Background: an optimization exercise with open tools, aiming at small area, a short achievable clock period and few clock cycles per item. Do not read the settings as production practice.
At most, simulation tests tie the RTL to the original design; equivalence was not proved.
Not every run is shown, and edits may drop behaviour that the tests do not exercise.
The RTL of runs 1 to 3, 9 and 10 was laid out without a check of its function.
Power and IR drop assume default switching activity.

## flow/design.v

```verilog
`timescale 1ns/1ps
module RGB2YUV (start, clk, rst_n, inportR, inportG, inportB, done, outportY, outportU, outportV);
	input start, clk, rst_n;
	input [8:0] inportR, inportG, inportB;
	output done;
	output reg [8:0] outportY, outportU, outportV;
	wire [8:0] y, u, v;
	wire n_inportR_0 = ~inportR[0];
	wire n_inportR_1 = ~inportR[1];
	wire n_inportR_2 = ~inportR[2];
	wire n_inportR_3 = ~inportR[3];
	wire n_inportR_4 = ~inportR[4];
	wire n_inportR_5 = ~inportR[5];
	wire n_inportR_6 = ~inportR[6];
	wire n_inportR_7 = ~inportR[7];
	wire s1;
	wire c2;
	FA fa_s1 (.a(inportR[2]), .b(inportR[0]), .c(n_inportR_4), .s(s1), .co(c2));
	wire s3;
	wire c4;
	FA fa_s3 (.a(inportR[3]), .b(inportR[1]), .c(n_inportR_5), .s(s3), .co(c4));
	wire g5;
	assign g5 = n_inportR_0 & 1'b1;
	wire g6;
	assign g6 = n_inportR_0 | 1'b1;
	wire g7;
	assign g7 = n_inportR_2 & inportR[0];
	wire g8;
	assign g8 = n_inportR_2 | inportR[0];
	wire g9;
	assign g9 = n_inportR_3 & inportR[1];
	wire g10;
	assign g10 = n_inportR_3 | inportR[1];
	wire g11;
	assign g11 = c2 & s3;
	wire g12;
	assign g12 = c2 | s3;
	wire g13;
	assign g13 = n_inportR_1 & g5;
	wire g14;
	assign g14 = n_inportR_1 & g6;
	wire g15;
	assign g15 = g8 & n_inportR_1;
	wire g16;
	assign g16 = g9 | (g10 & g7);
	wire g17;
	assign g17 = g10 & g8;
	wire g18;
	assign g18 = s1 & g9;
	wire g19;
	assign g19 = s1 & g10;
	wire g20;
	assign g20 = g12 & s1;
	wire g21;
	assign g21 = g7 | (g15 & g5);
	wire g22;
	assign g22 = g16 | (g17 & g13);
	wire g23;
	assign g23 = g17 & g14;
	wire g24;
	assign g24 = g18 | (g19 & g7);
	wire g25;
	assign g25 = g19 & g15;
	wire g26;
	assign g26 = g11 | (g20 & g16);
	wire g27;
	assign g27 = g20 & g17;
	wire g28;
	assign g28 = g24 | (g25 & g5);
	wire g29;
	assign g29 = g26 | (g27 & g13);
	wire n_inportG_0 = ~inportG[0];
	wire n_inportG_1 = ~inportG[1];
	wire n_inportG_2 = ~inportG[2];
	wire n_inportG_3 = ~inportG[3];
	wire n_inportG_4 = ~inportG[4];
	wire n_inportG_5 = ~inportG[5];
	wire n_inportG_6 = ~inportG[6];
	wire n_inportG_7 = ~inportG[7];
	wire s30;
	wire c31;
	FA fa_s30 (.a(1'b1), .b(n_inportG_2), .c(n_inportG_0), .s(s30), .co(c31));
	wire s32;
	wire c33;
	FA fa_s32 (.a(n_inportG_3), .b(n_inportG_1), .c(c31), .s(s32), .co(c33));
	wire s34;
	wire c35;
	FA fa_s34 (.a(inportG[0]), .b(n_inportG_4), .c(n_inportG_2), .s(s34), .co(c35));
	wire s36;
	wire c37;
	FA fa_s36 (.a(inportG[1]), .b(n_inportG_5), .c(n_inportG_3), .s(s36), .co(c37));
	wire s38;
	wire c39;
	FA fa_s38 (.a(inportG[2]), .b(inportG[0]), .c(n_inportG_6), .s(s38), .co(c39));
	wire s40;
	wire c41;
	FA fa_s40 (.a(n_inportG_4), .b(c37), .c(s38), .s(s40), .co(c41));
	wire g42;
	assign g42 = n_inportG_0 & 1'b1;
	wire g43;
	assign g43 = n_inportG_0 | 1'b1;
	wire g44;
	assign g44 = c33 & s34;
	wire g45;
	assign g45 = c33 | s34;
	wire g46;
	assign g46 = c35 & s36;
	wire g47;
	assign g47 = c35 | s36;
	wire g48;
	assign g48 = n_inportG_1 & g42;
	wire g49;
	assign g49 = n_inportG_1 & g43;
	wire g50;
	assign g50 = s30 & n_inportG_1;
	wire g51;
	assign g51 = s32 & s30;
	wire g52;
	assign g52 = g45 & s32;
	wire g53;
	assign g53 = g46 | (g47 & g44);
	wire g54;
	assign g54 = g47 & g45;
	wire g55;
	assign g55 = s40 & g46;
	wire g56;
	assign g56 = s40 & g47;
	wire g57;
	assign g57 = g50 & g42;
	wire g58;
	assign g58 = g51 & g48;
	wire g59;
	assign g59 = g51 & g49;
	wire g60;
	assign g60 = g52 & g50;
	wire g61;
	assign g61 = g54 & g51;
	wire g62;
	assign g62 = g55 | (g56 & g44);
	wire g63;
	assign g63 = g56 & g52;
	wire g64;
	assign g64 = g44 | (g60 & g42);
	wire g65;
	assign g65 = g53 | (g61 & g48);
	wire g66;
	assign g66 = g62 | (g63 & g57);
	wire n_inportB_0 = ~inportB[0];
	wire n_inportB_1 = ~inportB[1];
	wire n_inportB_2 = ~inportB[2];
	wire n_inportB_3 = ~inportB[3];
	wire n_inportB_4 = ~inportB[4];
	wire n_inportB_5 = ~inportB[5];
	wire n_inportB_6 = ~inportB[6];
	wire n_inportB_7 = ~inportB[7];
	wire s67;
	wire c68;
	FA fa_s67 (.a(inportB[2]), .b(1'b1), .c(n_inportB_0), .s(s67), .co(c68));
	wire s69;
	wire c70;
	FA fa_s69 (.a(inportB[3]), .b(n_inportB_1), .c(c68), .s(s69), .co(c70));
	wire s71;
	wire c72;
	FA fa_s71 (.a(inportB[4]), .b(n_inportB_2), .c(c70), .s(s71), .co(c72));
	wire s73;
	wire c74;
	FA fa_s73 (.a(inportB[5]), .b(inportB[0]), .c(n_inportB_3), .s(s73), .co(c74));
	wire s75;
	wire c76;
	FA fa_s75 (.a(inportB[6]), .b(inportB[1]), .c(n_inportB_4), .s(s75), .co(c76));
	wire s77;
	wire c78;
	FA fa_s77 (.a(inportB[7]), .b(inportB[2]), .c(n_inportB_5), .s(s77), .co(c78));
	wire g79;
	assign g79 = c72 & s73;
	wire g80;
	assign g80 = c72 | s73;
	wire g81;
	assign g81 = c74 & s75;
	wire g82;
	assign g82 = c74 | s75;
	wire g83;
	assign g83 = c76 & s77;
	wire g84;
	assign g84 = c76 | s77;
	wire g85;
	assign g85 = inportB[1] & inportB[0];
	wire g86;
	assign g86 = s67 & inportB[1];
	wire g87;
	assign g87 = s69 & s67;
	wire g88;
	assign g88 = s71 & s69;
	wire g89;
	assign g89 = g80 & s71;
	wire g90;
	assign g90 = g81 | (g82 & g79);
	wire g91;
	assign g91 = g82 & g80;
	wire g92;
	assign g92 = g83 | (g84 & g81);
	wire g93;
	assign g93 = g84 & g82;
	wire g94;
	assign g94 = g87 & g85;
	wire g95;
	assign g95 = g88 & g86;
	wire g96;
	assign g96 = g89 & g87;
	wire g97;
	assign g97 = g91 & g88;
	wire g98;
	assign g98 = g92 | (g93 & g79);
	wire g99;
	assign g99 = g93 & g89;
	wire g100;
	assign g100 = g99 & g94;
	wire [8:0] sg_y;
	function [8:0] f_y;
		input [2:0] s;
		case (s)
			3'd0: f_y = 9'd494;
			3'd1: f_y = 9'd418;
			3'd2: f_y = 9'd344;
			3'd3: f_y = 9'd268;
			3'd4: f_y = 9'd465;
			3'd5: f_y = 9'd389;
			3'd6: f_y = 9'd315;
			3'd7: f_y = 9'd239;
			default: f_y = 9'd0;
		endcase
	endfunction
	assign sg_y = f_y({inportB[8], inportG[8], inportR[8]});
	wire s101;
	wire c102;
	FA fa_s101 (.a(inportR[4]), .b(inportR[2]), .c(inportG[3]), .s(s101), .co(c102));
	wire s103;
	wire c104;
	FA fa_s103 (.a(inportG[1]), .b(inportB[3]), .c(n_inportR_6), .s(s103), .co(c104));
	wire s105;
	wire c106;
	FA fa_s105 (.a(n_inportG_7), .b(n_inportG_5), .c(n_inportB_6), .s(s105), .co(c106));
	wire s107;
	wire c108;
	FA fa_s107 (.a(sg_y[0]), .b(c4), .c(c39), .s(s107), .co(c108));
	wire s109;
	wire c110;
	FA fa_s109 (.a(c78), .b(s101), .c(s103), .s(s109), .co(c110));
	wire s111;
	wire c112;
	FA fa_s111 (.a(s105), .b(s107), .c(c41), .s(s111), .co(c112));
	wire s113;
	wire c114;
	FA fa_s113 (.a(s109), .b(g29), .c(s111), .s(s113), .co(c114));
	wire s115;
	wire c116;
	FA fa_s115 (.a(g66), .b(g98), .c(s113), .s(s115), .co(c116));
	wire s117;
	wire c118;
	FA fa_s117 (.a(inportR[5]), .b(inportR[3]), .c(inportG[4]), .s(s117), .co(c118));
	wire s119;
	wire c120;
	FA fa_s119 (.a(inportG[2]), .b(inportB[4]), .c(n_inportR_7), .s(s119), .co(c120));
	wire s121;
	wire c122;
	FA fa_s121 (.a(n_inportG_6), .b(n_inportB_7), .c(sg_y[1]), .s(s121), .co(c122));
	wire s123;
	wire c124;
	FA fa_s123 (.a(c102), .b(c104), .c(c106), .s(s123), .co(c124));
	wire s125;
	wire c126;
	FA fa_s125 (.a(s117), .b(s119), .c(s121), .s(s125), .co(c126));
	wire s127;
	wire c128;
	FA fa_s127 (.a(c108), .b(s123), .c(c110), .s(s127), .co(c128));
	wire s129;
	wire c130;
	FA fa_s129 (.a(s125), .b(c112), .c(s127), .s(s129), .co(c130));
	wire s131;
	wire c132;
	FA fa_s131 (.a(c114), .b(s129), .c(c116), .s(s131), .co(c132));
	wire s133;
	wire c134;
	FA fa_s133 (.a(inportR[6]), .b(inportR[4]), .c(inportG[5]), .s(s133), .co(c134));
	wire s135;
	wire c136;
	FA fa_s135 (.a(inportG[3]), .b(inportB[5]), .c(n_inportG_7), .s(s135), .co(c136));
	wire s137;
	wire c138;
	FA fa_s137 (.a(sg_y[2]), .b(c118), .c(c120), .s(s137), .co(c138));
	wire s139;
	wire c140;
	FA fa_s139 (.a(s133), .b(s135), .c(c122), .s(s139), .co(c140));
	wire s141;
	wire c142;
	FA fa_s141 (.a(c124), .b(s137), .c(s139), .s(s141), .co(c142));
	wire s143;
	wire c144;
	FA fa_s143 (.a(c126), .b(c128), .c(s141), .s(s143), .co(c144));
	wire s145;
	wire c146;
	FA fa_s145 (.a(c130), .b(s143), .c(c132), .s(s145), .co(c146));
	wire s147;
	wire c148;
	FA fa_s147 (.a(inportR[7]), .b(inportR[5]), .c(inportG[6]), .s(s147), .co(c148));
	wire s149;
	wire c150;
	FA fa_s149 (.a(inportG[4]), .b(inportB[6]), .c(sg_y[3]), .s(s149), .co(c150));
	wire s151;
	wire c152;
	FA fa_s151 (.a(c134), .b(c136), .c(s147), .s(s151), .co(c152));
	wire s153;
	wire c154;
	FA fa_s153 (.a(s149), .b(c138), .c(s151), .s(s153), .co(c154));
	wire s155;
	wire c156;
	FA fa_s155 (.a(c140), .b(s153), .c(c142), .s(s155), .co(c156));
	wire s157;
	wire c158;
	FA fa_s157 (.a(c144), .b(s155), .c(c146), .s(s157), .co(c158));
	wire s159;
	wire c160;
	FA fa_s159 (.a(inportR[6]), .b(inportG[7]), .c(inportG[5]), .s(s159), .co(c160));
	wire s161;
	wire c162;
	FA fa_s161 (.a(inportB[7]), .b(sg_y[4]), .c(c148), .s(s161), .co(c162));
	wire s163;
	wire c164;
	FA fa_s163 (.a(s159), .b(c150), .c(c152), .s(s163), .co(c164));
	wire s165;
	wire c166;
	FA fa_s165 (.a(s161), .b(c154), .c(s163), .s(s165), .co(c166));
	wire s167;
	wire c168;
	FA fa_s167 (.a(s165), .b(c156), .c(c158), .s(s167), .co(c168));
	wire s169;
	wire c170;
	FA fa_s169 (.a(inportR[7]), .b(inportG[6]), .c(sg_y[5]), .s(s169), .co(c170));
	wire s171;
	wire c172;
	FA fa_s171 (.a(c160), .b(c162), .c(s169), .s(s171), .co(c172));
	wire s173;
	wire c174;
	FA fa_s173 (.a(c164), .b(s171), .c(c166), .s(s173), .co(c174));
	wire s175;
	wire c176;
	FA fa_s175 (.a(inportG[7]), .b(sg_y[6]), .c(c170), .s(s175), .co(c176));
	wire s177;
	wire c178;
	FA fa_s177 (.a(s175), .b(c172), .c(c174), .s(s177), .co(c178));
	wire s179;
	wire c180;
	FA fa_s179 (.a(sg_y[7]), .b(c176), .c(c178), .s(s179), .co(c180));
	wire g181;
	assign g181 = c168 & s173;
	wire g182;
	assign g182 = c168 | s173;
	wire g183;
	assign g183 = s131 & s115;
	wire g184;
	assign g184 = s145 & s131;
	wire g185;
	assign g185 = s157 & s145;
	wire g186;
	assign g186 = s167 & s157;
	wire g187;
	assign g187 = g182 & s167;
	wire g188;
	assign g188 = s177 & g181;
	wire g189;
	assign g189 = s177 & g182;
	wire g190;
	assign g190 = s179 & s177;
	wire g191;
	assign g191 = g185 & g183;
	wire g192;
	assign g192 = g186 & g184;
	wire g193;
	assign g193 = g187 & g185;
	wire g194;
	assign g194 = g189 & g186;
	wire g195;
	assign g195 = g190 & g181;
	wire g196;
	assign g196 = g190 & g187;
	wire g197;
	assign g197 = g196 & g191;
	assign y = {(sg_y[8] ^ c180 ^ g195), (s179 ^ g188), (s177 ^ g181), (c168 ^ s173), (s167), (s157), (s145), (s131), (s115)};
	wire s198;
	wire c199;
	FA fa_s198 (.a(inportR[4]), .b(inportR[2]), .c(inportR[0]), .s(s198), .co(c199));
	wire s200;
	wire c201;
	FA fa_s200 (.a(inportR[5]), .b(inportR[3]), .c(inportR[1]), .s(s200), .co(c201));
	wire s202;
	wire c203;
	FA fa_s202 (.a(inportR[6]), .b(inportR[4]), .c(inportR[2]), .s(s202), .co(c203));
	wire s204;
	wire c205;
	FA fa_s204 (.a(1'b1), .b(n_inportR_0), .c(c201), .s(s204), .co(c205));
	wire s206;
	wire c207;
	FA fa_s206 (.a(inportR[7]), .b(inportR[5]), .c(inportR[3]), .s(s206), .co(c207));
	wire s208;
	wire c209;
	FA fa_s208 (.a(n_inportR_1), .b(c203), .c(s206), .s(s208), .co(c209));
	wire g210;
	assign g210 = inportR[2] & inportR[0];
	wire g211;
	assign g211 = inportR[2] | inportR[0];
	wire g212;
	assign g212 = inportR[3] & inportR[1];
	wire g213;
	assign g213 = inportR[3] | inportR[1];
	wire g214;
	assign g214 = c199 & s200;
	wire g215;
	assign g215 = c199 | s200;
	wire g216;
	assign g216 = s202 & s204;
	wire g217;
	assign g217 = s202 | s204;
	wire g218;
	assign g218 = c205 & s208;
	wire g219;
	assign g219 = c205 | s208;
	wire g220;
	assign g220 = inportR[1] & inportR[0];
	wire g221;
	assign g221 = g211 & inportR[1];
	wire g222;
	assign g222 = g212 | (g213 & g210);
	wire g223;
	assign g223 = g213 & g211;
	wire g224;
	assign g224 = s198 & g212;
	wire g225;
	assign g225 = s198 & g213;
	wire g226;
	assign g226 = g215 & s198;
	wire g227;
	assign g227 = g216 | (g217 & g214);
	wire g228;
	assign g228 = g217 & g215;
	wire g229;
	assign g229 = g218 | (g219 & g216);
	wire g230;
	assign g230 = g219 & g217;
	wire g231;
	assign g231 = g223 & g220;
	wire g232;
	assign g232 = g224 | (g225 & g210);
	wire g233;
	assign g233 = g225 & g221;
	wire g234;
	assign g234 = g214 | (g226 & g222);
	wire g235;
	assign g235 = g226 & g223;
	wire g236;
	assign g236 = g227 | (g228 & g224);
	wire g237;
	assign g237 = g228 & g225;
	wire g238;
	assign g238 = g229 | (g230 & g214);
	wire g239;
	assign g239 = g230 & g226;
	wire g240;
	assign g240 = g236 | (g237 & g210);
	wire g241;
	assign g241 = g238 | (g239 & g222);
	wire g242;
	assign g242 = g239 & g231;
	wire s243;
	wire c244;
	FA fa_s243 (.a(1'b1), .b(n_inportG_2), .c(n_inportG_0), .s(s243), .co(c244));
	wire s245;
	wire c246;
	FA fa_s245 (.a(n_inportG_3), .b(n_inportG_1), .c(c244), .s(s245), .co(c246));
	wire s247;
	wire c248;
	FA fa_s247 (.a(1'b1), .b(n_inportG_4), .c(n_inportG_2), .s(s247), .co(c248));
	wire s249;
	wire c250;
	FA fa_s249 (.a(n_inportG_0), .b(s247), .c(c246), .s(s249), .co(c250));
	wire s251;
	wire c252;
	FA fa_s251 (.a(n_inportG_5), .b(n_inportG_3), .c(n_inportG_1), .s(s251), .co(c252));
	wire s253;
	wire c254;
	FA fa_s253 (.a(c248), .b(s251), .c(c250), .s(s253), .co(c254));
	wire g255;
	assign g255 = n_inportG_0 & 1'b1;
	wire g256;
	assign g256 = n_inportG_0 | 1'b1;
	wire g257;
	assign g257 = n_inportG_1 & g255;
	wire g258;
	assign g258 = n_inportG_1 & g256;
	wire g259;
	assign g259 = s243 & n_inportG_1;
	wire g260;
	assign g260 = s245 & s243;
	wire g261;
	assign g261 = s249 & s245;
	wire g262;
	assign g262 = s253 & s249;
	wire g263;
	assign g263 = g259 & g255;
	wire g264;
	assign g264 = g260 & g257;
	wire g265;
	assign g265 = g260 & g258;
	wire g266;
	assign g266 = g261 & g259;
	wire g267;
	assign g267 = g262 & g260;
	wire g268;
	assign g268 = g266 & g255;
	wire g269;
	assign g269 = g267 & g257;
	wire [8:0] sg_u;
	function [8:0] f_u;
		input [2:0] s;
		case (s)
			3'd0: f_u = 9'd492;
			3'd1: f_u = 9'd364;
			3'd2: f_u = 9'd23;
			3'd3: f_u = 9'd407;
			3'd4: f_u = 9'd64;
			3'd5: f_u = 9'd448;
			3'd6: f_u = 9'd107;
			3'd7: f_u = 9'd491;
			default: f_u = 9'd0;
		endcase
	endfunction
	assign sg_u = f_u({inportG[8], inportR[8], inportB[8]});
	wire s270;
	wire c271;
	FA fa_s270 (.a(inportB[1]), .b(inportR[6]), .c(inportR[4]), .s(s270), .co(c271));
	wire s272;
	wire c273;
	FA fa_s272 (.a(n_inportR_2), .b(n_inportG_6), .c(n_inportG_4), .s(s272), .co(c273));
	wire s274;
	wire c275;
	FA fa_s274 (.a(n_inportG_2), .b(sg_u[0]), .c(c207), .s(s274), .co(c275));
	wire s276;
	wire c277;
	FA fa_s276 (.a(c252), .b(s270), .c(s272), .s(s276), .co(c277));
	wire s278;
	wire c279;
	FA fa_s278 (.a(c209), .b(s274), .c(s276), .s(s278), .co(c279));
	wire s280;
	wire c281;
	FA fa_s280 (.a(s278), .b(c254), .c(g241), .s(s280), .co(c281));
	wire s282;
	wire c283;
	FA fa_s282 (.a(inportB[2]), .b(inportR[7]), .c(inportR[5]), .s(s282), .co(c283));
	wire s284;
	wire c285;
	FA fa_s284 (.a(n_inportR_3), .b(n_inportG_7), .c(n_inportG_5), .s(s284), .co(c285));
	wire s286;
	wire c287;
	FA fa_s286 (.a(n_inportG_3), .b(sg_u[1]), .c(c271), .s(s286), .co(c287));
	wire s288;
	wire c289;
	FA fa_s288 (.a(c273), .b(s282), .c(s284), .s(s288), .co(c289));
	wire s290;
	wire c291;
	FA fa_s290 (.a(c275), .b(s286), .c(c277), .s(s290), .co(c291));
	wire s292;
	wire c293;
	FA fa_s292 (.a(s288), .b(c279), .c(s290), .s(s292), .co(c293));
	wire s294;
	wire c295;
	FA fa_s294 (.a(inportB[3]), .b(inportR[6]), .c(n_inportR_4), .s(s294), .co(c295));
	wire s296;
	wire c297;
	FA fa_s296 (.a(n_inportG_6), .b(n_inportG_4), .c(sg_u[2]), .s(s296), .co(c297));
	wire s298;
	wire c299;
	FA fa_s298 (.a(c283), .b(c285), .c(s294), .s(s298), .co(c299));
	wire s300;
	wire c301;
	FA fa_s300 (.a(c287), .b(s296), .c(c289), .s(s300), .co(c301));
	wire s302;
	wire c303;
	FA fa_s302 (.a(s298), .b(c291), .c(s300), .s(s302), .co(c303));
	wire s304;
	wire c305;
	FA fa_s304 (.a(inportB[4]), .b(inportR[7]), .c(n_inportR_5), .s(s304), .co(c305));
	wire s306;
	wire c307;
	FA fa_s306 (.a(n_inportG_7), .b(n_inportG_5), .c(sg_u[3]), .s(s306), .co(c307));
	wire s308;
	wire c309;
	FA fa_s308 (.a(c295), .b(s304), .c(c297), .s(s308), .co(c309));
	wire s310;
	wire c311;
	FA fa_s310 (.a(s306), .b(c299), .c(s308), .s(s310), .co(c311));
	wire s312;
	wire c313;
	FA fa_s312 (.a(c301), .b(s310), .c(c303), .s(s312), .co(c313));
	wire s314;
	wire c315;
	FA fa_s314 (.a(inportB[5]), .b(n_inportR_6), .c(n_inportG_6), .s(s314), .co(c315));
	wire s316;
	wire c317;
	FA fa_s316 (.a(sg_u[4]), .b(c305), .c(s314), .s(s316), .co(c317));
	wire s318;
	wire c319;
	FA fa_s318 (.a(c307), .b(s316), .c(c309), .s(s318), .co(c319));
	wire s320;
	wire c321;
	FA fa_s320 (.a(c311), .b(s318), .c(c313), .s(s320), .co(c321));
	wire s322;
	wire c323;
	FA fa_s322 (.a(inportB[6]), .b(n_inportR_7), .c(n_inportG_7), .s(s322), .co(c323));
	wire s324;
	wire c325;
	FA fa_s324 (.a(sg_u[5]), .b(c315), .c(s322), .s(s324), .co(c325));
	wire s326;
	wire c327;
	FA fa_s326 (.a(c317), .b(s324), .c(c319), .s(s326), .co(c327));
	wire s328;
	wire c329;
	FA fa_s328 (.a(inportB[7]), .b(sg_u[6]), .c(c323), .s(s328), .co(c329));
	wire s330;
	wire c331;
	FA fa_s330 (.a(s328), .b(c325), .c(c327), .s(s330), .co(c331));
	wire s332;
	wire c333;
	FA fa_s332 (.a(sg_u[7]), .b(c329), .c(c331), .s(s332), .co(c333));
	wire g334;
	assign g334 = g269 & s280;
	wire g335;
	assign g335 = g269 | s280;
	wire g336;
	assign g336 = c281 & s292;
	wire g337;
	assign g337 = c281 | s292;
	wire g338;
	assign g338 = c293 & s302;
	wire g339;
	assign g339 = c293 | s302;
	wire g340;
	assign g340 = c321 & s326;
	wire g341;
	assign g341 = c321 | s326;
	wire g342;
	assign g342 = g336 | (g337 & g334);
	wire g343;
	assign g343 = g337 & g335;
	wire g344;
	assign g344 = g338 | (g339 & g336);
	wire g345;
	assign g345 = g339 & g337;
	wire g346;
	assign g346 = s312 & g338;
	wire g347;
	assign g347 = s312 & g339;
	wire g348;
	assign g348 = s320 & s312;
	wire g349;
	assign g349 = g341 & s320;
	wire g350;
	assign g350 = s330 & g340;
	wire g351;
	assign g351 = s330 & g341;
	wire g352;
	assign g352 = s332 & s330;
	wire g353;
	assign g353 = g344 | (g345 & g334);
	wire g354;
	assign g354 = g346 | (g347 & g342);
	wire g355;
	assign g355 = g347 & g343;
	wire g356;
	assign g356 = g348 & g344;
	wire g357;
	assign g357 = g348 & g345;
	wire g358;
	assign g358 = g340 | (g349 & g346);
	wire g359;
	assign g359 = g349 & g347;
	wire g360;
	assign g360 = g351 & g348;
	wire g361;
	assign g361 = g352 & g340;
	wire g362;
	assign g362 = g352 & g349;
	wire g363;
	assign g363 = g356 | (g357 & g334);
	wire g364;
	assign g364 = g358 | (g359 & g342);
	wire g365;
	assign g365 = g350 | (g360 & g353);
	wire g366;
	assign g366 = g361 | (g362 & g354);
	wire g367;
	assign g367 = g362 & g355;
	assign u = {(sg_u[8] ^ c333 ^ g366), (s332 ^ g365), (s330 ^ g364), (c321 ^ s326 ^ g363), (s320 ^ g354), (s312 ^ g353), (c293 ^ s302 ^ g342), (c281 ^ s292 ^ g334), (g269 ^ s280)};
	wire s368;
	wire c369;
	FA fa_s368 (.a(inportG[4]), .b(inportG[2]), .c(inportG[0]), .s(s368), .co(c369));
	wire s370;
	wire c371;
	FA fa_s370 (.a(inportG[5]), .b(inportG[3]), .c(inportG[1]), .s(s370), .co(c371));
	wire s372;
	wire c373;
	FA fa_s372 (.a(inportG[6]), .b(inportG[4]), .c(inportG[2]), .s(s372), .co(c373));
	wire s374;
	wire c375;
	FA fa_s374 (.a(inportG[7]), .b(inportG[5]), .c(inportG[3]), .s(s374), .co(c375));
	wire s376;
	wire c377;
	FA fa_s376 (.a(1'b1), .b(n_inportG_0), .c(c373), .s(s376), .co(c377));
	wire g378;
	assign g378 = inportG[2] & inportG[0];
	wire g379;
	assign g379 = inportG[2] | inportG[0];
	wire g380;
	assign g380 = inportG[3] & inportG[1];
	wire g381;
	assign g381 = inportG[3] | inportG[1];
	wire g382;
	assign g382 = c369 & s370;
	wire g383;
	assign g383 = c369 | s370;
	wire g384;
	assign g384 = c371 & s372;
	wire g385;
	assign g385 = c371 | s372;
	wire g386;
	assign g386 = s374 & s376;
	wire g387;
	assign g387 = s374 | s376;
	wire g388;
	assign g388 = inportG[1] & inportG[0];
	wire g389;
	assign g389 = g379 & inportG[1];
	wire g390;
	assign g390 = g380 | (g381 & g378);
	wire g391;
	assign g391 = g381 & g379;
	wire g392;
	assign g392 = s368 & g380;
	wire g393;
	assign g393 = s368 & g381;
	wire g394;
	assign g394 = g383 & s368;
	wire g395;
	assign g395 = g384 | (g385 & g382);
	wire g396;
	assign g396 = g385 & g383;
	wire g397;
	assign g397 = g386 | (g387 & g384);
	wire g398;
	assign g398 = g387 & g385;
	wire g399;
	assign g399 = g391 & g388;
	wire g400;
	assign g400 = g392 | (g393 & g378);
	wire g401;
	assign g401 = g393 & g389;
	wire g402;
	assign g402 = g382 | (g394 & g390);
	wire g403;
	assign g403 = g394 & g391;
	wire g404;
	assign g404 = g395 | (g396 & g392);
	wire g405;
	assign g405 = g396 & g393;
	wire g406;
	assign g406 = g397 | (g398 & g382);
	wire g407;
	assign g407 = g398 & g394;
	wire g408;
	assign g408 = g404 | (g405 & g378);
	wire g409;
	assign g409 = g406 | (g407 & g390);
	wire g410;
	assign g410 = g407 & g399;
	wire s411;
	wire c412;
	FA fa_s411 (.a(1'b1), .b(n_inportB_2), .c(n_inportB_0), .s(s411), .co(c412));
	wire s413;
	wire c414;
	FA fa_s413 (.a(n_inportB_3), .b(n_inportB_1), .c(c412), .s(s413), .co(c414));
	wire s415;
	wire c416;
	FA fa_s415 (.a(n_inportB_4), .b(n_inportB_2), .c(c414), .s(s415), .co(c416));
	wire s417;
	wire c418;
	FA fa_s417 (.a(n_inportB_5), .b(n_inportB_3), .c(c416), .s(s417), .co(c418));
	wire g419;
	assign g419 = n_inportB_0 & 1'b1;
	wire g420;
	assign g420 = n_inportB_0 | 1'b1;
	wire g421;
	assign g421 = n_inportB_1 & g419;
	wire g422;
	assign g422 = n_inportB_1 & g420;
	wire g423;
	assign g423 = s411 & n_inportB_1;
	wire g424;
	assign g424 = s413 & s411;
	wire g425;
	assign g425 = s415 & s413;
	wire g426;
	assign g426 = s417 & s415;
	wire g427;
	assign g427 = g423 & g419;
	wire g428;
	assign g428 = g424 & g421;
	wire g429;
	assign g429 = g424 & g422;
	wire g430;
	assign g430 = g425 & g423;
	wire g431;
	assign g431 = g426 & g424;
	wire g432;
	assign g432 = g430 & g419;
	wire g433;
	assign g433 = g431 & g421;
	wire [8:0] sg_v;
	function [8:0] f_v;
		input [2:0] s;
		case (s)
			3'd0: f_v = 9'd492;
			3'd1: f_v = 9'd364;
			3'd2: f_v = 9'd87;
			3'd3: f_v = 9'd471;
			3'd4: f_v = 9'd0;
			3'd5: f_v = 9'd384;
			3'd6: f_v = 9'd107;
			3'd7: f_v = 9'd491;
			default: f_v = 9'd0;
		endcase
	endfunction
	assign sg_v = f_v({inportB[8], inportG[8], inportR[8]});
	wire s434;
	wire c435;
	FA fa_s434 (.a(inportR[1]), .b(inportG[6]), .c(inportG[4]), .s(s434), .co(c435));
	wire s436;
	wire c437;
	FA fa_s436 (.a(n_inportG_1), .b(n_inportB_6), .c(n_inportB_4), .s(s436), .co(c437));
	wire s438;
	wire c439;
	FA fa_s438 (.a(sg_v[0]), .b(c375), .c(s434), .s(s438), .co(c439));
	wire s440;
	wire c441;
	FA fa_s440 (.a(s436), .b(c377), .c(s438), .s(s440), .co(c441));
	wire s442;
	wire c443;
	FA fa_s442 (.a(s440), .b(g409), .c(c418), .s(s442), .co(c443));
	wire s444;
	wire c445;
	FA fa_s444 (.a(inportR[2]), .b(inportG[7]), .c(inportG[5]), .s(s444), .co(c445));
	wire s446;
	wire c447;
	FA fa_s446 (.a(n_inportG_2), .b(n_inportB_7), .c(n_inportB_5), .s(s446), .co(c447));
	wire s448;
	wire c449;
	FA fa_s448 (.a(sg_v[1]), .b(c435), .c(c437), .s(s448), .co(c449));
	wire s450;
	wire c451;
	FA fa_s450 (.a(s444), .b(s446), .c(c439), .s(s450), .co(c451));
	wire s452;
	wire c453;
	FA fa_s452 (.a(s448), .b(c441), .c(s450), .s(s452), .co(c453));
	wire s454;
	wire c455;
	FA fa_s454 (.a(inportR[3]), .b(inportG[6]), .c(n_inportG_3), .s(s454), .co(c455));
	wire s456;
	wire c457;
	FA fa_s456 (.a(n_inportB_6), .b(sg_v[2]), .c(c445), .s(s456), .co(c457));
	wire s458;
	wire c459;
	FA fa_s458 (.a(c447), .b(s454), .c(c449), .s(s458), .co(c459));
	wire s460;
	wire c461;
	FA fa_s460 (.a(s456), .b(c451), .c(s458), .s(s460), .co(c461));
	wire s462;
	wire c463;
	FA fa_s462 (.a(inportR[4]), .b(inportG[7]), .c(n_inportG_4), .s(s462), .co(c463));
	wire s464;
	wire c465;
	FA fa_s464 (.a(n_inportB_7), .b(sg_v[3]), .c(c455), .s(s464), .co(c465));
	wire s466;
	wire c467;
	FA fa_s466 (.a(s462), .b(c457), .c(s464), .s(s466), .co(c467));
	wire s468;
	wire c469;
	FA fa_s468 (.a(c459), .b(s466), .c(c461), .s(s468), .co(c469));
	wire s470;
	wire c471;
	FA fa_s470 (.a(inportR[5]), .b(n_inportG_5), .c(sg_v[4]), .s(s470), .co(c471));
	wire s472;
	wire c473;
	FA fa_s472 (.a(c463), .b(s470), .c(c465), .s(s472), .co(c473));
	wire s474;
	wire c475;
	FA fa_s474 (.a(c467), .b(s472), .c(c469), .s(s474), .co(c475));
	wire s476;
	wire c477;
	FA fa_s476 (.a(inportR[6]), .b(n_inportG_6), .c(sg_v[5]), .s(s476), .co(c477));
	wire s478;
	wire c479;
	FA fa_s478 (.a(c471), .b(s476), .c(c473), .s(s478), .co(c479));
	wire s480;
	wire c481;
	FA fa_s480 (.a(inportR[7]), .b(n_inportG_7), .c(sg_v[6]), .s(s480), .co(c481));
	wire s482;
	wire c483;
	FA fa_s482 (.a(c477), .b(s480), .c(c479), .s(s482), .co(c483));
	wire s484;
	wire c485;
	FA fa_s484 (.a(sg_v[7]), .b(c481), .c(c483), .s(s484), .co(c485));
	wire g486;
	assign g486 = g433 & s442;
	wire g487;
	assign g487 = g433 | s442;
	wire g488;
	assign g488 = c443 & s452;
	wire g489;
	assign g489 = c443 | s452;
	wire g490;
	assign g490 = c453 & s460;
	wire g491;
	assign g491 = c453 | s460;
	wire g492;
	assign g492 = c475 & s478;
	wire g493;
	assign g493 = c475 | s478;
	wire g494;
	assign g494 = g488 | (g489 & g486);
	wire g495;
	assign g495 = g489 & g487;
	wire g496;
	assign g496 = g490 | (g491 & g488);
	wire g497;
	assign g497 = g491 & g489;
	wire g498;
	assign g498 = s468 & g490;
	wire g499;
	assign g499 = s468 & g491;
	wire g500;
	assign g500 = s474 & s468;
	wire g501;
	assign g501 = g493 & s474;
	wire g502;
	assign g502 = s482 & g492;
	wire g503;
	assign g503 = s482 & g493;
	wire g504;
	assign g504 = s484 & s482;
	wire g505;
	assign g505 = g496 | (g497 & g486);
	wire g506;
	assign g506 = g498 | (g499 & g494);
	wire g507;
	assign g507 = g499 & g495;
	wire g508;
	assign g508 = g500 & g496;
	wire g509;
	assign g509 = g500 & g497;
	wire g510;
	assign g510 = g492 | (g501 & g498);
	wire g511;
	assign g511 = g501 & g499;
	wire g512;
	assign g512 = g503 & g500;
	wire g513;
	assign g513 = g504 & g492;
	wire g514;
	assign g514 = g504 & g501;
	wire g515;
	assign g515 = g508 | (g509 & g486);
	wire g516;
	assign g516 = g510 | (g511 & g494);
	wire g517;
	assign g517 = g502 | (g512 & g505);
	wire g518;
	assign g518 = g513 | (g514 & g506);
	wire g519;
	assign g519 = g514 & g507;
	assign v = {(sg_v[8] ^ c485 ^ g518), (s484 ^ g517), (s482 ^ g516), (c475 ^ s478 ^ g515), (s474 ^ g506), (s468 ^ g505), (c453 ^ s460 ^ g494), (c443 ^ s452 ^ g486), (g433 ^ s442)};
	assign done = start;
	always @(posedge clk or negedge rst_n) begin
		if (!rst_n) begin
			outportY <= 9'd0;
			outportU <= 9'd0;
			outportV <= 9'd0;
		end else if (start) begin
			outportY <= y;
			outportU <= u;
			outportV <= v;
		end
	end
endmodule
module FA (a, b, c, s, co);
	input a, b, c;
	output s, co;
	assign s = a ^ b ^ c;
	assign co = (a & b) | (a & c) | (b & c);
endmodule
```

## flow/run.sh

```bash
#!/bin/bash
# synth_recipe.tcl (not shown) runs the flow's synth.tcl, then flattens the netlist and writes it again
# the make line also repeats each setting of config.mk as NAME=value (left out here)
make -C /OpenROAD-flow-scripts/flow DESIGN_CONFIG=/design/flow/config.mk WORK_HOME=/design/flow/orfs CLKGATE_MAP_FILE= SYNTH_SCRIPT=/design/flow/synth_recipe.tcl finish
```

## flow/config.mk

```make
export PLATFORM = sky130hd
export DESIGN_NAME = RGB2YUV
export DESIGN_NICKNAME = RGB2YUV
export VERILOG_FILES = /design/flow/design.v
export SDC_FILE = /design/flow/constraint.sdc
export NUM_CORES = 4
export LEC_CHECK = 0
export CAP_MARGIN = 20
export CORE_MARGIN = 2
export CORE_UTILIZATION = 70
export SETUP_SLACK_MARGIN = 3
export SLEW_MARGIN = 20
export SYNTH_HIERARCHICAL = 1
export SYNTH_MINIMUM_KEEP_SIZE = 0
```

## flow/constraint.sdc

```tcl
create_clock -name core_clock -period 10.0 [get_ports {clk}]
set_input_delay 2.0000 -clock core_clock [delete_from_list [all_inputs] [get_ports {clk}]]
set_output_delay 2.0000 -clock core_clock [all_outputs]
set_load 0.01 [all_outputs]
```

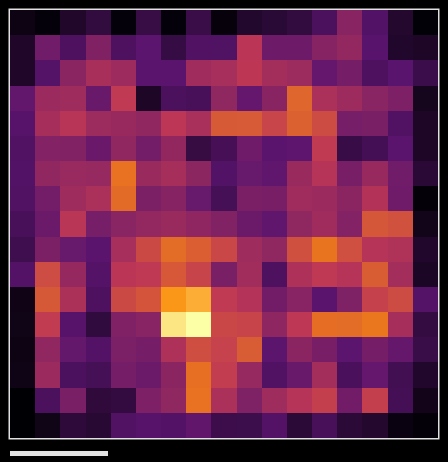
Fig. 1. Wiring heat map (run 1).
Bar = 20 um. 17 x 17 tiles, from black (low) to pale yellow (high), scaled to the fullest tile. Values are wire area over tile area, all layers added.
17% of the tiles are over half the peak. The fullest tile reaches 0.65. The densest ninth of the die: south. The mean over all tiles is 0.22. 3.1% of the tiles are nearly empty. The emptiest ninth of the die: south-west.

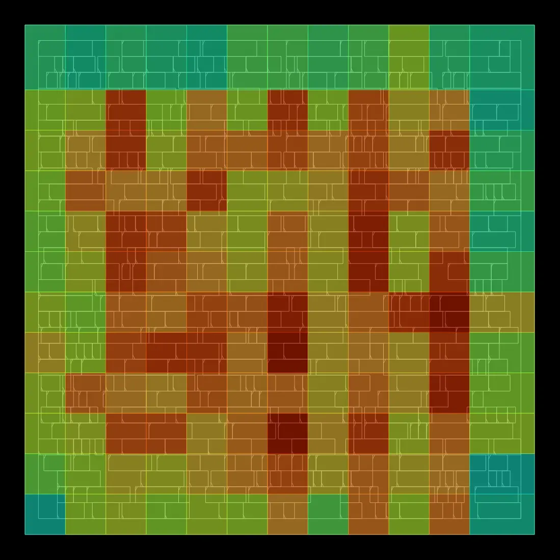
Fig. 2. Routing congestion map (run 1).
grt met2 use: 59.0%
Overall Global Routing Usage: 32.3%
fin util: 82.2%
met3 usage: 4.08%

==> key figures, run 1 <==
Run status
  – Run status: complete, no violations

Timing
  – Final WS setup: 3.14 ns
  – Clock Skew: 0 ns
  – Final setup vio count: 0

Worst setup path
  – Crit end category: register
  – Crit-path cells: clkdlybuf4s15_1, clkinvlp_4, fa_1, fa_1, fa_1, fa_1, fa_1, fa_1, fa_1, fa_1, ha_1, ha_1, mux2_2
  – Critical path's largest stage delay: 0.55 ns
  – Critical-path top delay cell: fa_1
  – CP required: 10.16 ns
  – Critical-path maximum fanout: 6
  – Critical path class: input port to register
  – Crit path top cell by count: fa_1

Finish
  – Area growth syn-to-layout: 14.6%
  – Share of post-route cells with drive strength above 1: 10.2%
  – Most frequent cells in the layout: fa_1, inv_1, clkdlybuf4s50_1, dfrtp_1, ha_1

Die
  – Die Span X: 87.0 um

CTS
  – Num CTS Buffers: 3
  – Root buffer cell: clkbuf_8
  – Clk slew on worst S/H paths: 0.09 ns

Power and ir drop
  – VDD IR-drop max: 0.189 mV

Drt
  – Routed length per placed instance: 19.9 um
  – DR top layer: met4
  – Iter 0 DRT Violations: 166
  – DRT Pass-1 Iters: 4

GRT
  – Total congestion overflow: 0
  – Global-route wire length before repair: 17.9 mm

Logic synthesis
  – Synthesized instance count: 377
  – Post-synthesis sequential area ratio: 14.0%
  – Syn_area_per_cell: 12.8 um^2
  – Post-synth top cells: fa_1, inv_1, dfrtp_1, ha_1, a21oi_1

Placement
  – Post-Place Setup Slack: 2.21 ns
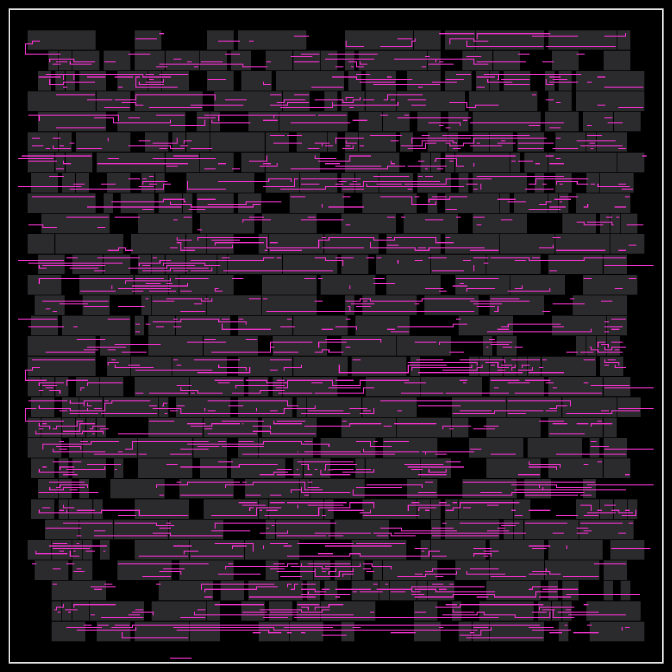
Fig. 3. The metal 1 layer (run 1).
Cells faint in the background.
The layer holds 37% of the routed length. The wires run mostly horizontal. 547 nets have wire on it.

## run 1: routing by layer
layer	up-vias	GRT usage (%)
li1	1321	-
met3	23	4.08
met1	1593	41.4
met2	96	59.0
met5	-	0
met4	0	7.81
## run 1: power breakdown
part	switching (mW)	leakage (nW)	internal, mW
Clock	0.0333	0.0255	0.0279
Sequential	0.0307	0.310	0.172
Combinational	0.517	2.03	0.523
## run 1: modules after synthesis (local to each module, per instance)
| module | cell area, um^2 | flip-flops and latches | copies in the design |
|---|---|---|---|
| RGB2YUV | 2160 | 27 | 1 |
| FA | 20.0 | 0 | 133 |
## run 1: worst max-delay path: cells and delay by family
family / cells / cell delay (ns)
mux: 1 / 0.26
buf+inv: 2 / 0.75
fa+ha+maj: 10 / 4.03
## run 1: state kept, by name, summed over array words and instances, names as in the netlist
name,cells
outportU,9
outportY,9
outportV,9
## run 1: layout make-up
class                      instances  area (um^2)  area share, %
clock buffer                       3         41.3          0.747
clock inverter                     1         5.00         0.0906
inverter                          47          184           3.33
multi-input combinational        302         3960           71.6
sequential                        27          676           12.2
tap                               80          100           1.81
timing repair buffer              60          561           10.1
## run 1: stage by stage
stage,power [mW],std cells,instance area (um^2)
2_1_floorplan,0.896,383,4840
3_3_place_gp,1.21,514,5480
3_5_place_dp,1.25,514,5480
4_1_cts,1.32,520,5540
5_1_grt,1.45,520,5520
6_report,1.30,520,5520
## run 1: cells by family (layout without fill, tap and decap cells)
family          count (synthesis)  after routing  share of synthesized area [%]
flops                          27             27                           14.0
xor+xnor                       17             17                           3.09
compound gates                 49             49                           6.39
other cells                     1              7                         0.0778
buf+inv                        54            111                           4.41
fa+ha+maj                     162            162                           63.0
simple gates                   48             48                           4.62
mux                            19             19                           4.39
## run 1: timing repair
item                       CTS  global route
setup endpoints to repair    5             3
resized for setup           30            17
setup buffers                2             0
## run 1: path summary, 6_finish.rpt
check                      slack (ns)   startpoint  cells past startpoint          end
hold reg to reg                  0.51  outportY[4]                      1  outportY[4]
max in group asynchronous        7.90        rst_n                      1  outportU[7]
setup reg to reg                 9.23  outportY[3]                      1  outportY[3]
hold / removal                   0.51  outportY[4]                      1  outportY[4]
setup / recovery                 3.14   inportG[7]                     13  outportY[6]
min in group asynchronous        1.72        rst_n                      1  outportU[2]
Fig. 4: run 1, clock wires, drivers and flops
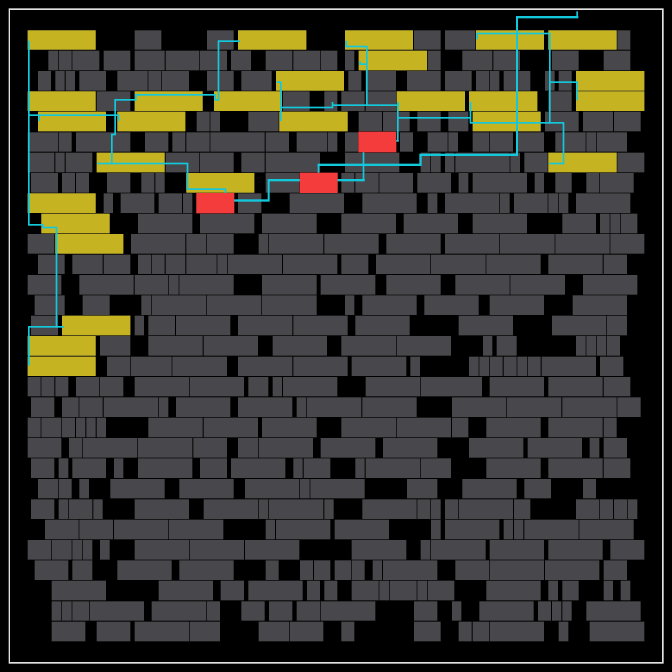

--- run 2 (diff from run 1) ---
--- a/flow/config.mk
+++ b/flow/config.mk
@@ -9,5 +9,5 @@
 export CORE_MARGIN = 2
 export CORE_UTILIZATION = 70
-export SETUP_SLACK_MARGIN = 3
+export SETUP_SLACK_MARGIN = 5
 export SLEW_MARGIN = 20
 export SYNTH_HIERARCHICAL = 1
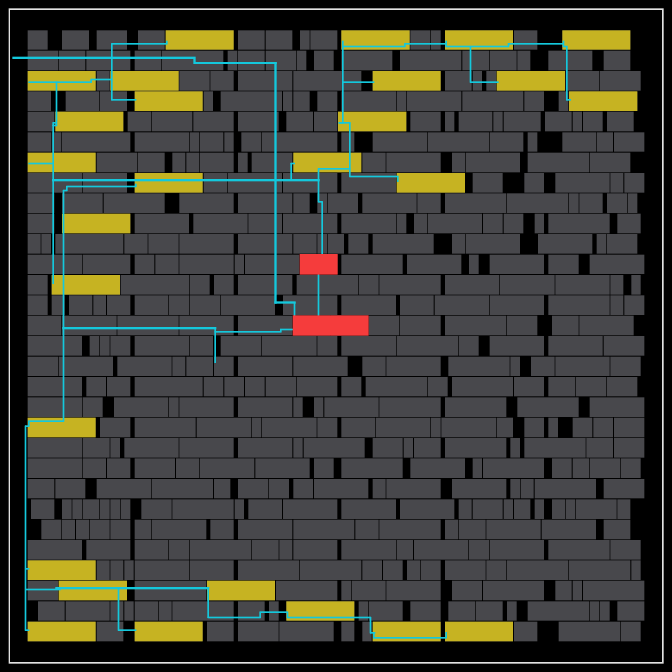
Fig. 5. Clock wires, drivers and flops (run 2).
Key: clock wires = cyan [length 474 um]; clock-net drivers = red [count 3]; flip-flops = yellow [count 27]
There are 4 routed clock nets. Position of the flops: all over the die.

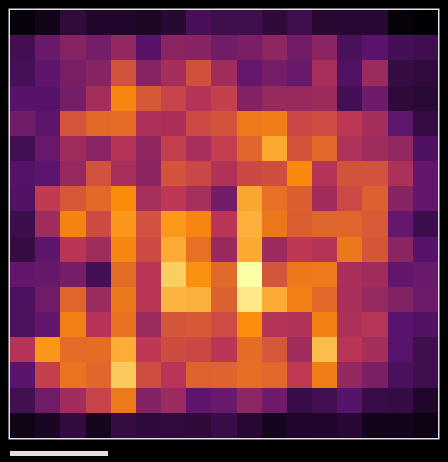
Fig. 6. Wiring heat map (run 2).
Bar = 20 um. 17 x 17 tiles, from black (low) to pale yellow (high), scaled to the fullest tile. Values are wire area over tile area, all layers added.
The mean over all tiles is 0.37. 1.0% of the tiles are nearly empty. The fullest tile reaches 0.88. The emptiest ninth of the die: north-east. 36% of the tiles are over half the peak. The densest ninth of the die: centre.

==> key figures, run 2 <==
GRT
  – Overall Global Routing Usage: 39.4%
  – Met3 usage: 9.29%
  – Total congestion overflow: 0
  – Global-route wire length before repair: 21.3 mm

Logic synthesis
  – Synthesized instance count: 377
  – Post-synthesis sequential area ratio: 14.0%
  – Syn_area_per_cell: 12.8 um^2
  – Post-synth top cells: fa_1, inv_1, dfrtp_1, ha_1, a21oi_1

Hold path
  – End of the worst hold path: outportV[1]
  – Hold depth: 1
  – Hold Startpoint: outportV[1]

Power and ir drop
  – VDD IR-drop max: 0.241 mV
  – Total power: 1.74 mW

CTS
  – Num CTS Buffers: 3
  – Clk slew on worst S/H paths: 0.12 ns
  – Root buffer cell: clkbuf_8

Drt
  – DRT Pass-1 Iters: 5
  – Routed length per placed instance: 28.5 um

Finish
  – Share of post-route cells with drive strength above 1: 40.4%
  – Fin util: 94.5%

Timing
  – Final setup vio count: 0
  – Clock Skew: 0 ns

Worst setup path
  – R2R cell count: 2
  – Critical-path maximum fanout: 5
  – Crit end category: register
  – FF-to-FF End: outportU[7]
  – R2R setup slack: 9.14 ns
  – Critical path class: input port to register

Run status
  – Run status: complete, no violations

Placement
  – Placed instance area: 5630 um^2
  – Post-Place Setup Slack: 2.32 ns
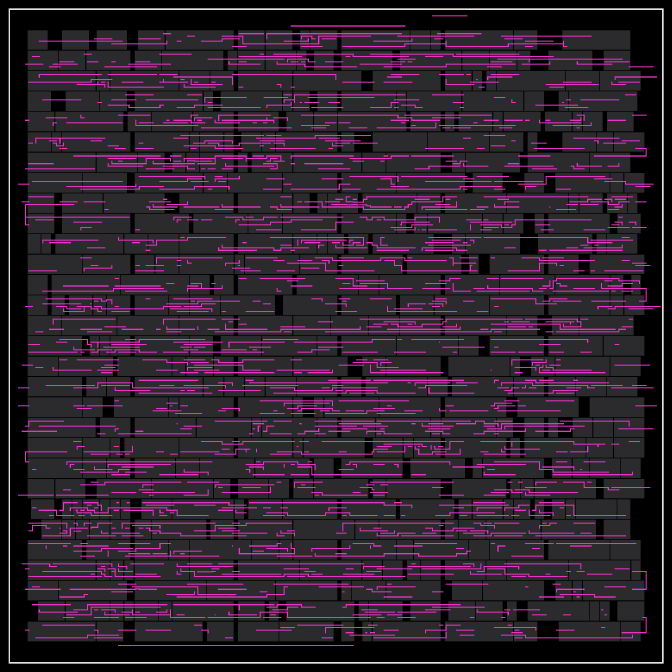
Fig. 7. The metal 1 layer (run 2).
Cells faint in the background.
The layer carries 4990 um of wire. 589 nets have wire on it.

-- run 2: layout make-up --
class | count | area, um^2 | share of cell area, %
Clock buffer | 3 | 41.3 | 0.651
Clock inverter | 1 | 7.51 | 0.118
Inverter | 47 | 223 | 3.51
Multi-Input combinational cell | 302 | 4370 | 68.9
Tap cell | 80 | 100 | 1.58
Timing Repair Buffer | 95 | 930 | 14.6
Sequential cell | 27 | 676 | 10.6
-- run 2: stage by stage --
stage          hold WS [ns]  instances
3_5_place_dp          0.493        515
5_1_grt               0.542        555
4_1_cts               0.522        541
2_1_floorplan         0.551        383
6_report              0.523        555
3_3_place_gp          0.488        515
-- run 2: report_power, final --
group	internal, mW	switching (mW)	total (mW)
registers	0.172	0.0396	0.211
logic	0.744	0.714	1.46
clock network	0.0284	0.0436	0.0720
total	0.944	0.797	1.74
-- run 2: Yosys stat by module (local to each module, per instance) --
module / flip-flops and latches / cells
RGB2YUV: 27 / 244
FA: 0 / 1
-- run 2: cell families after synthesis --
logic type	share of synthesized area, %
flops	14.0
xor+xnor	3.09
fa+ha+maj	63.0
other cells	0.0778
buf+inv	4.41
simple gates	4.62
mux	4.39
compound gates	6.39
-- run 2: worst max path at each step --
stage	to	from	slack [ns]	cells after the start
3_5_place_dp	outportY[6]	inportG[6]	2.32	14
6_report	outportY[6]	inportR[5]	3.64	14
4_1_cts	outportY[6]	inportG[6]	3.77	14
2_1_floorplan	outportY[6]	inportG[6]	3.52	13
3_3_place_gp	outportY[6]	inportG[6]	2.42	14
5_1_grt	outportY[6]	inportG[2]	3.53	17
-- run 2: metal layers --
| layer | part of all wire (%) | vias to the layer above | routed length, um |
|---|---|---|---|
| met2 | 49 | 352 | 7730 |
| met4 | 9.3 | 0 | 1480 |
| met3 | 10 | 116 | 1620 |
| met5 | 0 | - | 0 |
| li1 | - | 1397 | - |
| met1 | 32 | 1894 | 4990 |
-- run 2: critical path, stage by stage --
cell and delay (ns):
buf_12 0.10, inv_6 0.04, fa_2 0.40, fa_1 0.57, fa_1 0.47, fa_1 0.49, fa_2 0.38, fa_2 0.35
fa_2 0.36, fa_2 0.36, fa_2 0.37, ha_4 0.19, ha_4 0.20, mux2_2 0.26
-- run 2: repair_timing --
item,in CTS,in global routing
setup endpoints to repair,28,24
resized for setup,220,42
setup buffers,22,14
pin swaps,30,28
--- run 3 (diff from run 2) ---
--- a/flow/config.mk
+++ b/flow/config.mk
@@ -8,5 +8,6 @@
 export CAP_MARGIN = 20
 export CORE_MARGIN = 2
-export CORE_UTILIZATION = 70
+export CORE_UTILIZATION = 85
+export PLACE_DENSITY = 0.9
 export SETUP_SLACK_MARGIN = 5
 export SLEW_MARGIN = 20
==> key figures, run 3 <==
Logic synthesis
  – Cell taking the most area after synthesis: fa_1
  – Synth async-reset ratio: 100%
  – Top-area cell type share of the netlist area: 56.1%
  – Syn_area_per_cell: 12.8 um^2
  – Synthesized instance count: 377
  – Multiplexer area fraction after synthesis: 4.39%
  – Post-synthesis simple-gate area fraction: 4.62%
  – Synth Warn #: 7
  – Post-synth top cells: fa_1, inv_1, dfrtp_1, ha_1, a21oi_1
  – Synth Area in Compound Gates: 6.39%
  – Most frequent cell after synthesis: fa_1
  – Post-synthesis sequential area ratio: 14.0%
  – Largest family of logic cells by synthesized area: adder cells
  – Cell Area, Synth: 4820 um^2
  – Synth area leaders: fa_1, dfrtp_1, ha_1
  – Adder-Cell Fraction of Synth Area: 63.0%
  – Fraction of synthesized cell area in xor and xnor cells: 3.09%
  – EDFF count, synth: 0
  – Yosys reg bits: 27
  – Ys flop type: dfrtp_1
  – Distinct cells, synth: 39

Die
  – Die height: 79.3 um
  – IO Count: 58
  – Die Span X: 79.3 um
  – Initial Util: 87.5%
  – Site row count: 27

Placement
  – Port Buffers: 57

Run status
  – Failing step: global placement
  – Run status: aborted with a tool error
  – Error: [ERROR GPL-0301] Utilization 101.640 % exceeds 100%.
-- run 3: cell counts after synthesis --
Identical to the previous run, type by type.
-- run 3: cells by family after synthesis --
group / Yosys count
muxes: 19
AOI/OAI and AO/OA: 49
other: 1
and+or+nand+nor: 48
xor gates and xnor gates: 17
adders and majority gates: 162
buffers and inverters: 54
DFF: 27
-- run 3: per-module statistics from Yosys, one instance, submodules excluded --
module / area, um^2 / flops+latches / times used / cells
FA: 20.0 / 0 / 133 / 1
RGB2YUV: 2160 / 27 / 1 / 244
==> run 4: a larger rewrite; changed files in full <==
==> flow/design.v <==
`timescale 1ns/1ps
module RGB2YUV (start, clk, rst_n, inportR, inportG, inportB, done, outportY, outportU, outportV);
	input start, clk, rst_n;
	input [8:0] inportR, inportG, inportB;
	output done;
	output reg [8:0] outportY, outportU, outportV;
	wire [8:0] y, u, v;
	wire n_inportR_0 = ~inportR[0];
	wire n_inportR_1 = ~inportR[1];
	wire n_inportR_2 = ~inportR[2];
	wire n_inportR_3 = ~inportR[3];
	wire n_inportR_4 = ~inportR[4];
	wire n_inportR_5 = ~inportR[5];
	wire n_inportR_6 = ~inportR[6];
	wire n_inportR_7 = ~inportR[7];
	wire s1;
	wire c2;
	assign s1 = inportR[2] ^ inportR[0] ^ n_inportR_4;
	assign c2 = (inportR[2] & inportR[0]) | (inportR[2] & n_inportR_4) | (inportR[0] & n_inportR_4);
	wire s3;
	wire c4;
	assign s3 = inportR[3] ^ inportR[1] ^ n_inportR_5;
	assign c4 = (inportR[3] & inportR[1]) | (inportR[3] & n_inportR_5) | (inportR[1] & n_inportR_5);
	wire g5;
	assign g5 = n_inportR_0 & 1'b1;
	wire g6;
	assign g6 = n_inportR_0 | 1'b1;
	wire g7;
	assign g7 = n_inportR_2 & inportR[0];
	wire g8;
	assign g8 = n_inportR_2 | inportR[0];
	wire g9;
	assign g9 = n_inportR_3 & inportR[1];
	wire g10;
	assign g10 = n_inportR_3 | inportR[1];
	wire g11;
	assign g11 = c2 & s3;
	wire g12;
	assign g12 = c2 | s3;
	wire g13;
	assign g13 = n_inportR_1 & g5;
	wire g14;
	assign g14 = n_inportR_1 & g6;
	wire g15;
	assign g15 = g8 & n_inportR_1;
	wire g16;
	assign g16 = g9 | (g10 & g7);
	wire g17;
	assign g17 = g10 & g8;
	wire g18;
	assign g18 = s1 & g9;
	wire g19;
	assign g19 = s1 & g10;
	wire g20;
	assign g20 = g12 & s1;
	wire g21;
	assign g21 = g7 | (g15 & g5);
	wire g22;
	assign g22 = g16 | (g17 & g13);
	wire g23;
	assign g23 = g17 & g14;
	wire g24;
	assign g24 = g18 | (g19 & g7);
	wire g25;
	assign g25 = g19 & g15;
	wire g26;
	assign g26 = g11 | (g20 & g16);
	wire g27;
	assign g27 = g20 & g17;
	wire g28;
	assign g28 = g24 | (g25 & g5);
	wire g29;
	assign g29 = g26 | (g27 & g13);
	wire n_inportG_0 = ~inportG[0];
	wire n_inportG_1 = ~inportG[1];
	wire n_inportG_2 = ~inportG[2];
	wire n_inportG_3 = ~inportG[3];
	wire n_inportG_4 = ~inportG[4];
	wire n_inportG_5 = ~inportG[5];
	wire n_inportG_6 = ~inportG[6];
	wire n_inportG_7 = ~inportG[7];
	wire s30;
	wire c31;
	assign s30 = 1'b1 ^ n_inportG_2 ^ n_inportG_0;
	assign c31 = (1'b1 & n_inportG_2) | (1'b1 & n_inportG_0) | (n_inportG_2 & n_inportG_0);
	wire s32;
	wire c33;
	assign s32 = n_inportG_3 ^ n_inportG_1 ^ c31;
	assign c33 = (n_inportG_3 & n_inportG_1) | (n_inportG_3 & c31) | (n_inportG_1 & c31);
	wire s34;
	wire c35;
	assign s34 = inportG[0] ^ n_inportG_4 ^ n_inportG_2;
	assign c35 = (inportG[0] & n_inportG_4) | (inportG[0] & n_inportG_2) | (n_inportG_4 & n_inportG_2);
	wire s36;
	wire c37;
	assign s36 = inportG[1] ^ n_inportG_5 ^ n_inportG_3;
	assign c37 = (inportG[1] & n_inportG_5) | (inportG[1] & n_inportG_3) | (n_inportG_5 & n_inportG_3);
	wire s38;
	wire c39;
	assign s38 = inportG[2] ^ inportG[0] ^ n_inportG_6;
	assign c39 = (inportG[2] & inportG[0]) | (inportG[2] & n_inportG_6) | (inportG[0] & n_inportG_6);
	wire s40;
	wire c41;
	assign s40 = n_inportG_4 ^ c37 ^ s38;
	assign c41 = (n_inportG_4 & c37) | (n_inportG_4 & s38) | (c37 & s38);
	wire g42;
	assign g42 = n_inportG_0 & 1'b1;
	wire g43;
	assign g43 = n_inportG_0 | 1'b1;
	wire g44;
	assign g44 = c33 & s34;
	wire g45;
	assign g45 = c33 | s34;
	wire g46;
	assign g46 = c35 & s36;
	wire g47;
	assign g47 = c35 | s36;
	wire g48;
	assign g48 = n_inportG_1 & g42;
	wire g49;
	assign g49 = n_inportG_1 & g43;
	wire g50;
	assign g50 = s30 & n_inportG_1;
	wire g51;
	assign g51 = s32 & s30;
	wire g52;
	assign g52 = g45 & s32;
	wire g53;
	assign g53 = g46 | (g47 & g44);
	wire g54;
	assign g54 = g47 & g45;
	wire g55;
	assign g55 = s40 & g46;
	wire g56;
	assign g56 = s40 & g47;
	wire g57;
	assign g57 = g50 & g42;
	wire g58;
	assign g58 = g51 & g48;
	wire g59;
	assign g59 = g51 & g49;
	wire g60;
	assign g60 = g52 & g50;
	wire g61;
	assign g61 = g54 & g51;
	wire g62;
	assign g62 = g55 | (g56 & g44);
	wire g63;
	assign g63 = g56 & g52;
	wire g64;
	assign g64 = g44 | (g60 & g42);
	wire g65;
	assign g65 = g53 | (g61 & g48);
	wire g66;
	assign g66 = g62 | (g63 & g57);
	wire n_inportB_0 = ~inportB[0];
	wire n_inportB_1 = ~inportB[1];
	wire n_inportB_2 = ~inportB[2];
	wire n_inportB_3 = ~inportB[3];
	wire n_inportB_4 = ~inportB[4];
	wire n_inportB_5 = ~inportB[5];
	wire n_inportB_6 = ~inportB[6];
	wire n_inportB_7 = ~inportB[7];
	wire s67;
	wire c68;
	assign s67 = inportB[2] ^ 1'b1 ^ n_inportB_0;
	assign c68 = (inportB[2] & 1'b1) | (inportB[2] & n_inportB_0) | (1'b1 & n_inportB_0);
	wire s69;
	wire c70;
	assign s69 = inportB[3] ^ n_inportB_1 ^ c68;
	assign c70 = (inportB[3] & n_inportB_1) | (inportB[3] & c68) | (n_inportB_1 & c68);
	wire s71;
	wire c72;
	assign s71 = inportB[4] ^ n_inportB_2 ^ c70;
	assign c72 = (inportB[4] & n_inportB_2) | (inportB[4] & c70) | (n_inportB_2 & c70);
	wire s73;
	wire c74;
	assign s73 = inportB[5] ^ inportB[0] ^ n_inportB_3;
	assign c74 = (inportB[5] & inportB[0]) | (inportB[5] & n_inportB_3) | (inportB[0] & n_inportB_3);
	wire s75;
	wire c76;
	assign s75 = inportB[6] ^ inportB[1] ^ n_inportB_4;
	assign c76 = (inportB[6] & inportB[1]) | (inportB[6] & n_inportB_4) | (inportB[1] & n_inportB_4);
	wire s77;
	wire c78;
	assign s77 = inportB[7] ^ inportB[2] ^ n_inportB_5;
	assign c78 = (inportB[7] & inportB[2]) | (inportB[7] & n_inportB_5) | (inportB[2] & n_inportB_5);
	wire g79;
	assign g79 = c72 & s73;
	wire g80;
	assign g80 = c72 | s73;
	wire g81;
	assign g81 = c74 & s75;
	wire g82;
	assign g82 = c74 | s75;
	wire g83;
	assign g83 = c76 & s77;
	wire g84;
	assign g84 = c76 | s77;
	wire g85;
	assign g85 = inportB[1] & inportB[0];
	wire g86;
	assign g86 = s67 & inportB[1];
	wire g87;
	assign g87 = s69 & s67;
	wire g88;
	assign g88 = s71 & s69;
	wire g89;
	assign g89 = g80 & s71;
	wire g90;
	assign g90 = g81 | (g82 & g79);
	wire g91;
	assign g91 = g82 & g80;
	wire g92;
	assign g92 = g83 | (g84 & g81);
	wire g93;
	assign g93 = g84 & g82;
	wire g94;
	assign g94 = g87 & g85;
	wire g95;
	assign g95 = g88 & g86;
	wire g96;
	assign g96 = g89 & g87;
	wire g97;
	assign g97 = g91 & g88;
	wire g98;
	assign g98 = g92 | (g93 & g79);
	wire g99;
	assign g99 = g93 & g89;
	wire g100;
	assign g100 = g99 & g94;
	wire [8:0] sg_y;
	function [8:0] f_y;
		input [2:0] s;
		case (s)
			3'd0: f_y = 9'd494;
			3'd1: f_y = 9'd418;
			3'd2: f_y = 9'd344;
			3'd3: f_y = 9'd268;
			3'd4: f_y = 9'd465;
			3'd5: f_y = 9'd389;
			3'd6: f_y = 9'd315;
			3'd7: f_y = 9'd239;
			default: f_y = 9'd0;
		endcase
	endfunction
	assign sg_y = f_y({inportB[8], inportG[8], inportR[8]});
	wire s101;
	wire c102;
	assign s101 = inportR[4] ^ inportR[2] ^ inportG[3];
	assign c102 = (inportR[4] & inportR[2]) | (inportR[4] & inportG[3]) | (inportR[2] & inportG[3]);
	wire s103;
	wire c104;
	assign s103 = inportG[1] ^ inportB[3] ^ n_inportR_6;
	assign c104 = (inportG[1] & inportB[3]) | (inportG[1] & n_inportR_6) | (inportB[3] & n_inportR_6);
	wire s105;
	wire c106;
	assign s105 = n_inportG_7 ^ n_inportG_5 ^ n_inportB_6;
	assign c106 = (n_inportG_7 & n_inportG_5) | (n_inportG_7 & n_inportB_6) | (n_inportG_5 & n_inportB_6);
	wire s107;
	wire c108;
	assign s107 = sg_y[0] ^ c4 ^ c39;
	assign c108 = (sg_y[0] & c4) | (sg_y[0] & c39) | (c4 & c39);
	wire s109;
	wire c110;
	assign s109 = c78 ^ s101 ^ s103;
	assign c110 = (c78 & s101) | (c78 & s103) | (s101 & s103);
	wire s111;
	wire c112;
	assign s111 = s105 ^ s107 ^ c41;
	assign c112 = (s105 & s107) | (s105 & c41) | (s107 & c41);
	wire s113;
	wire c114;
	assign s113 = s109 ^ g29 ^ s111;
	assign c114 = (s109 & g29) | (s109 & s111) | (g29 & s111);
	wire s115;
	wire c116;
	assign s115 = g66 ^ g98 ^ s113;
	assign c116 = (g66 & g98) | (g66 & s113) | (g98 & s113);
	wire s117;
	wire c118;
	assign s117 = inportR[5] ^ inportR[3] ^ inportG[4];
	assign c118 = (inportR[5] & inportR[3]) | (inportR[5] & inportG[4]) | (inportR[3] & inportG[4]);
	wire s119;
	wire c120;
	assign s119 = inportG[2] ^ inportB[4] ^ n_inportR_7;
	assign c120 = (inportG[2] & inportB[4]) | (inportG[2] & n_inportR_7) | (inportB[4] & n_inportR_7);
	wire s121;
	wire c122;
	assign s121 = n_inportG_6 ^ n_inportB_7 ^ sg_y[1];
	assign c122 = (n_inportG_6 & n_inportB_7) | (n_inportG_6 & sg_y[1]) | (n_inportB_7 & sg_y[1]);
	wire s123;
	wire c124;
	assign s123 = c102 ^ c104 ^ c106;
	assign c124 = (c102 & c104) | (c102 & c106) | (c104 & c106);
	wire s125;
	wire c126;
	assign s125 = s117 ^ s119 ^ s121;
	assign c126 = (s117 & s119) | (s117 & s121) | (s119 & s121);
	wire s127;
	wire c128;
	assign s127 = c108 ^ s123 ^ c110;
	assign c128 = (c108 & s123) | (c108 & c110) | (s123 & c110);
	wire s129;
	wire c130;
	assign s129 = s125 ^ c112 ^ s127;
	assign c130 = (s125 & c112) | (s125 & s127) | (c112 & s127);
	wire s131;
	wire c132;
	assign s131 = c114 ^ s129 ^ c116;
	assign c132 = (c114 & s129) | (c114 & c116) | (s129 & c116);
	wire s133;
	wire c134;
	assign s133 = inportR[6] ^ inportR[4] ^ inportG[5];
	assign c134 = (inportR[6] & inportR[4]) | (inportR[6] & inportG[5]) | (inportR[4] & inportG[5]);
	wire s135;
	wire c136;
	assign s135 = inportG[3] ^ inportB[5] ^ n_inportG_7;
	assign c136 = (inportG[3] & inportB[5]) | (inportG[3] & n_inportG_7) | (inportB[5] & n_inportG_7);
	wire s137;
	wire c138;
	assign s137 = sg_y[2] ^ c118 ^ c120;
	assign c138 = (sg_y[2] & c118) | (sg_y[2] & c120) | (c118 & c120);
	wire s139;
	wire c140;
	assign s139 = s133 ^ s135 ^ c122;
	assign c140 = (s133 & s135) | (s133 & c122) | (s135 & c122);
	wire s141;
	wire c142;
	assign s141 = c124 ^ s137 ^ s139;
	assign c142 = (c124 & s137) | (c124 & s139) | (s137 & s139);
	wire s143;
	wire c144;
	assign s143 = c126 ^ c128 ^ s141;
	assign c144 = (c126 & c128) | (c126 & s141) | (c128 & s141);
	wire s145;
	wire c146;
	assign s145 = c130 ^ s143 ^ c132;
	assign c146 = (c130 & s143) | (c130 & c132) | (s143 & c132);
	wire s147;
	wire c148;
	assign s147 = inportR[7] ^ inportR[5] ^ inportG[6];
	assign c148 = (inportR[7] & inportR[5]) | (inportR[7] & inportG[6]) | (inportR[5] & inportG[6]);
	wire s149;
	wire c150;
	assign s149 = inportG[4] ^ inportB[6] ^ sg_y[3];
	assign c150 = (inportG[4] & inportB[6]) | (inportG[4] & sg_y[3]) | (inportB[6] & sg_y[3]);
	wire s151;
	wire c152;
	assign s151 = c134 ^ c136 ^ s147;
	assign c152 = (c134 & c136) | (c134 & s147) | (c136 & s147);
	wire s153;
	wire c154;
	assign s153 = s149 ^ c138 ^ s151;
	assign c154 = (s149 & c138) | (s149 & s151) | (c138 & s151);
	wire s155;
	wire c156;
	assign s155 = c140 ^ s153 ^ c142;
	assign c156 = (c140 & s153) | (c140 & c142) | (s153 & c142);
	wire s157;
	wire c158;
	assign s157 = c144 ^ s155 ^ c146;
	assign c158 = (c144 & s155) | (c144 & c146) | (s155 & c146);
	wire s159;
	wire c160;
	assign s159 = inportR[6] ^ inportG[7] ^ inportG[5];
	assign c160 = (inportR[6] & inportG[7]) | (inportR[6] & inportG[5]) | (inportG[7] & inportG[5]);
	wire s161;
	wire c162;
	assign s161 = inportB[7] ^ sg_y[4] ^ c148;
	assign c162 = (inportB[7] & sg_y[4]) | (inportB[7] & c148) | (sg_y[4] & c148);
	wire s163;
	wire c164;
	assign s163 = s159 ^ c150 ^ c152;
	assign c164 = (s159 & c150) | (s159 & c152) | (c150 & c152);
	wire s165;
	wire c166;
	assign s165 = s161 ^ c154 ^ s163;
	assign c166 = (s161 & c154) | (s161 & s163) | (c154 & s163);
	wire s167;
	wire c168;
	assign s167 = s165 ^ c156 ^ c158;
	assign c168 = (s165 & c156) | (s165 & c158) | (c156 & c158);
	wire s169;
	wire c170;
	assign s169 = inportR[7] ^ inportG[6] ^ sg_y[5];
	assign c170 = (inportR[7] & inportG[6]) | (inportR[7] & sg_y[5]) | (inportG[6] & sg_y[5]);
	wire s171;
	wire c172;
	assign s171 = c160 ^ c162 ^ s169;
	assign c172 = (c160 & c162) | (c160 & s169) | (c162 & s169);
	wire s173;
	wire c174;
	assign s173 = c164 ^ s171 ^ c166;
	assign c174 = (c164 & s171) | (c164 & c166) | (s171 & c166);
	wire s175;
	wire c176;
	assign s175 = inportG[7] ^ sg_y[6] ^ c170;
	assign c176 = (inportG[7] & sg_y[6]) | (inportG[7] & c170) | (sg_y[6] & c170);
	wire s177;
	wire c178;
	assign s177 = s175 ^ c172 ^ c174;
	assign c178 = (s175 & c172) | (s175 & c174) | (c172 & c174);
	wire s179;
	wire c180;
	assign s179 = sg_y[7] ^ c176 ^ c178;
	assign c180 = (sg_y[7] & c176) | (sg_y[7] & c178) | (c176 & c178);
	wire g181;
	assign g181 = c168 & s173;
	wire g182;
	assign g182 = c168 | s173;
	wire g183;
	assign g183 = s131 & s115;
	wire g184;
	assign g184 = s145 & s131;
	wire g185;
	assign g185 = s157 & s145;
	wire g186;
	assign g186 = s167 & s157;
	wire g187;
	assign g187 = g182 & s167;
	wire g188;
	assign g188 = s177 & g181;
	wire g189;
	assign g189 = s177 & g182;
	wire g190;
	assign g190 = s179 & s177;
	wire g191;
	assign g191 = g185 & g183;
	wire g192;
	assign g192 = g186 & g184;
	wire g193;
	assign g193 = g187 & g185;
	wire g194;
	assign g194 = g189 & g186;
	wire g195;
	assign g195 = g190 & g181;
	wire g196;
	assign g196 = g190 & g187;
	wire g197;
	assign g197 = g196 & g191;
	assign y = {(sg_y[8] ^ c180 ^ g195), (s179 ^ g188), (s177 ^ g181), (c168 ^ s173), (s167), (s157), (s145), (s131), (s115)};
	wire s198;
	wire c199;
	assign s198 = inportR[4] ^ inportR[2] ^ inportR[0];
	assign c199 = (inportR[4] & inportR[2]) | (inportR[4] & inportR[0]) | (inportR[2] & inportR[0]);
	wire s200;
	wire c201;
	assign s200 = inportR[5] ^ inportR[3] ^ inportR[1];
	assign c201 = (inportR[5] & inportR[3]) | (inportR[5] & inportR[1]) | (inportR[3] & inportR[1]);
	wire s202;
	wire c203;
	assign s202 = inportR[6] ^ inportR[4] ^ inportR[2];
	assign c203 = (inportR[6] & inportR[4]) | (inportR[6] & inportR[2]) | (inportR[4] & inportR[2]);
	wire s204;
	wire c205;
	assign s204 = 1'b1 ^ n_inportR_0 ^ c201;
	assign c205 = (1'b1 & n_inportR_0) | (1'b1 & c201) | (n_inportR_0 & c201);
	wire s206;
	wire c207;
	assign s206 = inportR[7] ^ inportR[5] ^ inportR[3];
	assign c207 = (inportR[7] & inportR[5]) | (inportR[7] & inportR[3]) | (inportR[5] & inportR[3]);
	wire s208;
	wire c209;
	assign s208 = n_inportR_1 ^ c203 ^ s206;
	assign c209 = (n_inportR_1 & c203) | (n_inportR_1 & s206) | (c203 & s206);
	wire g210;
	assign g210 = inportR[2] & inportR[0];
	wire g211;
	assign g211 = inportR[2] | inportR[0];
	wire g212;
	assign g212 = inportR[3] & inportR[1];
	wire g213;
	assign g213 = inportR[3] | inportR[1];
	wire g214;
	assign g214 = c199 & s200;
	wire g215;
	assign g215 = c199 | s200;
	wire g216;
	assign g216 = s202 & s204;
	wire g217;
	assign g217 = s202 | s204;
	wire g218;
	assign g218 = c205 & s208;
	wire g219;
	assign g219 = c205 | s208;
	wire g220;
	assign g220 = inportR[1] & inportR[0];
	wire g221;
	assign g221 = g211 & inportR[1];
	wire g222;
	assign g222 = g212 | (g213 & g210);
	wire g223;
	assign g223 = g213 & g211;
	wire g224;
	assign g224 = s198 & g212;
	wire g225;
	assign g225 = s198 & g213;
	wire g226;
	assign g226 = g215 & s198;
	wire g227;
	assign g227 = g216 | (g217 & g214);
	wire g228;
	assign g228 = g217 & g215;
	wire g229;
	assign g229 = g218 | (g219 & g216);
	wire g230;
	assign g230 = g219 & g217;
	wire g231;
	assign g231 = g223 & g220;
	wire g232;
	assign g232 = g224 | (g225 & g210);
	wire g233;
	assign g233 = g225 & g221;
	wire g234;
	assign g234 = g214 | (g226 & g222);
	wire g235;
	assign g235 = g226 & g223;
	wire g236;
	assign g236 = g227 | (g228 & g224);
	wire g237;
	assign g237 = g228 & g225;
	wire g238;
	assign g238 = g229 | (g230 & g214);
	wire g239;
	assign g239 = g230 & g226;
	wire g240;
	assign g240 = g236 | (g237 & g210);
	wire g241;
	assign g241 = g238 | (g239 & g222);
	wire g242;
	assign g242 = g239 & g231;
	wire s243;
	wire c244;
	assign s243 = 1'b1 ^ n_inportG_2 ^ n_inportG_0;
	assign c244 = (1'b1 & n_inportG_2) | (1'b1 & n_inportG_0) | (n_inportG_2 & n_inportG_0);
	wire s245;
	wire c246;
	assign s245 = n_inportG_3 ^ n_inportG_1 ^ c244;
	assign c246 = (n_inportG_3 & n_inportG_1) | (n_inportG_3 & c244) | (n_inportG_1 & c244);
	wire s247;
	wire c248;
	assign s247 = 1'b1 ^ n_inportG_4 ^ n_inportG_2;
	assign c248 = (1'b1 & n_inportG_4) | (1'b1 & n_inportG_2) | (n_inportG_4 & n_inportG_2);
	wire s249;
	wire c250;
	assign s249 = n_inportG_0 ^ s247 ^ c246;
	assign c250 = (n_inportG_0 & s247) | (n_inportG_0 & c246) | (s247 & c246);
	wire s251;
	wire c252;
	assign s251 = n_inportG_5 ^ n_inportG_3 ^ n_inportG_1;
	assign c252 = (n_inportG_5 & n_inportG_3) | (n_inportG_5 & n_inportG_1) | (n_inportG_3 & n_inportG_1);
	wire s253;
	wire c254;
	assign s253 = c248 ^ s251 ^ c250;
	assign c254 = (c248 & s251) | (c248 & c250) | (s251 & c250);
	wire g255;
	assign g255 = n_inportG_0 & 1'b1;
	wire g256;
	assign g256 = n_inportG_0 | 1'b1;
	wire g257;
	assign g257 = n_inportG_1 & g255;
	wire g258;
	assign g258 = n_inportG_1 & g256;
	wire g259;
	assign g259 = s243 & n_inportG_1;
	wire g260;
	assign g260 = s245 & s243;
	wire g261;
	assign g261 = s249 & s245;
	wire g262;
	assign g262 = s253 & s249;
	wire g263;
	assign g263 = g259 & g255;
	wire g264;
	assign g264 = g260 & g257;
	wire g265;
	assign g265 = g260 & g258;
	wire g266;
	assign g266 = g261 & g259;
	wire g267;
	assign g267 = g262 & g260;
	wire g268;
	assign g268 = g266 & g255;
	wire g269;
	assign g269 = g267 & g257;
	wire [8:0] sg_u;
	function [8:0] f_u;
		input [2:0] s;
		case (s)
			3'd0: f_u = 9'd492;
			3'd1: f_u = 9'd364;
			3'd2: f_u = 9'd23;
			3'd3: f_u = 9'd407;
			3'd4: f_u = 9'd64;
			3'd5: f_u = 9'd448;
			3'd6: f_u = 9'd107;
			3'd7: f_u = 9'd491;
			default: f_u = 9'd0;
		endcase
	endfunction
	assign sg_u = f_u({inportG[8], inportR[8], inportB[8]});
	wire s270;
	wire c271;
	assign s270 = inportB[1] ^ inportR[6] ^ inportR[4];
	assign c271 = (inportB[1] & inportR[6]) | (inportB[1] & inportR[4]) | (inportR[6] & inportR[4]);
	wire s272;
	wire c273;
	assign s272 = n_inportR_2 ^ n_inportG_6 ^ n_inportG_4;
	assign c273 = (n_inportR_2 & n_inportG_6) | (n_inportR_2 & n_inportG_4) | (n_inportG_6 & n_inportG_4);
	wire s274;
	wire c275;
	assign s274 = n_inportG_2 ^ sg_u[0] ^ c207;
	assign c275 = (n_inportG_2 & sg_u[0]) | (n_inportG_2 & c207) | (sg_u[0] & c207);
	wire s276;
	wire c277;
	assign s276 = c252 ^ s270 ^ s272;
	assign c277 = (c252 & s270) | (c252 & s272) | (s270 & s272);
	wire s278;
	wire c279;
	assign s278 = c209 ^ s274 ^ s276;
	assign c279 = (c209 & s274) | (c209 & s276) | (s274 & s276);
	wire s280;
	wire c281;
	assign s280 = s278 ^ c254 ^ g241;
	assign c281 = (s278 & c254) | (s278 & g241) | (c254 & g241);
	wire s282;
	wire c283;
	assign s282 = inportB[2] ^ inportR[7] ^ inportR[5];
	assign c283 = (inportB[2] & inportR[7]) | (inportB[2] & inportR[5]) | (inportR[7] & inportR[5]);
	wire s284;
	wire c285;
	assign s284 = n_inportR_3 ^ n_inportG_7 ^ n_inportG_5;
	assign c285 = (n_inportR_3 & n_inportG_7) | (n_inportR_3 & n_inportG_5) | (n_inportG_7 & n_inportG_5);
	wire s286;
	wire c287;
	assign s286 = n_inportG_3 ^ sg_u[1] ^ c271;
	assign c287 = (n_inportG_3 & sg_u[1]) | (n_inportG_3 & c271) | (sg_u[1] & c271);
	wire s288;
	wire c289;
	assign s288 = c273 ^ s282 ^ s284;
	assign c289 = (c273 & s282) | (c273 & s284) | (s282 & s284);
	wire s290;
	wire c291;
	assign s290 = c275 ^ s286 ^ c277;
	assign c291 = (c275 & s286) | (c275 & c277) | (s286 & c277);
	wire s292;
	wire c293;
	assign s292 = s288 ^ c279 ^ s290;
	assign c293 = (s288 & c279) | (s288 & s290) | (c279 & s290);
	wire s294;
	wire c295;
	assign s294 = inportB[3] ^ inportR[6] ^ n_inportR_4;
	assign c295 = (inportB[3] & inportR[6]) | (inportB[3] & n_inportR_4) | (inportR[6] & n_inportR_4);
	wire s296;
	wire c297;
	assign s296 = n_inportG_6 ^ n_inportG_4 ^ sg_u[2];
	assign c297 = (n_inportG_6 & n_inportG_4) | (n_inportG_6 & sg_u[2]) | (n_inportG_4 & sg_u[2]);
	wire s298;
	wire c299;
	assign s298 = c283 ^ c285 ^ s294;
	assign c299 = (c283 & c285) | (c283 & s294) | (c285 & s294);
	wire s300;
	wire c301;
	assign s300 = c287 ^ s296 ^ c289;
	assign c301 = (c287 & s296) | (c287 & c289) | (s296 & c289);
	wire s302;
	wire c303;
	assign s302 = s298 ^ c291 ^ s300;
	assign c303 = (s298 & c291) | (s298 & s300) | (c291 & s300);
	wire s304;
	wire c305;
	assign s304 = inportB[4] ^ inportR[7] ^ n_inportR_5;
	assign c305 = (inportB[4] & inportR[7]) | (inportB[4] & n_inportR_5) | (inportR[7] & n_inportR_5);
	wire s306;
	wire c307;
	assign s306 = n_inportG_7 ^ n_inportG_5 ^ sg_u[3];
	assign c307 = (n_inportG_7 & n_inportG_5) | (n_inportG_7 & sg_u[3]) | (n_inportG_5 & sg_u[3]);
	wire s308;
	wire c309;
	assign s308 = c295 ^ s304 ^ c297;
	assign c309 = (c295 & s304) | (c295 & c297) | (s304 & c297);
	wire s310;
	wire c311;
	assign s310 = s306 ^ c299 ^ s308;
	assign c311 = (s306 & c299) | (s306 & s308) | (c299 & s308);
	wire s312;
	wire c313;
	assign s312 = c301 ^ s310 ^ c303;
	assign c313 = (c301 & s310) | (c301 & c303) | (s310 & c303);
	wire s314;
	wire c315;
	assign s314 = inportB[5] ^ n_inportR_6 ^ n_inportG_6;
	assign c315 = (inportB[5] & n_inportR_6) | (inportB[5] & n_inportG_6) | (n_inportR_6 & n_inportG_6);
	wire s316;
	wire c317;
	assign s316 = sg_u[4] ^ c305 ^ s314;
	assign c317 = (sg_u[4] & c305) | (sg_u[4] & s314) | (c305 & s314);
	wire s318;
	wire c319;
	assign s318 = c307 ^ s316 ^ c309;
	assign c319 = (c307 & s316) | (c307 & c309) | (s316 & c309);
	wire s320;
	wire c321;
	assign s320 = c311 ^ s318 ^ c313;
	assign c321 = (c311 & s318) | (c311 & c313) | (s318 & c313);
	wire s322;
	wire c323;
	assign s322 = inportB[6] ^ n_inportR_7 ^ n_inportG_7;
	assign c323 = (inportB[6] & n_inportR_7) | (inportB[6] & n_inportG_7) | (n_inportR_7 & n_inportG_7);
	wire s324;
	wire c325;
	assign s324 = sg_u[5] ^ c315 ^ s322;
	assign c325 = (sg_u[5] & c315) | (sg_u[5] & s322) | (c315 & s322);
	wire s326;
	wire c327;
	assign s326 = c317 ^ s324 ^ c319;
	assign c327 = (c317 & s324) | (c317 & c319) | (s324 & c319);
	wire s328;
	wire c329;
	assign s328 = inportB[7] ^ sg_u[6] ^ c323;
	assign c329 = (inportB[7] & sg_u[6]) | (inportB[7] & c323) | (sg_u[6] & c323);
	wire s330;
	wire c331;
	assign s330 = s328 ^ c325 ^ c327;
	assign c331 = (s328 & c325) | (s328 & c327) | (c325 & c327);
	wire s332;
	wire c333;
	assign s332 = sg_u[7] ^ c329 ^ c331;
	assign c333 = (sg_u[7] & c329) | (sg_u[7] & c331) | (c329 & c331);
	wire g334;
	assign g334 = g269 & s280;
	wire g335;
	assign g335 = g269 | s280;
	wire g336;
	assign g336 = c281 & s292;
	wire g337;
	assign g337 = c281 | s292;
	wire g338;
	assign g338 = c293 & s302;
	wire g339;
	assign g339 = c293 | s302;
	wire g340;
	assign g340 = c321 & s326;
	wire g341;
	assign g341 = c321 | s326;
	wire g342;
	assign g342 = g336 | (g337 & g334);
	wire g343;
	assign g343 = g337 & g335;
	wire g344;
	assign g344 = g338 | (g339 & g336);
	wire g345;
	assign g345 = g339 & g337;
	wire g346;
	assign g346 = s312 & g338;
	wire g347;
	assign g347 = s312 & g339;
	wire g348;
	assign g348 = s320 & s312;
	wire g349;
	assign g349 = g341 & s320;
	wire g350;
	assign g350 = s330 & g340;
	wire g351;
	assign g351 = s330 & g341;
	wire g352;
	assign g352 = s332 & s330;
	wire g353;
	assign g353 = g344 | (g345 & g334);
	wire g354;
	assign g354 = g346 | (g347 & g342);
	wire g355;
	assign g355 = g347 & g343;
	wire g356;
	assign g356 = g348 & g344;
	wire g357;
	assign g357 = g348 & g345;
	wire g358;
	assign g358 = g340 | (g349 & g346);
	wire g359;
	assign g359 = g349 & g347;
	wire g360;
	assign g360 = g351 & g348;
	wire g361;
	assign g361 = g352 & g340;
	wire g362;
	assign g362 = g352 & g349;
	wire g363;
	assign g363 = g356 | (g357 & g334);
	wire g364;
	assign g364 = g358 | (g359 & g342);
	wire g365;
	assign g365 = g350 | (g360 & g353);
	wire g366;
	assign g366 = g361 | (g362 & g354);
	wire g367;
	assign g367 = g362 & g355;
	assign u = {(sg_u[8] ^ c333 ^ g366), (s332 ^ g365), (s330 ^ g364), (c321 ^ s326 ^ g363), (s320 ^ g354), (s312 ^ g353), (c293 ^ s302 ^ g342), (c281 ^ s292 ^ g334), (g269 ^ s280)};
	wire s368;
	wire c369;
	assign s368 = inportG[4] ^ inportG[2] ^ inportG[0];
	assign c369 = (inportG[4] & inportG[2]) | (inportG[4] & inportG[0]) | (inportG[2] & inportG[0]);
	wire s370;
	wire c371;
	assign s370 = inportG[5] ^ inportG[3] ^ inportG[1];
	assign c371 = (inportG[5] & inportG[3]) | (inportG[5] & inportG[1]) | (inportG[3] & inportG[1]);
	wire s372;
	wire c373;
	assign s372 = inportG[6] ^ inportG[4] ^ inportG[2];
	assign c373 = (inportG[6] & inportG[4]) | (inportG[6] & inportG[2]) | (inportG[4] & inportG[2]);
	wire s374;
	wire c375;
	assign s374 = inportG[7] ^ inportG[5] ^ inportG[3];
	assign c375 = (inportG[7] & inportG[5]) | (inportG[7] & inportG[3]) | (inportG[5] & inportG[3]);
	wire s376;
	wire c377;
	assign s376 = 1'b1 ^ n_inportG_0 ^ c373;
	assign c377 = (1'b1 & n_inportG_0) | (1'b1 & c373) | (n_inportG_0 & c373);
	wire g378;
	assign g378 = inportG[2] & inportG[0];
	wire g379;
	assign g379 = inportG[2] | inportG[0];
	wire g380;
	assign g380 = inportG[3] & inportG[1];
	wire g381;
	assign g381 = inportG[3] | inportG[1];
	wire g382;
	assign g382 = c369 & s370;
	wire g383;
	assign g383 = c369 | s370;
	wire g384;
	assign g384 = c371 & s372;
	wire g385;
	assign g385 = c371 | s372;
	wire g386;
	assign g386 = s374 & s376;
	wire g387;
	assign g387 = s374 | s376;
	wire g388;
	assign g388 = inportG[1] & inportG[0];
	wire g389;
	assign g389 = g379 & inportG[1];
	wire g390;
	assign g390 = g380 | (g381 & g378);
	wire g391;
	assign g391 = g381 & g379;
	wire g392;
	assign g392 = s368 & g380;
	wire g393;
	assign g393 = s368 & g381;
	wire g394;
	assign g394 = g383 & s368;
	wire g395;
	assign g395 = g384 | (g385 & g382);
	wire g396;
	assign g396 = g385 & g383;
	wire g397;
	assign g397 = g386 | (g387 & g384);
	wire g398;
	assign g398 = g387 & g385;
	wire g399;
	assign g399 = g391 & g388;
	wire g400;
	assign g400 = g392 | (g393 & g378);
	wire g401;
	assign g401 = g393 & g389;
	wire g402;
	assign g402 = g382 | (g394 & g390);
	wire g403;
	assign g403 = g394 & g391;
	wire g404;
	assign g404 = g395 | (g396 & g392);
	wire g405;
	assign g405 = g396 & g393;
	wire g406;
	assign g406 = g397 | (g398 & g382);
	wire g407;
	assign g407 = g398 & g394;
	wire g408;
	assign g408 = g404 | (g405 & g378);
	wire g409;
	assign g409 = g406 | (g407 & g390);
	wire g410;
	assign g410 = g407 & g399;
	wire s411;
	wire c412;
	assign s411 = 1'b1 ^ n_inportB_2 ^ n_inportB_0;
	assign c412 = (1'b1 & n_inportB_2) | (1'b1 & n_inportB_0) | (n_inportB_2 & n_inportB_0);
	wire s413;
	wire c414;
	assign s413 = n_inportB_3 ^ n_inportB_1 ^ c412;
	assign c414 = (n_inportB_3 & n_inportB_1) | (n_inportB_3 & c412) | (n_inportB_1 & c412);
	wire s415;
	wire c416;
	assign s415 = n_inportB_4 ^ n_inportB_2 ^ c414;
	assign c416 = (n_inportB_4 & n_inportB_2) | (n_inportB_4 & c414) | (n_inportB_2 & c414);
	wire s417;
	wire c418;
	assign s417 = n_inportB_5 ^ n_inportB_3 ^ c416;
	assign c418 = (n_inportB_5 & n_inportB_3) | (n_inportB_5 & c416) | (n_inportB_3 & c416);
	wire g419;
	assign g419 = n_inportB_0 & 1'b1;
	wire g420;
	assign g420 = n_inportB_0 | 1'b1;
	wire g421;
	assign g421 = n_inportB_1 & g419;
	wire g422;
	assign g422 = n_inportB_1 & g420;
	wire g423;
	assign g423 = s411 & n_inportB_1;
	wire g424;
	assign g424 = s413 & s411;
	wire g425;
	assign g425 = s415 & s413;
	wire g426;
	assign g426 = s417 & s415;
	wire g427;
	assign g427 = g423 & g419;
	wire g428;
	assign g428 = g424 & g421;
	wire g429;
	assign g429 = g424 & g422;
	wire g430;
	assign g430 = g425 & g423;
	wire g431;
	assign g431 = g426 & g424;
	wire g432;
	assign g432 = g430 & g419;
	wire g433;
	assign g433 = g431 & g421;
	wire [8:0] sg_v;
	function [8:0] f_v;
		input [2:0] s;
		case (s)
			3'd0: f_v = 9'd492;
			3'd1: f_v = 9'd364;
			3'd2: f_v = 9'd87;
			3'd3: f_v = 9'd471;
			3'd4: f_v = 9'd0;
			3'd5: f_v = 9'd384;
			3'd6: f_v = 9'd107;
			3'd7: f_v = 9'd491;
			default: f_v = 9'd0;
		endcase
	endfunction
	assign sg_v = f_v({inportB[8], inportG[8], inportR[8]});
	wire s434;
	wire c435;
	assign s434 = inportR[1] ^ inportG[6] ^ inportG[4];
	assign c435 = (inportR[1] & inportG[6]) | (inportR[1] & inportG[4]) | (inportG[6] & inportG[4]);
	wire s436;
	wire c437;
	assign s436 = n_inportG_1 ^ n_inportB_6 ^ n_inportB_4;
	assign c437 = (n_inportG_1 & n_inportB_6) | (n_inportG_1 & n_inportB_4) | (n_inportB_6 & n_inportB_4);
	wire s438;
	wire c439;
	assign s438 = sg_v[0] ^ c375 ^ s434;
	assign c439 = (sg_v[0] & c375) | (sg_v[0] & s434) | (c375 & s434);
	wire s440;
	wire c441;
	assign s440 = s436 ^ c377 ^ s438;
	assign c441 = (s436 & c377) | (s436 & s438) | (c377 & s438);
	wire s442;
	wire c443;
	assign s442 = s440 ^ g409 ^ c418;
	assign c443 = (s440 & g409) | (s440 & c418) | (g409 & c418);
	wire s444;
	wire c445;
	assign s444 = inportR[2] ^ inportG[7] ^ inportG[5];
	assign c445 = (inportR[2] & inportG[7]) | (inportR[2] & inportG[5]) | (inportG[7] & inportG[5]);
	wire s446;
	wire c447;
	assign s446 = n_inportG_2 ^ n_inportB_7 ^ n_inportB_5;
	assign c447 = (n_inportG_2 & n_inportB_7) | (n_inportG_2 & n_inportB_5) | (n_inportB_7 & n_inportB_5);
	wire s448;
	wire c449;
	assign s448 = sg_v[1] ^ c435 ^ c437;
	assign c449 = (sg_v[1] & c435) | (sg_v[1] & c437) | (c435 & c437);
	wire s450;
	wire c451;
	assign s450 = s444 ^ s446 ^ c439;
	assign c451 = (s444 & s446) | (s444 & c439) | (s446 & c439);
	wire s452;
	wire c453;
	assign s452 = s448 ^ c441 ^ s450;
	assign c453 = (s448 & c441) | (s448 & s450) | (c441 & s450);
	wire s454;
	wire c455;
	assign s454 = inportR[3] ^ inportG[6] ^ n_inportG_3;
	assign c455 = (inportR[3] & inportG[6]) | (inportR[3] & n_inportG_3) | (inportG[6] & n_inportG_3);
	wire s456;
	wire c457;
	assign s456 = n_inportB_6 ^ sg_v[2] ^ c445;
	assign c457 = (n_inportB_6 & sg_v[2]) | (n_inportB_6 & c445) | (sg_v[2] & c445);
	wire s458;
	wire c459;
	assign s458 = c447 ^ s454 ^ c449;
	assign c459 = (c447 & s454) | (c447 & c449) | (s454 & c449);
	wire s460;
	wire c461;
	assign s460 = s456 ^ c451 ^ s458;
	assign c461 = (s456 & c451) | (s456 & s458) | (c451 & s458);
	wire s462;
	wire c463;
	assign s462 = inportR[4] ^ inportG[7] ^ n_inportG_4;
	assign c463 = (inportR[4] & inportG[7]) | (inportR[4] & n_inportG_4) | (inportG[7] & n_inportG_4);
	wire s464;
	wire c465;
	assign s464 = n_inportB_7 ^ sg_v[3] ^ c455;
	assign c465 = (n_inportB_7 & sg_v[3]) | (n_inportB_7 & c455) | (sg_v[3] & c455);
	wire s466;
	wire c467;
	assign s466 = s462 ^ c457 ^ s464;
	assign c467 = (s462 & c457) | (s462 & s464) | (c457 & s464);
	wire s468;
	wire c469;
	assign s468 = c459 ^ s466 ^ c461;
	assign c469 = (c459 & s466) | (c459 & c461) | (s466 & c461);
	wire s470;
	wire c471;
	assign s470 = inportR[5] ^ n_inportG_5 ^ sg_v[4];
	assign c471 = (inportR[5] & n_inportG_5) | (inportR[5] & sg_v[4]) | (n_inportG_5 & sg_v[4]);
	wire s472;
	wire c473;
	assign s472 = c463 ^ s470 ^ c465;
	assign c473 = (c463 & s470) | (c463 & c465) | (s470 & c465);
	wire s474;
	wire c475;
	assign s474 = c467 ^ s472 ^ c469;
	assign c475 = (c467 & s472) | (c467 & c469) | (s472 & c469);
	wire s476;
	wire c477;
	assign s476 = inportR[6] ^ n_inportG_6 ^ sg_v[5];
	assign c477 = (inportR[6] & n_inportG_6) | (inportR[6] & sg_v[5]) | (n_inportG_6 & sg_v[5]);
	wire s478;
	wire c479;
	assign s478 = c471 ^ s476 ^ c473;
	assign c479 = (c471 & s476) | (c471 & c473) | (s476 & c473);
	wire s480;
	wire c481;
	assign s480 = inportR[7] ^ n_inportG_7 ^ sg_v[6];
	assign c481 = (inportR[7] & n_inportG_7) | (inportR[7] & sg_v[6]) | (n_inportG_7 & sg_v[6]);
	wire s482;
	wire c483;
	assign s482 = c477 ^ s480 ^ c479;
	assign c483 = (c477 & s480) | (c477 & c479) | (s480 & c479);
	wire s484;
	wire c485;
	assign s484 = sg_v[7] ^ c481 ^ c483;
	assign c485 = (sg_v[7] & c481) | (sg_v[7] & c483) | (c481 & c483);
	wire g486;
	assign g486 = g433 & s442;
	wire g487;
	assign g487 = g433 | s442;
	wire g488;
	assign g488 = c443 & s452;
	wire g489;
	assign g489 = c443 | s452;
	wire g490;
	assign g490 = c453 & s460;
	wire g491;
	assign g491 = c453 | s460;
	wire g492;
	assign g492 = c475 & s478;
	wire g493;
	assign g493 = c475 | s478;
	wire g494;
	assign g494 = g488 | (g489 & g486);
	wire g495;
	assign g495 = g489 & g487;
	wire g496;
	assign g496 = g490 | (g491 & g488);
	wire g497;
	assign g497 = g491 & g489;
	wire g498;
	assign g498 = s468 & g490;
	wire g499;
	assign g499 = s468 & g491;
	wire g500;
	assign g500 = s474 & s468;
	wire g501;
	assign g501 = g493 & s474;
	wire g502;
	assign g502 = s482 & g492;
	wire g503;
	assign g503 = s482 & g493;
	wire g504;
	assign g504 = s484 & s482;
	wire g505;
	assign g505 = g496 | (g497 & g486);
	wire g506;
	assign g506 = g498 | (g499 & g494);
	wire g507;
	assign g507 = g499 & g495;
	wire g508;
	assign g508 = g500 & g496;
	wire g509;
	assign g509 = g500 & g497;
	wire g510;
	assign g510 = g492 | (g501 & g498);
	wire g511;
	assign g511 = g501 & g499;
	wire g512;
	assign g512 = g503 & g500;
	wire g513;
	assign g513 = g504 & g492;
	wire g514;
	assign g514 = g504 & g501;
	wire g515;
	assign g515 = g508 | (g509 & g486);
	wire g516;
	assign g516 = g510 | (g511 & g494);
	wire g517;
	assign g517 = g502 | (g512 & g505);
	wire g518;
	assign g518 = g513 | (g514 & g506);
	wire g519;
	assign g519 = g514 & g507;
	assign v = {(sg_v[8] ^ c485 ^ g518), (s484 ^ g517), (s482 ^ g516), (c475 ^ s478 ^ g515), (s474 ^ g506), (s468 ^ g505), (c453 ^ s460 ^ g494), (c443 ^ s452 ^ g486), (g433 ^ s442)};
	assign done = start;
	always @(posedge clk or negedge rst_n) begin
		if (!rst_n) begin
			outportY <= 9'd0;
			outportU <= 9'd0;
			outportV <= 9'd0;
		end else if (start) begin
			outportY <= y;
			outportU <= u;
			outportV <= v;
		end
	end
endmodule
==> flow/config.mk <==
export PLATFORM = sky130hd
export DESIGN_NAME = RGB2YUV
export DESIGN_NICKNAME = RGB2YUV
export VERILOG_FILES = /design/flow/design.v
export SDC_FILE = /design/flow/constraint.sdc
export NUM_CORES = 4
export LEC_CHECK = 0
export CAP_MARGIN = 20
export CORE_MARGIN = 2
export CORE_UTILIZATION = 40
export SLEW_MARGIN = 20
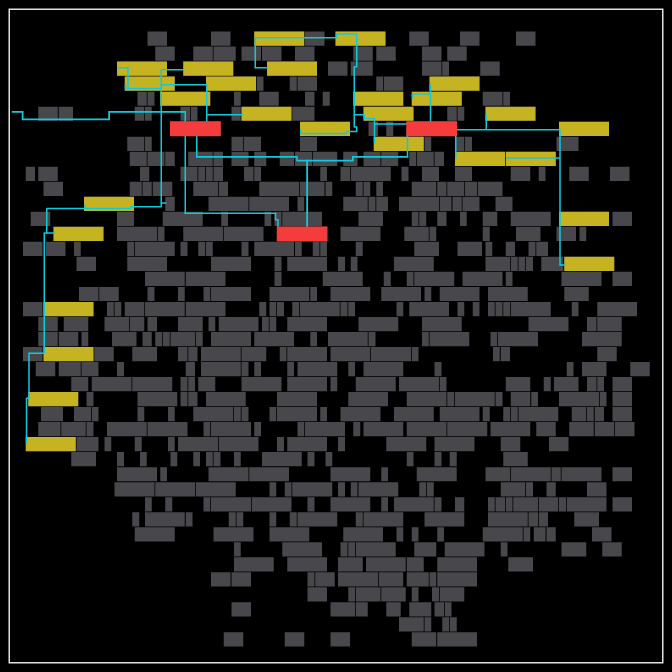
Fig. 8. Clock wires, drivers and flops (run 4).
Key: clock-net drivers = red [count 3]; clock wires = cyan [length 425 um]; flip-flops = yellow [count 27]
There are 4 routed clock nets.

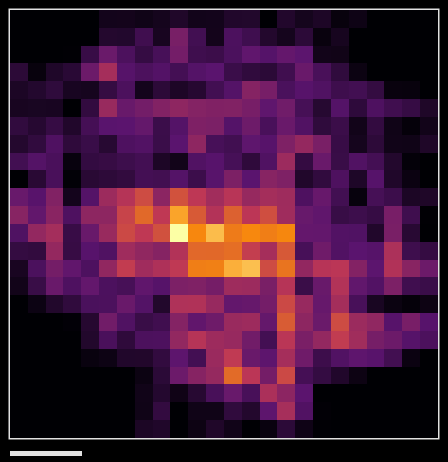
Fig. 9. Wiring heat map (run 4).
Bar = 20 um. 24 x 24 tiles, from black (low) to pale yellow (high), scaled to the fullest tile. Values are wire area over tile area, all layers added.
The fullest tile reaches 0.62. The densest ninth of the die: centre. 20% of the tiles are nearly empty. The mean over all tiles is 0.13.

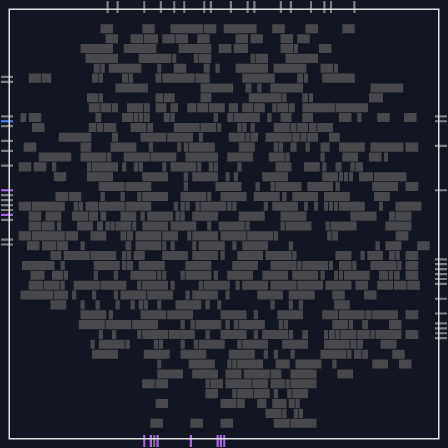
Fig. 10. Pin map (run 4).
Pins as bars across the die edge, other pins in grey.
Key: `inportR` = purple [pins 9, direction input, edge 7 south, 2 west]; `start` = blue [pins 1, direction input, edge west]
All pins by edge: 17 west, 17 north, 16 east, 8 south.
Port Buffers: 57
die height: 118 um
Die Span X: 118 um

==> key figures, run 4 <==
CTS
  – PostCTS Resize Cnt: 0
  – Setup Fix Bufs, Post-CTS: 0

Logic synthesis
  – Top-area cell type share of the netlist area: 47.7%
  – EDFF count, synth: 0
  – Ys flop type: dfrtp_1

GRT
  – Overall Global Routing Usage: 18.1%
  – Met3 usage: 3.44%
  – Total congestion overflow: 0
  – Grt met2 use: 32.0%

Worst setup path
  – Critical-path top delay cell: clkdlybuf4s50_1
  – Critical-path maximum fanout: 7
  – R2R cell count: 3
  – CP top delay family: adder cells
  – FF-to-FF End: outportU[7]
  – R2R setup slack: 9.12 ns
  – Critical path class: input port to register
  – Critical path's largest stage delay: 0.61 ns
  – CP Launch Point: inportG[2]

Hold path
  – Hold Startpoint: outportY[3]

Placement
  – Post-Place Setup Slack: 2.41 ns

Drt
  – Routed length per placed instance: 15.6 um
  – DRT Pass-1 Iters: 4

Run status
  – Run status: complete, no violations

Finish
  – Largest regs: outportU: 9 flops, outportV: 9 flops, outportY: 9 flops
  – Most frequent cells in the layout: inv_1, fa_1, clkdlybuf4s50_1, ha_1, dfrtp_1

Timing
  – Final WS setup: 2.73 ns
  – Clock Skew: 0 ns

Power and ir drop
  – Total power: 1.36 mW
Testbench counts for the RTL of run 4, summed over its fixed seeds: cycles 3,208, items 3,200.
==> run 4: cell count changes after synthesis, sizes merged, moves of 4 or more <==
cell	delta
fa	-11
maj3	+4
mux2	-8
ha	+19
inv	+114
mux2i	+8
==> run 4: cell type report <==
type | instances | area (um^2) | share of cell area [%]
sequential | 27 | 676 | 11.2
timing repair buffer | 58 | 573 | 9.48
multi-input combinational | 297 | 3900 | 64.5
clock inverter | 1 | 5.00 | 0.0828
inverter | 161 | 604 | 10.0
tap | 172 | 215 | 3.56
clock buffer | 3 | 75.1 | 1.24
==> run 4: logic make-up (layout without fill, tap and decap cells) <==
family / count (synthesis) / count (layout) / share of synthesized area [%]
fa+ha+maj: 174 / 174 / 59.4
buf+inv: 167 / 223 / 12.2
simple gates: 46 / 46 / 4.13
compound gates: 39 / 39 / 4.21
flops: 27 / 27 / 13.0
xor+xnor: 19 / 19 / 3.20
mux: 19 / 19 / 3.87
==> run 4: metrics by stage <==
stage	hold WS [ns]	std cells
floorplan	0.547	491
global placement	0.493	715
detailed placement	0.502	715
CTS	0.518	719
global route	0.533	719
finish	0.509	719
==> run 4: metal layers <==
layer  routed length (um)  share of wire, %  vias to the layer above
li1                     -                 -                     1519
met1                 4530                40                     1689
met2                 5860                52                       87
met3                  656               5.8                       12
met4                  189               1.7                        0
met5                    0                 0                        -
==> run 4: how the worst min path moves through the flow <==
stage                        endpoint  slack, ns  cells after the start
final                     outportY[3]       0.51                      1
after global routing      outportV[0]       0.53                      1
after CTS                 outportY[3]       0.52                      1
after detailed placement  outportY[3]       0.50                      1
after global placement    outportY[3]       0.49                      1
after floorplan           outportU[1]       0.55                      2
==> run 4: report_power, final <==
group | switching, mW | internal (mW) | leakage (nW)
combinational | 0.540 | 0.523 | 2.62
sequential | 0.0300 | 0.173 | 0.312
clock | 0.0388 | 0.0541 | 0.0409
--- run 5 (changed files replaced; the others as in run 4) ---
==> flow/design.v <==
`timescale 1ns/1ps
module RGB2YUV (start, clk, rst_n, inportR, inportG, inportB, done, outportY, outportU, outportV);
	input start, clk, rst_n;
	input [8:0] inportR, inportG, inportB;
	output done;
	output reg [8:0] outportY, outportU, outportV;
	wire [8:0] y, u, v;
	wire n_inportR_0 = ~inportR[0];
	wire n_inportR_1 = ~inportR[1];
	wire n_inportR_2 = ~inportR[2];
	wire n_inportR_3 = ~inportR[3];
	wire n_inportR_4 = ~inportR[4];
	wire n_inportR_5 = ~inportR[5];
	wire n_inportR_6 = ~inportR[6];
	wire n_inportR_7 = ~inportR[7];
	wire s1;
	wire c2;
	FA fa_s1 (.a(inportR[2]), .b(inportR[0]), .c(n_inportR_4), .s(s1), .co(c2));
	wire s3;
	wire c4;
	FA fa_s3 (.a(inportR[3]), .b(inportR[1]), .c(n_inportR_5), .s(s3), .co(c4));
	wire g5;
	assign g5 = n_inportR_0 & 1'b1;
	wire g6;
	assign g6 = n_inportR_0 | 1'b1;
	wire g7;
	assign g7 = n_inportR_2 & inportR[0];
	wire g8;
	assign g8 = n_inportR_2 | inportR[0];
	wire g9;
	assign g9 = n_inportR_3 & inportR[1];
	wire g10;
	assign g10 = n_inportR_3 | inportR[1];
	wire g11;
	assign g11 = c2 & s3;
	wire g12;
	assign g12 = c2 | s3;
	wire g13;
	assign g13 = n_inportR_1 & g5;
	wire g14;
	assign g14 = n_inportR_1 & g6;
	wire g15;
	assign g15 = g8 & n_inportR_1;
	wire g16;
	assign g16 = g9 | (g10 & g7);
	wire g17;
	assign g17 = g10 & g8;
	wire g18;
	assign g18 = s1 & g9;
	wire g19;
	assign g19 = s1 & g10;
	wire g20;
	assign g20 = g12 & s1;
	wire g21;
	assign g21 = g7 | (g15 & g5);
	wire g22;
	assign g22 = g16 | (g17 & g13);
	wire g23;
	assign g23 = g17 & g14;
	wire g24;
	assign g24 = g18 | (g19 & g7);
	wire g25;
	assign g25 = g19 & g15;
	wire g26;
	assign g26 = g11 | (g20 & g16);
	wire g27;
	assign g27 = g20 & g17;
	wire g28;
	assign g28 = g24 | (g25 & g5);
	wire g29;
	assign g29 = g26 | (g27 & g13);
	wire n_inportG_0 = ~inportG[0];
	wire n_inportG_1 = ~inportG[1];
	wire n_inportG_2 = ~inportG[2];
	wire n_inportG_3 = ~inportG[3];
	wire n_inportG_4 = ~inportG[4];
	wire n_inportG_5 = ~inportG[5];
	wire n_inportG_6 = ~inportG[6];
	wire n_inportG_7 = ~inportG[7];
	wire s30;
	wire c31;
	FA fa_s30 (.a(1'b1), .b(n_inportG_2), .c(n_inportG_0), .s(s30), .co(c31));
	wire s32;
	wire c33;
	FA fa_s32 (.a(n_inportG_3), .b(n_inportG_1), .c(c31), .s(s32), .co(c33));
	wire s34;
	wire c35;
	FA fa_s34 (.a(inportG[0]), .b(n_inportG_4), .c(n_inportG_2), .s(s34), .co(c35));
	wire s36;
	wire c37;
	FA fa_s36 (.a(inportG[1]), .b(n_inportG_5), .c(n_inportG_3), .s(s36), .co(c37));
	wire s38;
	wire c39;
	FA fa_s38 (.a(inportG[2]), .b(inportG[0]), .c(n_inportG_6), .s(s38), .co(c39));
	wire s40;
	wire c41;
	FA fa_s40 (.a(n_inportG_4), .b(c37), .c(s38), .s(s40), .co(c41));
	wire g42;
	assign g42 = n_inportG_0 & 1'b1;
	wire g43;
	assign g43 = n_inportG_0 | 1'b1;
	wire g44;
	assign g44 = c33 & s34;
	wire g45;
	assign g45 = c33 | s34;
	wire g46;
	assign g46 = c35 & s36;
	wire g47;
	assign g47 = c35 | s36;
	wire g48;
	assign g48 = n_inportG_1 & g42;
	wire g49;
	assign g49 = n_inportG_1 & g43;
	wire g50;
	assign g50 = s30 & n_inportG_1;
	wire g51;
	assign g51 = s32 & s30;
	wire g52;
	assign g52 = g45 & s32;
	wire g53;
	assign g53 = g46 | (g47 & g44);
	wire g54;
	assign g54 = g47 & g45;
	wire g55;
	assign g55 = s40 & g46;
	wire g56;
	assign g56 = s40 & g47;
	wire g57;
	assign g57 = g50 & g42;
	wire g58;
	assign g58 = g51 & g48;
	wire g59;
	assign g59 = g51 & g49;
	wire g60;
	assign g60 = g52 & g50;
	wire g61;
	assign g61 = g54 & g51;
	wire g62;
	assign g62 = g55 | (g56 & g44);
	wire g63;
	assign g63 = g56 & g52;
	wire g64;
	assign g64 = g44 | (g60 & g42);
	wire g65;
	assign g65 = g53 | (g61 & g48);
	wire g66;
	assign g66 = g62 | (g63 & g57);
	wire n_inportB_0 = ~inportB[0];
	wire n_inportB_1 = ~inportB[1];
	wire n_inportB_2 = ~inportB[2];
	wire n_inportB_3 = ~inportB[3];
	wire n_inportB_4 = ~inportB[4];
	wire n_inportB_5 = ~inportB[5];
	wire n_inportB_6 = ~inportB[6];
	wire n_inportB_7 = ~inportB[7];
	wire s67;
	wire c68;
	FA fa_s67 (.a(inportB[2]), .b(1'b1), .c(n_inportB_0), .s(s67), .co(c68));
	wire s69;
	wire c70;
	FA fa_s69 (.a(inportB[3]), .b(n_inportB_1), .c(c68), .s(s69), .co(c70));
	wire s71;
	wire c72;
	FA fa_s71 (.a(inportB[4]), .b(n_inportB_2), .c(c70), .s(s71), .co(c72));
	wire s73;
	wire c74;
	FA fa_s73 (.a(inportB[5]), .b(inportB[0]), .c(n_inportB_3), .s(s73), .co(c74));
	wire s75;
	wire c76;
	FA fa_s75 (.a(inportB[6]), .b(inportB[1]), .c(n_inportB_4), .s(s75), .co(c76));
	wire s77;
	wire c78;
	FA fa_s77 (.a(inportB[7]), .b(inportB[2]), .c(n_inportB_5), .s(s77), .co(c78));
	wire g79;
	assign g79 = c72 & s73;
	wire g80;
	assign g80 = c72 | s73;
	wire g81;
	assign g81 = c74 & s75;
	wire g82;
	assign g82 = c74 | s75;
	wire g83;
	assign g83 = c76 & s77;
	wire g84;
	assign g84 = c76 | s77;
	wire g85;
	assign g85 = inportB[1] & inportB[0];
	wire g86;
	assign g86 = s67 & inportB[1];
	wire g87;
	assign g87 = s69 & s67;
	wire g88;
	assign g88 = s71 & s69;
	wire g89;
	assign g89 = g80 & s71;
	wire g90;
	assign g90 = g81 | (g82 & g79);
	wire g91;
	assign g91 = g82 & g80;
	wire g92;
	assign g92 = g83 | (g84 & g81);
	wire g93;
	assign g93 = g84 & g82;
	wire g94;
	assign g94 = g87 & g85;
	wire g95;
	assign g95 = g88 & g86;
	wire g96;
	assign g96 = g89 & g87;
	wire g97;
	assign g97 = g91 & g88;
	wire g98;
	assign g98 = g92 | (g93 & g79);
	wire g99;
	assign g99 = g93 & g89;
	wire g100;
	assign g100 = g99 & g94;
	wire [8:0] sg_y;
	function [8:0] f_y;
		input [2:0] s;
		case (s)
			3'd0: f_y = 9'd494;
			3'd1: f_y = 9'd418;
			3'd2: f_y = 9'd344;
			3'd3: f_y = 9'd268;
			3'd4: f_y = 9'd465;
			3'd5: f_y = 9'd389;
			3'd6: f_y = 9'd315;
			3'd7: f_y = 9'd239;
			default: f_y = 9'd0;
		endcase
	endfunction
	assign sg_y = f_y({inportB[8], inportG[8], inportR[8]});
	wire s101;
	wire c102;
	FA fa_s101 (.a(inportR[4]), .b(inportR[2]), .c(inportG[3]), .s(s101), .co(c102));
	wire s103;
	wire c104;
	FA fa_s103 (.a(inportG[1]), .b(inportB[3]), .c(n_inportR_6), .s(s103), .co(c104));
	wire s105;
	wire c106;
	FA fa_s105 (.a(n_inportG_7), .b(n_inportG_5), .c(n_inportB_6), .s(s105), .co(c106));
	wire s107;
	wire c108;
	FA fa_s107 (.a(sg_y[0]), .b(c4), .c(c39), .s(s107), .co(c108));
	wire s109;
	wire c110;
	FA fa_s109 (.a(c78), .b(s101), .c(s103), .s(s109), .co(c110));
	wire s111;
	wire c112;
	FA fa_s111 (.a(s105), .b(s107), .c(c41), .s(s111), .co(c112));
	wire s113;
	wire c114;
	FA fa_s113 (.a(s109), .b(g29), .c(s111), .s(s113), .co(c114));
	wire s115;
	wire c116;
	FA fa_s115 (.a(inportR[5]), .b(inportR[3]), .c(inportG[4]), .s(s115), .co(c116));
	wire s117;
	wire c118;
	FA fa_s117 (.a(inportG[2]), .b(inportB[4]), .c(n_inportR_7), .s(s117), .co(c118));
	wire s119;
	wire c120;
	FA fa_s119 (.a(n_inportG_6), .b(n_inportB_7), .c(sg_y[1]), .s(s119), .co(c120));
	wire s121;
	wire c122;
	FA fa_s121 (.a(c102), .b(c104), .c(c106), .s(s121), .co(c122));
	wire s123;
	wire c124;
	FA fa_s123 (.a(s115), .b(s117), .c(s119), .s(s123), .co(c124));
	wire s125;
	wire c126;
	FA fa_s125 (.a(c108), .b(s121), .c(c110), .s(s125), .co(c126));
	wire s127;
	wire c128;
	FA fa_s127 (.a(s123), .b(c112), .c(s125), .s(s127), .co(c128));
	wire s129;
	wire c130;
	FA fa_s129 (.a(inportR[6]), .b(inportR[4]), .c(inportG[5]), .s(s129), .co(c130));
	wire s131;
	wire c132;
	FA fa_s131 (.a(inportG[3]), .b(inportB[5]), .c(n_inportG_7), .s(s131), .co(c132));
	wire s133;
	wire c134;
	FA fa_s133 (.a(sg_y[2]), .b(c116), .c(c118), .s(s133), .co(c134));
	wire s135;
	wire c136;
	FA fa_s135 (.a(s129), .b(s131), .c(c120), .s(s135), .co(c136));
	wire s137;
	wire c138;
	FA fa_s137 (.a(c122), .b(s133), .c(s135), .s(s137), .co(c138));
	wire s139;
	wire c140;
	FA fa_s139 (.a(c124), .b(c126), .c(s137), .s(s139), .co(c140));
	wire s141;
	wire c142;
	FA fa_s141 (.a(inportR[7]), .b(inportR[5]), .c(inportG[6]), .s(s141), .co(c142));
	wire s143;
	wire c144;
	FA fa_s143 (.a(inportG[4]), .b(inportB[6]), .c(sg_y[3]), .s(s143), .co(c144));
	wire s145;
	wire c146;
	FA fa_s145 (.a(c130), .b(c132), .c(s141), .s(s145), .co(c146));
	wire s147;
	wire c148;
	FA fa_s147 (.a(s143), .b(c134), .c(s145), .s(s147), .co(c148));
	wire s149;
	wire c150;
	FA fa_s149 (.a(c136), .b(s147), .c(c138), .s(s149), .co(c150));
	wire s151;
	wire c152;
	FA fa_s151 (.a(inportR[6]), .b(inportG[7]), .c(inportG[5]), .s(s151), .co(c152));
	wire s153;
	wire c154;
	FA fa_s153 (.a(inportB[7]), .b(sg_y[4]), .c(c142), .s(s153), .co(c154));
	wire s155;
	wire c156;
	FA fa_s155 (.a(s151), .b(c144), .c(c146), .s(s155), .co(c156));
	wire s157;
	wire c158;
	FA fa_s157 (.a(s153), .b(c148), .c(s155), .s(s157), .co(c158));
	wire s159;
	wire c160;
	FA fa_s159 (.a(inportR[7]), .b(inportG[6]), .c(sg_y[5]), .s(s159), .co(c160));
	wire s161;
	wire c162;
	FA fa_s161 (.a(c152), .b(c154), .c(s159), .s(s161), .co(c162));
	wire s163;
	wire c164;
	FA fa_s163 (.a(c156), .b(s161), .c(c158), .s(s163), .co(c164));
	wire s165;
	wire c166;
	FA fa_s165 (.a(inportG[7]), .b(sg_y[6]), .c(c160), .s(s165), .co(c166));
	wire s167;
	wire c168;
	FA fa_s167 (.a(s165), .b(c162), .c(c164), .s(s167), .co(c168));
	wire s169;
	wire c170;
	FA fa_s169 (.a(sg_y[7]), .b(c166), .c(c168), .s(s169), .co(c170));
	wire g171;
	assign g171 = g66 & s113;
	wire g172;
	assign g172 = g66 | s113;
	wire g173;
	assign g173 = c114 & s127;
	wire g174;
	assign g174 = c114 | s127;
	wire g175;
	assign g175 = c128 & s139;
	wire g176;
	assign g176 = c128 | s139;
	wire g177;
	assign g177 = c140 & s149;
	wire g178;
	assign g178 = c140 | s149;
	wire g179;
	assign g179 = c150 & s157;
	wire g180;
	assign g180 = c150 | s157;
	wire g181;
	assign g181 = g171 | (g172 & g98);
	wire g182;
	assign g182 = g173 | (g174 & g171);
	wire g183;
	assign g183 = g174 & g172;
	wire g184;
	assign g184 = g175 | (g176 & g173);
	wire g185;
	assign g185 = g176 & g174;
	wire g186;
	assign g186 = g177 | (g178 & g175);
	wire g187;
	assign g187 = g178 & g176;
	wire g188;
	assign g188 = g179 | (g180 & g177);
	wire g189;
	assign g189 = g180 & g178;
	wire g190;
	assign g190 = s163 & g179;
	wire g191;
	assign g191 = s163 & g180;
	wire g192;
	assign g192 = s167 & s163;
	wire g193;
	assign g193 = s169 & s167;
	wire g194;
	assign g194 = g182 | (g183 & g98);
	wire g195;
	assign g195 = g184 | (g185 & g181);
	wire g196;
	assign g196 = g186 | (g187 & g182);
	wire g197;
	assign g197 = g187 & g183;
	wire g198;
	assign g198 = g188 | (g189 & g184);
	wire g199;
	assign g199 = g189 & g185;
	wire g200;
	assign g200 = g190 | (g191 & g186);
	wire g201;
	assign g201 = g191 & g187;
	wire g202;
	assign g202 = g192 & g188;
	wire g203;
	assign g203 = g192 & g189;
	wire g204;
	assign g204 = g193 & g190;
	wire g205;
	assign g205 = g193 & g191;
	wire g206;
	assign g206 = g196 | (g197 & g98);
	wire g207;
	assign g207 = g198 | (g199 & g181);
	wire g208;
	assign g208 = g200 | (g201 & g194);
	wire g209;
	assign g209 = g202 | (g203 & g195);
	wire g210;
	assign g210 = g204 | (g205 & g196);
	wire g211;
	assign g211 = g205 & g197;
	wire g212;
	assign g212 = g210 | (g211 & g98);
	assign y = {(sg_y[8] ^ c170 ^ g212), (s169 ^ g209), (s167 ^ g208), (s163 ^ g207), (c150 ^ s157 ^ g206), (c140 ^ s149 ^ g195), (c128 ^ s139 ^ g194), (c114 ^ s127 ^ g181), (g66 ^ s113 ^ g98)};
	wire s213;
	wire c214;
	FA fa_s213 (.a(inportR[4]), .b(inportR[2]), .c(inportR[0]), .s(s213), .co(c214));
	wire s215;
	wire c216;
	FA fa_s215 (.a(inportR[5]), .b(inportR[3]), .c(inportR[1]), .s(s215), .co(c216));
	wire s217;
	wire c218;
	FA fa_s217 (.a(inportR[6]), .b(inportR[4]), .c(inportR[2]), .s(s217), .co(c218));
	wire s219;
	wire c220;
	FA fa_s219 (.a(1'b1), .b(n_inportR_0), .c(c216), .s(s219), .co(c220));
	wire s221;
	wire c222;
	FA fa_s221 (.a(inportR[7]), .b(inportR[5]), .c(inportR[3]), .s(s221), .co(c222));
	wire s223;
	wire c224;
	FA fa_s223 (.a(n_inportR_1), .b(c218), .c(s221), .s(s223), .co(c224));
	wire g225;
	assign g225 = inportR[2] & inportR[0];
	wire g226;
	assign g226 = inportR[2] | inportR[0];
	wire g227;
	assign g227 = inportR[3] & inportR[1];
	wire g228;
	assign g228 = inportR[3] | inportR[1];
	wire g229;
	assign g229 = c214 & s215;
	wire g230;
	assign g230 = c214 | s215;
	wire g231;
	assign g231 = s217 & s219;
	wire g232;
	assign g232 = s217 | s219;
	wire g233;
	assign g233 = c220 & s223;
	wire g234;
	assign g234 = c220 | s223;
	wire g235;
	assign g235 = inportR[1] & inportR[0];
	wire g236;
	assign g236 = g226 & inportR[1];
	wire g237;
	assign g237 = g227 | (g228 & g225);
	wire g238;
	assign g238 = g228 & g226;
	wire g239;
	assign g239 = s213 & g227;
	wire g240;
	assign g240 = s213 & g228;
	wire g241;
	assign g241 = g230 & s213;
	wire g242;
	assign g242 = g231 | (g232 & g229);
	wire g243;
	assign g243 = g232 & g230;
	wire g244;
	assign g244 = g233 | (g234 & g231);
	wire g245;
	assign g245 = g234 & g232;
	wire g246;
	assign g246 = g238 & g235;
	wire g247;
	assign g247 = g239 | (g240 & g225);
	wire g248;
	assign g248 = g240 & g236;
	wire g249;
	assign g249 = g229 | (g241 & g237);
	wire g250;
	assign g250 = g241 & g238;
	wire g251;
	assign g251 = g242 | (g243 & g239);
	wire g252;
	assign g252 = g243 & g240;
	wire g253;
	assign g253 = g244 | (g245 & g229);
	wire g254;
	assign g254 = g245 & g241;
	wire g255;
	assign g255 = g251 | (g252 & g225);
	wire g256;
	assign g256 = g253 | (g254 & g237);
	wire g257;
	assign g257 = g254 & g246;
	wire s258;
	wire c259;
	FA fa_s258 (.a(1'b1), .b(n_inportG_2), .c(n_inportG_0), .s(s258), .co(c259));
	wire s260;
	wire c261;
	FA fa_s260 (.a(n_inportG_3), .b(n_inportG_1), .c(c259), .s(s260), .co(c261));
	wire s262;
	wire c263;
	FA fa_s262 (.a(1'b1), .b(n_inportG_4), .c(n_inportG_2), .s(s262), .co(c263));
	wire s264;
	wire c265;
	FA fa_s264 (.a(n_inportG_0), .b(s262), .c(c261), .s(s264), .co(c265));
	wire s266;
	wire c267;
	FA fa_s266 (.a(n_inportG_5), .b(n_inportG_3), .c(n_inportG_1), .s(s266), .co(c267));
	wire s268;
	wire c269;
	FA fa_s268 (.a(c263), .b(s266), .c(c265), .s(s268), .co(c269));
	wire g270;
	assign g270 = n_inportG_0 & 1'b1;
	wire g271;
	assign g271 = n_inportG_0 | 1'b1;
	wire g272;
	assign g272 = n_inportG_1 & g270;
	wire g273;
	assign g273 = n_inportG_1 & g271;
	wire g274;
	assign g274 = s258 & n_inportG_1;
	wire g275;
	assign g275 = s260 & s258;
	wire g276;
	assign g276 = s264 & s260;
	wire g277;
	assign g277 = s268 & s264;
	wire g278;
	assign g278 = g274 & g270;
	wire g279;
	assign g279 = g275 & g272;
	wire g280;
	assign g280 = g275 & g273;
	wire g281;
	assign g281 = g276 & g274;
	wire g282;
	assign g282 = g277 & g275;
	wire g283;
	assign g283 = g281 & g270;
	wire g284;
	assign g284 = g282 & g272;
	wire [8:0] sg_u;
	function [8:0] f_u;
		input [2:0] s;
		case (s)
			3'd0: f_u = 9'd492;
			3'd1: f_u = 9'd364;
			3'd2: f_u = 9'd23;
			3'd3: f_u = 9'd407;
			3'd4: f_u = 9'd64;
			3'd5: f_u = 9'd448;
			3'd6: f_u = 9'd107;
			3'd7: f_u = 9'd491;
			default: f_u = 9'd0;
		endcase
	endfunction
	assign sg_u = f_u({inportG[8], inportR[8], inportB[8]});
	wire s285;
	wire c286;
	FA fa_s285 (.a(inportB[1]), .b(inportR[6]), .c(inportR[4]), .s(s285), .co(c286));
	wire s287;
	wire c288;
	FA fa_s287 (.a(n_inportR_2), .b(n_inportG_6), .c(n_inportG_4), .s(s287), .co(c288));
	wire s289;
	wire c290;
	FA fa_s289 (.a(n_inportG_2), .b(sg_u[0]), .c(c222), .s(s289), .co(c290));
	wire s291;
	wire c292;
	FA fa_s291 (.a(c267), .b(s285), .c(s287), .s(s291), .co(c292));
	wire s293;
	wire c294;
	FA fa_s293 (.a(c224), .b(s289), .c(s291), .s(s293), .co(c294));
	wire s295;
	wire c296;
	FA fa_s295 (.a(s293), .b(c269), .c(g256), .s(s295), .co(c296));
	wire s297;
	wire c298;
	FA fa_s297 (.a(inportB[2]), .b(inportR[7]), .c(inportR[5]), .s(s297), .co(c298));
	wire s299;
	wire c300;
	FA fa_s299 (.a(n_inportR_3), .b(n_inportG_7), .c(n_inportG_5), .s(s299), .co(c300));
	wire s301;
	wire c302;
	FA fa_s301 (.a(n_inportG_3), .b(sg_u[1]), .c(c286), .s(s301), .co(c302));
	wire s303;
	wire c304;
	FA fa_s303 (.a(c288), .b(s297), .c(s299), .s(s303), .co(c304));
	wire s305;
	wire c306;
	FA fa_s305 (.a(c290), .b(s301), .c(c292), .s(s305), .co(c306));
	wire s307;
	wire c308;
	FA fa_s307 (.a(s303), .b(c294), .c(s305), .s(s307), .co(c308));
	wire s309;
	wire c310;
	FA fa_s309 (.a(inportB[3]), .b(inportR[6]), .c(n_inportR_4), .s(s309), .co(c310));
	wire s311;
	wire c312;
	FA fa_s311 (.a(n_inportG_6), .b(n_inportG_4), .c(sg_u[2]), .s(s311), .co(c312));
	wire s313;
	wire c314;
	FA fa_s313 (.a(c298), .b(c300), .c(s309), .s(s313), .co(c314));
	wire s315;
	wire c316;
	FA fa_s315 (.a(c302), .b(s311), .c(c304), .s(s315), .co(c316));
	wire s317;
	wire c318;
	FA fa_s317 (.a(s313), .b(c306), .c(s315), .s(s317), .co(c318));
	wire s319;
	wire c320;
	FA fa_s319 (.a(inportB[4]), .b(inportR[7]), .c(n_inportR_5), .s(s319), .co(c320));
	wire s321;
	wire c322;
	FA fa_s321 (.a(n_inportG_7), .b(n_inportG_5), .c(sg_u[3]), .s(s321), .co(c322));
	wire s323;
	wire c324;
	FA fa_s323 (.a(c310), .b(s319), .c(c312), .s(s323), .co(c324));
	wire s325;
	wire c326;
	FA fa_s325 (.a(s321), .b(c314), .c(s323), .s(s325), .co(c326));
	wire s327;
	wire c328;
	FA fa_s327 (.a(c316), .b(s325), .c(c318), .s(s327), .co(c328));
	wire s329;
	wire c330;
	FA fa_s329 (.a(inportB[5]), .b(n_inportR_6), .c(n_inportG_6), .s(s329), .co(c330));
	wire s331;
	wire c332;
	FA fa_s331 (.a(sg_u[4]), .b(c320), .c(s329), .s(s331), .co(c332));
	wire s333;
	wire c334;
	FA fa_s333 (.a(c322), .b(s331), .c(c324), .s(s333), .co(c334));
	wire s335;
	wire c336;
	FA fa_s335 (.a(c326), .b(s333), .c(c328), .s(s335), .co(c336));
	wire s337;
	wire c338;
	FA fa_s337 (.a(inportB[6]), .b(n_inportR_7), .c(n_inportG_7), .s(s337), .co(c338));
	wire s339;
	wire c340;
	FA fa_s339 (.a(sg_u[5]), .b(c330), .c(s337), .s(s339), .co(c340));
	wire s341;
	wire c342;
	FA fa_s341 (.a(c332), .b(s339), .c(c334), .s(s341), .co(c342));
	wire s343;
	wire c344;
	FA fa_s343 (.a(inportB[7]), .b(sg_u[6]), .c(c338), .s(s343), .co(c344));
	wire s345;
	wire c346;
	FA fa_s345 (.a(s343), .b(c340), .c(c342), .s(s345), .co(c346));
	wire s347;
	wire c348;
	FA fa_s347 (.a(sg_u[7]), .b(c344), .c(c346), .s(s347), .co(c348));
	wire g349;
	assign g349 = c296 & s307;
	wire g350;
	assign g350 = c296 | s307;
	wire g351;
	assign g351 = c308 & s317;
	wire g352;
	assign g352 = c308 | s317;
	wire g353;
	assign g353 = c336 & s341;
	wire g354;
	assign g354 = c336 | s341;
	wire g355;
	assign g355 = s295 & g284;
	wire g356;
	assign g356 = g350 & s295;
	wire g357;
	assign g357 = g351 | (g352 & g349);
	wire g358;
	assign g358 = g352 & g350;
	wire g359;
	assign g359 = s327 & g351;
	wire g360;
	assign g360 = s327 & g352;
	wire g361;
	assign g361 = s335 & s327;
	wire g362;
	assign g362 = g354 & s335;
	wire g363;
	assign g363 = s345 & g353;
	wire g364;
	assign g364 = s345 & g354;
	wire g365;
	assign g365 = s347 & s345;
	wire g366;
	assign g366 = g349 | (g356 & g284);
	wire g367;
	assign g367 = g357 | (g358 & g355);
	wire g368;
	assign g368 = g359 | (g360 & g349);
	wire g369;
	assign g369 = g360 & g356;
	wire g370;
	assign g370 = g361 & g357;
	wire g371;
	assign g371 = g361 & g358;
	wire g372;
	assign g372 = g353 | (g362 & g359);
	wire g373;
	assign g373 = g362 & g360;
	wire g374;
	assign g374 = g364 & g361;
	wire g375;
	assign g375 = g365 & g353;
	wire g376;
	assign g376 = g365 & g362;
	wire g377;
	assign g377 = g368 | (g369 & g284);
	wire g378;
	assign g378 = g370 | (g371 & g355);
	wire g379;
	assign g379 = g372 | (g373 & g366);
	wire g380;
	assign g380 = g363 | (g374 & g367);
	wire g381;
	assign g381 = g375 | (g376 & g368);
	wire g382;
	assign g382 = g376 & g369;
	wire g383;
	assign g383 = g381 | (g382 & g284);
	assign u = {(sg_u[8] ^ c348 ^ g383), (s347 ^ g380), (s345 ^ g379), (c336 ^ s341 ^ g378), (s335 ^ g377), (s327 ^ g367), (c308 ^ s317 ^ g366), (c296 ^ s307 ^ g355), (s295 ^ g284)};
	wire s384;
	wire c385;
	FA fa_s384 (.a(inportG[4]), .b(inportG[2]), .c(inportG[0]), .s(s384), .co(c385));
	wire s386;
	wire c387;
	FA fa_s386 (.a(inportG[5]), .b(inportG[3]), .c(inportG[1]), .s(s386), .co(c387));
	wire s388;
	wire c389;
	FA fa_s388 (.a(inportG[6]), .b(inportG[4]), .c(inportG[2]), .s(s388), .co(c389));
	wire s390;
	wire c391;
	FA fa_s390 (.a(inportG[7]), .b(inportG[5]), .c(inportG[3]), .s(s390), .co(c391));
	wire s392;
	wire c393;
	FA fa_s392 (.a(1'b1), .b(n_inportG_0), .c(c389), .s(s392), .co(c393));
	wire g394;
	assign g394 = inportG[2] & inportG[0];
	wire g395;
	assign g395 = inportG[2] | inportG[0];
	wire g396;
	assign g396 = inportG[3] & inportG[1];
	wire g397;
	assign g397 = inportG[3] | inportG[1];
	wire g398;
	assign g398 = c385 & s386;
	wire g399;
	assign g399 = c385 | s386;
	wire g400;
	assign g400 = c387 & s388;
	wire g401;
	assign g401 = c387 | s388;
	wire g402;
	assign g402 = s390 & s392;
	wire g403;
	assign g403 = s390 | s392;
	wire g404;
	assign g404 = inportG[1] & inportG[0];
	wire g405;
	assign g405 = g395 & inportG[1];
	wire g406;
	assign g406 = g396 | (g397 & g394);
	wire g407;
	assign g407 = g397 & g395;
	wire g408;
	assign g408 = s384 & g396;
	wire g409;
	assign g409 = s384 & g397;
	wire g410;
	assign g410 = g399 & s384;
	wire g411;
	assign g411 = g400 | (g401 & g398);
	wire g412;
	assign g412 = g401 & g399;
	wire g413;
	assign g413 = g402 | (g403 & g400);
	wire g414;
	assign g414 = g403 & g401;
	wire g415;
	assign g415 = g407 & g404;
	wire g416;
	assign g416 = g408 | (g409 & g394);
	wire g417;
	assign g417 = g409 & g405;
	wire g418;
	assign g418 = g398 | (g410 & g406);
	wire g419;
	assign g419 = g410 & g407;
	wire g420;
	assign g420 = g411 | (g412 & g408);
	wire g421;
	assign g421 = g412 & g409;
	wire g422;
	assign g422 = g413 | (g414 & g398);
	wire g423;
	assign g423 = g414 & g410;
	wire g424;
	assign g424 = g420 | (g421 & g394);
	wire g425;
	assign g425 = g422 | (g423 & g406);
	wire g426;
	assign g426 = g423 & g415;
	wire s427;
	wire c428;
	FA fa_s427 (.a(1'b1), .b(n_inportB_2), .c(n_inportB_0), .s(s427), .co(c428));
	wire s429;
	wire c430;
	FA fa_s429 (.a(n_inportB_3), .b(n_inportB_1), .c(c428), .s(s429), .co(c430));
	wire s431;
	wire c432;
	FA fa_s431 (.a(n_inportB_4), .b(n_inportB_2), .c(c430), .s(s431), .co(c432));
	wire s433;
	wire c434;
	FA fa_s433 (.a(n_inportB_5), .b(n_inportB_3), .c(c432), .s(s433), .co(c434));
	wire g435;
	assign g435 = n_inportB_0 & 1'b1;
	wire g436;
	assign g436 = n_inportB_0 | 1'b1;
	wire g437;
	assign g437 = n_inportB_1 & g435;
	wire g438;
	assign g438 = n_inportB_1 & g436;
	wire g439;
	assign g439 = s427 & n_inportB_1;
	wire g440;
	assign g440 = s429 & s427;
	wire g441;
	assign g441 = s431 & s429;
	wire g442;
	assign g442 = s433 & s431;
	wire g443;
	assign g443 = g439 & g435;
	wire g444;
	assign g444 = g440 & g437;
	wire g445;
	assign g445 = g440 & g438;
	wire g446;
	assign g446 = g441 & g439;
	wire g447;
	assign g447 = g442 & g440;
	wire g448;
	assign g448 = g446 & g435;
	wire g449;
	assign g449 = g447 & g437;
	wire [8:0] sg_v;
	function [8:0] f_v;
		input [2:0] s;
		case (s)
			3'd0: f_v = 9'd492;
			3'd1: f_v = 9'd364;
			3'd2: f_v = 9'd87;
			3'd3: f_v = 9'd471;
			3'd4: f_v = 9'd0;
			3'd5: f_v = 9'd384;
			3'd6: f_v = 9'd107;
			3'd7: f_v = 9'd491;
			default: f_v = 9'd0;
		endcase
	endfunction
	assign sg_v = f_v({inportB[8], inportG[8], inportR[8]});
	wire s450;
	wire c451;
	FA fa_s450 (.a(inportR[1]), .b(inportG[6]), .c(inportG[4]), .s(s450), .co(c451));
	wire s452;
	wire c453;
	FA fa_s452 (.a(n_inportG_1), .b(n_inportB_6), .c(n_inportB_4), .s(s452), .co(c453));
	wire s454;
	wire c455;
	FA fa_s454 (.a(sg_v[0]), .b(c391), .c(s450), .s(s454), .co(c455));
	wire s456;
	wire c457;
	FA fa_s456 (.a(s452), .b(c393), .c(s454), .s(s456), .co(c457));
	wire s458;
	wire c459;
	FA fa_s458 (.a(s456), .b(g425), .c(c434), .s(s458), .co(c459));
	wire s460;
	wire c461;
	FA fa_s460 (.a(inportR[2]), .b(inportG[7]), .c(inportG[5]), .s(s460), .co(c461));
	wire s462;
	wire c463;
	FA fa_s462 (.a(n_inportG_2), .b(n_inportB_7), .c(n_inportB_5), .s(s462), .co(c463));
	wire s464;
	wire c465;
	FA fa_s464 (.a(sg_v[1]), .b(c451), .c(c453), .s(s464), .co(c465));
	wire s466;
	wire c467;
	FA fa_s466 (.a(s460), .b(s462), .c(c455), .s(s466), .co(c467));
	wire s468;
	wire c469;
	FA fa_s468 (.a(s464), .b(c457), .c(s466), .s(s468), .co(c469));
	wire s470;
	wire c471;
	FA fa_s470 (.a(inportR[3]), .b(inportG[6]), .c(n_inportG_3), .s(s470), .co(c471));
	wire s472;
	wire c473;
	FA fa_s472 (.a(n_inportB_6), .b(sg_v[2]), .c(c461), .s(s472), .co(c473));
	wire s474;
	wire c475;
	FA fa_s474 (.a(c463), .b(s470), .c(c465), .s(s474), .co(c475));
	wire s476;
	wire c477;
	FA fa_s476 (.a(s472), .b(c467), .c(s474), .s(s476), .co(c477));
	wire s478;
	wire c479;
	FA fa_s478 (.a(inportR[4]), .b(inportG[7]), .c(n_inportG_4), .s(s478), .co(c479));
	wire s480;
	wire c481;
	FA fa_s480 (.a(n_inportB_7), .b(sg_v[3]), .c(c471), .s(s480), .co(c481));
	wire s482;
	wire c483;
	FA fa_s482 (.a(s478), .b(c473), .c(s480), .s(s482), .co(c483));
	wire s484;
	wire c485;
	FA fa_s484 (.a(c475), .b(s482), .c(c477), .s(s484), .co(c485));
	wire s486;
	wire c487;
	FA fa_s486 (.a(inportR[5]), .b(n_inportG_5), .c(sg_v[4]), .s(s486), .co(c487));
	wire s488;
	wire c489;
	FA fa_s488 (.a(c479), .b(s486), .c(c481), .s(s488), .co(c489));
	wire s490;
	wire c491;
	FA fa_s490 (.a(c483), .b(s488), .c(c485), .s(s490), .co(c491));
	wire s492;
	wire c493;
	FA fa_s492 (.a(inportR[6]), .b(n_inportG_6), .c(sg_v[5]), .s(s492), .co(c493));
	wire s494;
	wire c495;
	FA fa_s494 (.a(c487), .b(s492), .c(c489), .s(s494), .co(c495));
	wire s496;
	wire c497;
	FA fa_s496 (.a(inportR[7]), .b(n_inportG_7), .c(sg_v[6]), .s(s496), .co(c497));
	wire s498;
	wire c499;
	FA fa_s498 (.a(c493), .b(s496), .c(c495), .s(s498), .co(c499));
	wire s500;
	wire c501;
	FA fa_s500 (.a(sg_v[7]), .b(c497), .c(c499), .s(s500), .co(c501));
	wire g502;
	assign g502 = c459 & s468;
	wire g503;
	assign g503 = c459 | s468;
	wire g504;
	assign g504 = c469 & s476;
	wire g505;
	assign g505 = c469 | s476;
	wire g506;
	assign g506 = c491 & s494;
	wire g507;
	assign g507 = c491 | s494;
	wire g508;
	assign g508 = s458 & g449;
	wire g509;
	assign g509 = g503 & s458;
	wire g510;
	assign g510 = g504 | (g505 & g502);
	wire g511;
	assign g511 = g505 & g503;
	wire g512;
	assign g512 = s484 & g504;
	wire g513;
	assign g513 = s484 & g505;
	wire g514;
	assign g514 = s490 & s484;
	wire g515;
	assign g515 = g507 & s490;
	wire g516;
	assign g516 = s498 & g506;
	wire g517;
	assign g517 = s498 & g507;
	wire g518;
	assign g518 = s500 & s498;
	wire g519;
	assign g519 = g502 | (g509 & g449);
	wire g520;
	assign g520 = g510 | (g511 & g508);
	wire g521;
	assign g521 = g512 | (g513 & g502);
	wire g522;
	assign g522 = g513 & g509;
	wire g523;
	assign g523 = g514 & g510;
	wire g524;
	assign g524 = g514 & g511;
	wire g525;
	assign g525 = g506 | (g515 & g512);
	wire g526;
	assign g526 = g515 & g513;
	wire g527;
	assign g527 = g517 & g514;
	wire g528;
	assign g528 = g518 & g506;
	wire g529;
	assign g529 = g518 & g515;
	wire g530;
	assign g530 = g521 | (g522 & g449);
	wire g531;
	assign g531 = g523 | (g524 & g508);
	wire g532;
	assign g532 = g525 | (g526 & g519);
	wire g533;
	assign g533 = g516 | (g527 & g520);
	wire g534;
	assign g534 = g528 | (g529 & g521);
	wire g535;
	assign g535 = g529 & g522;
	wire g536;
	assign g536 = g534 | (g535 & g449);
	assign v = {(sg_v[8] ^ c501 ^ g536), (s500 ^ g533), (s498 ^ g532), (c491 ^ s494 ^ g531), (s490 ^ g530), (s484 ^ g520), (c469 ^ s476 ^ g519), (c459 ^ s468 ^ g508), (s458 ^ g449)};
	assign done = start;
	always @(posedge clk or negedge rst_n) begin
		if (!rst_n) begin
			outportY <= 9'd0;
			outportU <= 9'd0;
			outportV <= 9'd0;
		end else if (start) begin
			outportY <= y;
			outportU <= u;
			outportV <= v;
		end
	end
endmodule
module FA (a, b, c, s, co);
	input a, b, c;
	output s, co;
	assign s = a ^ b ^ c;
	assign co = (a & b) | (a & c) | (b & c);
endmodule
==> flow/config.mk <==
export PLATFORM = sky130hd
export DESIGN_NAME = RGB2YUV
export DESIGN_NICKNAME = RGB2YUV
export VERILOG_FILES = /design/flow/design.v
export SDC_FILE = /design/flow/constraint.sdc
export NUM_CORES = 4
export LEC_CHECK = 0
export CAP_MARGIN = 20
export CORE_MARGIN = 2
export CORE_UTILIZATION = 70
export SETUP_SLACK_MARGIN = 5
export SLEW_MARGIN = 20
export SYNTH_HIERARCHICAL = 1
export SYNTH_MINIMUM_KEEP_SIZE = 0
==> key figures, run 5 <==
Run status
  – Run status: aborted with a tool error
  – Failing step: global routing
  – Error: [ERROR DPL-0038] Utilization greater than 100%, impossible to legalize

Logic synthesis
  – Most frequent cell after synthesis: fa_1
  – Synthesized instance count: 437
  – Top-area cell type share of the netlist area: 50.2%
  – Cell taking the most area after synthesis: fa_1
  – Synth async-reset ratio: 100%
  – Post-synthesis sequential area ratio: 13.1%
  – Synth area leaders: fa_1, dfrtp_1, ha_1
  – Yosys reg bits: 27
  – EDFF count, synth: 0
  – Post-synth top cells: fa_1, inv_1, ha_1, dfrtp_1, a21oi_1
  – Distinct cells, synth: 50
  – Syn_area_per_cell: 11.8 um^2
  – Ys flop type: dfrtp_1
  – Synth Warn #: 7
  – Cell Area, Synth: 5150 um^2

Die
  – Die Span X: 89.8 um
  – Initial Util: 71.7%
  – Site row count: 31
  – Die height: 89.8 um
  – IO Count: 58

GRT
  – Pin count of the biggest net entering global routing: 28

CTS
  – Cts hold-fix bufs: 0
  – Max clock buf depth: 2
  – Root buffer cell: clkbuf_8
  – Clk sinks: 27
  – Num CTS Buffers: 3
  – H-tree levels: 1

Placement
  – Hpwl dp: 11.3 mm
  – Gpl congestion: 0.953
  – Port Buffers: 57

Timing
  – Worst EP kind: register input
  – GRT worst endpoint: outportY[6]$_DFFE_PN0P_/D
Testbench counts for the RTL of run 5, summed over its fixed seeds: cycles 3,208, items 3,200.
[run 5: changes by cell type after synthesis, sizes merged, moves of 4 or more]
cell / change
inv: -94
fa: +5
o22ai: +4
mux2i: -9
nand3: +5
a31oi: +4
ha: -11
nand4: +4
[run 5: per-module statistics from Yosys, one instance, submodules excluded]
| module | cell area (um^2) | cells |
|---|---|---|
| RGB2YUV | 2580 | 309 |
| FA | 20.0 | 1 |
[run 5: worst min path at each step]
stage / to / from / slack [ns] / depth (start not counted)
CTS: outportY[0] / outportY[0] / 0.52 / 2
global placement: outportY[0] / outportY[0] / 0.48 / 2
floorplan: outportY[0] / outportY[0] / 0.52 / 2
detailed placement: outportY[0] / outportY[0] / 0.49 / 2
[run 5: logic make-up after synthesis]
family	share of synthesized area (%)
DFF	13.1
xor gates and xnor gates	3.38
adders and majority gates	59.1
muxes	2.60
and+or+nand+nor	6.68
buffers and inverters	5.49
other	0.0729
AOI/OAI and AO/OA	9.53
[run 5: power groups by stage]
stage | Combinational (mW) | Sequential, mW | Clock, mW
floorplan | 0.922 | 0.228 | 0
global placement | 1.30 | 0.203 | 0
detailed placement | 1.37 | 0.205 | 0
CTS | 1.61 | 0.204 | 0.0644
[run 5: per-stage QoR]
step,hold slack [ns],utilization (%),cells,setup WS [ns],cell area (um^2)
after floorplan,0.519,-,443,4.28,5380
after global placement,0.480,84.4,594,3.22,6050
after detailed placement,0.493,84.4,594,3.14,6050
after CTS,0.516,95.4,650,4.41,6850
[run 5: repair_timing]
action | CTS
endpoints found under the setup margin | 28
cloned | 2
endpoints found under the hold margin | 0
setup buffers | 50
resized for setup | 236
pin swaps | 62
--- run 6 (diff from run 5) ---
--- a/flow/config.mk
+++ b/flow/config.mk
@@ -9,5 +9,5 @@
 export CORE_MARGIN = 2
 export CORE_UTILIZATION = 70
-export SETUP_SLACK_MARGIN = 5
+export SETUP_SLACK_MARGIN = 3
 export SLEW_MARGIN = 20
 export SYNTH_HIERARCHICAL = 1
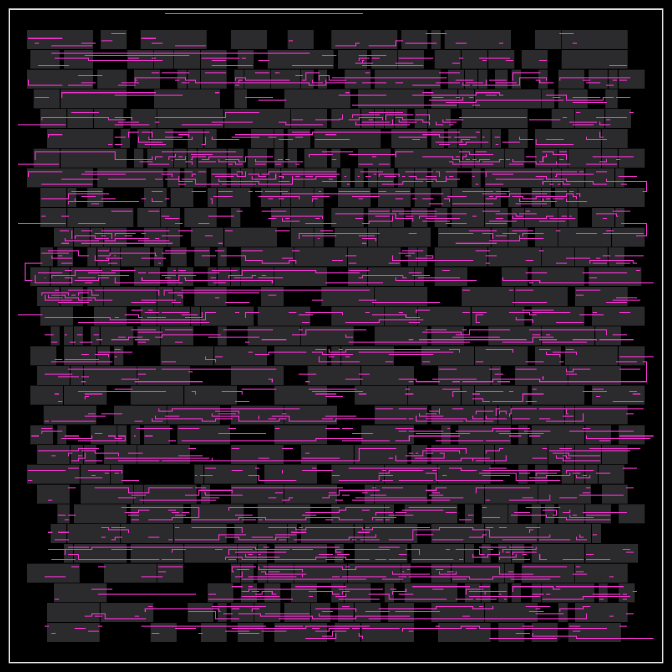
Fig. 11. The metal 1 layer (run 6).
Cells faint in the background.
met1 usage: 42.0%
routed wire length: 12.4 mm

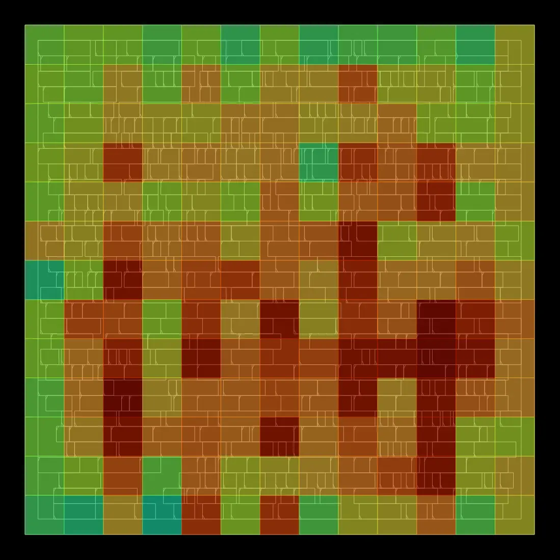
Fig. 12. Routing congestion map (run 6).
fin util: 82.2%
met3 usage: 5.78%
busiest grt layer: met2
grt met2 use: 61.4%
Overall Global Routing Usage: 34.6%

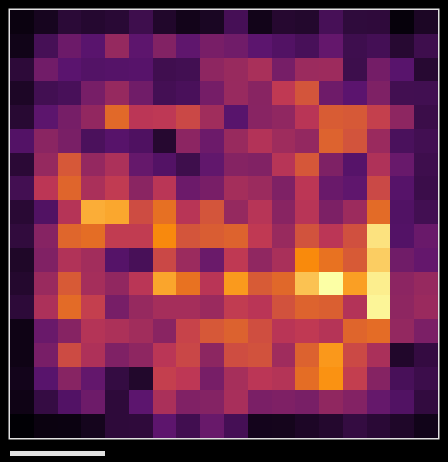
Fig. 13. Wiring heat map (run 6).
Bar = 20 um. 18 x 18 tiles, from black (low) to pale yellow (high), scaled to the fullest tile. Values are wire area over tile area, all layers added.
The mean over all tiles is 0.25. 0.60% of the tiles are nearly empty. The fullest tile reaches 0.70.

==> key figures, run 6 <==
Timing
  – Final WS setup: 3.34 ns
  – Clock Skew: 0 ns
  – Hold Slack: 0.516 ns

Logic synthesis
  – Most frequent cell after synthesis: fa_1
  – Synth area leaders: fa_1, dfrtp_1, ha_1
  – Cell Area, Synth: 5150 um^2
  – Post-synth top cells: fa_1, inv_1, ha_1, dfrtp_1, a21oi_1
  – Syn_area_per_cell: 11.8 um^2
  – Post-synthesis simple-gate area fraction: 6.68%
  – Cell taking the most area after synthesis: fa_1
  – Largest family of logic cells by synthesized area: adder cells

Placement
  – Post-Place Setup Slack: 2.93 ns
  – Port Buffers: 57

Worst setup path
  – Critical path's largest stage delay: 0.75 ns
  – Critical-path maximum fanout: 6
  – CP top delay family: adder cells
  – CP required: 10.16 ns
  – Crit-path cells: clkdlybuf4s50_1, inv_1, fa_1, fa_1, fa_1, fa_1, fa_1, fa_1, ha_1, inv_1, nand3_1, o22ai_1, nor3_1, a311o_1
  – Crit end category: register
  – Worst Path Buf+Inv: 3

Die
  – Die height: 89.8 um
  – Die Span X: 89.8 um
  – Initial Util: 71.7%
  – Site row count: 31
  – IO Count: 58

CTS
  – Cts hold-fix bufs: 0
  – PostCTS Resize Cnt: 0
  – Clk slew on worst S/H paths: 0.09 ns
  – Max clock buf depth: 2
  – Clk sinks: 27

GRT
  – Pin count of the biggest net entering global routing: 47

Drt
  – Iter 0 DRT Violations: 182
  – DRT Pass-1 Iters: 4
  – Routed length per placed instance: 20.8 um

Finish
  – Share of post-route cells with drive strength above 1: 4.21%
  – Area growth syn-to-layout: 14.5%
  – Most frequent cells in the layout: fa_1, inv_1, clkdlybuf4s50_1, ha_1, dfrtp_1

Power and ir drop
  – VDD IR-drop max: 0.225 mV

Run status
  – Run status: complete, no violations
## run 6: cell counts after synthesis
Identical to the previous run, type by type.
## run 6: per-module statistics from Yosys (local to each module, per instance)
| module | times used | flops+latches |
|---|---|---|
| RGB2YUV | 1 | 27 |
| FA | 128 | 0 |
## run 6: logic make-up (layout without fill, tap and decap cells)
logic type      after synthesis  in the layout
fa+ha+maj                   167            167
xor+xnor                     19             19
buf+inv                      74            130
flops                        27             27
other cells                   1              7
mux                          12             12
compound gates               71             71
simple gates                 66             66
## run 6: final timing paths
path                            cells past startpoint  slack, ns     endpoint         from
worst min register to register                      1       0.52  outportV[3]  outportV[3]
max in group asynchronous                           2       7.65  outportV[6]        rst_n
worst max register to register                      2       9.00  outportV[8]  outportV[8]
worst min-delay path                                1       0.52  outportV[3]  outportV[3]
worst max-delay path                               14       3.34  outportU[8]   inportG[7]
min in group asynchronous                           2       2.08  outportU[0]        rst_n
## run 6: final cells by class
type                    count  area [um^2]  share of cell area (%)
well taps                  99          124                    2.10
clock buffers               4         45.0                   0.764
multi-input cells         342         4210                    71.4
repair buffers             59          588                    9.97
flip-flops and latches     27          676                    11.5
inverters                  67          251                    4.27
## run 6: where the power goes
group	switching (mW)	total (mW)	internal, mW
Combinational	0.657	1.28	0.622
Clock	0.0330	0.0616	0.0285
Sequential	0.0286	0.200	0.172
Total	0.719	1.54	0.822
## run 6: routing by layer
| metal | vias to the layer above | global-route usage (%) | routed length [um] | part of all wire, % |
|---|---|---|---|---|
| met5 | - | 0 | 0 | 0 |
| met4 | 0 | 15.6 | 632 | 5.1 |
| met3 | 48 | 5.78 | 712 | 5.7 |
| met2 | 153 | 61.4 | 6590 | 53 |
| met1 | 1888 | 42.0 | 4480 | 36 |
| li1 | 1538 | - | - | - |
## run 6: stage by stage
| stage | instance area [um^2] | std cells | util (%) |
|---|---|---|---|
| 2_1_floorplan | 5170 | 443 | - |
| 3_3_place_gp | 5850 | 594 | 81.5 |
| 3_5_place_dp | 5850 | 594 | 81.5 |
| 4_1_cts | 5890 | 598 | 82.1 |
| 5_1_grt | 5900 | 598 | 82.2 |
| 6_report | 5900 | 598 | 82.2 |
Fig. 14: run 6, pin map
Pins as bars across the die edge, other pins in grey.
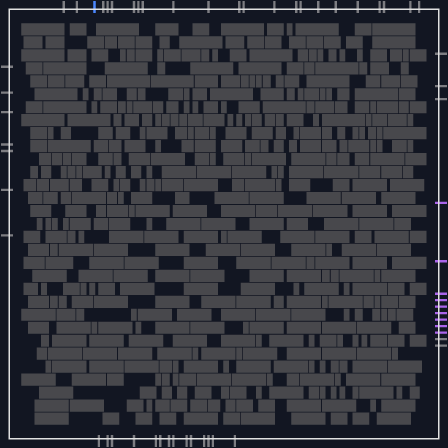

--- run 7 (diff from run 6) ---
--- a/flow/config.mk
+++ b/flow/config.mk
@@ -8,6 +8,6 @@
 export CAP_MARGIN = 20
 export CORE_MARGIN = 2
-export CORE_UTILIZATION = 70
-export SETUP_SLACK_MARGIN = 3
+export CORE_UTILIZATION = 55
+export SETUP_SLACK_MARGIN = 4.5
 export SLEW_MARGIN = 20
 export SYNTH_HIERARCHICAL = 1
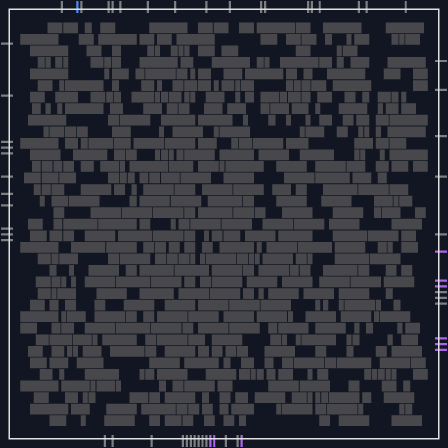
Fig. 15. Pin map (run 7).
Pins as bars across the die edge, other pins in grey.
Key: `inportR` = purple [pins 9, direction input, edge 6 east, 3 south]; `start` = blue [pins 1, direction input, edge north]
All pins by edge: 18 north, 15 south, 14 east, 11 west.

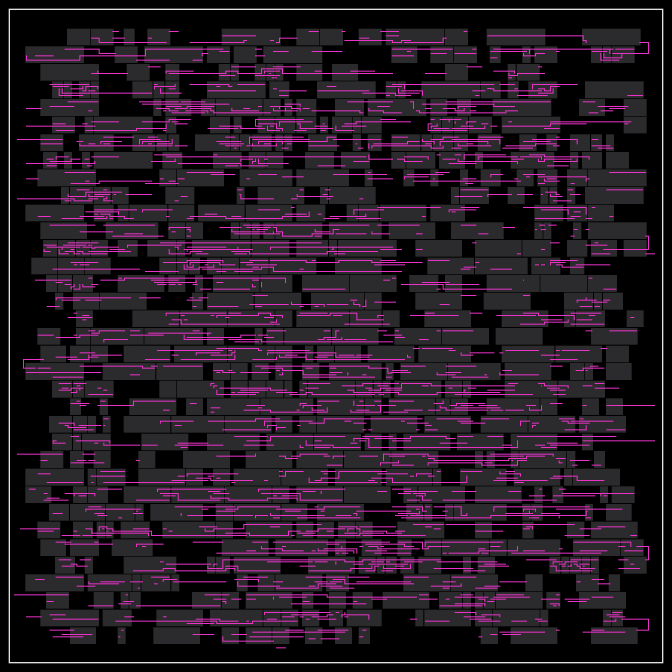
Fig. 16. The metal 1 layer (run 7).
Cells faint in the background.
The layer holds 38% of the routed length. The longest straight run is 30.8 um. The layer carries 4870 um of wire.
met1 usage: 34.3%
routed wire length: 12.9 mm
routed vias: 3667

==> key figures, run 7 <==
Run status
  – Run status: complete, no violations

Logic synthesis
  – Post-synthesis simple-gate area fraction: 6.68%
  – Most frequent cell after synthesis: fa_1
  – Synth Warn #: 7
  – Cell taking the most area after synthesis: fa_1
  – Fraction of synthesized cell area in xor and xnor cells: 3.38%
  – Post-synthesis sequential area ratio: 13.1%
  – Synthesized instance count: 437
  – Multiplexer area fraction after synthesis: 2.60%
  – Synth async-reset ratio: 100%
  – Yosys reg bits: 27
  – EDFF count, synth: 0
  – Distinct cells, synth: 50
  – Syn_area_per_cell: 11.8 um^2
  – Largest family of logic cells by synthesized area: adder cells

Placement
  – Hpwl dp: 10.3 mm
  – Port Buffers: 57
  – Post-Place Setup Slack: 2.98 ns

Finish
  – Most frequent cells in the layout: fa_1, buf_4, inv_1, clkdlybuf4s50_1, fa_2
  – Largest regs: outportU: 9 flops, outportV: 9 flops, outportY: 9 flops
  – Area growth syn-to-layout: 27.4%
  – Reg area: 676 um^2

Worst setup path
  – Critical-path maximum fanout: 6
  – R2R cell count: 3
  – Critical path class: input port to register
  – Worst R2R Start: outportY[6]
  – FF-to-FF End: outportY[6]
  – Crit end category: register

Die
  – Site row count: 35
  – Die Span X: 101 um
  – IO Count: 58

CTS
  – Clk slew on worst S/H paths: 0.11 ns
  – Max clock buf depth: 2
  – Cts hold-fix bufs: 0
  – H-tree levels: 1
  – Clk sinks: 27

Drt
  – DRT Pass-1 Iters: 4

Timing
  – Clock Skew: 0 ns
  – Final setup vio count: 0
  – Final WS setup: 4.44 ns

GRT
  – Global-route wire length before repair: 21.3 mm

Power and ir drop
  – Total power: 1.67 mW
  – VDD IR-drop max: 0.263 mV

Hold path
  – End of the worst hold path: outportY[0]
  – Hold Startpoint: outportY[0]
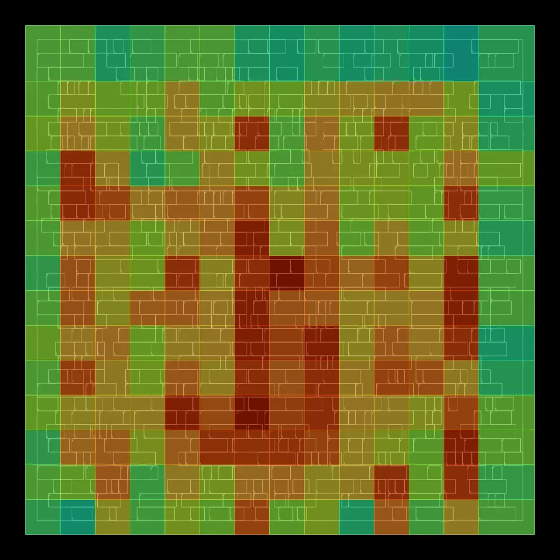
Fig. 17. Routing congestion map (run 7).
met3 usage: 4.30%
Overall Global Routing Usage: 27.8%
routed length per placed instance: 19.5 um
fin util: 71.6%

run 7: worst max path at each step:
stage,startpoint,to,slack (ns),cells after the start
2_1_floorplan,inportG[8],outportY[6],4.28,12
3_3_place_gp,inportG[8],outportY[7],2.99,12
3_5_place_dp,inportG[8],outportY[7],2.98,12
4_1_cts,inportG[8],outportY[6],4.41,13
5_1_grt,inportG[5],outportU[8],4.29,16
6_report,inportG[6],outportY[6],4.44,14
run 7: stage by stage:
stage	instances	util [%]	hold slack, ns	instance area [um^2]
final	659	71.6	0.508	6560
after global routing	659	71.6	0.535	6560
after CTS	637	68.6	0.513	6280
after detailed placement	605	64.8	0.483	5930
after global placement	605	64.8	0.486	5930
after floorplan	443	-	0.519	5250
run 7: critical path, cell delays in order:
cell and delay, ns:
buf_12 0.09, clkinvlp_4 0.07, buf_4 0.14, buf_4 0.13
fa_2 0.38, fa_1 0.55, fa_2 0.46, fa_1 0.54
inv_1 0.05, ha_2 0.17, or2_4 0.23, or3b_4 0.38
o2111a_1 0.22, or3_1 0.31
run 7: final cells by class:
cell class	instances	share of cell area, %
clock inverters	1	0.0763
repair buffers	108	14.7
well taps	111	2.12
flip-flops and latches	27	10.3
clock buffers	3	0.630
multi-input cells	342	67.7
inverters	67	4.41
run 7: per-layer routing:
metal / share of wire [%] / global-route usage [%] / wire [um]
met1: 38 / 34.3 / 4870
met2: 54 / 50.8 / 6960
met3: 5.1 / 4.30 / 653
met4: 2.9 / 7.69 / 376
met5: 0 / 0 / 0
run 7: timing repair:
item,in CTS,in global routing
buffers inserted,28,22
gates resized for setup,165,47
setup endpoints to repair,25,18
pin swaps,23,26
run 7: where the power goes:
part | total [mW] | internal, mW | switching (mW) | leakage (nW)
combinational | 1.40 | 0.721 | 0.682 | 2.36
clock | 0.0671 | 0.0280 | 0.0390 | 0.0255
sequential | 0.200 | 0.172 | 0.0285 | 0.313
total | 1.67 | 0.921 | 0.750 | 2.69
run 7: per-module statistics from Yosys (local to each module, per instance):
module	copies in the design	flops+latches	area, um^2	cells
RGB2YUV	1	27	2580	309
FA	128	0	20.0	1
Fig. 18: run 7, wiring heat map
Bar = 20 um. 20 x 20 tiles, from black (low) to pale yellow (high), scaled to the fullest tile. Values are wire area over tile area, all layers added.
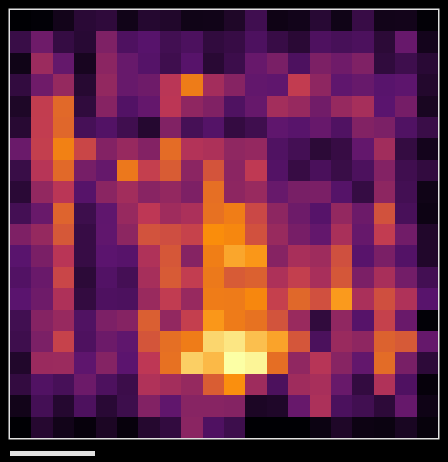

--- run 8 (diff from run 7) ---
--- a/flow/config.mk
+++ b/flow/config.mk
@@ -9,5 +9,5 @@
 export CORE_MARGIN = 2
 export CORE_UTILIZATION = 55
-export SETUP_SLACK_MARGIN = 4.5
+export SETUP_SLACK_MARGIN = 4
 export SLEW_MARGIN = 20
 export SYNTH_HIERARCHICAL = 1
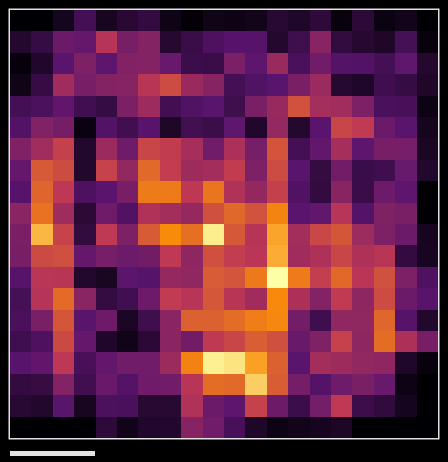
Fig. 19. Wiring heat map (run 8).
Bar = 20 um. 20 x 20 tiles, from black (low) to pale yellow (high), scaled to the fullest tile. Values are wire area over tile area, all layers added.
The fullest tile reaches 0.59. 4.8% of the tiles are nearly empty. The mean over all tiles is 0.19. The densest ninth of the die: centre.

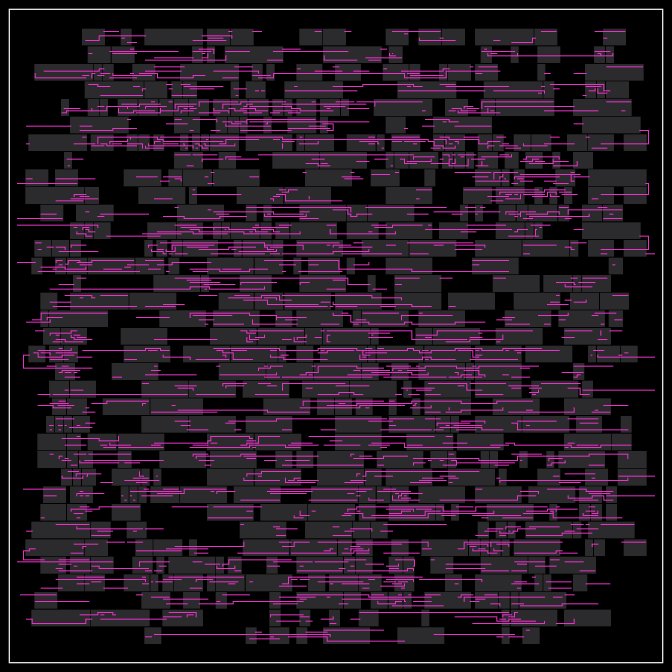
Fig. 20. The metal 1 layer (run 8).
Cells faint in the background.
628 nets have wire on it. The longest straight run is 27.1 um.

==> key figures, run 8 <==
Run status
  – Run status: complete, no violations

GRT
  – Overall Global Routing Usage: 26.8%
  – Pin count of the biggest net entering global routing: 47
  – Global-route wire length before repair: 20.6 mm

Logic synthesis
  – Cell taking the most area after synthesis: fa_1
  – Fraction of synthesized cell area in xor and xnor cells: 3.38%
  – Distinct cells, synth: 50
  – Synth Area in Compound Gates: 9.53%
  – Synth async-reset ratio: 100%
  – Multiplexer area fraction after synthesis: 2.60%
  – Syn_area_per_cell: 11.8 um^2
  – Cell Area, Synth: 5150 um^2
  – Largest family of logic cells by synthesized area: adder cells
  – EDFF count, synth: 0
  – Post-synthesis simple-gate area fraction: 6.68%
  – Post-synth top cells: fa_1, inv_1, ha_1, dfrtp_1, a21oi_1
  – Synthesized instance count: 437

Placement
  – Hpwl dp: 10.4 mm
  – Post-Place Setup Slack: 3.05 ns

Worst setup path
  – CP Launch Point: inportR[8]
  – FF-to-FF End: outportU[8]
  – Critical path class: input port to register
  – Crit end category: register
  – R2R setup slack: 9.00 ns
  – Worst R2R Start: outportU[8]
  – Critical-path maximum fanout: 7

CTS
  – H-tree levels: 1
  – Clk slew on worst S/H paths: 0.11 ns
  – Max clock buf depth: 2
  – Clk sinks: 27
  – Root buffer cell: clkbuf_8

Finish
  – Share of post-route cells with drive strength above 1: 14.4%
  – Largest regs: outportU: 9 flops, outportV: 9 flops, outportY: 9 flops
  – Reg area: 676 um^2
  – Area growth syn-to-layout: 17.0%

Die
  – Die Span X: 101 um
  – Initial Util: 56.2%

Drt
  – Iter 0 DRT Violations: 113
  – Routed vias: 3479

Timing
  – Final setup vio count: 0
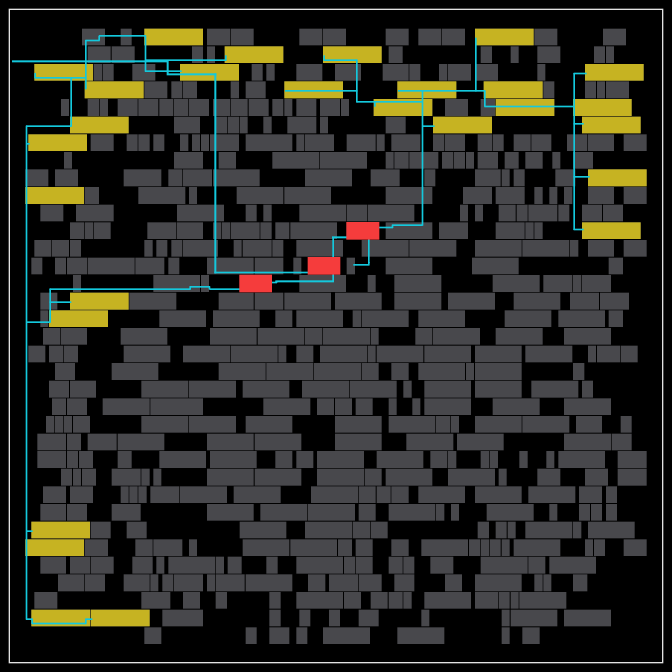
Fig. 21. Clock wires, drivers and flops (run 8).
Key: flip-flops = yellow [count 27]; clock wires = cyan [length 448 um]; clock-net drivers = red [count 3]
Position of the flops: all over the die.
Worst-Skew Late Latency: 0.27 ns
Clk power: 0.0654 mW
Clock Skew: 0 ns
clock share of power: 4.3%

## run 8: kinds of logic (layout without fill, tap and decap cells)
logic type | after synthesis | after routing
compound gates | 71 | 71
xor+xnor | 19 | 19
fa+ha+maj | 167 | 167
buf+inv | 74 | 145
flops | 27 | 27
mux | 12 | 12
other cells | 1 | 7
simple gates | 66 | 66
## run 8: routing by layer
layer / GRT usage, % / vias to the layer above / part of all wire (%)
li1: - / 1576 / -
met5: 0 / - / 0
met1: 34.2 / 1778 / 40
met3: 3.95 / 26 / 4.4
met4: 9.69 / 0 / 4.1
met2: 46.9 / 99 / 52
## run 8: worst min-delay path by stage
stage           startpoint           to  slack (ns)  cells after the start
6_report       outportY[0]  outportY[0]        0.49                      2
5_1_grt        outportU[2]  outportU[2]        0.53                      1
4_1_cts        outportY[0]  outportY[0]        0.50                      2
3_5_place_dp   outportY[0]  outportY[0]        0.47                      2
3_3_place_gp   outportY[0]  outportY[0]        0.49                      2
2_1_floorplan  outportY[0]  outportY[0]        0.52                      2
## run 8: cell type report
type / count / area share, %
flip-flops and latches: 27 / 11.2
repair buffers: 74 / 10.2
multi-input cells: 342 / 70.8
inverters: 67 / 4.66
clock buffers: 4 / 0.748
well taps: 111 / 2.31
## run 8: power breakdown
group	internal [mW]	switching, mW	total (mW)
Clock	0.0286	0.0367	0.0654
Combinational	0.627	0.630	1.26
Sequential	0.172	0.0277	0.199
## run 8: Yosys stat by module, one instance, submodules excluded
module | flops+latches | cell area [um^2]
FA | 0 | 20.0
RGB2YUV | 27 | 2580
## run 8: through the flow
stage	cell area [um^2]	hold WS [ns]	power [mW]	util (%)
floorplan	5170	0.519	1.08	-
CTS	6050	0.501	1.54	66.1
global placement	5850	0.488	1.42	63.9
detailed placement	5850	0.473	1.45	63.9
global route	6020	0.532	1.71	65.8
finish	6020	0.494	1.52	65.8
## run 8: timing repair
| action | in CTS | in global routing |
|---|---|---|
| gates resized for setup | 71 | 48 |
| hold endpoints to repair | 0 | 0 |
| hold buffers | 0 | 0 |
| buffers inserted | 13 | 3 |
| setup endpoints to repair | 18 | 16 |
| pin swaps | 0 | 1 |
## run 8: critical path, stage by stage
cell and delay, ns:
buf_2 0.21, inv_1 0.17, ha_2 0.42, mux2i_4 0.11, fa_1 0.45, fa_1 0.44
fa_1 0.42, fa_1 0.39, fa_1 0.40, fa_1 0.50, or3_1 0.40, a31oi_1 0.18
Fig. 22: run 8, routing congestion map
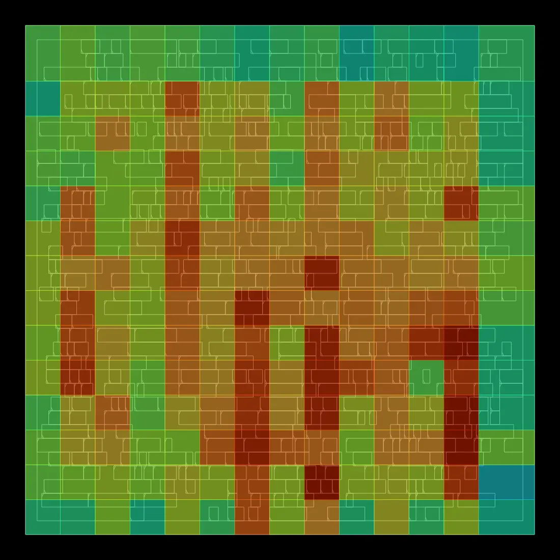

--- run 9 (diff from run 8) ---
--- a/flow/design.v
+++ b/flow/design.v
@@ -4,5 +4,5 @@
 	input [8:0] inportR, inportG, inportB;
 	output done;
-	output reg [8:0] outportY, outportU, outportV;
+	output [8:0] outportY, outportU, outportV;
 	wire [8:0] y, u, v;
 	wire n_inportR_0 = ~inportR[0];
@@ -243,11 +243,11 @@
 	wire s107;
 	wire c108;
-	FA fa_s107 (.a(sg_y[0]), .b(c4), .c(c39), .s(s107), .co(c108));
+	FA fa_s107 (.a(c4), .b(c39), .c(c78), .s(s107), .co(c108));
 	wire s109;
 	wire c110;
-	FA fa_s109 (.a(c78), .b(s101), .c(s103), .s(s109), .co(c110));
+	FA fa_s109 (.a(s101), .b(s103), .c(s105), .s(s109), .co(c110));
 	wire s111;
 	wire c112;
-	FA fa_s111 (.a(s105), .b(s107), .c(c41), .s(s111), .co(c112));
+	FA fa_s111 (.a(sg_y[0]), .b(s107), .c(c41), .s(s111), .co(c112));
 	wire s113;
 	wire c114;
@@ -261,17 +261,17 @@
 	wire s119;
 	wire c120;
-	FA fa_s119 (.a(n_inportG_6), .b(n_inportB_7), .c(sg_y[1]), .s(s119), .co(c120));
+	FA fa_s119 (.a(n_inportG_6), .b(n_inportB_7), .c(c102), .s(s119), .co(c120));
 	wire s121;
 	wire c122;
-	FA fa_s121 (.a(c102), .b(c104), .c(c106), .s(s121), .co(c122));
+	FA fa_s121 (.a(c104), .b(c106), .c(s115), .s(s121), .co(c122));
 	wire s123;
 	wire c124;
-	FA fa_s123 (.a(s115), .b(s117), .c(s119), .s(s123), .co(c124));
+	FA fa_s123 (.a(s117), .b(sg_y[1]), .c(c108), .s(s123), .co(c124));
 	wire s125;
 	wire c126;
-	FA fa_s125 (.a(c108), .b(s121), .c(c110), .s(s125), .co(c126));
+	FA fa_s125 (.a(s119), .b(c110), .c(s121), .s(s125), .co(c126));
 	wire s127;
 	wire c128;
-	FA fa_s127 (.a(s123), .b(c112), .c(s125), .s(s127), .co(c128));
+	FA fa_s127 (.a(c112), .b(s123), .c(s125), .s(s127), .co(c128));
 	wire s129;
 	wire c130;
@@ -282,14 +282,14 @@
 	wire s133;
 	wire c134;
-	FA fa_s133 (.a(sg_y[2]), .b(c116), .c(c118), .s(s133), .co(c134));
+	FA fa_s133 (.a(c116), .b(c118), .c(s129), .s(s133), .co(c134));
 	wire s135;
 	wire c136;
-	FA fa_s135 (.a(s129), .b(s131), .c(c120), .s(s135), .co(c136));
+	FA fa_s135 (.a(s131), .b(sg_y[2]), .c(c120), .s(s135), .co(c136));
 	wire s137;
 	wire c138;
-	FA fa_s137 (.a(c122), .b(s133), .c(s135), .s(s137), .co(c138));
+	FA fa_s137 (.a(c122), .b(s133), .c(c124), .s(s137), .co(c138));
 	wire s139;
 	wire c140;
-	FA fa_s139 (.a(c124), .b(c126), .c(s137), .s(s139), .co(c140));
+	FA fa_s139 (.a(s135), .b(c126), .c(s137), .s(s139), .co(c140));
 	wire s141;
 	wire c142;
@@ -297,11 +297,11 @@
 	wire s143;
 	wire c144;
-	FA fa_s143 (.a(inportG[4]), .b(inportB[6]), .c(sg_y[3]), .s(s143), .co(c144));
+	FA fa_s143 (.a(inportG[4]), .b(inportB[6]), .c(c130), .s(s143), .co(c144));
 	wire s145;
 	wire c146;
-	FA fa_s145 (.a(c130), .b(c132), .c(s141), .s(s145), .co(c146));
+	FA fa_s145 (.a(c132), .b(s141), .c(sg_y[3]), .s(s145), .co(c146));
 	wire s147;
 	wire c148;
-	FA fa_s147 (.a(s143), .b(c134), .c(s145), .s(s147), .co(c148));
+	FA fa_s147 (.a(c134), .b(s143), .c(s145), .s(s147), .co(c148));
 	wire s149;
 	wire c150;
@@ -312,8 +312,8 @@
 	wire s153;
 	wire c154;
-	FA fa_s153 (.a(inportB[7]), .b(sg_y[4]), .c(c142), .s(s153), .co(c154));
+	FA fa_s153 (.a(inportB[7]), .b(c142), .c(s151), .s(s153), .co(c154));
 	wire s155;
 	wire c156;
-	FA fa_s155 (.a(s151), .b(c144), .c(c146), .s(s155), .co(c156));
+	FA fa_s155 (.a(sg_y[4]), .b(c144), .c(c146), .s(s155), .co(c156));
 	wire s157;
 	wire c158;
@@ -321,8 +321,8 @@
 	wire s159;
 	wire c160;
-	FA fa_s159 (.a(inportR[7]), .b(inportG[6]), .c(sg_y[5]), .s(s159), .co(c160));
+	FA fa_s159 (.a(inportR[7]), .b(inportG[6]), .c(c152), .s(s159), .co(c160));
 	wire s161;
 	wire c162;
-	FA fa_s161 (.a(c152), .b(c154), .c(s159), .s(s161), .co(c162));
+	FA fa_s161 (.a(sg_y[5]), .b(c154), .c(s159), .s(s161), .co(c162));
 	wire s163;
 	wire c164;
@@ -333,30 +333,32 @@
 	wire s167;
 	wire c168;
-	FA fa_s167 (.a(s165), .b(c162), .c(c164), .s(s167), .co(c168));
+	FA fa_s167 (.a(c162), .b(s165), .c(c164), .s(s167), .co(c168));
 	wire s169;
 	wire c170;
 	FA fa_s169 (.a(sg_y[7]), .b(c166), .c(c168), .s(s169), .co(c170));
+	reg [14:0] st_y;
+	wire [14:0] nx_y = {g98, (sg_y[8] ^ c170), s169, s167, s163, s157, c150, s149, c140, s139, c128, s127, c114, s113, g66};
 	wire g171;
-	assign g171 = g66 & s113;
+	assign g171 = st_y[0] & st_y[1];
 	wire g172;
-	assign g172 = g66 | s113;
+	assign g172 = st_y[0] | st_y[1];
 	wire g173;
-	assign g173 = c114 & s127;
+	assign g173 = st_y[2] & st_y[3];
 	wire g174;
-	assign g174 = c114 | s127;
+	assign g174 = st_y[2] | st_y[3];
 	wire g175;
-	assign g175 = c128 & s139;
+	assign g175 = st_y[4] & st_y[5];
 	wire g176;
-	assign g176 = c128 | s139;
+	assign g176 = st_y[4] | st_y[5];
 	wire g177;
-	assign g177 = c140 & s149;
+	assign g177 = st_y[6] & st_y[7];
 	wire g178;
-	assign g178 = c140 | s149;
+	assign g178 = st_y[6] | st_y[7];
 	wire g179;
-	assign g179 = c150 & s157;
+	assign g179 = st_y[8] & st_y[9];
 	wire g180;
-	assign g180 = c150 | s157;
+	assign g180 = st_y[8] | st_y[9];
 	wire g181;
-	assign g181 = g171 | (g172 & g98);
+	assign g181 = g171 | (g172 & st_y[14]);
 	wire g182;
 	assign g182 = g173 | (g174 & g171);
@@ -376,13 +378,13 @@
 	assign g189 = g180 & g178;
 	wire g190;
-	assign g190 = s163 & g179;
+	assign g190 = st_y[10] & g179;
 	wire g191;
-	assign g191 = s163 & g180;
+	assign g191 = st_y[10] & g180;
 	wire g192;
-	assign g192 = s167 & s163;
+	assign g192 = st_y[11] & st_y[10];
 	wire g193;
-	assign g193 = s169 & s167;
+	assign g193 = st_y[12] & st_y[11];
 	wire g194;
-	assign g194 = g182 | (g183 & g98);
+	assign g194 = g182 | (g183 & st_y[14]);
 	wire g195;
 	assign g195 = g184 | (g185 & g181);
@@ -408,5 +410,5 @@
 	assign g205 = g193 & g191;
 	wire g206;
-	assign g206 = g196 | (g197 & g98);
+	assign g206 = g196 | (g197 & st_y[14]);
 	wire g207;
 	assign g207 = g198 | (g199 & g181);
@@ -420,6 +422,6 @@
 	assign g211 = g205 & g197;
 	wire g212;
-	assign g212 = g210 | (g211 & g98);
-	assign y = {(sg_y[8] ^ c170 ^ g212), (s169 ^ g209), (s167 ^ g208), (s163 ^ g207), (c150 ^ s157 ^ g206), (c140 ^ s149 ^ g195), (c128 ^ s139 ^ g194), (c114 ^ s127 ^ g181), (g66 ^ s113 ^ g98)};
+	assign g212 = g210 | (g211 & st_y[14]);
+	assign y = {(st_y[13] ^ g212), (st_y[12] ^ g209), (st_y[11] ^ g208), (st_y[10] ^ g207), (st_y[8] ^ st_y[9] ^ g206), (st_y[6] ^ st_y[7] ^ g195), (st_y[4] ^ st_y[5] ^ g194), (st_y[2] ^ st_y[3] ^ g181), (st_y[0] ^ st_y[1] ^ st_y[14])};
 	wire s213;
 	wire c214;
@@ -578,8 +580,8 @@
 	wire s289;
 	wire c290;
-	FA fa_s289 (.a(n_inportG_2), .b(sg_u[0]), .c(c222), .s(s289), .co(c290));
+	FA fa_s289 (.a(n_inportG_2), .b(c222), .c(c267), .s(s289), .co(c290));
 	wire s291;
 	wire c292;
-	FA fa_s291 (.a(c267), .b(s285), .c(s287), .s(s291), .co(c292));
+	FA fa_s291 (.a(s285), .b(s287), .c(sg_u[0]), .s(s291), .co(c292));
 	wire s293;
 	wire c294;
@@ -596,8 +598,8 @@
 	wire s301;
 	wire c302;
-	FA fa_s301 (.a(n_inportG_3), .b(sg_u[1]), .c(c286), .s(s301), .co(c302));
+	FA fa_s301 (.a(n_inportG_3), .b(c286), .c(c288), .s(s301), .co(c302));
 	wire s303;
 	wire c304;
-	FA fa_s303 (.a(c288), .b(s297), .c(s299), .s(s303), .co(c304));
+	FA fa_s303 (.a(s297), .b(s299), .c(sg_u[1]), .s(s303), .co(c304));
 	wire s305;
 	wire c306;
@@ -611,8 +613,8 @@
 	wire s311;
 	wire c312;
-	FA fa_s311 (.a(n_inportG_6), .b(n_inportG_4), .c(sg_u[2]), .s(s311), .co(c312));
+	FA fa_s311 (.a(n_inportG_6), .b(n_inportG_4), .c(c298), .s(s311), .co(c312));
 	wire s313;
 	wire c314;
-	FA fa_s313 (.a(c298), .b(c300), .c(s309), .s(s313), .co(c314));
+	FA fa_s313 (.a(c300), .b(s309), .c(sg_u[2]), .s(s313), .co(c314));
 	wire s315;
 	wire c316;
@@ -626,8 +628,8 @@
 	wire s321;
 	wire c322;
-	FA fa_s321 (.a(n_inportG_7), .b(n_inportG_5), .c(sg_u[3]), .s(s321), .co(c322));
+	FA fa_s321 (.a(n_inportG_7), .b(n_inportG_5), .c(c310), .s(s321), .co(c322));
 	wire s323;
 	wire c324;
-	FA fa_s323 (.a(c310), .b(s319), .c(c312), .s(s323), .co(c324));
+	FA fa_s323 (.a(s319), .b(sg_u[3]), .c(c312), .s(s323), .co(c324));
 	wire s325;
 	wire c326;
@@ -641,5 +643,5 @@
 	wire s331;
 	wire c332;
-	FA fa_s331 (.a(sg_u[4]), .b(c320), .c(s329), .s(s331), .co(c332));
+	FA fa_s331 (.a(c320), .b(s329), .c(sg_u[4]), .s(s331), .co(c332));
 	wire s333;
 	wire c334;
@@ -653,5 +655,5 @@
 	wire s339;
 	wire c340;
-	FA fa_s339 (.a(sg_u[5]), .b(c330), .c(s337), .s(s339), .co(c340));
+	FA fa_s339 (.a(c330), .b(s337), .c(sg_u[5]), .s(s339), .co(c340));
 	wire s341;
 	wire c342;
@@ -659,27 +661,29 @@
 	wire s343;
 	wire c344;
-	FA fa_s343 (.a(inportB[7]), .b(sg_u[6]), .c(c338), .s(s343), .co(c344));
+	FA fa_s343 (.a(inportB[7]), .b(c338), .c(sg_u[6]), .s(s343), .co(c344));
 	wire s345;
 	wire c346;
-	FA fa_s345 (.a(s343), .b(c340), .c(c342), .s(s345), .co(c346));
+	FA fa_s345 (.a(c340), .b(s343), .c(c342), .s(s345), .co(c346));
 	wire s347;
 	wire c348;
 	FA fa_s347 (.a(sg_u[7]), .b(c344), .c(c346), .s(s347), .co(c348));
+	reg [12:0] st_u;
+	wire [12:0] nx_u = {g284, (sg_u[8] ^ c348), s347, s345, s341, c336, s335, s327, s317, c308, s307, c296, s295};
 	wire g349;
-	assign g349 = c296 & s307;
+	assign g349 = st_u[1] & st_u[2];
 	wire g350;
-	assign g350 = c296 | s307;
+	assign g350 = st_u[1] | st_u[2];
 	wire g351;
-	assign g351 = c308 & s317;
+	assign g351 = st_u[3] & st_u[4];
 	wire g352;
-	assign g352 = c308 | s317;
+	assign g352 = st_u[3] | st_u[4];
 	wire g353;
-	assign g353 = c336 & s341;
+	assign g353 = st_u[7] & st_u[8];
 	wire g354;
-	assign g354 = c336 | s341;
+	assign g354 = st_u[7] | st_u[8];
 	wire g355;
-	assign g355 = s295 & g284;
+	assign g355 = st_u[0] & st_u[12];
 	wire g356;
-	assign g356 = g350 & s295;
+	assign g356 = g350 & st_u[0];
 	wire g357;
 	assign g357 = g351 | (g352 & g349);
@@ -687,19 +691,19 @@
 	assign g358 = g352 & g350;
 	wire g359;
-	assign g359 = s327 & g351;
+	assign g359 = st_u[5] & g351;
 	wire g360;
-	assign g360 = s327 & g352;
+	assign g360 = st_u[5] & g352;
 	wire g361;
-	assign g361 = s335 & s327;
+	assign g361 = st_u[6] & st_u[5];
 	wire g362;
-	assign g362 = g354 & s335;
+	assign g362 = g354 & st_u[6];
 	wire g363;
-	assign g363 = s345 & g353;
+	assign g363 = st_u[9] & g353;
 	wire g364;
-	assign g364 = s345 & g354;
+	assign g364 = st_u[9] & g354;
 	wire g365;
-	assign g365 = s347 & s345;
+	assign g365 = st_u[10] & st_u[9];
 	wire g366;
-	assign g366 = g349 | (g356 & g284);
+	assign g366 = g349 | (g356 & st_u[12]);
 	wire g367;
 	assign g367 = g357 | (g358 & g355);
@@ -723,5 +727,5 @@
 	assign g376 = g365 & g362;
 	wire g377;
-	assign g377 = g368 | (g369 & g284);
+	assign g377 = g368 | (g369 & st_u[12]);
 	wire g378;
 	assign g378 = g370 | (g371 & g355);
@@ -735,6 +739,6 @@
 	assign g382 = g376 & g369;
 	wire g383;
-	assign g383 = g381 | (g382 & g284);
-	assign u = {(sg_u[8] ^ c348 ^ g383), (s347 ^ g380), (s345 ^ g379), (c336 ^ s341 ^ g378), (s335 ^ g377), (s327 ^ g367), (c308 ^ s317 ^ g366), (c296 ^ s307 ^ g355), (s295 ^ g284)};
+	assign g383 = g381 | (g382 & st_u[12]);
+	assign u = {(st_u[11] ^ g383), (st_u[10] ^ g380), (st_u[9] ^ g379), (st_u[7] ^ st_u[8] ^ g378), (st_u[6] ^ g377), (st_u[5] ^ g367), (st_u[3] ^ st_u[4] ^ g366), (st_u[1] ^ st_u[2] ^ g355), (st_u[0] ^ st_u[12])};
 	wire s384;
 	wire c385;
@@ -884,8 +888,8 @@
 	wire s454;
 	wire c455;
-	FA fa_s454 (.a(sg_v[0]), .b(c391), .c(s450), .s(s454), .co(c455));
+	FA fa_s454 (.a(c391), .b(s450), .c(s452), .s(s454), .co(c455));
 	wire s456;
 	wire c457;
-	FA fa_s456 (.a(s452), .b(c393), .c(s454), .s(s456), .co(c457));
+	FA fa_s456 (.a(sg_v[0]), .b(c393), .c(s454), .s(s456), .co(c457));
 	wire s458;
 	wire c459;
@@ -899,8 +903,8 @@
 	wire s464;
 	wire c465;
-	FA fa_s464 (.a(sg_v[1]), .b(c451), .c(c453), .s(s464), .co(c465));
+	FA fa_s464 (.a(c451), .b(c453), .c(s460), .s(s464), .co(c465));
 	wire s466;
 	wire c467;
-	FA fa_s466 (.a(s460), .b(s462), .c(c455), .s(s466), .co(c467));
+	FA fa_s466 (.a(s462), .b(sg_v[1]), .c(c455), .s(s466), .co(c467));
 	wire s468;
 	wire c469;
@@ -911,8 +915,8 @@
 	wire s472;
 	wire c473;
-	FA fa_s472 (.a(n_inportB_6), .b(sg_v[2]), .c(c461), .s(s472), .co(c473));
+	FA fa_s472 (.a(n_inportB_6), .b(c461), .c(c463), .s(s472), .co(c473));
 	wire s474;
 	wire c475;
-	FA fa_s474 (.a(c463), .b(s470), .c(c465), .s(s474), .co(c475));
+	FA fa_s474 (.a(s470), .b(sg_v[2]), .c(c465), .s(s474), .co(c475));
 	wire s476;
 	wire c477;
@@ -923,8 +927,8 @@
 	wire s480;
 	wire c481;
-	FA fa_s480 (.a(n_inportB_7), .b(sg_v[3]), .c(c471), .s(s480), .co(c481));
+	FA fa_s480 (.a(n_inportB_7), .b(c471), .c(s478), .s(s480), .co(c481));
 	wire s482;
 	wire c483;
-	FA fa_s482 (.a(s478), .b(c473), .c(s480), .s(s482), .co(c483));
+	FA fa_s482 (.a(sg_v[3]), .b(c473), .c(s480), .s(s482), .co(c483));
 	wire s484;
 	wire c485;
@@ -932,8 +936,8 @@
 	wire s486;
 	wire c487;
-	FA fa_s486 (.a(inportR[5]), .b(n_inportG_5), .c(sg_v[4]), .s(s486), .co(c487));
+	FA fa_s486 (.a(inportR[5]), .b(n_inportG_5), .c(c479), .s(s486), .co(c487));
 	wire s488;
 	wire c489;
-	FA fa_s488 (.a(c479), .b(s486), .c(c481), .s(s488), .co(c489));
+	FA fa_s488 (.a(sg_v[4]), .b(s486), .c(c481), .s(s488), .co(c489));
 	wire s490;
 	wire c491;
@@ -954,20 +958,22 @@
 	wire c501;
 	FA fa_s500 (.a(sg_v[7]), .b(c497), .c(c499), .s(s500), .co(c501));
+	reg [12:0] st_v;
+	wire [12:0] nx_v = {g449, (sg_v[8] ^ c501), s500, s498, s494, c491, s490, s484, s476, c469, s468, c459, s458};
 	wire g502;
-	assign g502 = c459 & s468;
+	assign g502 = st_v[1] & st_v[2];
 	wire g503;
-	assign g503 = c459 | s468;
+	assign g503 = st_v[1] | st_v[2];
 	wire g504;
-	assign g504 = c469 & s476;
+	assign g504 = st_v[3] & st_v[4];
 	wire g505;
-	assign g505 = c469 | s476;
+	assign g505 = st_v[3] | st_v[4];
 	wire g506;
-	assign g506 = c491 & s494;
+	assign g506 = st_v[7] & st_v[8];
 	wire g507;
-	assign g507 = c491 | s494;
+	assign g507 = st_v[7] | st_v[8];
 	wire g508;
-	assign g508 = s458 & g449;
+	assign g508 = st_v[0] & st_v[12];
 	wire g509;
-	assign g509 = g503 & s458;
+	assign g509 = g503 & st_v[0];
 	wire g510;
 	assign g510 = g504 | (g505 & g502);
@@ -975,19 +981,19 @@
 	assign g511 = g505 & g503;
 	wire g512;
-	assign g512 = s484 & g504;
+	assign g512 = st_v[5] & g504;
 	wire g513;
-	assign g513 = s484 & g505;
+	assign g513 = st_v[5] & g505;
 	wire g514;
-	assign g514 = s490 & s484;
+	assign g514 = st_v[6] & st_v[5];
 	wire g515;
-	assign g515 = g507 & s490;
+	assign g515 = g507 & st_v[6];
 	wire g516;
-	assign g516 = s498 & g506;
+	assign g516 = st_v[9] & g506;
 	wire g517;
-	assign g517 = s498 & g507;
+	assign g517 = st_v[9] & g507;
 	wire g518;
-	assign g518 = s500 & s498;
+	assign g518 = st_v[10] & st_v[9];
 	wire g519;
-	assign g519 = g502 | (g509 & g449);
+	assign g519 = g502 | (g509 & st_v[12]);
 	wire g520;
 	assign g520 = g510 | (g511 & g508);
@@ -1011,5 +1017,5 @@
 	assign g529 = g518 & g515;
 	wire g530;
-	assign g530 = g521 | (g522 & g449);
+	assign g530 = g521 | (g522 & st_v[12]);
 	wire g531;
 	assign g531 = g523 | (g524 & g508);
@@ -1023,18 +1029,21 @@
 	assign g535 = g529 & g522;
 	wire g536;
-	assign g536 = g534 | (g535 & g449);
-	assign v = {(sg_v[8] ^ c501 ^ g536), (s500 ^ g533), (s498 ^ g532), (c491 ^ s494 ^ g531), (s490 ^ g530), (s484 ^ g520), (c469 ^ s476 ^ g519), (c459 ^ s468 ^ g508), (s458 ^ g449)};
+	assign g536 = g534 | (g535 & st_v[12]);
+	assign v = {(st_v[11] ^ g536), (st_v[10] ^ g533), (st_v[9] ^ g532), (st_v[7] ^ st_v[8] ^ g531), (st_v[6] ^ g530), (st_v[5] ^ g520), (st_v[3] ^ st_v[4] ^ g519), (st_v[1] ^ st_v[2] ^ g508), (st_v[0] ^ st_v[12])};
 	assign done = start;
 	always @(posedge clk or negedge rst_n) begin
 		if (!rst_n) begin
-			outportY <= 9'd0;
-			outportU <= 9'd0;
-			outportV <= 9'd0;
+			st_y <= 15'd0;
+			st_u <= 13'd0;
+			st_v <= 13'd0;
 		end else if (start) begin
-			outportY <= y;
-			outportU <= u;
-			outportV <= v;
+			st_y <= nx_y;
+			st_u <= nx_u;
+			st_v <= nx_v;
 		end
 	end
+	assign outportY = y;
+	assign outportU = u;
+	assign outportV = v;
 endmodule
 module FA (a, b, c, s, co);
--- a/flow/config.mk
+++ b/flow/config.mk
@@ -9,5 +9,5 @@
 export CORE_MARGIN = 2
 export CORE_UTILIZATION = 55
-export SETUP_SLACK_MARGIN = 4
+export SETUP_SLACK_MARGIN = 5
 export SLEW_MARGIN = 20
 export SYNTH_HIERARCHICAL = 1
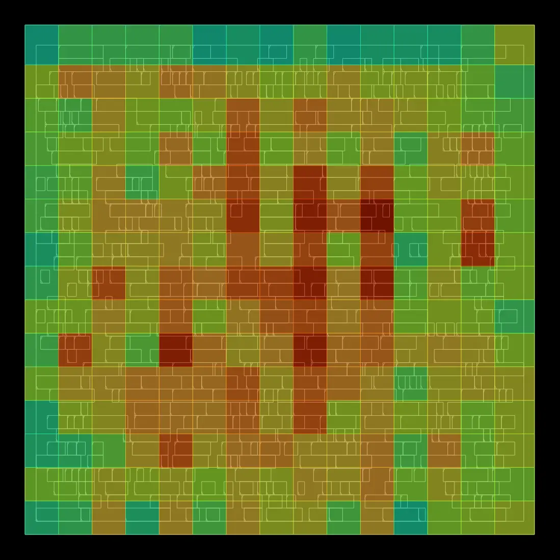
Fig. 23. Routing congestion map (run 9).
routed length per placed instance: 17.9 um
grt met2 use: 42.9%

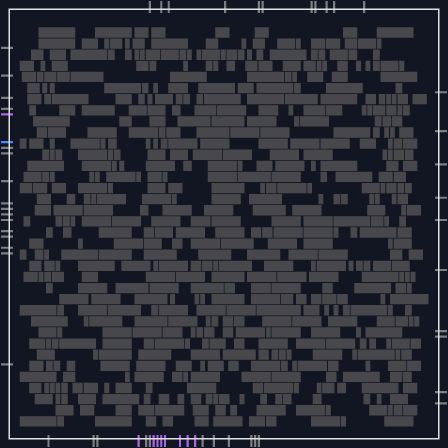
Fig. 24. Pin map (run 9).
Pins as bars across the die edge, other pins in grey.
Key: `start` = blue [pins 1, direction input, edge west]; `inportR` = purple [pins 9, direction input, edge 8 south, 1 west]
All pins by edge: 19 south, 18 west, 11 north, 10 east.
die height: 105 um
Die Span X: 105 um

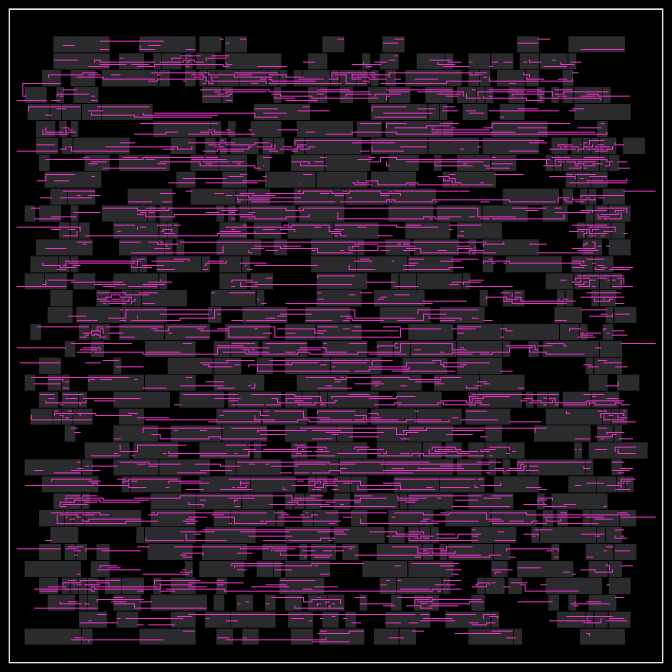
Fig. 25. The metal 1 layer (run 9).
Cells faint in the background.
666 nets have wire on it. The layer holds 45% of the routed length. The longest straight run is 49.2 um. The wires run mostly horizontal.

==> key figures, run 9 <==
Worst setup path
  – CP required: 10.17 ns
  – Critical path class: input port to register
  – Crit end category: register

Finish
  – Top reg by flops: st_y
  – Reg area: 1030 um^2
  – Logic inverters: 63
  – Largest regs: st_y: 15 flops, st_u: 13 flops, st_v: 13 flops
  – Nonclk buf count: 73
  – Multi-input combinational area share: 66.7%
  – Final-layout non-clock buffer area share: 9.64%
  – Multi-input logic area: 4390 um^2
  – Comb_multi_in: 374
  – Share of post-route cells with drive strength above 1: 19.9%
  – Final clock-cell share: 1.58%
  – Most frequent cells in the layout: fa_1, inv_1, dfrtp_1, nand2_1, o21ai_0
  – Sequential share of cell area: 15.6%
  – Top cell category: multi-input combinational cells

GRT
  – Overall Global Routing Usage: 25.3%
  – Met1 usage: 34.5%
  – Global-route wire length before repair: 21.1 mm
  – Met3 usage: 2.68%

CTS
  – Clk slew on worst S/H paths: 0.08 ns
  – Clk sinks: 41
  – Worst-Skew Late Latency: 0.31 ns
  – H-tree levels: 2
  – Max clock buf depth: 2
  – Num CTS Buffers: 5

Run status
  – Run status: complete, no violations

Placement
  – Hpwl dp: 10.3 mm
  – Port Buffers: 57

Power and ir drop
  – VDD IR-drop max: 0.130 mV
  – Clock share of power: 9.1%
  – Seq pwr share: 20.7%
  – Switching Share: 41.8%
  – Int Pwr: 0.850 mW

Logic synthesis
  – Synthesized instance count: 483
  – Post-synth top cells: fa_1, inv_1, dfrtp_1, nand2_1, o21ai_0
  – Cell taking the most area after synthesis: fa_1
  – Synth async-reset ratio: 100%
  – Post-synthesis sequential area ratio: 18.4%
  – Synth area leaders: fa_1, dfrtp_1, ha_1
  – Synth Warn #: 7
  – Distinct cells, synth: 46
  – Ys flop type: dfrtp_1

Die
  – Site row count: 36
  – Tapcells inserted: 133
  – Initial Util: 56.9%

Timing
  – Final setup vio count: 0

Drt
  – Routed vias: 3736
  – Routed length on met2: 6.20 mm
  – M1 WL: 5.51 mm
  – DRT Pass-1 Iters: 5
  – Metal3 WL: 283 um
[run 9: cell types whose count changed in the layout (fill, tap and decap cells not counted), moves of 5 or more]
cell and change:
maj3_1 -5, a21oi_1 -6, o21ai_0 +26, fa_1 -28
nand2_1 +28, inv_1 -6, xor2_1 +6, fa_2 +28
dfrtp_1 +14
[run 9: metrics by stage]
step | cell area, um^2 | util (%) | worst slack (ns) | cells
detailed placement | 6350 | 64.6 | 3.52 | 669
finish | 6580 | 67.0 | 4.88 | 691
global placement | 6350 | 64.6 | 3.58 | 669
global route | 6580 | 67.0 | 4.76 | 691
CTS | 6530 | 66.5 | 4.89 | 688
floorplan | 5660 | - | 4.74 | 489
[run 9: cell families (layout without fill, tap and decap cells)]
logic type | Yosys count | after routing | synth area share, %
adder cells (fa/ha/maj) | 166 | 166 | 54.4
AO/OA/AOI/OAI | 77 | 77 | 8.15
XOR/XNOR | 22 | 22 | 3.45
multiplexers | 19 | 19 | 3.76
other | 1 | 7 | 0.0671
AND/OR/NAND/NOR | 83 | 83 | 6.81
flip-flops | 41 | 41 | 18.4
buffers and inverters | 74 | 143 | 5.04
[run 9: power by group through the flow]
stage	sequential, mW	combinational [mW]	clock, mW
final	0.302	1.02	0.133
after global routing	0.312	1.15	0.144
after CTS	0.302	1.03	0.138
after detailed placement	0.304	1.01	0
after global placement	0.300	0.990	0
after floorplan	0.282	0.625	0
[run 9: per-module statistics from Yosys (local to each module, per instance)]
module	area, um^2	flops+latches	times used
FA	20.0	0	128
RGB2YUV	3030	41	1
[run 9: critical path: stages]
cell and delay [ns]:
buf_12 0.11, fa_1 0.57, fa_2 0.46, fa_2 0.36, fa_2 0.38, fa_2 0.36
fa_2 0.34, fa_2 0.34, and3_1 0.18, o21ai_1 0.11, o21ai_1 0.08
[run 9: worst paths after layout]
kind	depth (start not counted)	slack, ns	start	end
min in group asynchronous	1	1.81	rst_n	st_u[2]
max	11	4.88	inportR[5]	st_y[13]
min reg2reg	1	0.55	st_u[11]	st_u[11]
max in group asynchronous	1	7.57	rst_n	st_y[0]
min	1	0.55	st_u[11]	st_u[11]
max reg2reg	1	9.08	st_y[12]	st_y[12]
[run 9: repair_timing]
item / 4_1_cts / 5_1_grt
hold buffers: 0 / 0
buffers inserted: 12 / 3
endpoints found under the setup margin: 34 / 10
gates resized for setup: 144 / 21
cloned: 0 / 0
pin swaps: 7 / 4
hold endpoints to repair: 0 / 0
Fig. 26: run 9, clock wires, drivers and flops
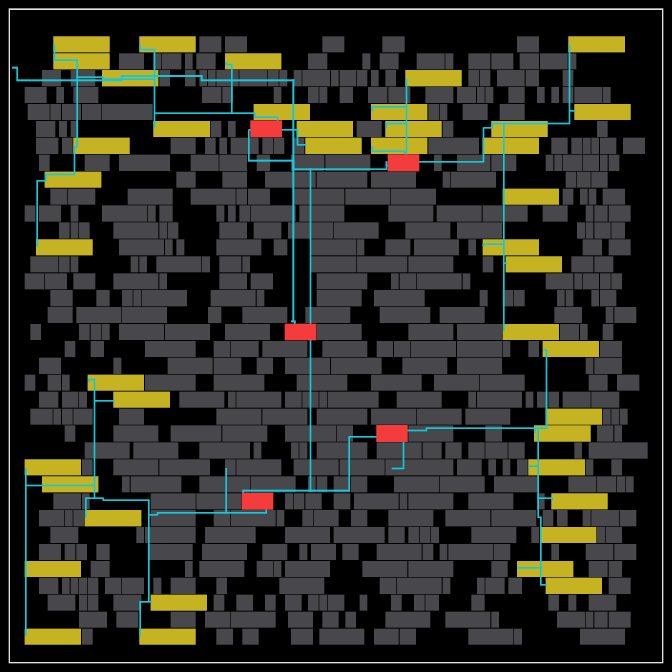

--- run 10 (diff from run 9) ---
==> flow/flow/run.sh (new file) <==
#!/bin/bash
# The standard layout (standard.sh), except that the port buffers are
# sky130_fd_sc_hd__buf_1 cells rather than ORFS's default delay buffers, and timing
# repair aims for 5.5 ns of setup slack. Each run's output goes to its own log.
set -euo pipefail
export BUFFER_PORTS_ARGS="-buffer_cell sky130_fd_sc_hd__buf_1"
export SETUP_SLACK_MARGIN=5.5
bash standard.sh synth > synth.log 2>&1
bash standard.sh > layout.log 2>&1
==> flow/standard.sh (new file) <==
#!/bin/bash
# synth_recipe.tcl (not shown) runs the flow's synth.tcl, then flattens the netlist and writes it again
# the make line also repeats each setting of config.mk as NAME=value (left out here)
make -C /OpenROAD-flow-scripts/flow DESIGN_CONFIG=/design/flow/config.mk WORK_HOME=/design/flow/orfs CLKGATE_MAP_FILE= SYNTH_SCRIPT=/design/flow/synth_recipe.tcl "${@:-finish}"
--- a/flow/config.mk
+++ b/flow/config.mk
@@ -9,5 +9,4 @@
 export CORE_MARGIN = 2
 export CORE_UTILIZATION = 55
-export SETUP_SLACK_MARGIN = 5
 export SLEW_MARGIN = 20
 export SYNTH_HIERARCHICAL = 1
removed: flow/run.sh
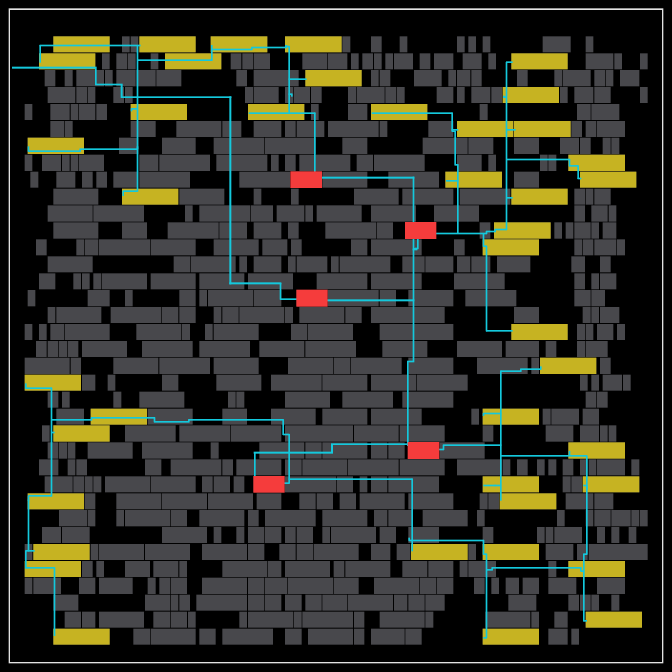
Fig. 27. Clock wires, drivers and flops (run 10).
Key: clock-net drivers = red [count 5]; flip-flops = yellow [count 41]; clock wires = cyan [length 712 um]
Position of the flops: all over the die. There are 6 routed clock nets.
Clk power: 0.147 mW
Worst-Skew Late Latency: 0.31 ns

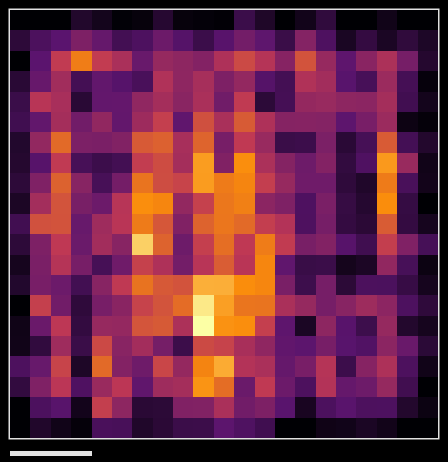
Fig. 28. Wiring heat map (run 10).
Bar = 20 um. 21 x 21 tiles, from black (low) to pale yellow (high), scaled to the fullest tile. Values are wire area over tile area, all layers added.
The mean over all tiles is 0.19. 21% of the tiles are over half the peak. The densest ninth of the die: centre. The fullest tile reaches 0.59.
Overall Global Routing Usage: 26.9%
routed vias: 3840
routed wire length: 13.7 mm

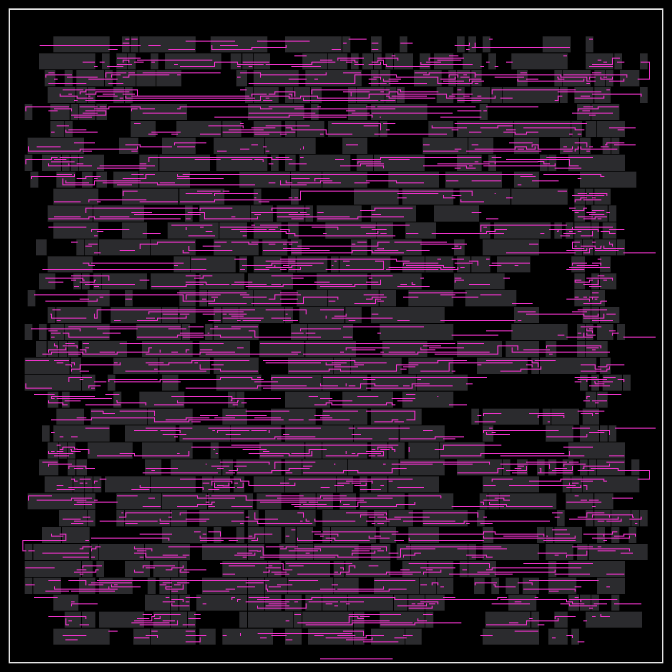
Fig. 29. The metal 1 layer (run 10).
Cells faint in the background.
The longest straight run is 56.1 um. The layer holds 43% of the routed length. The layer carries 5930 um of wire.

==> key figures, run 10 <==
CTS
  – Max clock buf depth: 2
  – Clk slew on worst S/H paths: 0.08 ns
  – Root buffer cell: clkbuf_8
  – Num CTS Buffers: 5
  – Clk sinks: 41

GRT
  – Met1 usage: 36.7%
  – Pin count of the biggest net entering global routing: 42
  – Busiest grt layer: met2
  – Met3 usage: 4.18%
  – Grt met2 use: 45.0%
  – Global-route wire length before repair: 22.3 mm

Drt
  – Routed length per placed instance: 19.2 um
  – DR top layer: met4
  – Iter 0 DRT Violations: 218
  – M1 WL: 5.93 mm

Timing
  – Final WS setup: 4.88 ns
  – Final setup vio count: 0

Logic synthesis
  – Most frequent cell after synthesis: fa_1
  – EDFF count, synth: 0
  – Yosys reg bits: 41
  – Distinct cells, synth: 46
  – Top-area cell type share of the netlist area: 46.2%
  – Synth Warn #: 7
  – Ys flop type: dfrtp_1
  – Cell taking the most area after synthesis: fa_1
  – Cell Area, Synth: 5590 um^2
  – Syn_area_per_cell: 11.6 um^2
  – Post-synth top cells: fa_1, inv_1, dfrtp_1, nand2_1, o21ai_0

Worst setup path
  – Critical-path maximum fanout: 7
  – CP required: 10.20 ns
  – Crit end category: register
  – Critical-path top delay cell: fa_1
  – Critical path class: input port to register

Die
  – IO Count: 58
  – Initial Util: 56.9%
  – Site row count: 36
  – Die height: 105 um
  – Die Span X: 105 um

Run status
  – Run status: complete, no violations

Finish
  – Largest register FFs: 15
  – Most frequent cells in the layout: fa_1, inv_1, fa_2, dfrtp_1, nand2_1
  – Top reg by flops: st_y
  – Largest regs: st_y: 15 flops, st_u: 13 flops, st_v: 13 flops

Placement
  – Port Buffers: 57
  – Gpl congestion: 0.897
  – Post-Place Setup Slack: 3.87 ns
==> run 10: cell counts after synthesis <==
Identical to the previous run, type by type.
==> run 10: area by class of cell <==
class	count	area, um^2
multi-input cells	374	4460
fillers	740	3050
flip-flops and latches	41	1030
repair buffers	94	724
inverters	63	273
well taps	133	166
clock buffers	7	86.3
clock inverters	1	30.0
==> run 10: metrics by stage <==
stage | utilization, % | instances | total power [mW] | area (um^2) | hold WS (ns)
6_report | 68.9 | 713 | 1.36 | 6770 | 0.541
5_1_grt | 68.9 | 713 | 1.50 | 6770 | 0.579
4_1_cts | 66.8 | 696 | 1.35 | 6560 | 0.548
3_5_place_dp | 61.8 | 669 | 1.17 | 6070 | 0.529
3_3_place_gp | 61.8 | 669 | 1.15 | 6070 | 0.524
2_1_floorplan | - | 489 | 0.916 | 5730 | 0.501
==> run 10: critical path, delay by kind of cell <==
kind / cells / cell delay [ns]
compound gates: 2 / 0.17
fa+ha+maj: 7 / 2.84
buf+inv: 1 / 0.11
simple gates: 1 / 0.19
==> run 10: kinds of logic after synthesis <==
logic type                 after synthesis  synth area share [%]
xor gates and xnor gates                22                  3.45
other                                    1                0.0671
adders and majority gates              166                  54.4
and+or+nand+nor                         83                  6.81
buffers and inverters                   74                  5.04
DFF                                     41                  18.4
muxes                                   19                  3.76
AOI/OAI and AO/OA                       77                  8.15
==> run 10: what timing repair did <==
action / 4_1_cts / 5_1_grt
pin swaps: 21 / 22
setup buffers: 17 / 17
resized for setup: 73 / 26
hold buffers: 0 / 0
cloned: 2 / 0
endpoints found under the setup margin: 39 / 27
==> run 10: power by group <==
group	leakage [nW]	internal (mW)	total (mW)	switching [mW]
Clock	0.0585	0.0815	0.147	0.0653
Sequential	0.497	0.238	0.301	0.0628
Combinational	2.31	0.422	0.912	0.490
==> run 10: modules after synthesis (local to each module, per instance) <==
module   cells  cell area [um^2]  copies in the design  flops+latches
FA           1              20.0                   128              0
RGB2YUV    355              3030                     1             41
==> run 10: path summary, 6_finish.rpt <==
check	from	to	slack [ns]
max in group asynchronous	rst_n	st_v[5]	7.92
hold reg to reg	st_u[11]	st_u[11]	0.54
hold / removal	st_u[11]	st_u[11]	0.54
setup / recovery	inportR[5]	st_y[13]	4.88
setup reg to reg	st_y[12]	st_y[12]	9.13
min in group asynchronous	rst_n	st_u[0]	1.68
Fig. 30: run 10, pin map
Pins as bars across the die edge, other pins in grey.
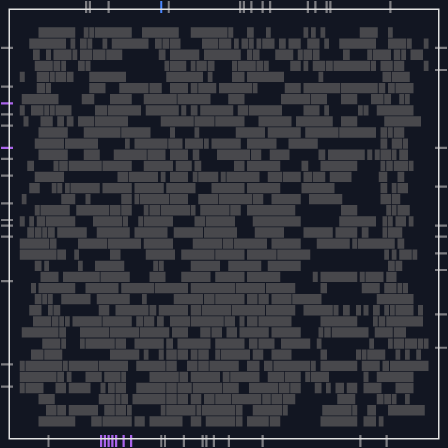

--- run 11: outline of the changes from run 10 ---
flow/design.v: 1054 -> 1138 lines; modules unchanged: 1
  RGB2YUV: edited, 1047 -> 1131 lines
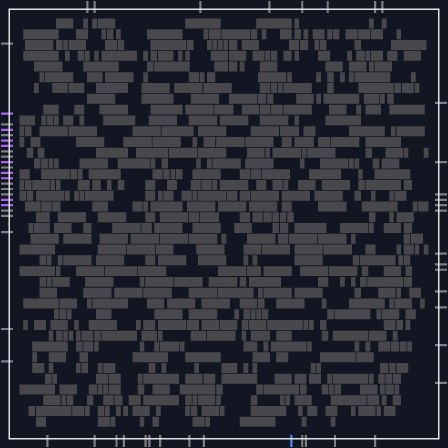
Fig. 31. Pin map (run 11).
Pins as bars across the die edge, other pins in grey.
Key: `start` = blue [pins 1, direction input, edge south]; `inportR` = purple [pins 9, direction input, edge west]
All pins by edge: 23 west, 14 south, 13 east, 8 north.
Die Span X: 108 um
die height: 108 um

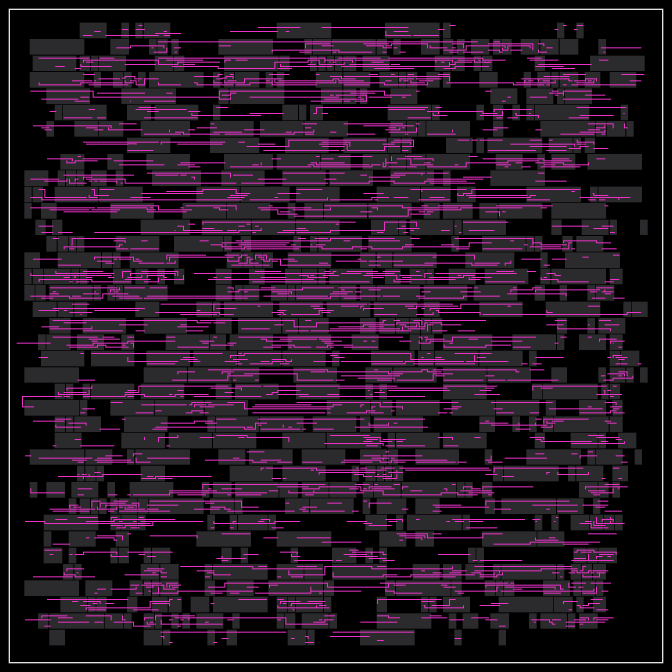
Fig. 32. The metal 1 layer (run 11).
Cells faint in the background.
The layer carries 6300 um of wire. The wires run mostly horizontal.

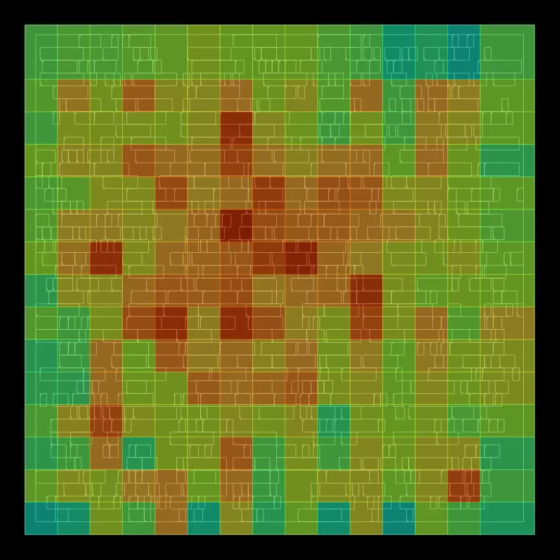
Fig. 33. Routing congestion map (run 11).
grt met2 use: 40.6%
routed length per placed instance: 18.1 um
Overall Global Routing Usage: 26.2%
fin util: 62.6%
met1 usage: 39.4%

==> key figures, run 11 <==
Run status
  – Run status: complete, no violations

Finish
  – Top reg by flops: st_y
  – Fillers: 913
  – Reg area: 1180 um^2
  – Largest regs: st_y: 17 flops, st_u: 15 flops, st_v: 15 flops
  – Multi-input logic area: 4530 um^2
  – Share of post-route cells with drive strength above 1: 13.5%

Worst setup path
  – Crit-path cells: buf_4, clkinvlp_4, fa_2, fa_1, fa_1, fa_2, fa_1, mux2_2
  – Critical path's largest stage delay: 0.47 ns
  – Crit end category: register
  – CP required: 10.21 ns
  – Critical-path top delay cell: fa_1
  – Critical-path maximum fanout: 5
  – CP top delay family: adder cells
  – Crit path top cell by count: fa_1
  – CP Launch Point: inportG[1]

Power and ir drop
  – Int Pwr: 0.732 mW
  – Total power: 1.37 mW
  – Comb pwr share: 67.5%
  – Seq pwr share: 23.3%
  – Switching Share: 46.6%

Timing
  – Clock Skew: 0 ns

Die
  – Site row count: 38
  – IO Count: 58
  – Initial Util: 55.7%

Placement
  – Gpl congestion: 0.887
  – Port Buffers: 57
  – Hpwl dp: 11.4 mm

Drt
  – Routed wire length: 13.7 mm
  – Iter 0 DRT Violations: 270
  – Routed vias: 4130
  – DRT Pass-1 Iters: 4

Logic synthesis
  – Synth async-reset ratio: 100%
  – Distinct cells, synth: 44
  – EDFF count, synth: 0
  – Post-synthesis sequential area ratio: 19.7%
  – Ys flop type: dfrtp_1
  – Post-synth top cells: fa_1, inv_1, ha_1, dfrtp_1, nand2_1
  – Cell Area, Synth: 5960 um^2
  – Synthesized instance count: 539
  – Syn_area_per_cell: 11.1 um^2
  – Synth Warn #: 7
  – Cell taking the most area after synthesis: fa_1

GRT
  – Busiest grt layer: met2
  – Pin count of the biggest net entering global routing: 85
  – Total congestion overflow: 0
  – Global-route wire length before repair: 22.9 mm

CTS
  – Clk slew on worst S/H paths: 0.09 ns
  – Cts hold-fix bufs: 0
  – Worst-Skew Late Latency: 0.30 ns
  – Max clock buf depth: 2
  – Root buffer cell: clkbuf_8
  – Clk sinks: 47
  – H-tree levels: 2

Hold path
  – Hold Startpoint: st_y[15]
Testbench counts for the RTL of run 11, summed over its fixed seeds: cycles 3,208, items 3,200.
[run 11: cell count changes after synthesis, moves of 4 or more]
| cell | previous run | this run |
|---|---|---|
| ha_1 | 32 | 54 |
| inv_1 | 63 | 79 |
| fa_1 | 129 | 119 |
| o21ai_0 | 38 | 46 |
| mux2_2 | 16 | 9 |
| nand2_1 | 40 | 47 |
| dfrtp_1 | 41 | 47 |
| xnor2_1 | 10 | 16 |
| nor2b_1 | 1 | 5 |
[run 11: power groups by stage]
stage	clock network (mW)	logic, mW	registers [mW]
2_1_floorplan	0	0.664	0.307
3_3_place_gp	0	0.905	0.319
5_1_grt	0.137	1.06	0.331
6_report	0.125	0.926	0.320
3_5_place_dp	0	0.923	0.324
4_1_cts	0.130	0.937	0.320
[run 11: Yosys stat by module (local to each module, per instance)]
module   cell area (um^2)  cells
RGB2YUV              3600    421
FA                   20.0      1
[run 11: area by class of cell]
class	count	area share (%)
Clock buffer	7	1.29
Clock inverter	1	0.131
Inverter	79	4.82
Multi-Input combinational cell	408	67.5
Sequential cell	47	17.6
Tap cell	140	2.61
Timing Repair Buffer	73	6.07
[run 11: final timing paths]
check / endpoint / cells past startpoint
min in group asynchronous: st_v[6] / 2
min: st_y[15] / 1
min reg2reg: st_y[15] / 1
max in group asynchronous: st_y[4] / 2
max: st_v[5] / 8
max reg2reg: st_y[12] / 1
[run 11: what timing repair did]
action                     in CTS  in global routing
gates resized for setup        36                 15
setup endpoints to repair      31                  9
buffers inserted               12                  2
[run 11: logic make-up (layout without fill, tap and decap cells)]
kind of cell / Yosys count / in the layout / synth area share, %
and+or+nand+nor: 93 / 93 / 7.15
AOI/OAI and AO/OA: 92 / 92 / 9.13
buffers and inverters: 90 / 160 / 5.73
adders and majority gates: 178 / 178 / 52.2
other: 1 / 7 / 0.0629
xor gates and xnor gates: 26 / 26 / 3.82
DFF: 47 / 47 / 19.7
muxes: 12 / 12 / 2.20
[run 11: metrics by stage]
step	utilization (%)	instances	hold WS, ns	setup WS (ns)	instance area (um^2)
CTS	62.0	753	0.552	5.49	6630
detailed placement	59.6	733	0.532	4.54	6380
global route	62.6	755	0.559	5.50	6700
finish	62.6	755	0.547	5.54	6700
floorplan	-	545	0.482	5.39	6020
global placement	59.6	733	0.516	4.58	6380
[run 11: per-layer routing]
metal	vias to the layer above	wire, um
met5	-	0
met4	0	122
met3	8	912
met2	116	6360
met1	2123	6300
li1	1883	-
Fig. 34: run 11, wiring heat map
Bar = 20 um. 22 x 22 tiles, from black (low) to pale yellow (high), scaled to the fullest tile. Values are wire area over tile area, all layers added.
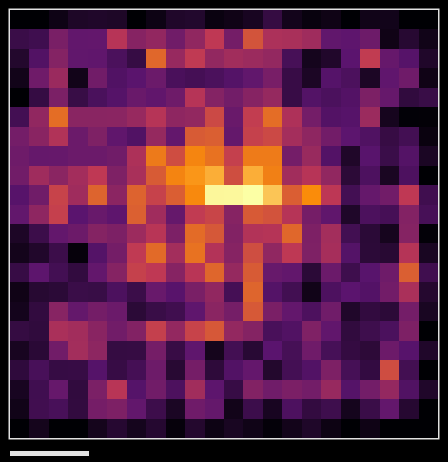

--- run 12 (diff from run 11) ---
==> flow/run.sh (new file) <==
#!/bin/bash
# synth_recipe.tcl (not shown) runs the flow's synth.tcl, then flattens the netlist and writes it again
# the make line also repeats each setting of config.mk as NAME=value (left out here)
make -C /OpenROAD-flow-scripts/flow DESIGN_CONFIG=/design/flow/config.mk WORK_HOME=/design/flow/orfs CLKGATE_MAP_FILE= SYNTH_SCRIPT=/design/flow/synth_recipe.tcl finish
--- a/flow/config.mk
+++ b/flow/config.mk
@@ -9,4 +9,5 @@
 export CORE_MARGIN = 2
 export CORE_UTILIZATION = 55
+export SETUP_SLACK_MARGIN = 5
 export SLEW_MARGIN = 20
 export SYNTH_HIERARCHICAL = 1
removed: flow/flow/run.sh
removed: flow/standard.sh
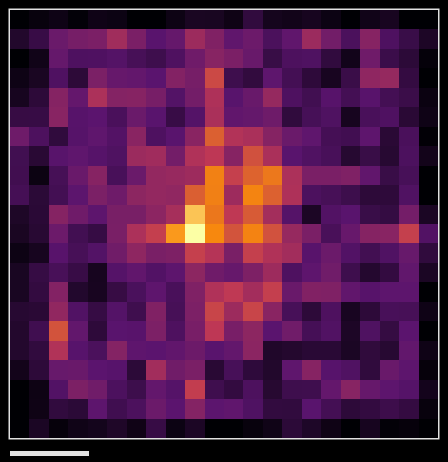
Fig. 35. Wiring heat map (run 12).
Bar = 20 um. 22 x 22 tiles, from black (low) to pale yellow (high), scaled to the fullest tile. Values are wire area over tile area, all layers added.
5.4% of the tiles are nearly empty. 6.8% of the tiles are over half the peak. The mean over all tiles is 0.19. The densest ninth of the die: centre. The fullest tile reaches 0.78.
routed wire length: 13.6 mm
routed vias: 4051
Overall Global Routing Usage: 26.2%
routed length per placed instance: 18.2 um

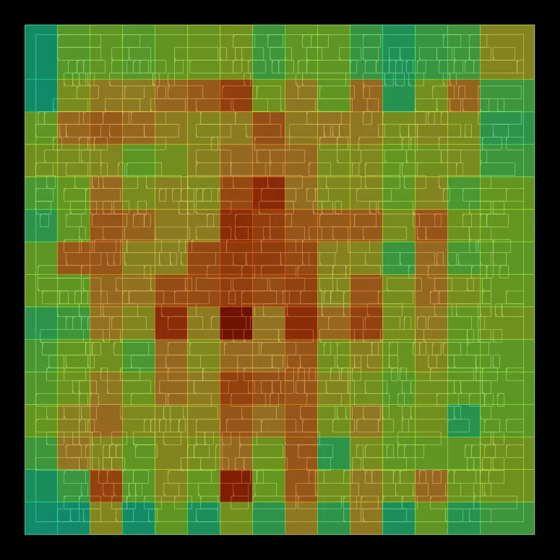
Fig. 36. Routing congestion map (run 12).
grt met2 use: 40.4%
met3 usage: 6.21%
fin util: 63.6%
met1 usage: 38.5%

==> key figures, run 12 <==
Die
  – Site row count: 38
  – Initial Util: 55.7%
  – Die height: 108 um

Run status
  – Run status: complete, no violations

Worst setup path
  – CP Launch Point: inportR[7]
  – CP required: 10.21 ns
  – Crit-path cells: dlygate4sd2_1, fa_1, fa_1, fa_1, fa_1, fa_1, mux2_2
  – Worst R2R Start: st_y[12]
  – Crit path top cell by count: fa_1
  – Crit end category: register

Logic synthesis
  – Synthesized instance count: 539
  – Post-synthesis sequential area ratio: 19.7%
  – Synth area leaders: fa_1, dfrtp_1, ha_1
  – Most frequent cell after synthesis: fa_1
  – Cell Area, Synth: 5960 um^2
  – Synth Warn #: 7
  – EDFF count, synth: 0
  – Synth async-reset ratio: 100%
  – Ys flop type: dfrtp_1
  – Distinct cells, synth: 44
  – Top-area cell type share of the netlist area: 39.9%
  – Syn_area_per_cell: 11.1 um^2

Finish
  – Largest regs: st_y: 17 flops, st_u: 15 flops, st_v: 15 flops
  – Largest register FFs: 17
  – Area growth syn-to-layout: 14.1%
  – Fillers: 910

Timing
  – Final WS setup: 5.07 ns
  – Clock Skew: 0 ns
  – Hold Slack: 0.539 ns

Power and ir drop
  – Int Pwr: 0.879 mW
  – Seq pwr share: 20.9%
  – Switching Share: 42.2%

Drt
  – M1 WL: 6.06 mm
  – DRT Pass-1 Iters: 4

Placement
  – Post-Place Setup Slack: 4.25 ns

CTS
  – Root buffer cell: clkbuf_8
  – Clk slew on worst S/H paths: 0.10 ns

GRT
  – Global-route wire length before repair: 22.9 mm
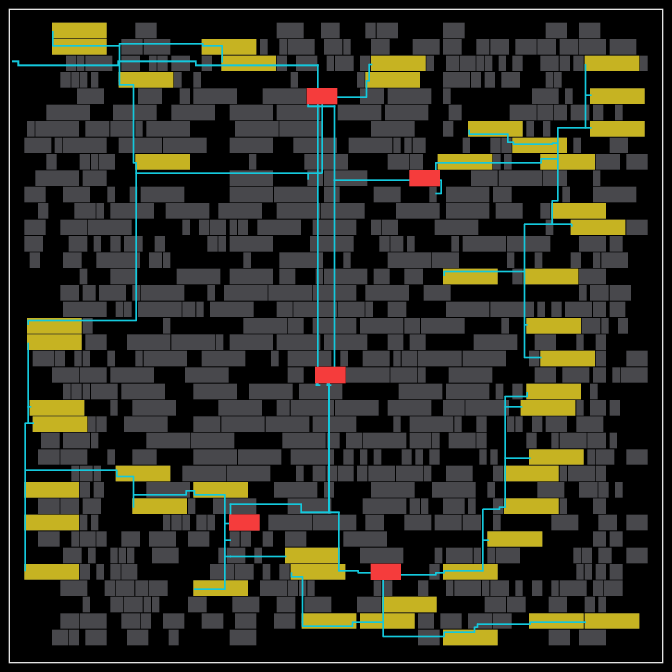
Fig. 37. Clock wires, drivers and flops (run 12).
Clk power: 0.120 mW
clock share of power: 7.9%
Worst-Skew Late Latency: 0.32 ns

## run 12: cell types whose count changed in the layout (fill, tap and decap cells not counted), moves of 4 or more
cell             change
buf_1               -33
buf_2                -8
buf_4               -14
buf_6                -4
clkdlybuf4s50_1     +34
dlygate4sd2_1        +7
dlymetal6s2s_1       +5
fa_1                +13
fa_2                -13
## run 12: worst max-delay path, delay by kind of cell
family	cells	cell delay, ns
fa+ha+maj	5	2.29
buf+inv	1	0.59
mux	1	0.27
## run 12: kinds of logic (layout without fill, tap and decap cells)
group	after synthesis	in the layout	share of synthesized area [%]
fa+ha+maj	178	178	52.2
compound gates	92	92	9.13
flops	47	47	19.7
mux	12	12	2.20
buf+inv	90	151	5.73
xor+xnor	26	26	3.82
simple gates	93	93	7.15
other cells	1	7	0.0629
## run 12: worst paths after layout
check | endpoint | slack (ns) | cells past startpoint
min | st_y[15] | 0.54 | 1
max reg2reg | st_y[12] | 9.13 | 1
max | st_u[5] | 5.07 | 7
min reg2reg | st_y[15] | 0.54 | 1
min in group asynchronous | st_v[10] | 1.77 | 2
max in group asynchronous | st_u[7] | 7.79 | 2
## run 12: Yosys stat by module (local to each module, per instance)
module   flops+latches  cell area, um^2  cells  times used
FA                   0             20.0      1         118
RGB2YUV             47             3600    421           1
## run 12: final cells by class
cell class,count,area [um^2],share of cell area [%]
tap,140,175,2.58
clock inverter,2,12.5,0.184
inverter,79,310,4.56
timing repair buffer,64,587,8.63
sequential,47,1180,17.3
multi-input combinational,408,4470,65.7
clock buffer,6,72.6,1.07
## run 12: what timing repair did
action,CTS,global route
gates resized for setup,22,20
setup buffers,5,0
endpoints found under the setup margin,11,9
cloned,0,0
## run 12: power by group through the flow
stage	combinational [mW]	sequential, mW	clock [mW]
CTS	1.10	0.318	0.125
global route	1.22	0.328	0.132
detailed placement	1.08	0.323	0
floorplan	0.662	0.307	0
finish	1.08	0.318	0.120
global placement	1.08	0.317	0
## run 12: through the flow
stage / std cells / util [%]
2_1_floorplan: 545 / -
3_3_place_gp: 733 / 62.5
3_5_place_dp: 733 / 62.5
4_1_cts: 746 / 63.6
5_1_grt: 746 / 63.6
6_report: 746 / 63.6
## run 12: per-layer routing
| metal | up-vias | global-route usage, % |
|---|---|---|
| met1 | 2041 | 38.5 |
| met5 | - | 0 |
| li1 | 1864 | - |
| met2 | 136 | 40.4 |
| met3 | 10 | 6.21 |
| met4 | 0 | 5.49 |
Fig. 38: run 12, the metal 1 layer
Cells faint in the background.
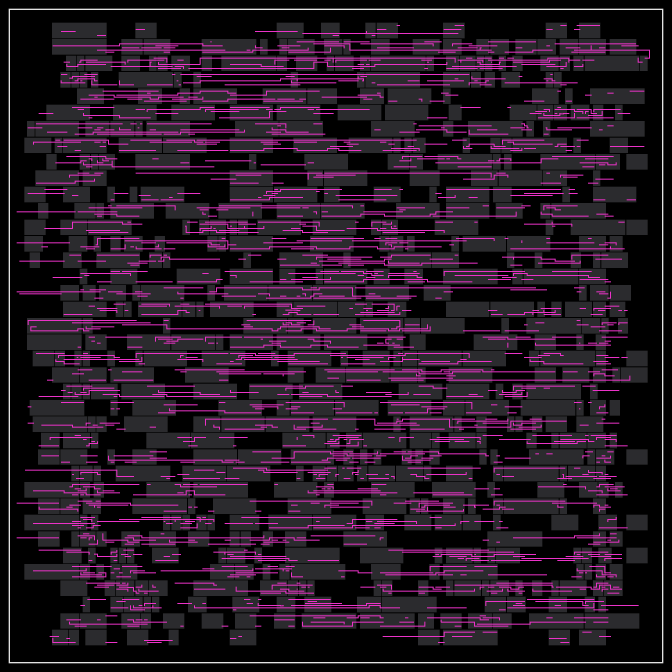

## Run 13: large edit since run 12, in outline
flow/design.v: 1138 -> 1109 lines; modules unchanged: 1
  RGB2YUV: edited, 1131 -> 1102 lines
==> flow/flow/run.sh (new file) <==
#!/bin/bash
# The standard layout, except that the port buffers are sky130_fd_sc_hd__buf_1
# cells rather than ORFS's default delay buffers. Each run's output goes to its own log.
set -euo pipefail
export BUFFER_PORTS_ARGS="-buffer_cell sky130_fd_sc_hd__buf_1"
bash standard.sh synth > synth.log 2>&1
bash standard.sh > layout.log 2>&1
==> flow/standard.sh (new file) <==
#!/bin/bash
# synth_recipe.tcl (not shown) runs the flow's synth.tcl, then flattens the netlist and writes it again
# the make line also repeats each setting of config.mk as NAME=value (left out here)
make -C /OpenROAD-flow-scripts/flow DESIGN_CONFIG=/design/flow/config.mk WORK_HOME=/design/flow/orfs CLKGATE_MAP_FILE= SYNTH_SCRIPT=/design/flow/synth_recipe.tcl "${@:-finish}"
removed: flow/run.sh
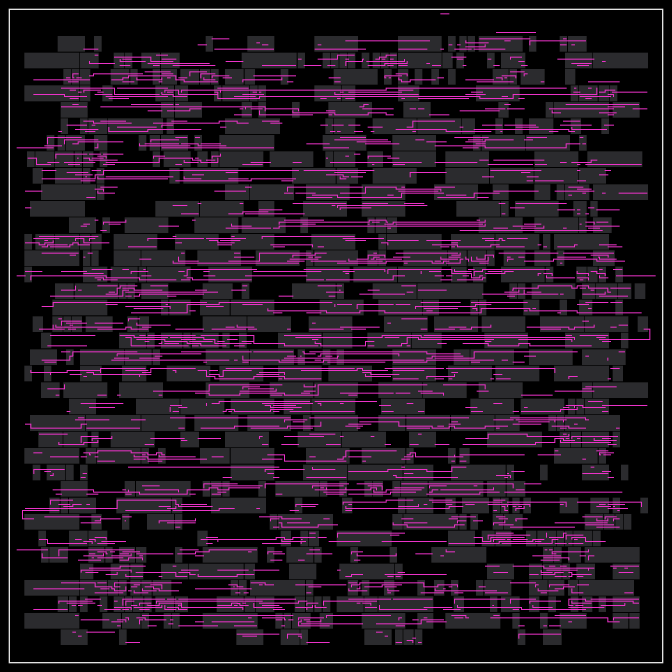
Fig. 39. The metal 1 layer (run 13).
Cells faint in the background.
met1 usage: 35.6%
routed vias: 3907

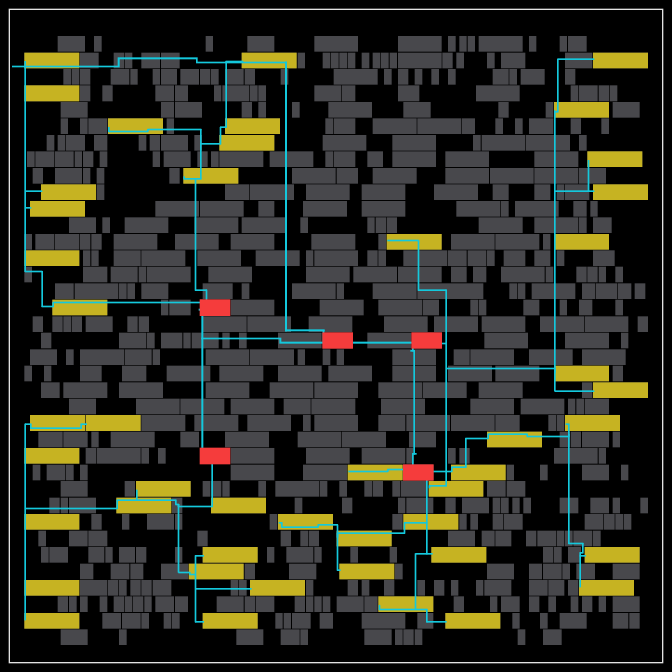
Fig. 40. Clock wires, drivers and flops (run 13).
Key: flip-flops = yellow [count 46]; clock-net drivers = red [count 5]; clock wires = cyan [length 760 um]
There are 6 routed clock nets.

==> key figures, run 13 <==
Run status
  – Run status: complete, no violations

Logic synthesis
  – Yosys reg bits: 46
  – Synthesized instance count: 526
  – Most frequent cell after synthesis: fa_1
  – Synth async-reset ratio: 100%
  – Ys flop type: dfrtp_1
  – Cell Area, Synth: 5900 um^2
  – Cell taking the most area after synthesis: fa_1
  – Post-synth top cells: fa_1, inv_1, ha_1, dfrtp_1, nand2_1
  – Top-area cell type share of the netlist area: 41.4%
  – Synth Warn #: 7

Finish
  – Most frequent cells in the layout: fa_1, inv_1, ha_1
  – Post-route design area: 6450 um^2
  – Fin util: 62.2%
  – Top reg by flops: st_y
  – Largest regs: st_y: 16 flops, st_u: 15 flops, st_v: 15 flops

Die
  – Initial Util: 56.9%
  – IO Count: 58
  – Site row count: 37

CTS
  – Num CTS Buffers: 5
  – H-tree levels: 2
  – Max clock buf depth: 2
  – Clk slew on worst S/H paths: 0.09 ns

Placement
  – Port Buffers: 57
  – Placed instance area: 6280 um^2
  – Hpwl dp: 10.7 mm

GRT
  – Overall Global Routing Usage: 24.5%
  – Total congestion overflow: 0

Worst setup path
  – Critical-path top delay cell: fa_1
  – CP required: 10.20 ns
  – Worst Path Buf+Inv: 2
  – Critical path's largest stage delay: 0.54 ns
  – Critical path class: input port to register

Timing
  – Clock Skew: 0 ns
  – Final setup vio count: 0

Power and ir drop
  – VDD IR-drop max: 0.174 mV

Drt
  – Iter 0 DRT Violations: 197
Testbench counts for the RTL of run 13, summed over its fixed seeds: cycles 3,208, items 3,200.
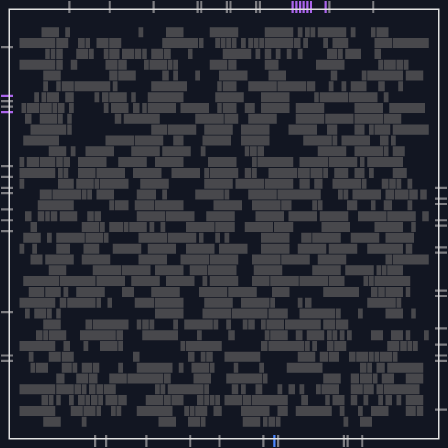
Fig. 41. Pin map (run 13).
Pins as bars across the die edge, other pins in grey.
Key: `start` = blue [pins 1, direction input, edge south]; `inportR` = purple [pins 9, direction input, edge 7 north, 2 west]
All pins by edge: 18 north, 15 west, 14 east, 11 south.

[run 13: cell type report]
| class | instances | area (um^2) |
|---|---|---|
| well taps | 136 | 170 |
| fillers | 899 | 3920 |
| repair buffers | 64 | 280 |
| multi-input cells | 398 | 4440 |
| flip-flops and latches | 46 | 1150 |
| clock buffers | 6 | 82.6 |
| clock inverters | 1 | 30.0 |
| inverters | 78 | 300 |
[run 13: per-stage QoR]
step	cells	total power [mW]	hold WS, ns	setup slack (ns)
after detailed placement	717	1.22	0.521	4.57
final	729	1.36	0.538	5.06
after floorplan	532	0.949	0.462	5.29
after global placement	717	1.20	0.517	4.65
after global routing	729	1.51	0.576	4.91
after CTS	726	1.38	0.543	4.98
[run 13: where the power goes]
part / total (mW) / leakage, nW / switching (mW) / internal (mW)
Clock: 0.148 / 0.0573 / 0.0677 / 0.0801
Sequential: 0.314 / 0.560 / 0.0541 / 0.260
Combinational: 0.896 / 2.26 / 0.502 / 0.393
Total: 1.36 / 2.88 / 0.624 / 0.733
[run 13: routing by layer]
layer	up-vias	global-route usage, %	part of all wire, %
met3	15	3.33	3.7
li1	1803	-	-
met4	0	5.77	1.7
met1	2017	35.6	46
met5	-	0	0
met2	72	39.6	48
[run 13: cells by family (layout without fill, tap and decap cells)]
| family | after synthesis | after routing | synth area share, % |
|---|---|---|---|
| AND/OR/NAND/NOR | 90 | 90 | 6.87 |
| flip-flops | 46 | 46 | 19.5 |
| other | 1 | 7 | 0.0635 |
| multiplexers | 12 | 12 | 2.23 |
| AO/OA/AOI/OAI | 82 | 82 | 8.31 |
| adder cells (fa/ha/maj) | 180 | 180 | 53.4 |
| XOR/XNOR | 27 | 27 | 4.01 |
| buffers and inverters | 88 | 149 | 5.66 |
[run 13: final timing paths]
check	endpoint	depth (start not counted)	slack [ns]
worst max-delay path	st_u[5]	8	5.06
worst min-delay path	st_y[14]	1	0.54
worst max register to register	st_v[14]	1	9.12
worst min register to register	st_y[14]	1	0.54
max in group asynchronous	st_y[9]	2	7.78
min in group asynchronous	st_v[4]	2	1.79
[run 13: per-module statistics from Yosys, one instance, submodules excluded]
module,flip-flops and latches,area [um^2],cells inside
FA,0,20.0,1
RGB2YUV,46,3480,405
[run 13: repair_timing]
action                                  in CTS  in global routing
resized for setup                            5                  6
endpoints found under the setup margin       3                  7
buffers inserted                             2                  3
hold buffers                                 0                  0
Fig. 42: run 13, wiring heat map
Bar = 20 um. 22 x 22 tiles, from black (low) to pale yellow (high), scaled to the fullest tile. Values are wire area over tile area, all layers added.
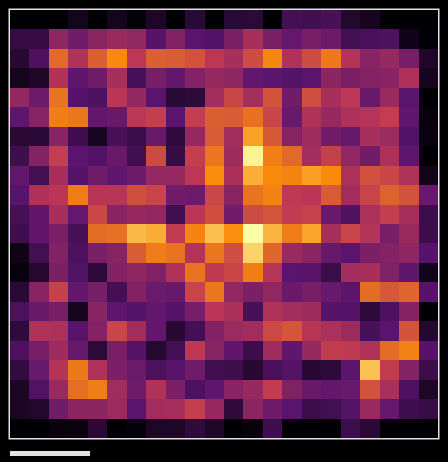

--- run 14 (diff from run 13) ---
==> flow/run.sh (new file) <==
#!/bin/bash
# synth_recipe.tcl (not shown) runs the flow's synth.tcl, then flattens the netlist and writes it again
# the make line also repeats each setting of config.mk as NAME=value (left out here)
make -C /OpenROAD-flow-scripts/flow DESIGN_CONFIG=/design/flow/config.mk WORK_HOME=/design/flow/orfs CLKGATE_MAP_FILE= SYNTH_SCRIPT=/design/flow/synth_recipe.tcl finish
removed: flow/flow/run.sh
removed: flow/standard.sh
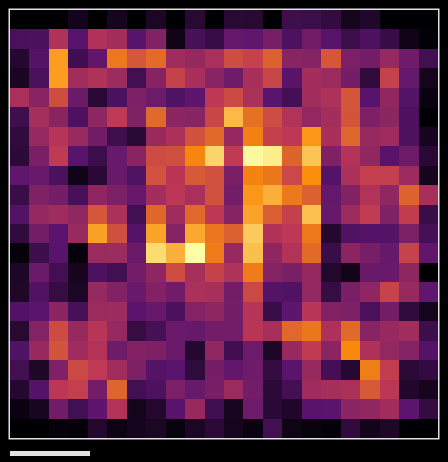
Fig. 43. Wiring heat map (run 14).
Bar = 20 um. 22 x 22 tiles, from black (low) to pale yellow (high), scaled to the fullest tile. Values are wire area over tile area, all layers added.
5.0% of the tiles are nearly empty. The mean over all tiles is 0.17. The densest ninth of the die: centre. 21% of the tiles are over half the peak. The fullest tile reaches 0.51.

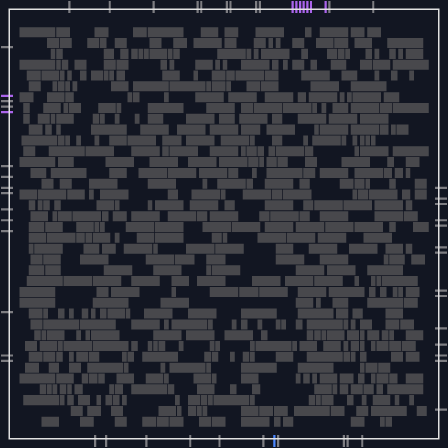
Fig. 44. Pin map (run 14).
Pins as bars across the die edge, other pins in grey.
Key: `start` = blue [pins 1, direction input, edge south]; `inportR` = purple [pins 9, direction input, edge 7 north, 2 west]

==> key figures, run 14 <==
Power and ir drop
  – VDD IR-drop max: 0.189 mV
  – Total power: 1.49 mW

CTS
  – Clk sinks: 46
  – H-tree levels: 2
  – Max clock buf depth: 2
  – Root buffer cell: clkbuf_8
  – Clk slew on worst S/H paths: 0.10 ns
  – Cts hold-fix bufs: 0
  – Num CTS Buffers: 5

Logic synthesis
  – Synth area leaders: fa_1, dfrtp_1, ha_1
  – Ys flop type: dfrtp_1
  – Post-synth top cells: fa_1, inv_1, ha_1, dfrtp_1, nand2_1
  – Synthesized instance count: 526
  – Yosys reg bits: 46
  – Most frequent cell after synthesis: fa_1
  – Distinct cells, synth: 43
  – Synth async-reset ratio: 100%
  – EDFF count, synth: 0
  – Cell Area, Synth: 5900 um^2
  – Cell taking the most area after synthesis: fa_1
  – Top-area cell type share of the netlist area: 41.4%

Die
  – IO Count: 58
  – Die height: 108 um
  – Initial Util: 56.9%
  – Die Span X: 108 um

Placement
  – Gpl congestion: 0.898
  – Port Buffers: 57
  – Hpwl dp: 10.8 mm

Drt
  – Iter 0 DRT Violations: 187
  – DRT Pass-1 Iters: 4
  – Routed wire length: 12.9 mm
  – Routed length per placed instance: 17.6 um

Finish
  – Area growth syn-to-layout: 14.8%
  – Largest register FFs: 16
  – Fillers: 864
  – Top reg by flops: st_y
  – Most frequent cells in the layout: fa_1, inv_1, ha_1, nand2_1, dfrtp_1
  – Share of post-route cells with drive strength above 1: 9.18%

Worst setup path
  – Crit end category: register
  – Critical-path maximum fanout: 6
  – CP Launch Point: inportG[7]
  – Critical path class: input port to register
  – CP required: 10.20 ns
  – Worst R2R Start: st_v[14]

GRT
  – Overall Global Routing Usage: 25.2%
  – Global-route wire length before repair: 22.0 mm

Timing
  – Clock Skew: 0 ns

Run status
  – Run status: complete, no violations

Hold path
  – Hold Startpoint: st_y[14]
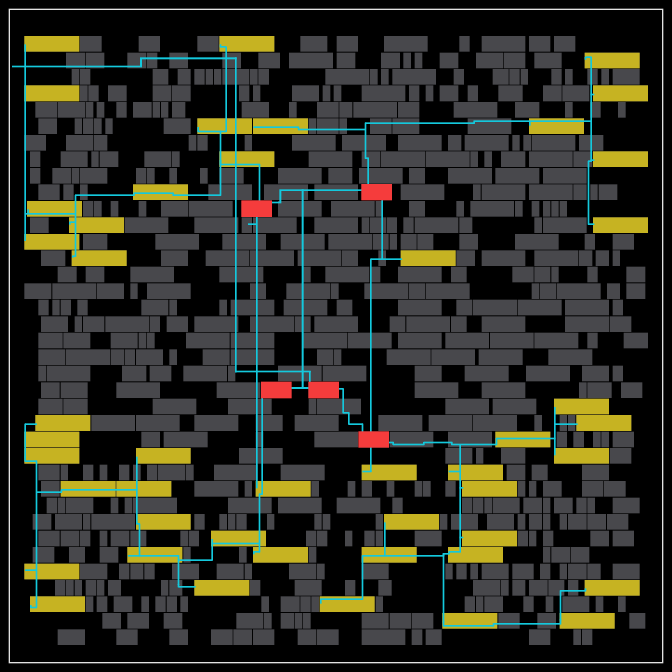
Fig. 45. Clock wires, drivers and flops (run 14).
Key: clock wires = cyan [length 790 um]; flip-flops = yellow [count 46]; clock-net drivers = red [count 5]
There are 6 routed clock nets.
clock share of power: 8.1%
Worst-Skew Late Latency: 0.31 ns

==> run 14: area by class of cell <==
cell class	instances	area (um^2)	share of cell area, %
Tap cell	136	170	2.51
Timing Repair Buffer	69	611	9.02
Inverter	78	314	4.64
Clock inverter	2	13.8	0.203
Sequential cell	46	1150	17.0
Clock buffer	6	72.6	1.07
Multi-Input combinational cell	398	4440	65.6
==> run 14: stage by stage <==
stage	util (%)	area [um^2]	hold WS [ns]	instances	setup WS, ns
floorplan	-	5920	0.462	532	5.29
global route	65.3	6770	0.567	735	4.99
detailed placement	63.9	6620	0.527	716	4.28
global placement	63.9	6620	0.515	716	4.33
finish	65.3	6770	0.553	735	5.12
CTS	65.1	6750	0.550	730	4.95
==> run 14: power by group <==
| group | switching, mW | internal [mW] | leakage [nW] |
|---|---|---|---|
| sequential | 0.0546 | 0.260 | 0.560 |
| clock | 0.0717 | 0.0496 | 0.0452 |
| combinational | 0.503 | 0.551 | 2.44 |
==> run 14: repair_timing <==
action | 4_1_cts | 5_1_grt
buffers inserted | 6 | 5
pin swaps | 0 | 0
resized for setup | 31 | 24
endpoints found under the hold margin | 0 | 0
setup endpoints to repair | 19 | 7
==> run 14: worst max-delay path, cell delays in order <==
cell and delay [ns]:
clkdlybuf4s15_2 0.30, inv_1 0.34, fa_1 0.50, fa_1 0.39, fa_1 0.47, fa_1 0.39
fa_1 0.43, mux2_2 0.26
==> run 14: logic make-up after synthesis <==
family / share of synthesized area, %
fa+ha+maj: 53.4
simple gates: 6.87
buf+inv: 5.66
compound gates: 8.31
flops: 19.5
xor+xnor: 4.01
mux: 2.23
other cells: 0.0635
==> run 14: path summary, 6_finish.rpt <==
check                           end  depth (start not counted)  slack [ns]
max                         st_u[5]                          8        5.12
max in group asynchronous  st_v[13]                          1        7.87
max reg2reg                st_v[14]                          1        9.14
min                        st_y[14]                          1        0.55
min in group asynchronous   st_v[3]                          1        1.70
min reg2reg                st_y[14]                          1        0.55
==> run 14: layer usage <==
| layer | vias to the layer above | share of wire (%) | track usage [%] |
|---|---|---|---|
| li1 | 1821 | - | - |
| met1 | 2029 | 45 | 36.1 |
| met2 | 64 | 50 | 41.8 |
| met3 | 14 | 3.0 | 2.78 |
| met4 | 0 | 1.8 | 5.86 |
| met5 | - | 0 | 0 |
Fig. 46: run 14, the metal 1 layer
Cells faint in the background.
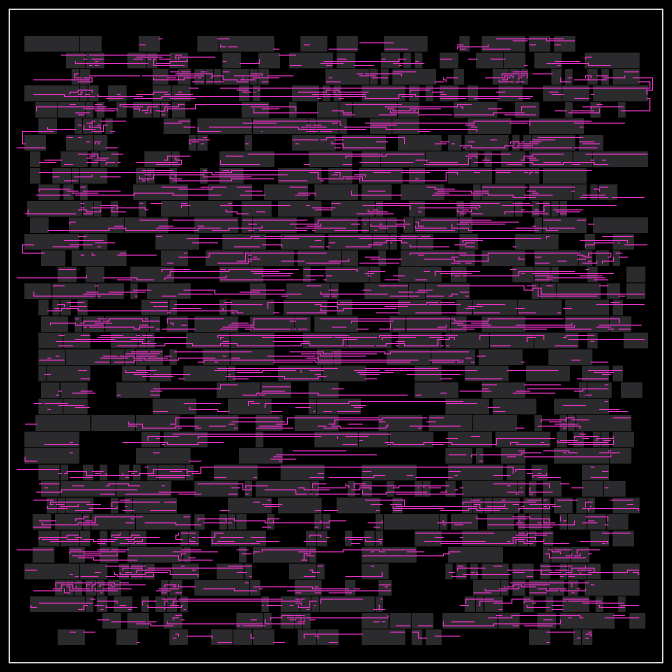

--- run 15 (diff from run 14) ---
==> flow/flow/run.sh (new file) <==
#!/bin/bash
# The standard layout, except that the port buffers are sky130_fd_sc_hd__buf_2
# cells rather than ORFS's default delay buffers, and timing repair aims for
# 5.5 ns of setup slack. Each run's output goes to its own log.
set -euo pipefail
export BUFFER_PORTS_ARGS="-buffer_cell sky130_fd_sc_hd__buf_2"
export SETUP_SLACK_MARGIN=5.5
bash standard.sh synth > synth.log 2>&1
bash standard.sh > layout.log 2>&1
==> flow/standard.sh (new file) <==
#!/bin/bash
# synth_recipe.tcl (not shown) runs the flow's synth.tcl, then flattens the netlist and writes it again
# the make line also repeats each setting of config.mk as NAME=value (left out here)
make -C /OpenROAD-flow-scripts/flow DESIGN_CONFIG=/design/flow/config.mk WORK_HOME=/design/flow/orfs CLKGATE_MAP_FILE= SYNTH_SCRIPT=/design/flow/synth_recipe.tcl "${@:-finish}"
--- a/flow/config.mk
+++ b/flow/config.mk
@@ -9,5 +9,4 @@
 export CORE_MARGIN = 2
 export CORE_UTILIZATION = 55
-export SETUP_SLACK_MARGIN = 5
 export SLEW_MARGIN = 20
 export SYNTH_HIERARCHICAL = 1
removed: flow/run.sh
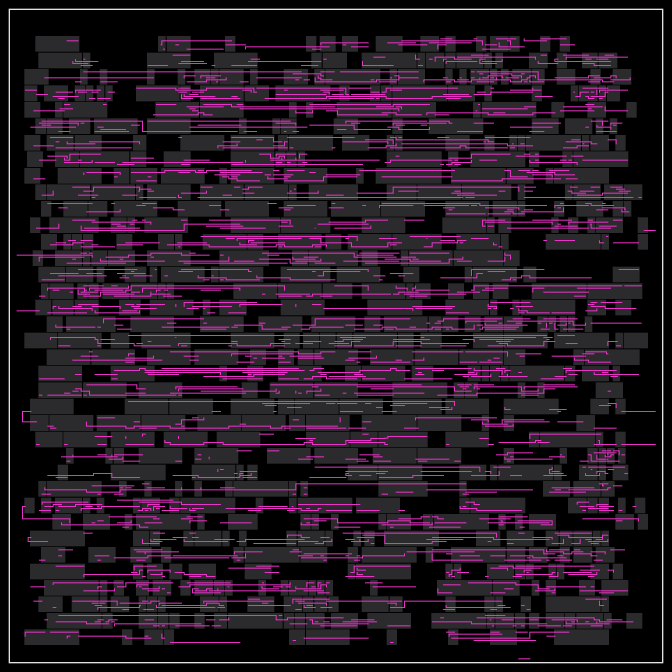
Fig. 47. The metal 1 layer (run 15).
Cells faint in the background.
The layer carries 6060 um of wire. 696 nets have wire on it. The layer holds 44% of the routed length. The longest straight run is 69.0 um. The wires run mostly horizontal.
routed wire length: 13.7 mm
routed vias: 4014
met1 usage: 37.3%

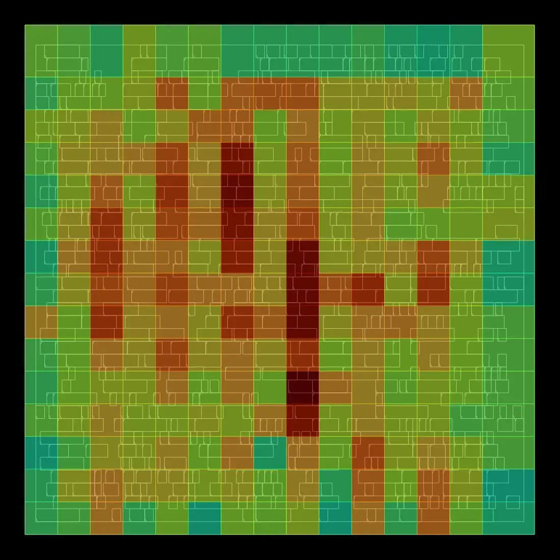
Fig. 48. Routing congestion map (run 15).
met3 usage: 2.78%
Overall Global Routing Usage: 25.0%
grt met2 use: 40.6%
fin util: 66.3%

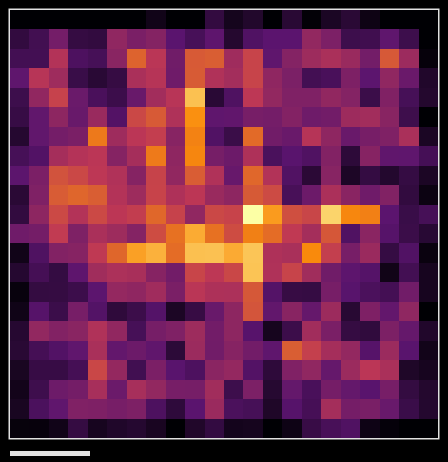
Fig. 49. Wiring heat map (run 15).
Bar = 20 um. 22 x 22 tiles, from black (low) to pale yellow (high), scaled to the fullest tile. Values are wire area over tile area, all layers added.
The densest ninth of the die: centre. 15% of the tiles are over half the peak. 5.2% of the tiles are nearly empty. The mean over all tiles is 0.19. The fullest tile reaches 0.59.

==> key figures, run 15 <==
Worst setup path
  – Worst Path Buf+Inv: 3
  – FF-to-FF End: st_v[14]
  – R2R cell count: 1
  – CP required: 8.00 ns
  – CP top delay family: buffers and inverters
  – R2R setup slack: 9.15 ns
  – Critical-path top delay cell: clkbuf_4

Logic synthesis
  – Post-synthesis sequential area ratio: 19.5%
  – Post-synth top cells: fa_1, inv_1, ha_1, dfrtp_1, nand2_1
  – Distinct cells, synth: 43
  – Ys flop type: dfrtp_1
  – Top-area cell type share of the netlist area: 41.4%
  – Cell taking the most area after synthesis: fa_1

Die
  – IO Count: 58
  – Die Span X: 108 um
  – Site row count: 37

Finish
  – Final clock-cell share: 1.55%
  – FFs & Latches: 46
  – Share of post-route cells with drive strength above 1: 22.4%
  – Logic inverters: 78
  – Fin cells: 748
  – Multi-input combinational area share: 65.2%
  – Multi-input logic area: 4490 um^2
  – Reg area: 1150 um^2
  – Largest regs: st_y: 16 flops, st_u: 15 flops, st_v: 15 flops
  – Largest register FFs: 16
  – Clock Buffer Count: 7

Hold path
  – Hold depth: 2

Drt
  – Iter 0 DRT Violations: 327

Run status
  – Run status: complete, no violations

Timing
  – Clock Skew: 0 ns

Placement
  – Placed Instances: 716
  – Post-Place Setup Slack: 4.90 ns
  – Hpwl dp: 11.0 mm
==> run 15: cell counts after synthesis <==
Identical to the previous run, type by type.
==> run 15: worst min-delay path: stages, from the launching register on <==
cell and delay, ns:
dfrtp_1 0.38, nand2_1 0.06, o41ai_1 0.05
==> run 15: logic make-up (layout without fill, tap and decap cells) <==
group                    Yosys count  in the layout  synth area share, %
adder cells (fa/ha/maj)          180            180                 53.4
AND/OR/NAND/NOR                   90             90                 6.87
buffers and inverters             88            168                 5.66
AO/OA/AOI/OAI                     82             82                 8.31
flip-flops                        46             46                 19.5
XOR/XNOR                          27             27                 4.01
multiplexers                      12             12                 2.23
other                              1              7               0.0635
==> run 15: modules after synthesis, one instance, submodules excluded <==
| module | area (um^2) | flops+latches | cells inside | copies in the design |
|---|---|---|---|---|
| RGB2YUV | 3480 | 46 | 405 | 1 |
| FA | 20.0 | 0 | 1 | 121 |
==> run 15: per-stage QoR <==
| stage | hold slack [ns] | instance area [um^2] | utilization (%) | total power, mW |
|---|---|---|---|---|
| after floorplan | 0.462 | 5970 | - | 0.952 |
| after global routing | 0.577 | 6880 | 66.3 | 1.56 |
| after CTS | 0.540 | 6680 | 64.4 | 1.41 |
| after global placement | 0.500 | 6390 | 61.6 | 1.25 |
| final | 0.524 | 6880 | 66.3 | 1.41 |
| after detailed placement | 0.520 | 6390 | 61.6 | 1.26 |
==> run 15: metal layers <==
layer | part of all wire, % | GRT usage [%]
met1 | 44 | 37.3
met2 | 49 | 40.6
met3 | 5.7 | 2.78
met4 | 1.1 | 4.12
met5 | 0 | 0
==> run 15: worst max-delay path by stage <==
| stage | startpoint | to | slack, ns | cells after the start |
|---|---|---|---|---|
| after global routing | start | done | 5.49 | 3 |
| after floorplan | inportG[7] | st_u[5] | 5.39 | 7 |
| after CTS | start | done | 5.41 | 3 |
| after global placement | inportG[7] | st_u[5] | 4.96 | 8 |
| after detailed placement | inportG[7] | st_u[5] | 4.90 | 8 |
| final | start | done | 5.51 | 3 |
==> run 15: power breakdown <==
part | leakage [nW] | total (mW) | switching, mW | internal [mW]
Sequential | 0.560 | 0.313 | 0.0537 | 0.260
Combinational | 2.48 | 0.954 | 0.508 | 0.446
Clock | 0.0524 | 0.138 | 0.0628 | 0.0748
==> run 15: what timing repair did <==
action / in CTS / in global routing
resized for setup: 26 / 23
pin swaps: 3 / 2
setup buffers: 13 / 8
setup endpoints to repair: 14 / 12
gates cloned: 0 / 3
Fig. 50: run 15, pin map
Pins as bars across the die edge, other pins in grey.
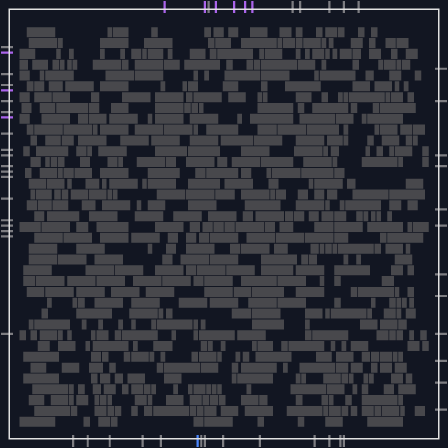

--- run 16 (diff from run 15) ---
==> flow/flow/run.sh (replaced) <==
#!/bin/bash
# The standard layout (standard.sh), except that the port buffers are
# sky130_fd_sc_hd__buf_1 cells rather than ORFS's default delay buffers, and timing
# repair aims for 5.8 ns of setup slack. Each run's output goes to its own log.
set -euo pipefail
export BUFFER_PORTS_ARGS="-buffer_cell sky130_fd_sc_hd__buf_1"
export SETUP_SLACK_MARGIN=5.8
bash standard.sh synth > synth.log 2>&1
bash standard.sh > layout.log 2>&1
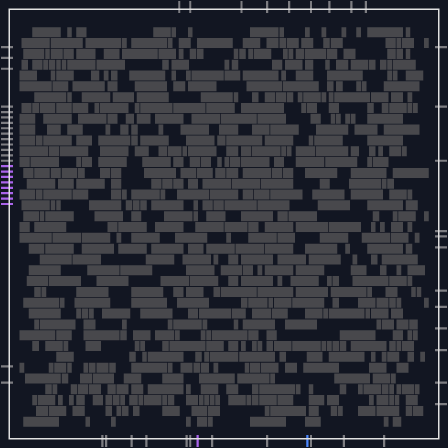
Fig. 51. Pin map (run 16).
Pins as bars across the die edge, other pins in grey.
die height: 108 um
Die Span X: 108 um

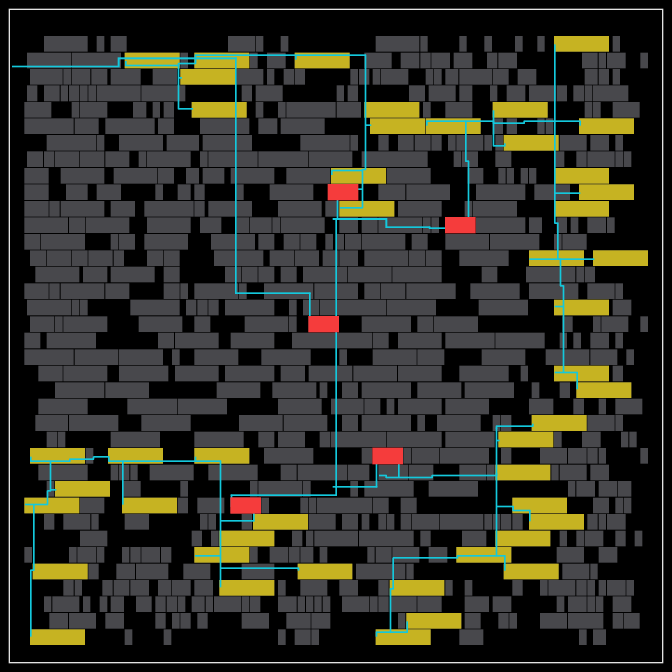
Fig. 52. Clock wires, drivers and flops (run 16).
clock share of power: 10.1%
Clk power: 0.144 mW

==> key figures, run 16 <==
Run status
  – Run status: complete, no violations

Logic synthesis
  – Syn_area_per_cell: 11.2 um^2
  – Cell Area, Synth: 5900 um^2
  – Synth Warn #: 7
  – Ys flop type: dfrtp_1
  – Synth async-reset ratio: 100%

Die
  – Initial Util: 56.9%

Power and ir drop
  – Total power: 1.43 mW
  – VDD IR-drop max: 0.171 mV

GRT
  – Pin count of the biggest net entering global routing: 81
  – Total congestion overflow: 0

Worst setup path
  – R2R setup slack: 9.15 ns
  – Worst R2R Start: st_v[14]
  – Critical path class: input port to register

Placement
  – Placed Instances: 718
  – Placed instance area: 6400 um^2

CTS
  – Clk sinks: 46
  – Clk slew on worst S/H paths: 0.08 ns
  – Max clock buf depth: 2
  – H-tree levels: 2

Hold path
  – Hold depth: 1

Drt
  – Routed wire length: 14.1 mm
  – DRT Pass-1 Iters: 5

Finish
  – Fin cells: 765
  – Area growth syn-to-layout: 23.3%
  – Fin util: 70.2%
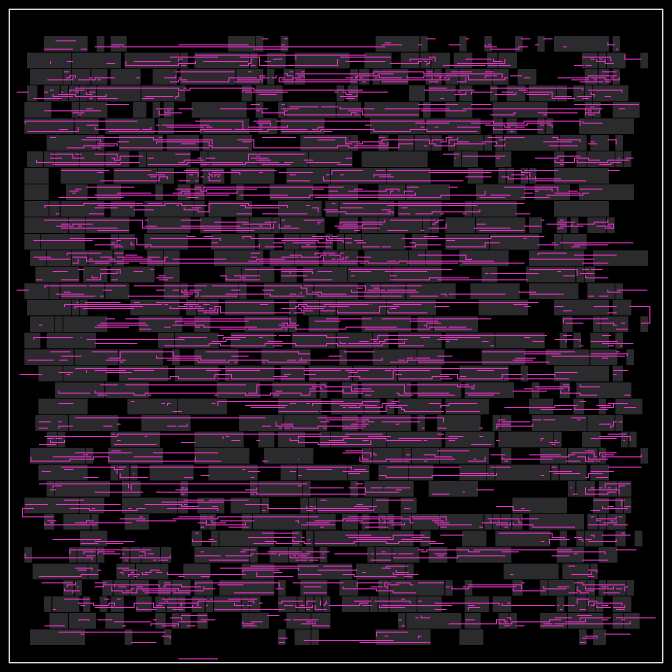
Fig. 53. The metal 1 layer (run 16).
Cells faint in the background.
The longest straight run is 71.3 um. The wires run mostly horizontal. The layer carries 6410 um of wire. The layer holds 46% of the routed length.

[run 16: cell counts after synthesis]
Identical to the previous run, type by type.
[run 16: layout make-up]
class,instances,area (um^2)
well taps,136,170
clock buffers,6,82.6
flip-flops and latches,46,1150
fillers,779,3090
repair buffers,100,782
inverters,78,335
multi-input cells,398,4720
clock inverters,1,30.0
[run 16: layer usage]
metal	vias up	GRT usage [%]	share of wire, %
li1	1880	-	-
met1	2150	38.0	46
met2	116	41.2	47
met3	20	4.66	5.0
met4	0	7.42	2.2
met5	-	0	0
[run 16: worst max path at each step]
stage	start	to	slack (ns)
2_1_floorplan	inportG[7]	st_u[5]	5.41
5_1_grt	inportG[7]	st_u[5]	5.53
4_1_cts	inportB[0]	st_y[1]	5.55
3_5_place_dp	inportG[7]	st_y[10]	4.48
6_report	inportG[7]	st_u[5]	5.59
3_3_place_gp	inportG[7]	st_y[10]	4.56
[run 16: report_power, final]
group,internal [mW],switching [mW]
registers,0.260,0.0534
logic,0.443,0.530
clock network,0.0800,0.0643
total,0.782,0.647
[run 16: kinds of logic (layout without fill, tap and decap cells)]
group           Yosys count  in the layout  synth area share [%]
fa+ha+maj               180            180                  53.4
other cells               1              7                0.0635
mux                      12             12                  2.23
xor+xnor                 27             27                  4.01
buf+inv                  88            185                  5.66
compound gates           82             82                  8.31
simple gates             90             90                  6.87
flops                    46             46                  19.5
[run 16: per-stage QoR]
stage	setup WS (ns)	hold slack (ns)
after floorplan	5.41	0.462
after global placement	4.56	0.514
after detailed placement	4.48	0.527
after CTS	5.55	0.546
after global routing	5.53	0.559
final	5.59	0.540
[run 16: what timing repair did]
| item | in CTS | in global routing |
|---|---|---|
| hold buffers | 0 | 0 |
| pin swaps | 20 | 20 |
| hold endpoints to repair | 0 | 0 |
| gates cloned | 0 | 0 |
| endpoints found under the setup margin | 45 | 36 |
| resized for setup | 123 | 34 |
| buffers inserted | 32 | 8 |
[run 16: modules after synthesis (local to each module, per instance)]
module,area (um^2),copies in the design
RGB2YUV,3480,1
FA,20.0,121
[run 16: worst max-delay path, stage by stage]
cell and delay (ns):
buf_12 0.09, clkinvlp_4 0.15, fa_1 0.52, fa_2 0.35
fa_1 0.46, fa_2 0.36, fa_2 0.40, mux2_2 0.26
Fig. 54: run 16, routing congestion map
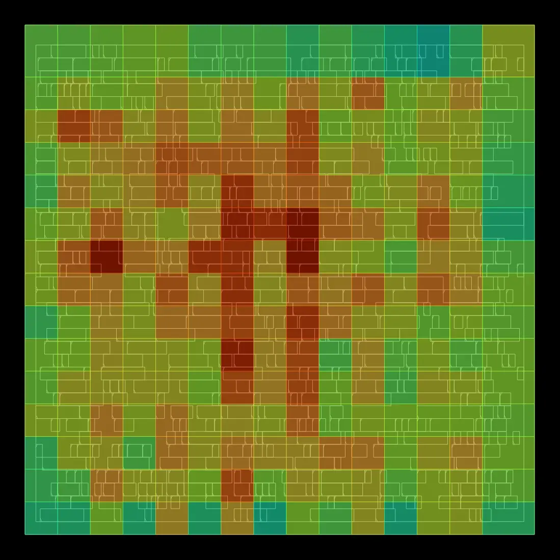

--- run 17 (diff from run 16) ---
==> flow/flow/run.sh (replaced) <==
#!/bin/bash
# The standard layout (standard.sh), except that the port buffers are
# sky130_fd_sc_hd__buf_1 cells rather than ORFS's default delay buffers, and timing
# repair aims for 5.4 ns of setup slack. Each run's output goes to its own log.
set -euo pipefail
export BUFFER_PORTS_ARGS="-buffer_cell sky130_fd_sc_hd__buf_1"
export SETUP_SLACK_MARGIN=5.4
bash standard.sh synth > synth.log 2>&1
bash standard.sh > layout.log 2>&1
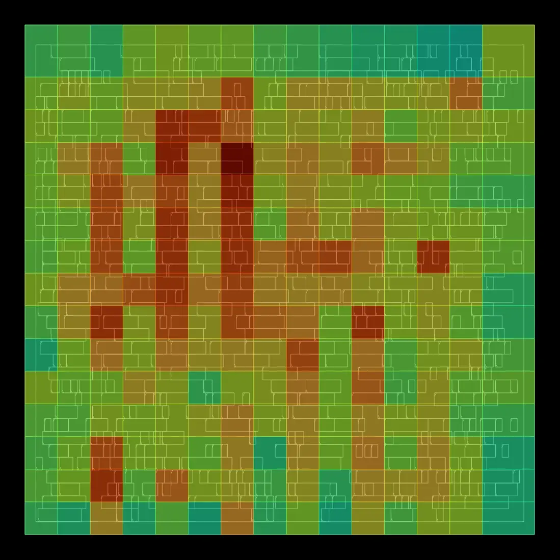
Fig. 55. Routing congestion map (run 17).
met3 usage: 3.93%
Overall Global Routing Usage: 24.8%
fin util: 63.8%

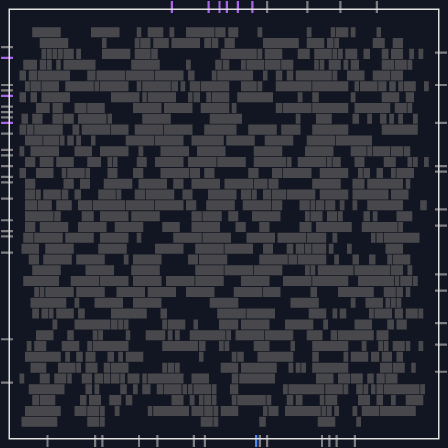
Fig. 56. Pin map (run 17).
Pins as bars across the die edge, other pins in grey.
Key: `start` = blue [pins 1, direction input, edge south]; `inportR` = purple [pins 9, direction input, edge 6 north, 3 west]

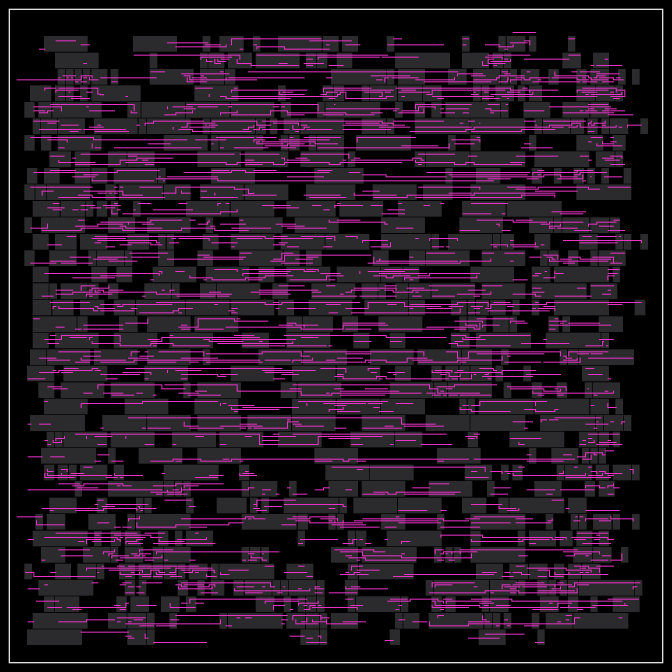
Fig. 57. The metal 1 layer (run 17).
Cells faint in the background.
The layer carries 6040 um of wire. The layer holds 47% of the routed length. The longest straight run is 45.5 um. The wires run mostly horizontal. 697 nets have wire on it.

==> key figures, run 17 <==
Logic synthesis
  – Cell Area, Synth: 5900 um^2
  – Most frequent cell after synthesis: fa_1
  – Syn_area_per_cell: 11.2 um^2
  – Ys flop type: dfrtp_1
  – Synth Warn #: 7

Finish
  – Multi-input logic area: 4460 um^2
  – Fillers: 900

Worst setup path
  – Critical-path maximum fanout: 6

GRT
  – Total congestion overflow: 0

Drt
  – Iter 0 DRT Violations: 204
  – Routed wire length: 12.8 mm
  – Routed vias: 3924

Power and ir drop
  – Net Sw Power: 0.624 mW
  – Total power: 1.34 mW
  – VDD IR-drop max: 0.168 mV
  – Seq pwr share: 23.3%

Placement
  – Hpwl dp: 11.0 mm
  – Placed Instances: 717
  – Placed instance area: 6310 um^2

Run status
  – Run status: complete, no violations

Die
  – Die height: 108 um
  – Site row count: 37

Hold path
  – Hold depth: 2

CTS
  – Num CTS Buffers: 5
  – H-tree levels: 2

Timing
  – Final setup vio count: 0
[run 17: cell count changes in the layout (fill, tap and decap cells not counted), sizes merged]
cell    delta
bufinv     -1
buf       -32
clkbuf    +10
[run 17: kinds of logic (layout without fill, tap and decap cells)]
logic type / Yosys count / after routing / share of synthesized area, %
AOI/OAI and AO/OA: 82 / 82 / 8.31
xor gates and xnor gates: 27 / 27 / 4.01
adders and majority gates: 180 / 180 / 53.4
buffers and inverters: 88 / 162 / 5.66
DFF: 46 / 46 / 19.5
muxes: 12 / 12 / 2.23
other: 1 / 7 / 0.0635
and+or+nand+nor: 90 / 90 / 6.87
[run 17: worst max-delay path, stage by stage]
cell	delay [ns]
buf_4	0.18
clkinvlp_4	0.17
fa_1	0.53
fa_2	0.36
fa_1	0.47
fa_2	0.35
fa_1	0.44
mux2_2	0.27
[run 17: final timing paths]
check	endpoint	slack, ns	start
min in group asynchronous	st_y[8]	1.78	rst_n
worst min register to register	st_u[14]	0.53	st_u[14]
worst max-delay path	st_u[5]	5.43	inportG[7]
max in group asynchronous	st_u[1]	7.80	rst_n
worst min-delay path	st_u[14]	0.53	st_u[14]
worst max register to register	st_v[14]	9.15	st_v[14]
[run 17: area by class of cell]
| cell class | count | share of cell area [%] |
|---|---|---|
| Timing Repair Buffer | 77 | 6.54 |
| Sequential cell | 46 | 17.4 |
| Clock buffer | 7 | 1.15 |
| Multi-Input combinational cell | 398 | 67.4 |
| Tap cell | 136 | 2.57 |
| Inverter | 78 | 4.99 |
[run 17: timing repair]
item,in CTS,in global routing
endpoints found under the setup margin,30,10
gates resized for setup,34,16
buffers inserted,10,8
pin swaps,3,2
[run 17: power groups by stage]
stage | combinational [mW] | sequential, mW | clock, mW
detailed placement | 0.914 | 0.317 | 0
floorplan | 0.650 | 0.301 | 0
finish | 0.919 | 0.312 | 0.107
CTS | 0.926 | 0.313 | 0.111
global route | 1.05 | 0.324 | 0.119
global placement | 0.897 | 0.313 | 0
[run 17: per-layer routing]
| metal | vias to the layer above | part of all wire (%) | wire length, um |
|---|---|---|---|
| met1 | 2003 | 47 | 6040 |
| met2 | 80 | 47 | 6060 |
| met3 | 8 | 4.2 | 533 |
| met4 | 0 | 1.0 | 129 |
| met5 | - | 0 | 0 |
| li1 | 1833 | - | - |

==> re-timing with driven ports <==
The flow's constraints put no driver on any port. The routed layouts listed below were extracted and timed again, unchanged, in two steps. Step 1 assumes that a clkbuf_16 drives the clock port and a buf_2 every other input. Step 2 moves the port delays by t, midway between the first and last clock arrival at a register: inputs arrive t later, outputs are due t later. That takes back most of the time a late clock gives input paths. a / b / c = no drivers / after step 1 / after step 2; a / b = the first two.
| run | t, ns | setup WS [ns] | hold WS [ns] | latest minus earliest clock arrival (ns) | slew at the worst register clock pin (ns) |
|---|---|---|---|---|---|
| run 1 | 0.297 | 3.137 / 3.130 / 2.833 | 0.514 / 0.514 / 0.514 | 0.004 / 0.004 | 0.09 / 0.09 |
| run 2 | 0.315 | 3.641 / 3.602 / 3.287 | 0.523 / 0.523 / 0.523 | 0.006 / 0.005 | 0.12 / 0.12 |
| run 4 | 0.297 | 2.732 / 2.734 / 2.437 | 0.509 / 0.509 / 0.509 | 0.003 / 0.003 | 0.07 / 0.07 |
| run 6 | 0.294 | 3.344 / 3.349 / 3.054 | 0.516 / 0.516 / 0.516 | 0.009 / 0.009 | 0.09 / 0.09 |
| run 7 | 0.309 | 4.440 / 4.408 / 4.099 | 0.508 / 0.508 / 0.508 | 0.016 / 0.016 | 0.11 / 0.11 |
| run 8 | 0.307 | 4.109 / 4.115 / 3.808 | 0.494 / 0.494 / 0.494 | 0.013 / 0.014 | 0.11 / 0.11 |
| run 9 | 0.336 | 4.883 / 4.870 / 4.534 | 0.546 / 0.546 / 0.546 | 0.009 / 0.009 | 0.08 / 0.08 |
| run 10 | 0.340 | 4.878 / 4.854 / 4.514 | 0.541 / 0.541 / 0.541 | 0.007 / 0.007 | 0.09 / 0.09 |
| run 11 | 0.343 | 5.537 / 5.545 / 5.202 | 0.547 / 0.547 / 0.547 | 0.008 / 0.008 | 0.10 / 0.10 |
| run 12 | 0.351 | 5.073 / 5.085 / 4.734 | 0.539 / 0.539 / 0.539 | 0.014 / 0.014 | 0.10 / 0.10 |
| run 13 | 0.335 | 5.061 / 5.071 / 4.736 | 0.538 / 0.538 / 0.538 | 0.006 / 0.006 | 0.09 / 0.09 |
| run 14 | 0.342 | 5.119 / 5.136 / 4.794 | 0.553 / 0.553 / 0.553 | 0.007 / 0.008 | 0.10 / 0.10 |
| run 15 | 0.336 | 5.510 / 5.488 / 5.209 | 0.524 / 0.524 / 0.524 | 0.010 / 0.009 | 0.09 / 0.09 |
| run 16 | 0.338 | 5.595 / 5.567 / 5.229 | 0.540 / 0.540 / 0.540 | 0.007 / 0.007 | 0.09 / 0.09 |
| run 17 | 0.332 | 5.430 / 5.437 / 5.105 | 0.530 / 0.530 / 0.530 | 0.006 / 0.006 | 0.08 / 0.08 |
After both steps setup and hold are still met in every run listed. The setup slack of run 16, which loses most, moves by -0.028 ns with the drivers and by -0.366 ns with both steps.
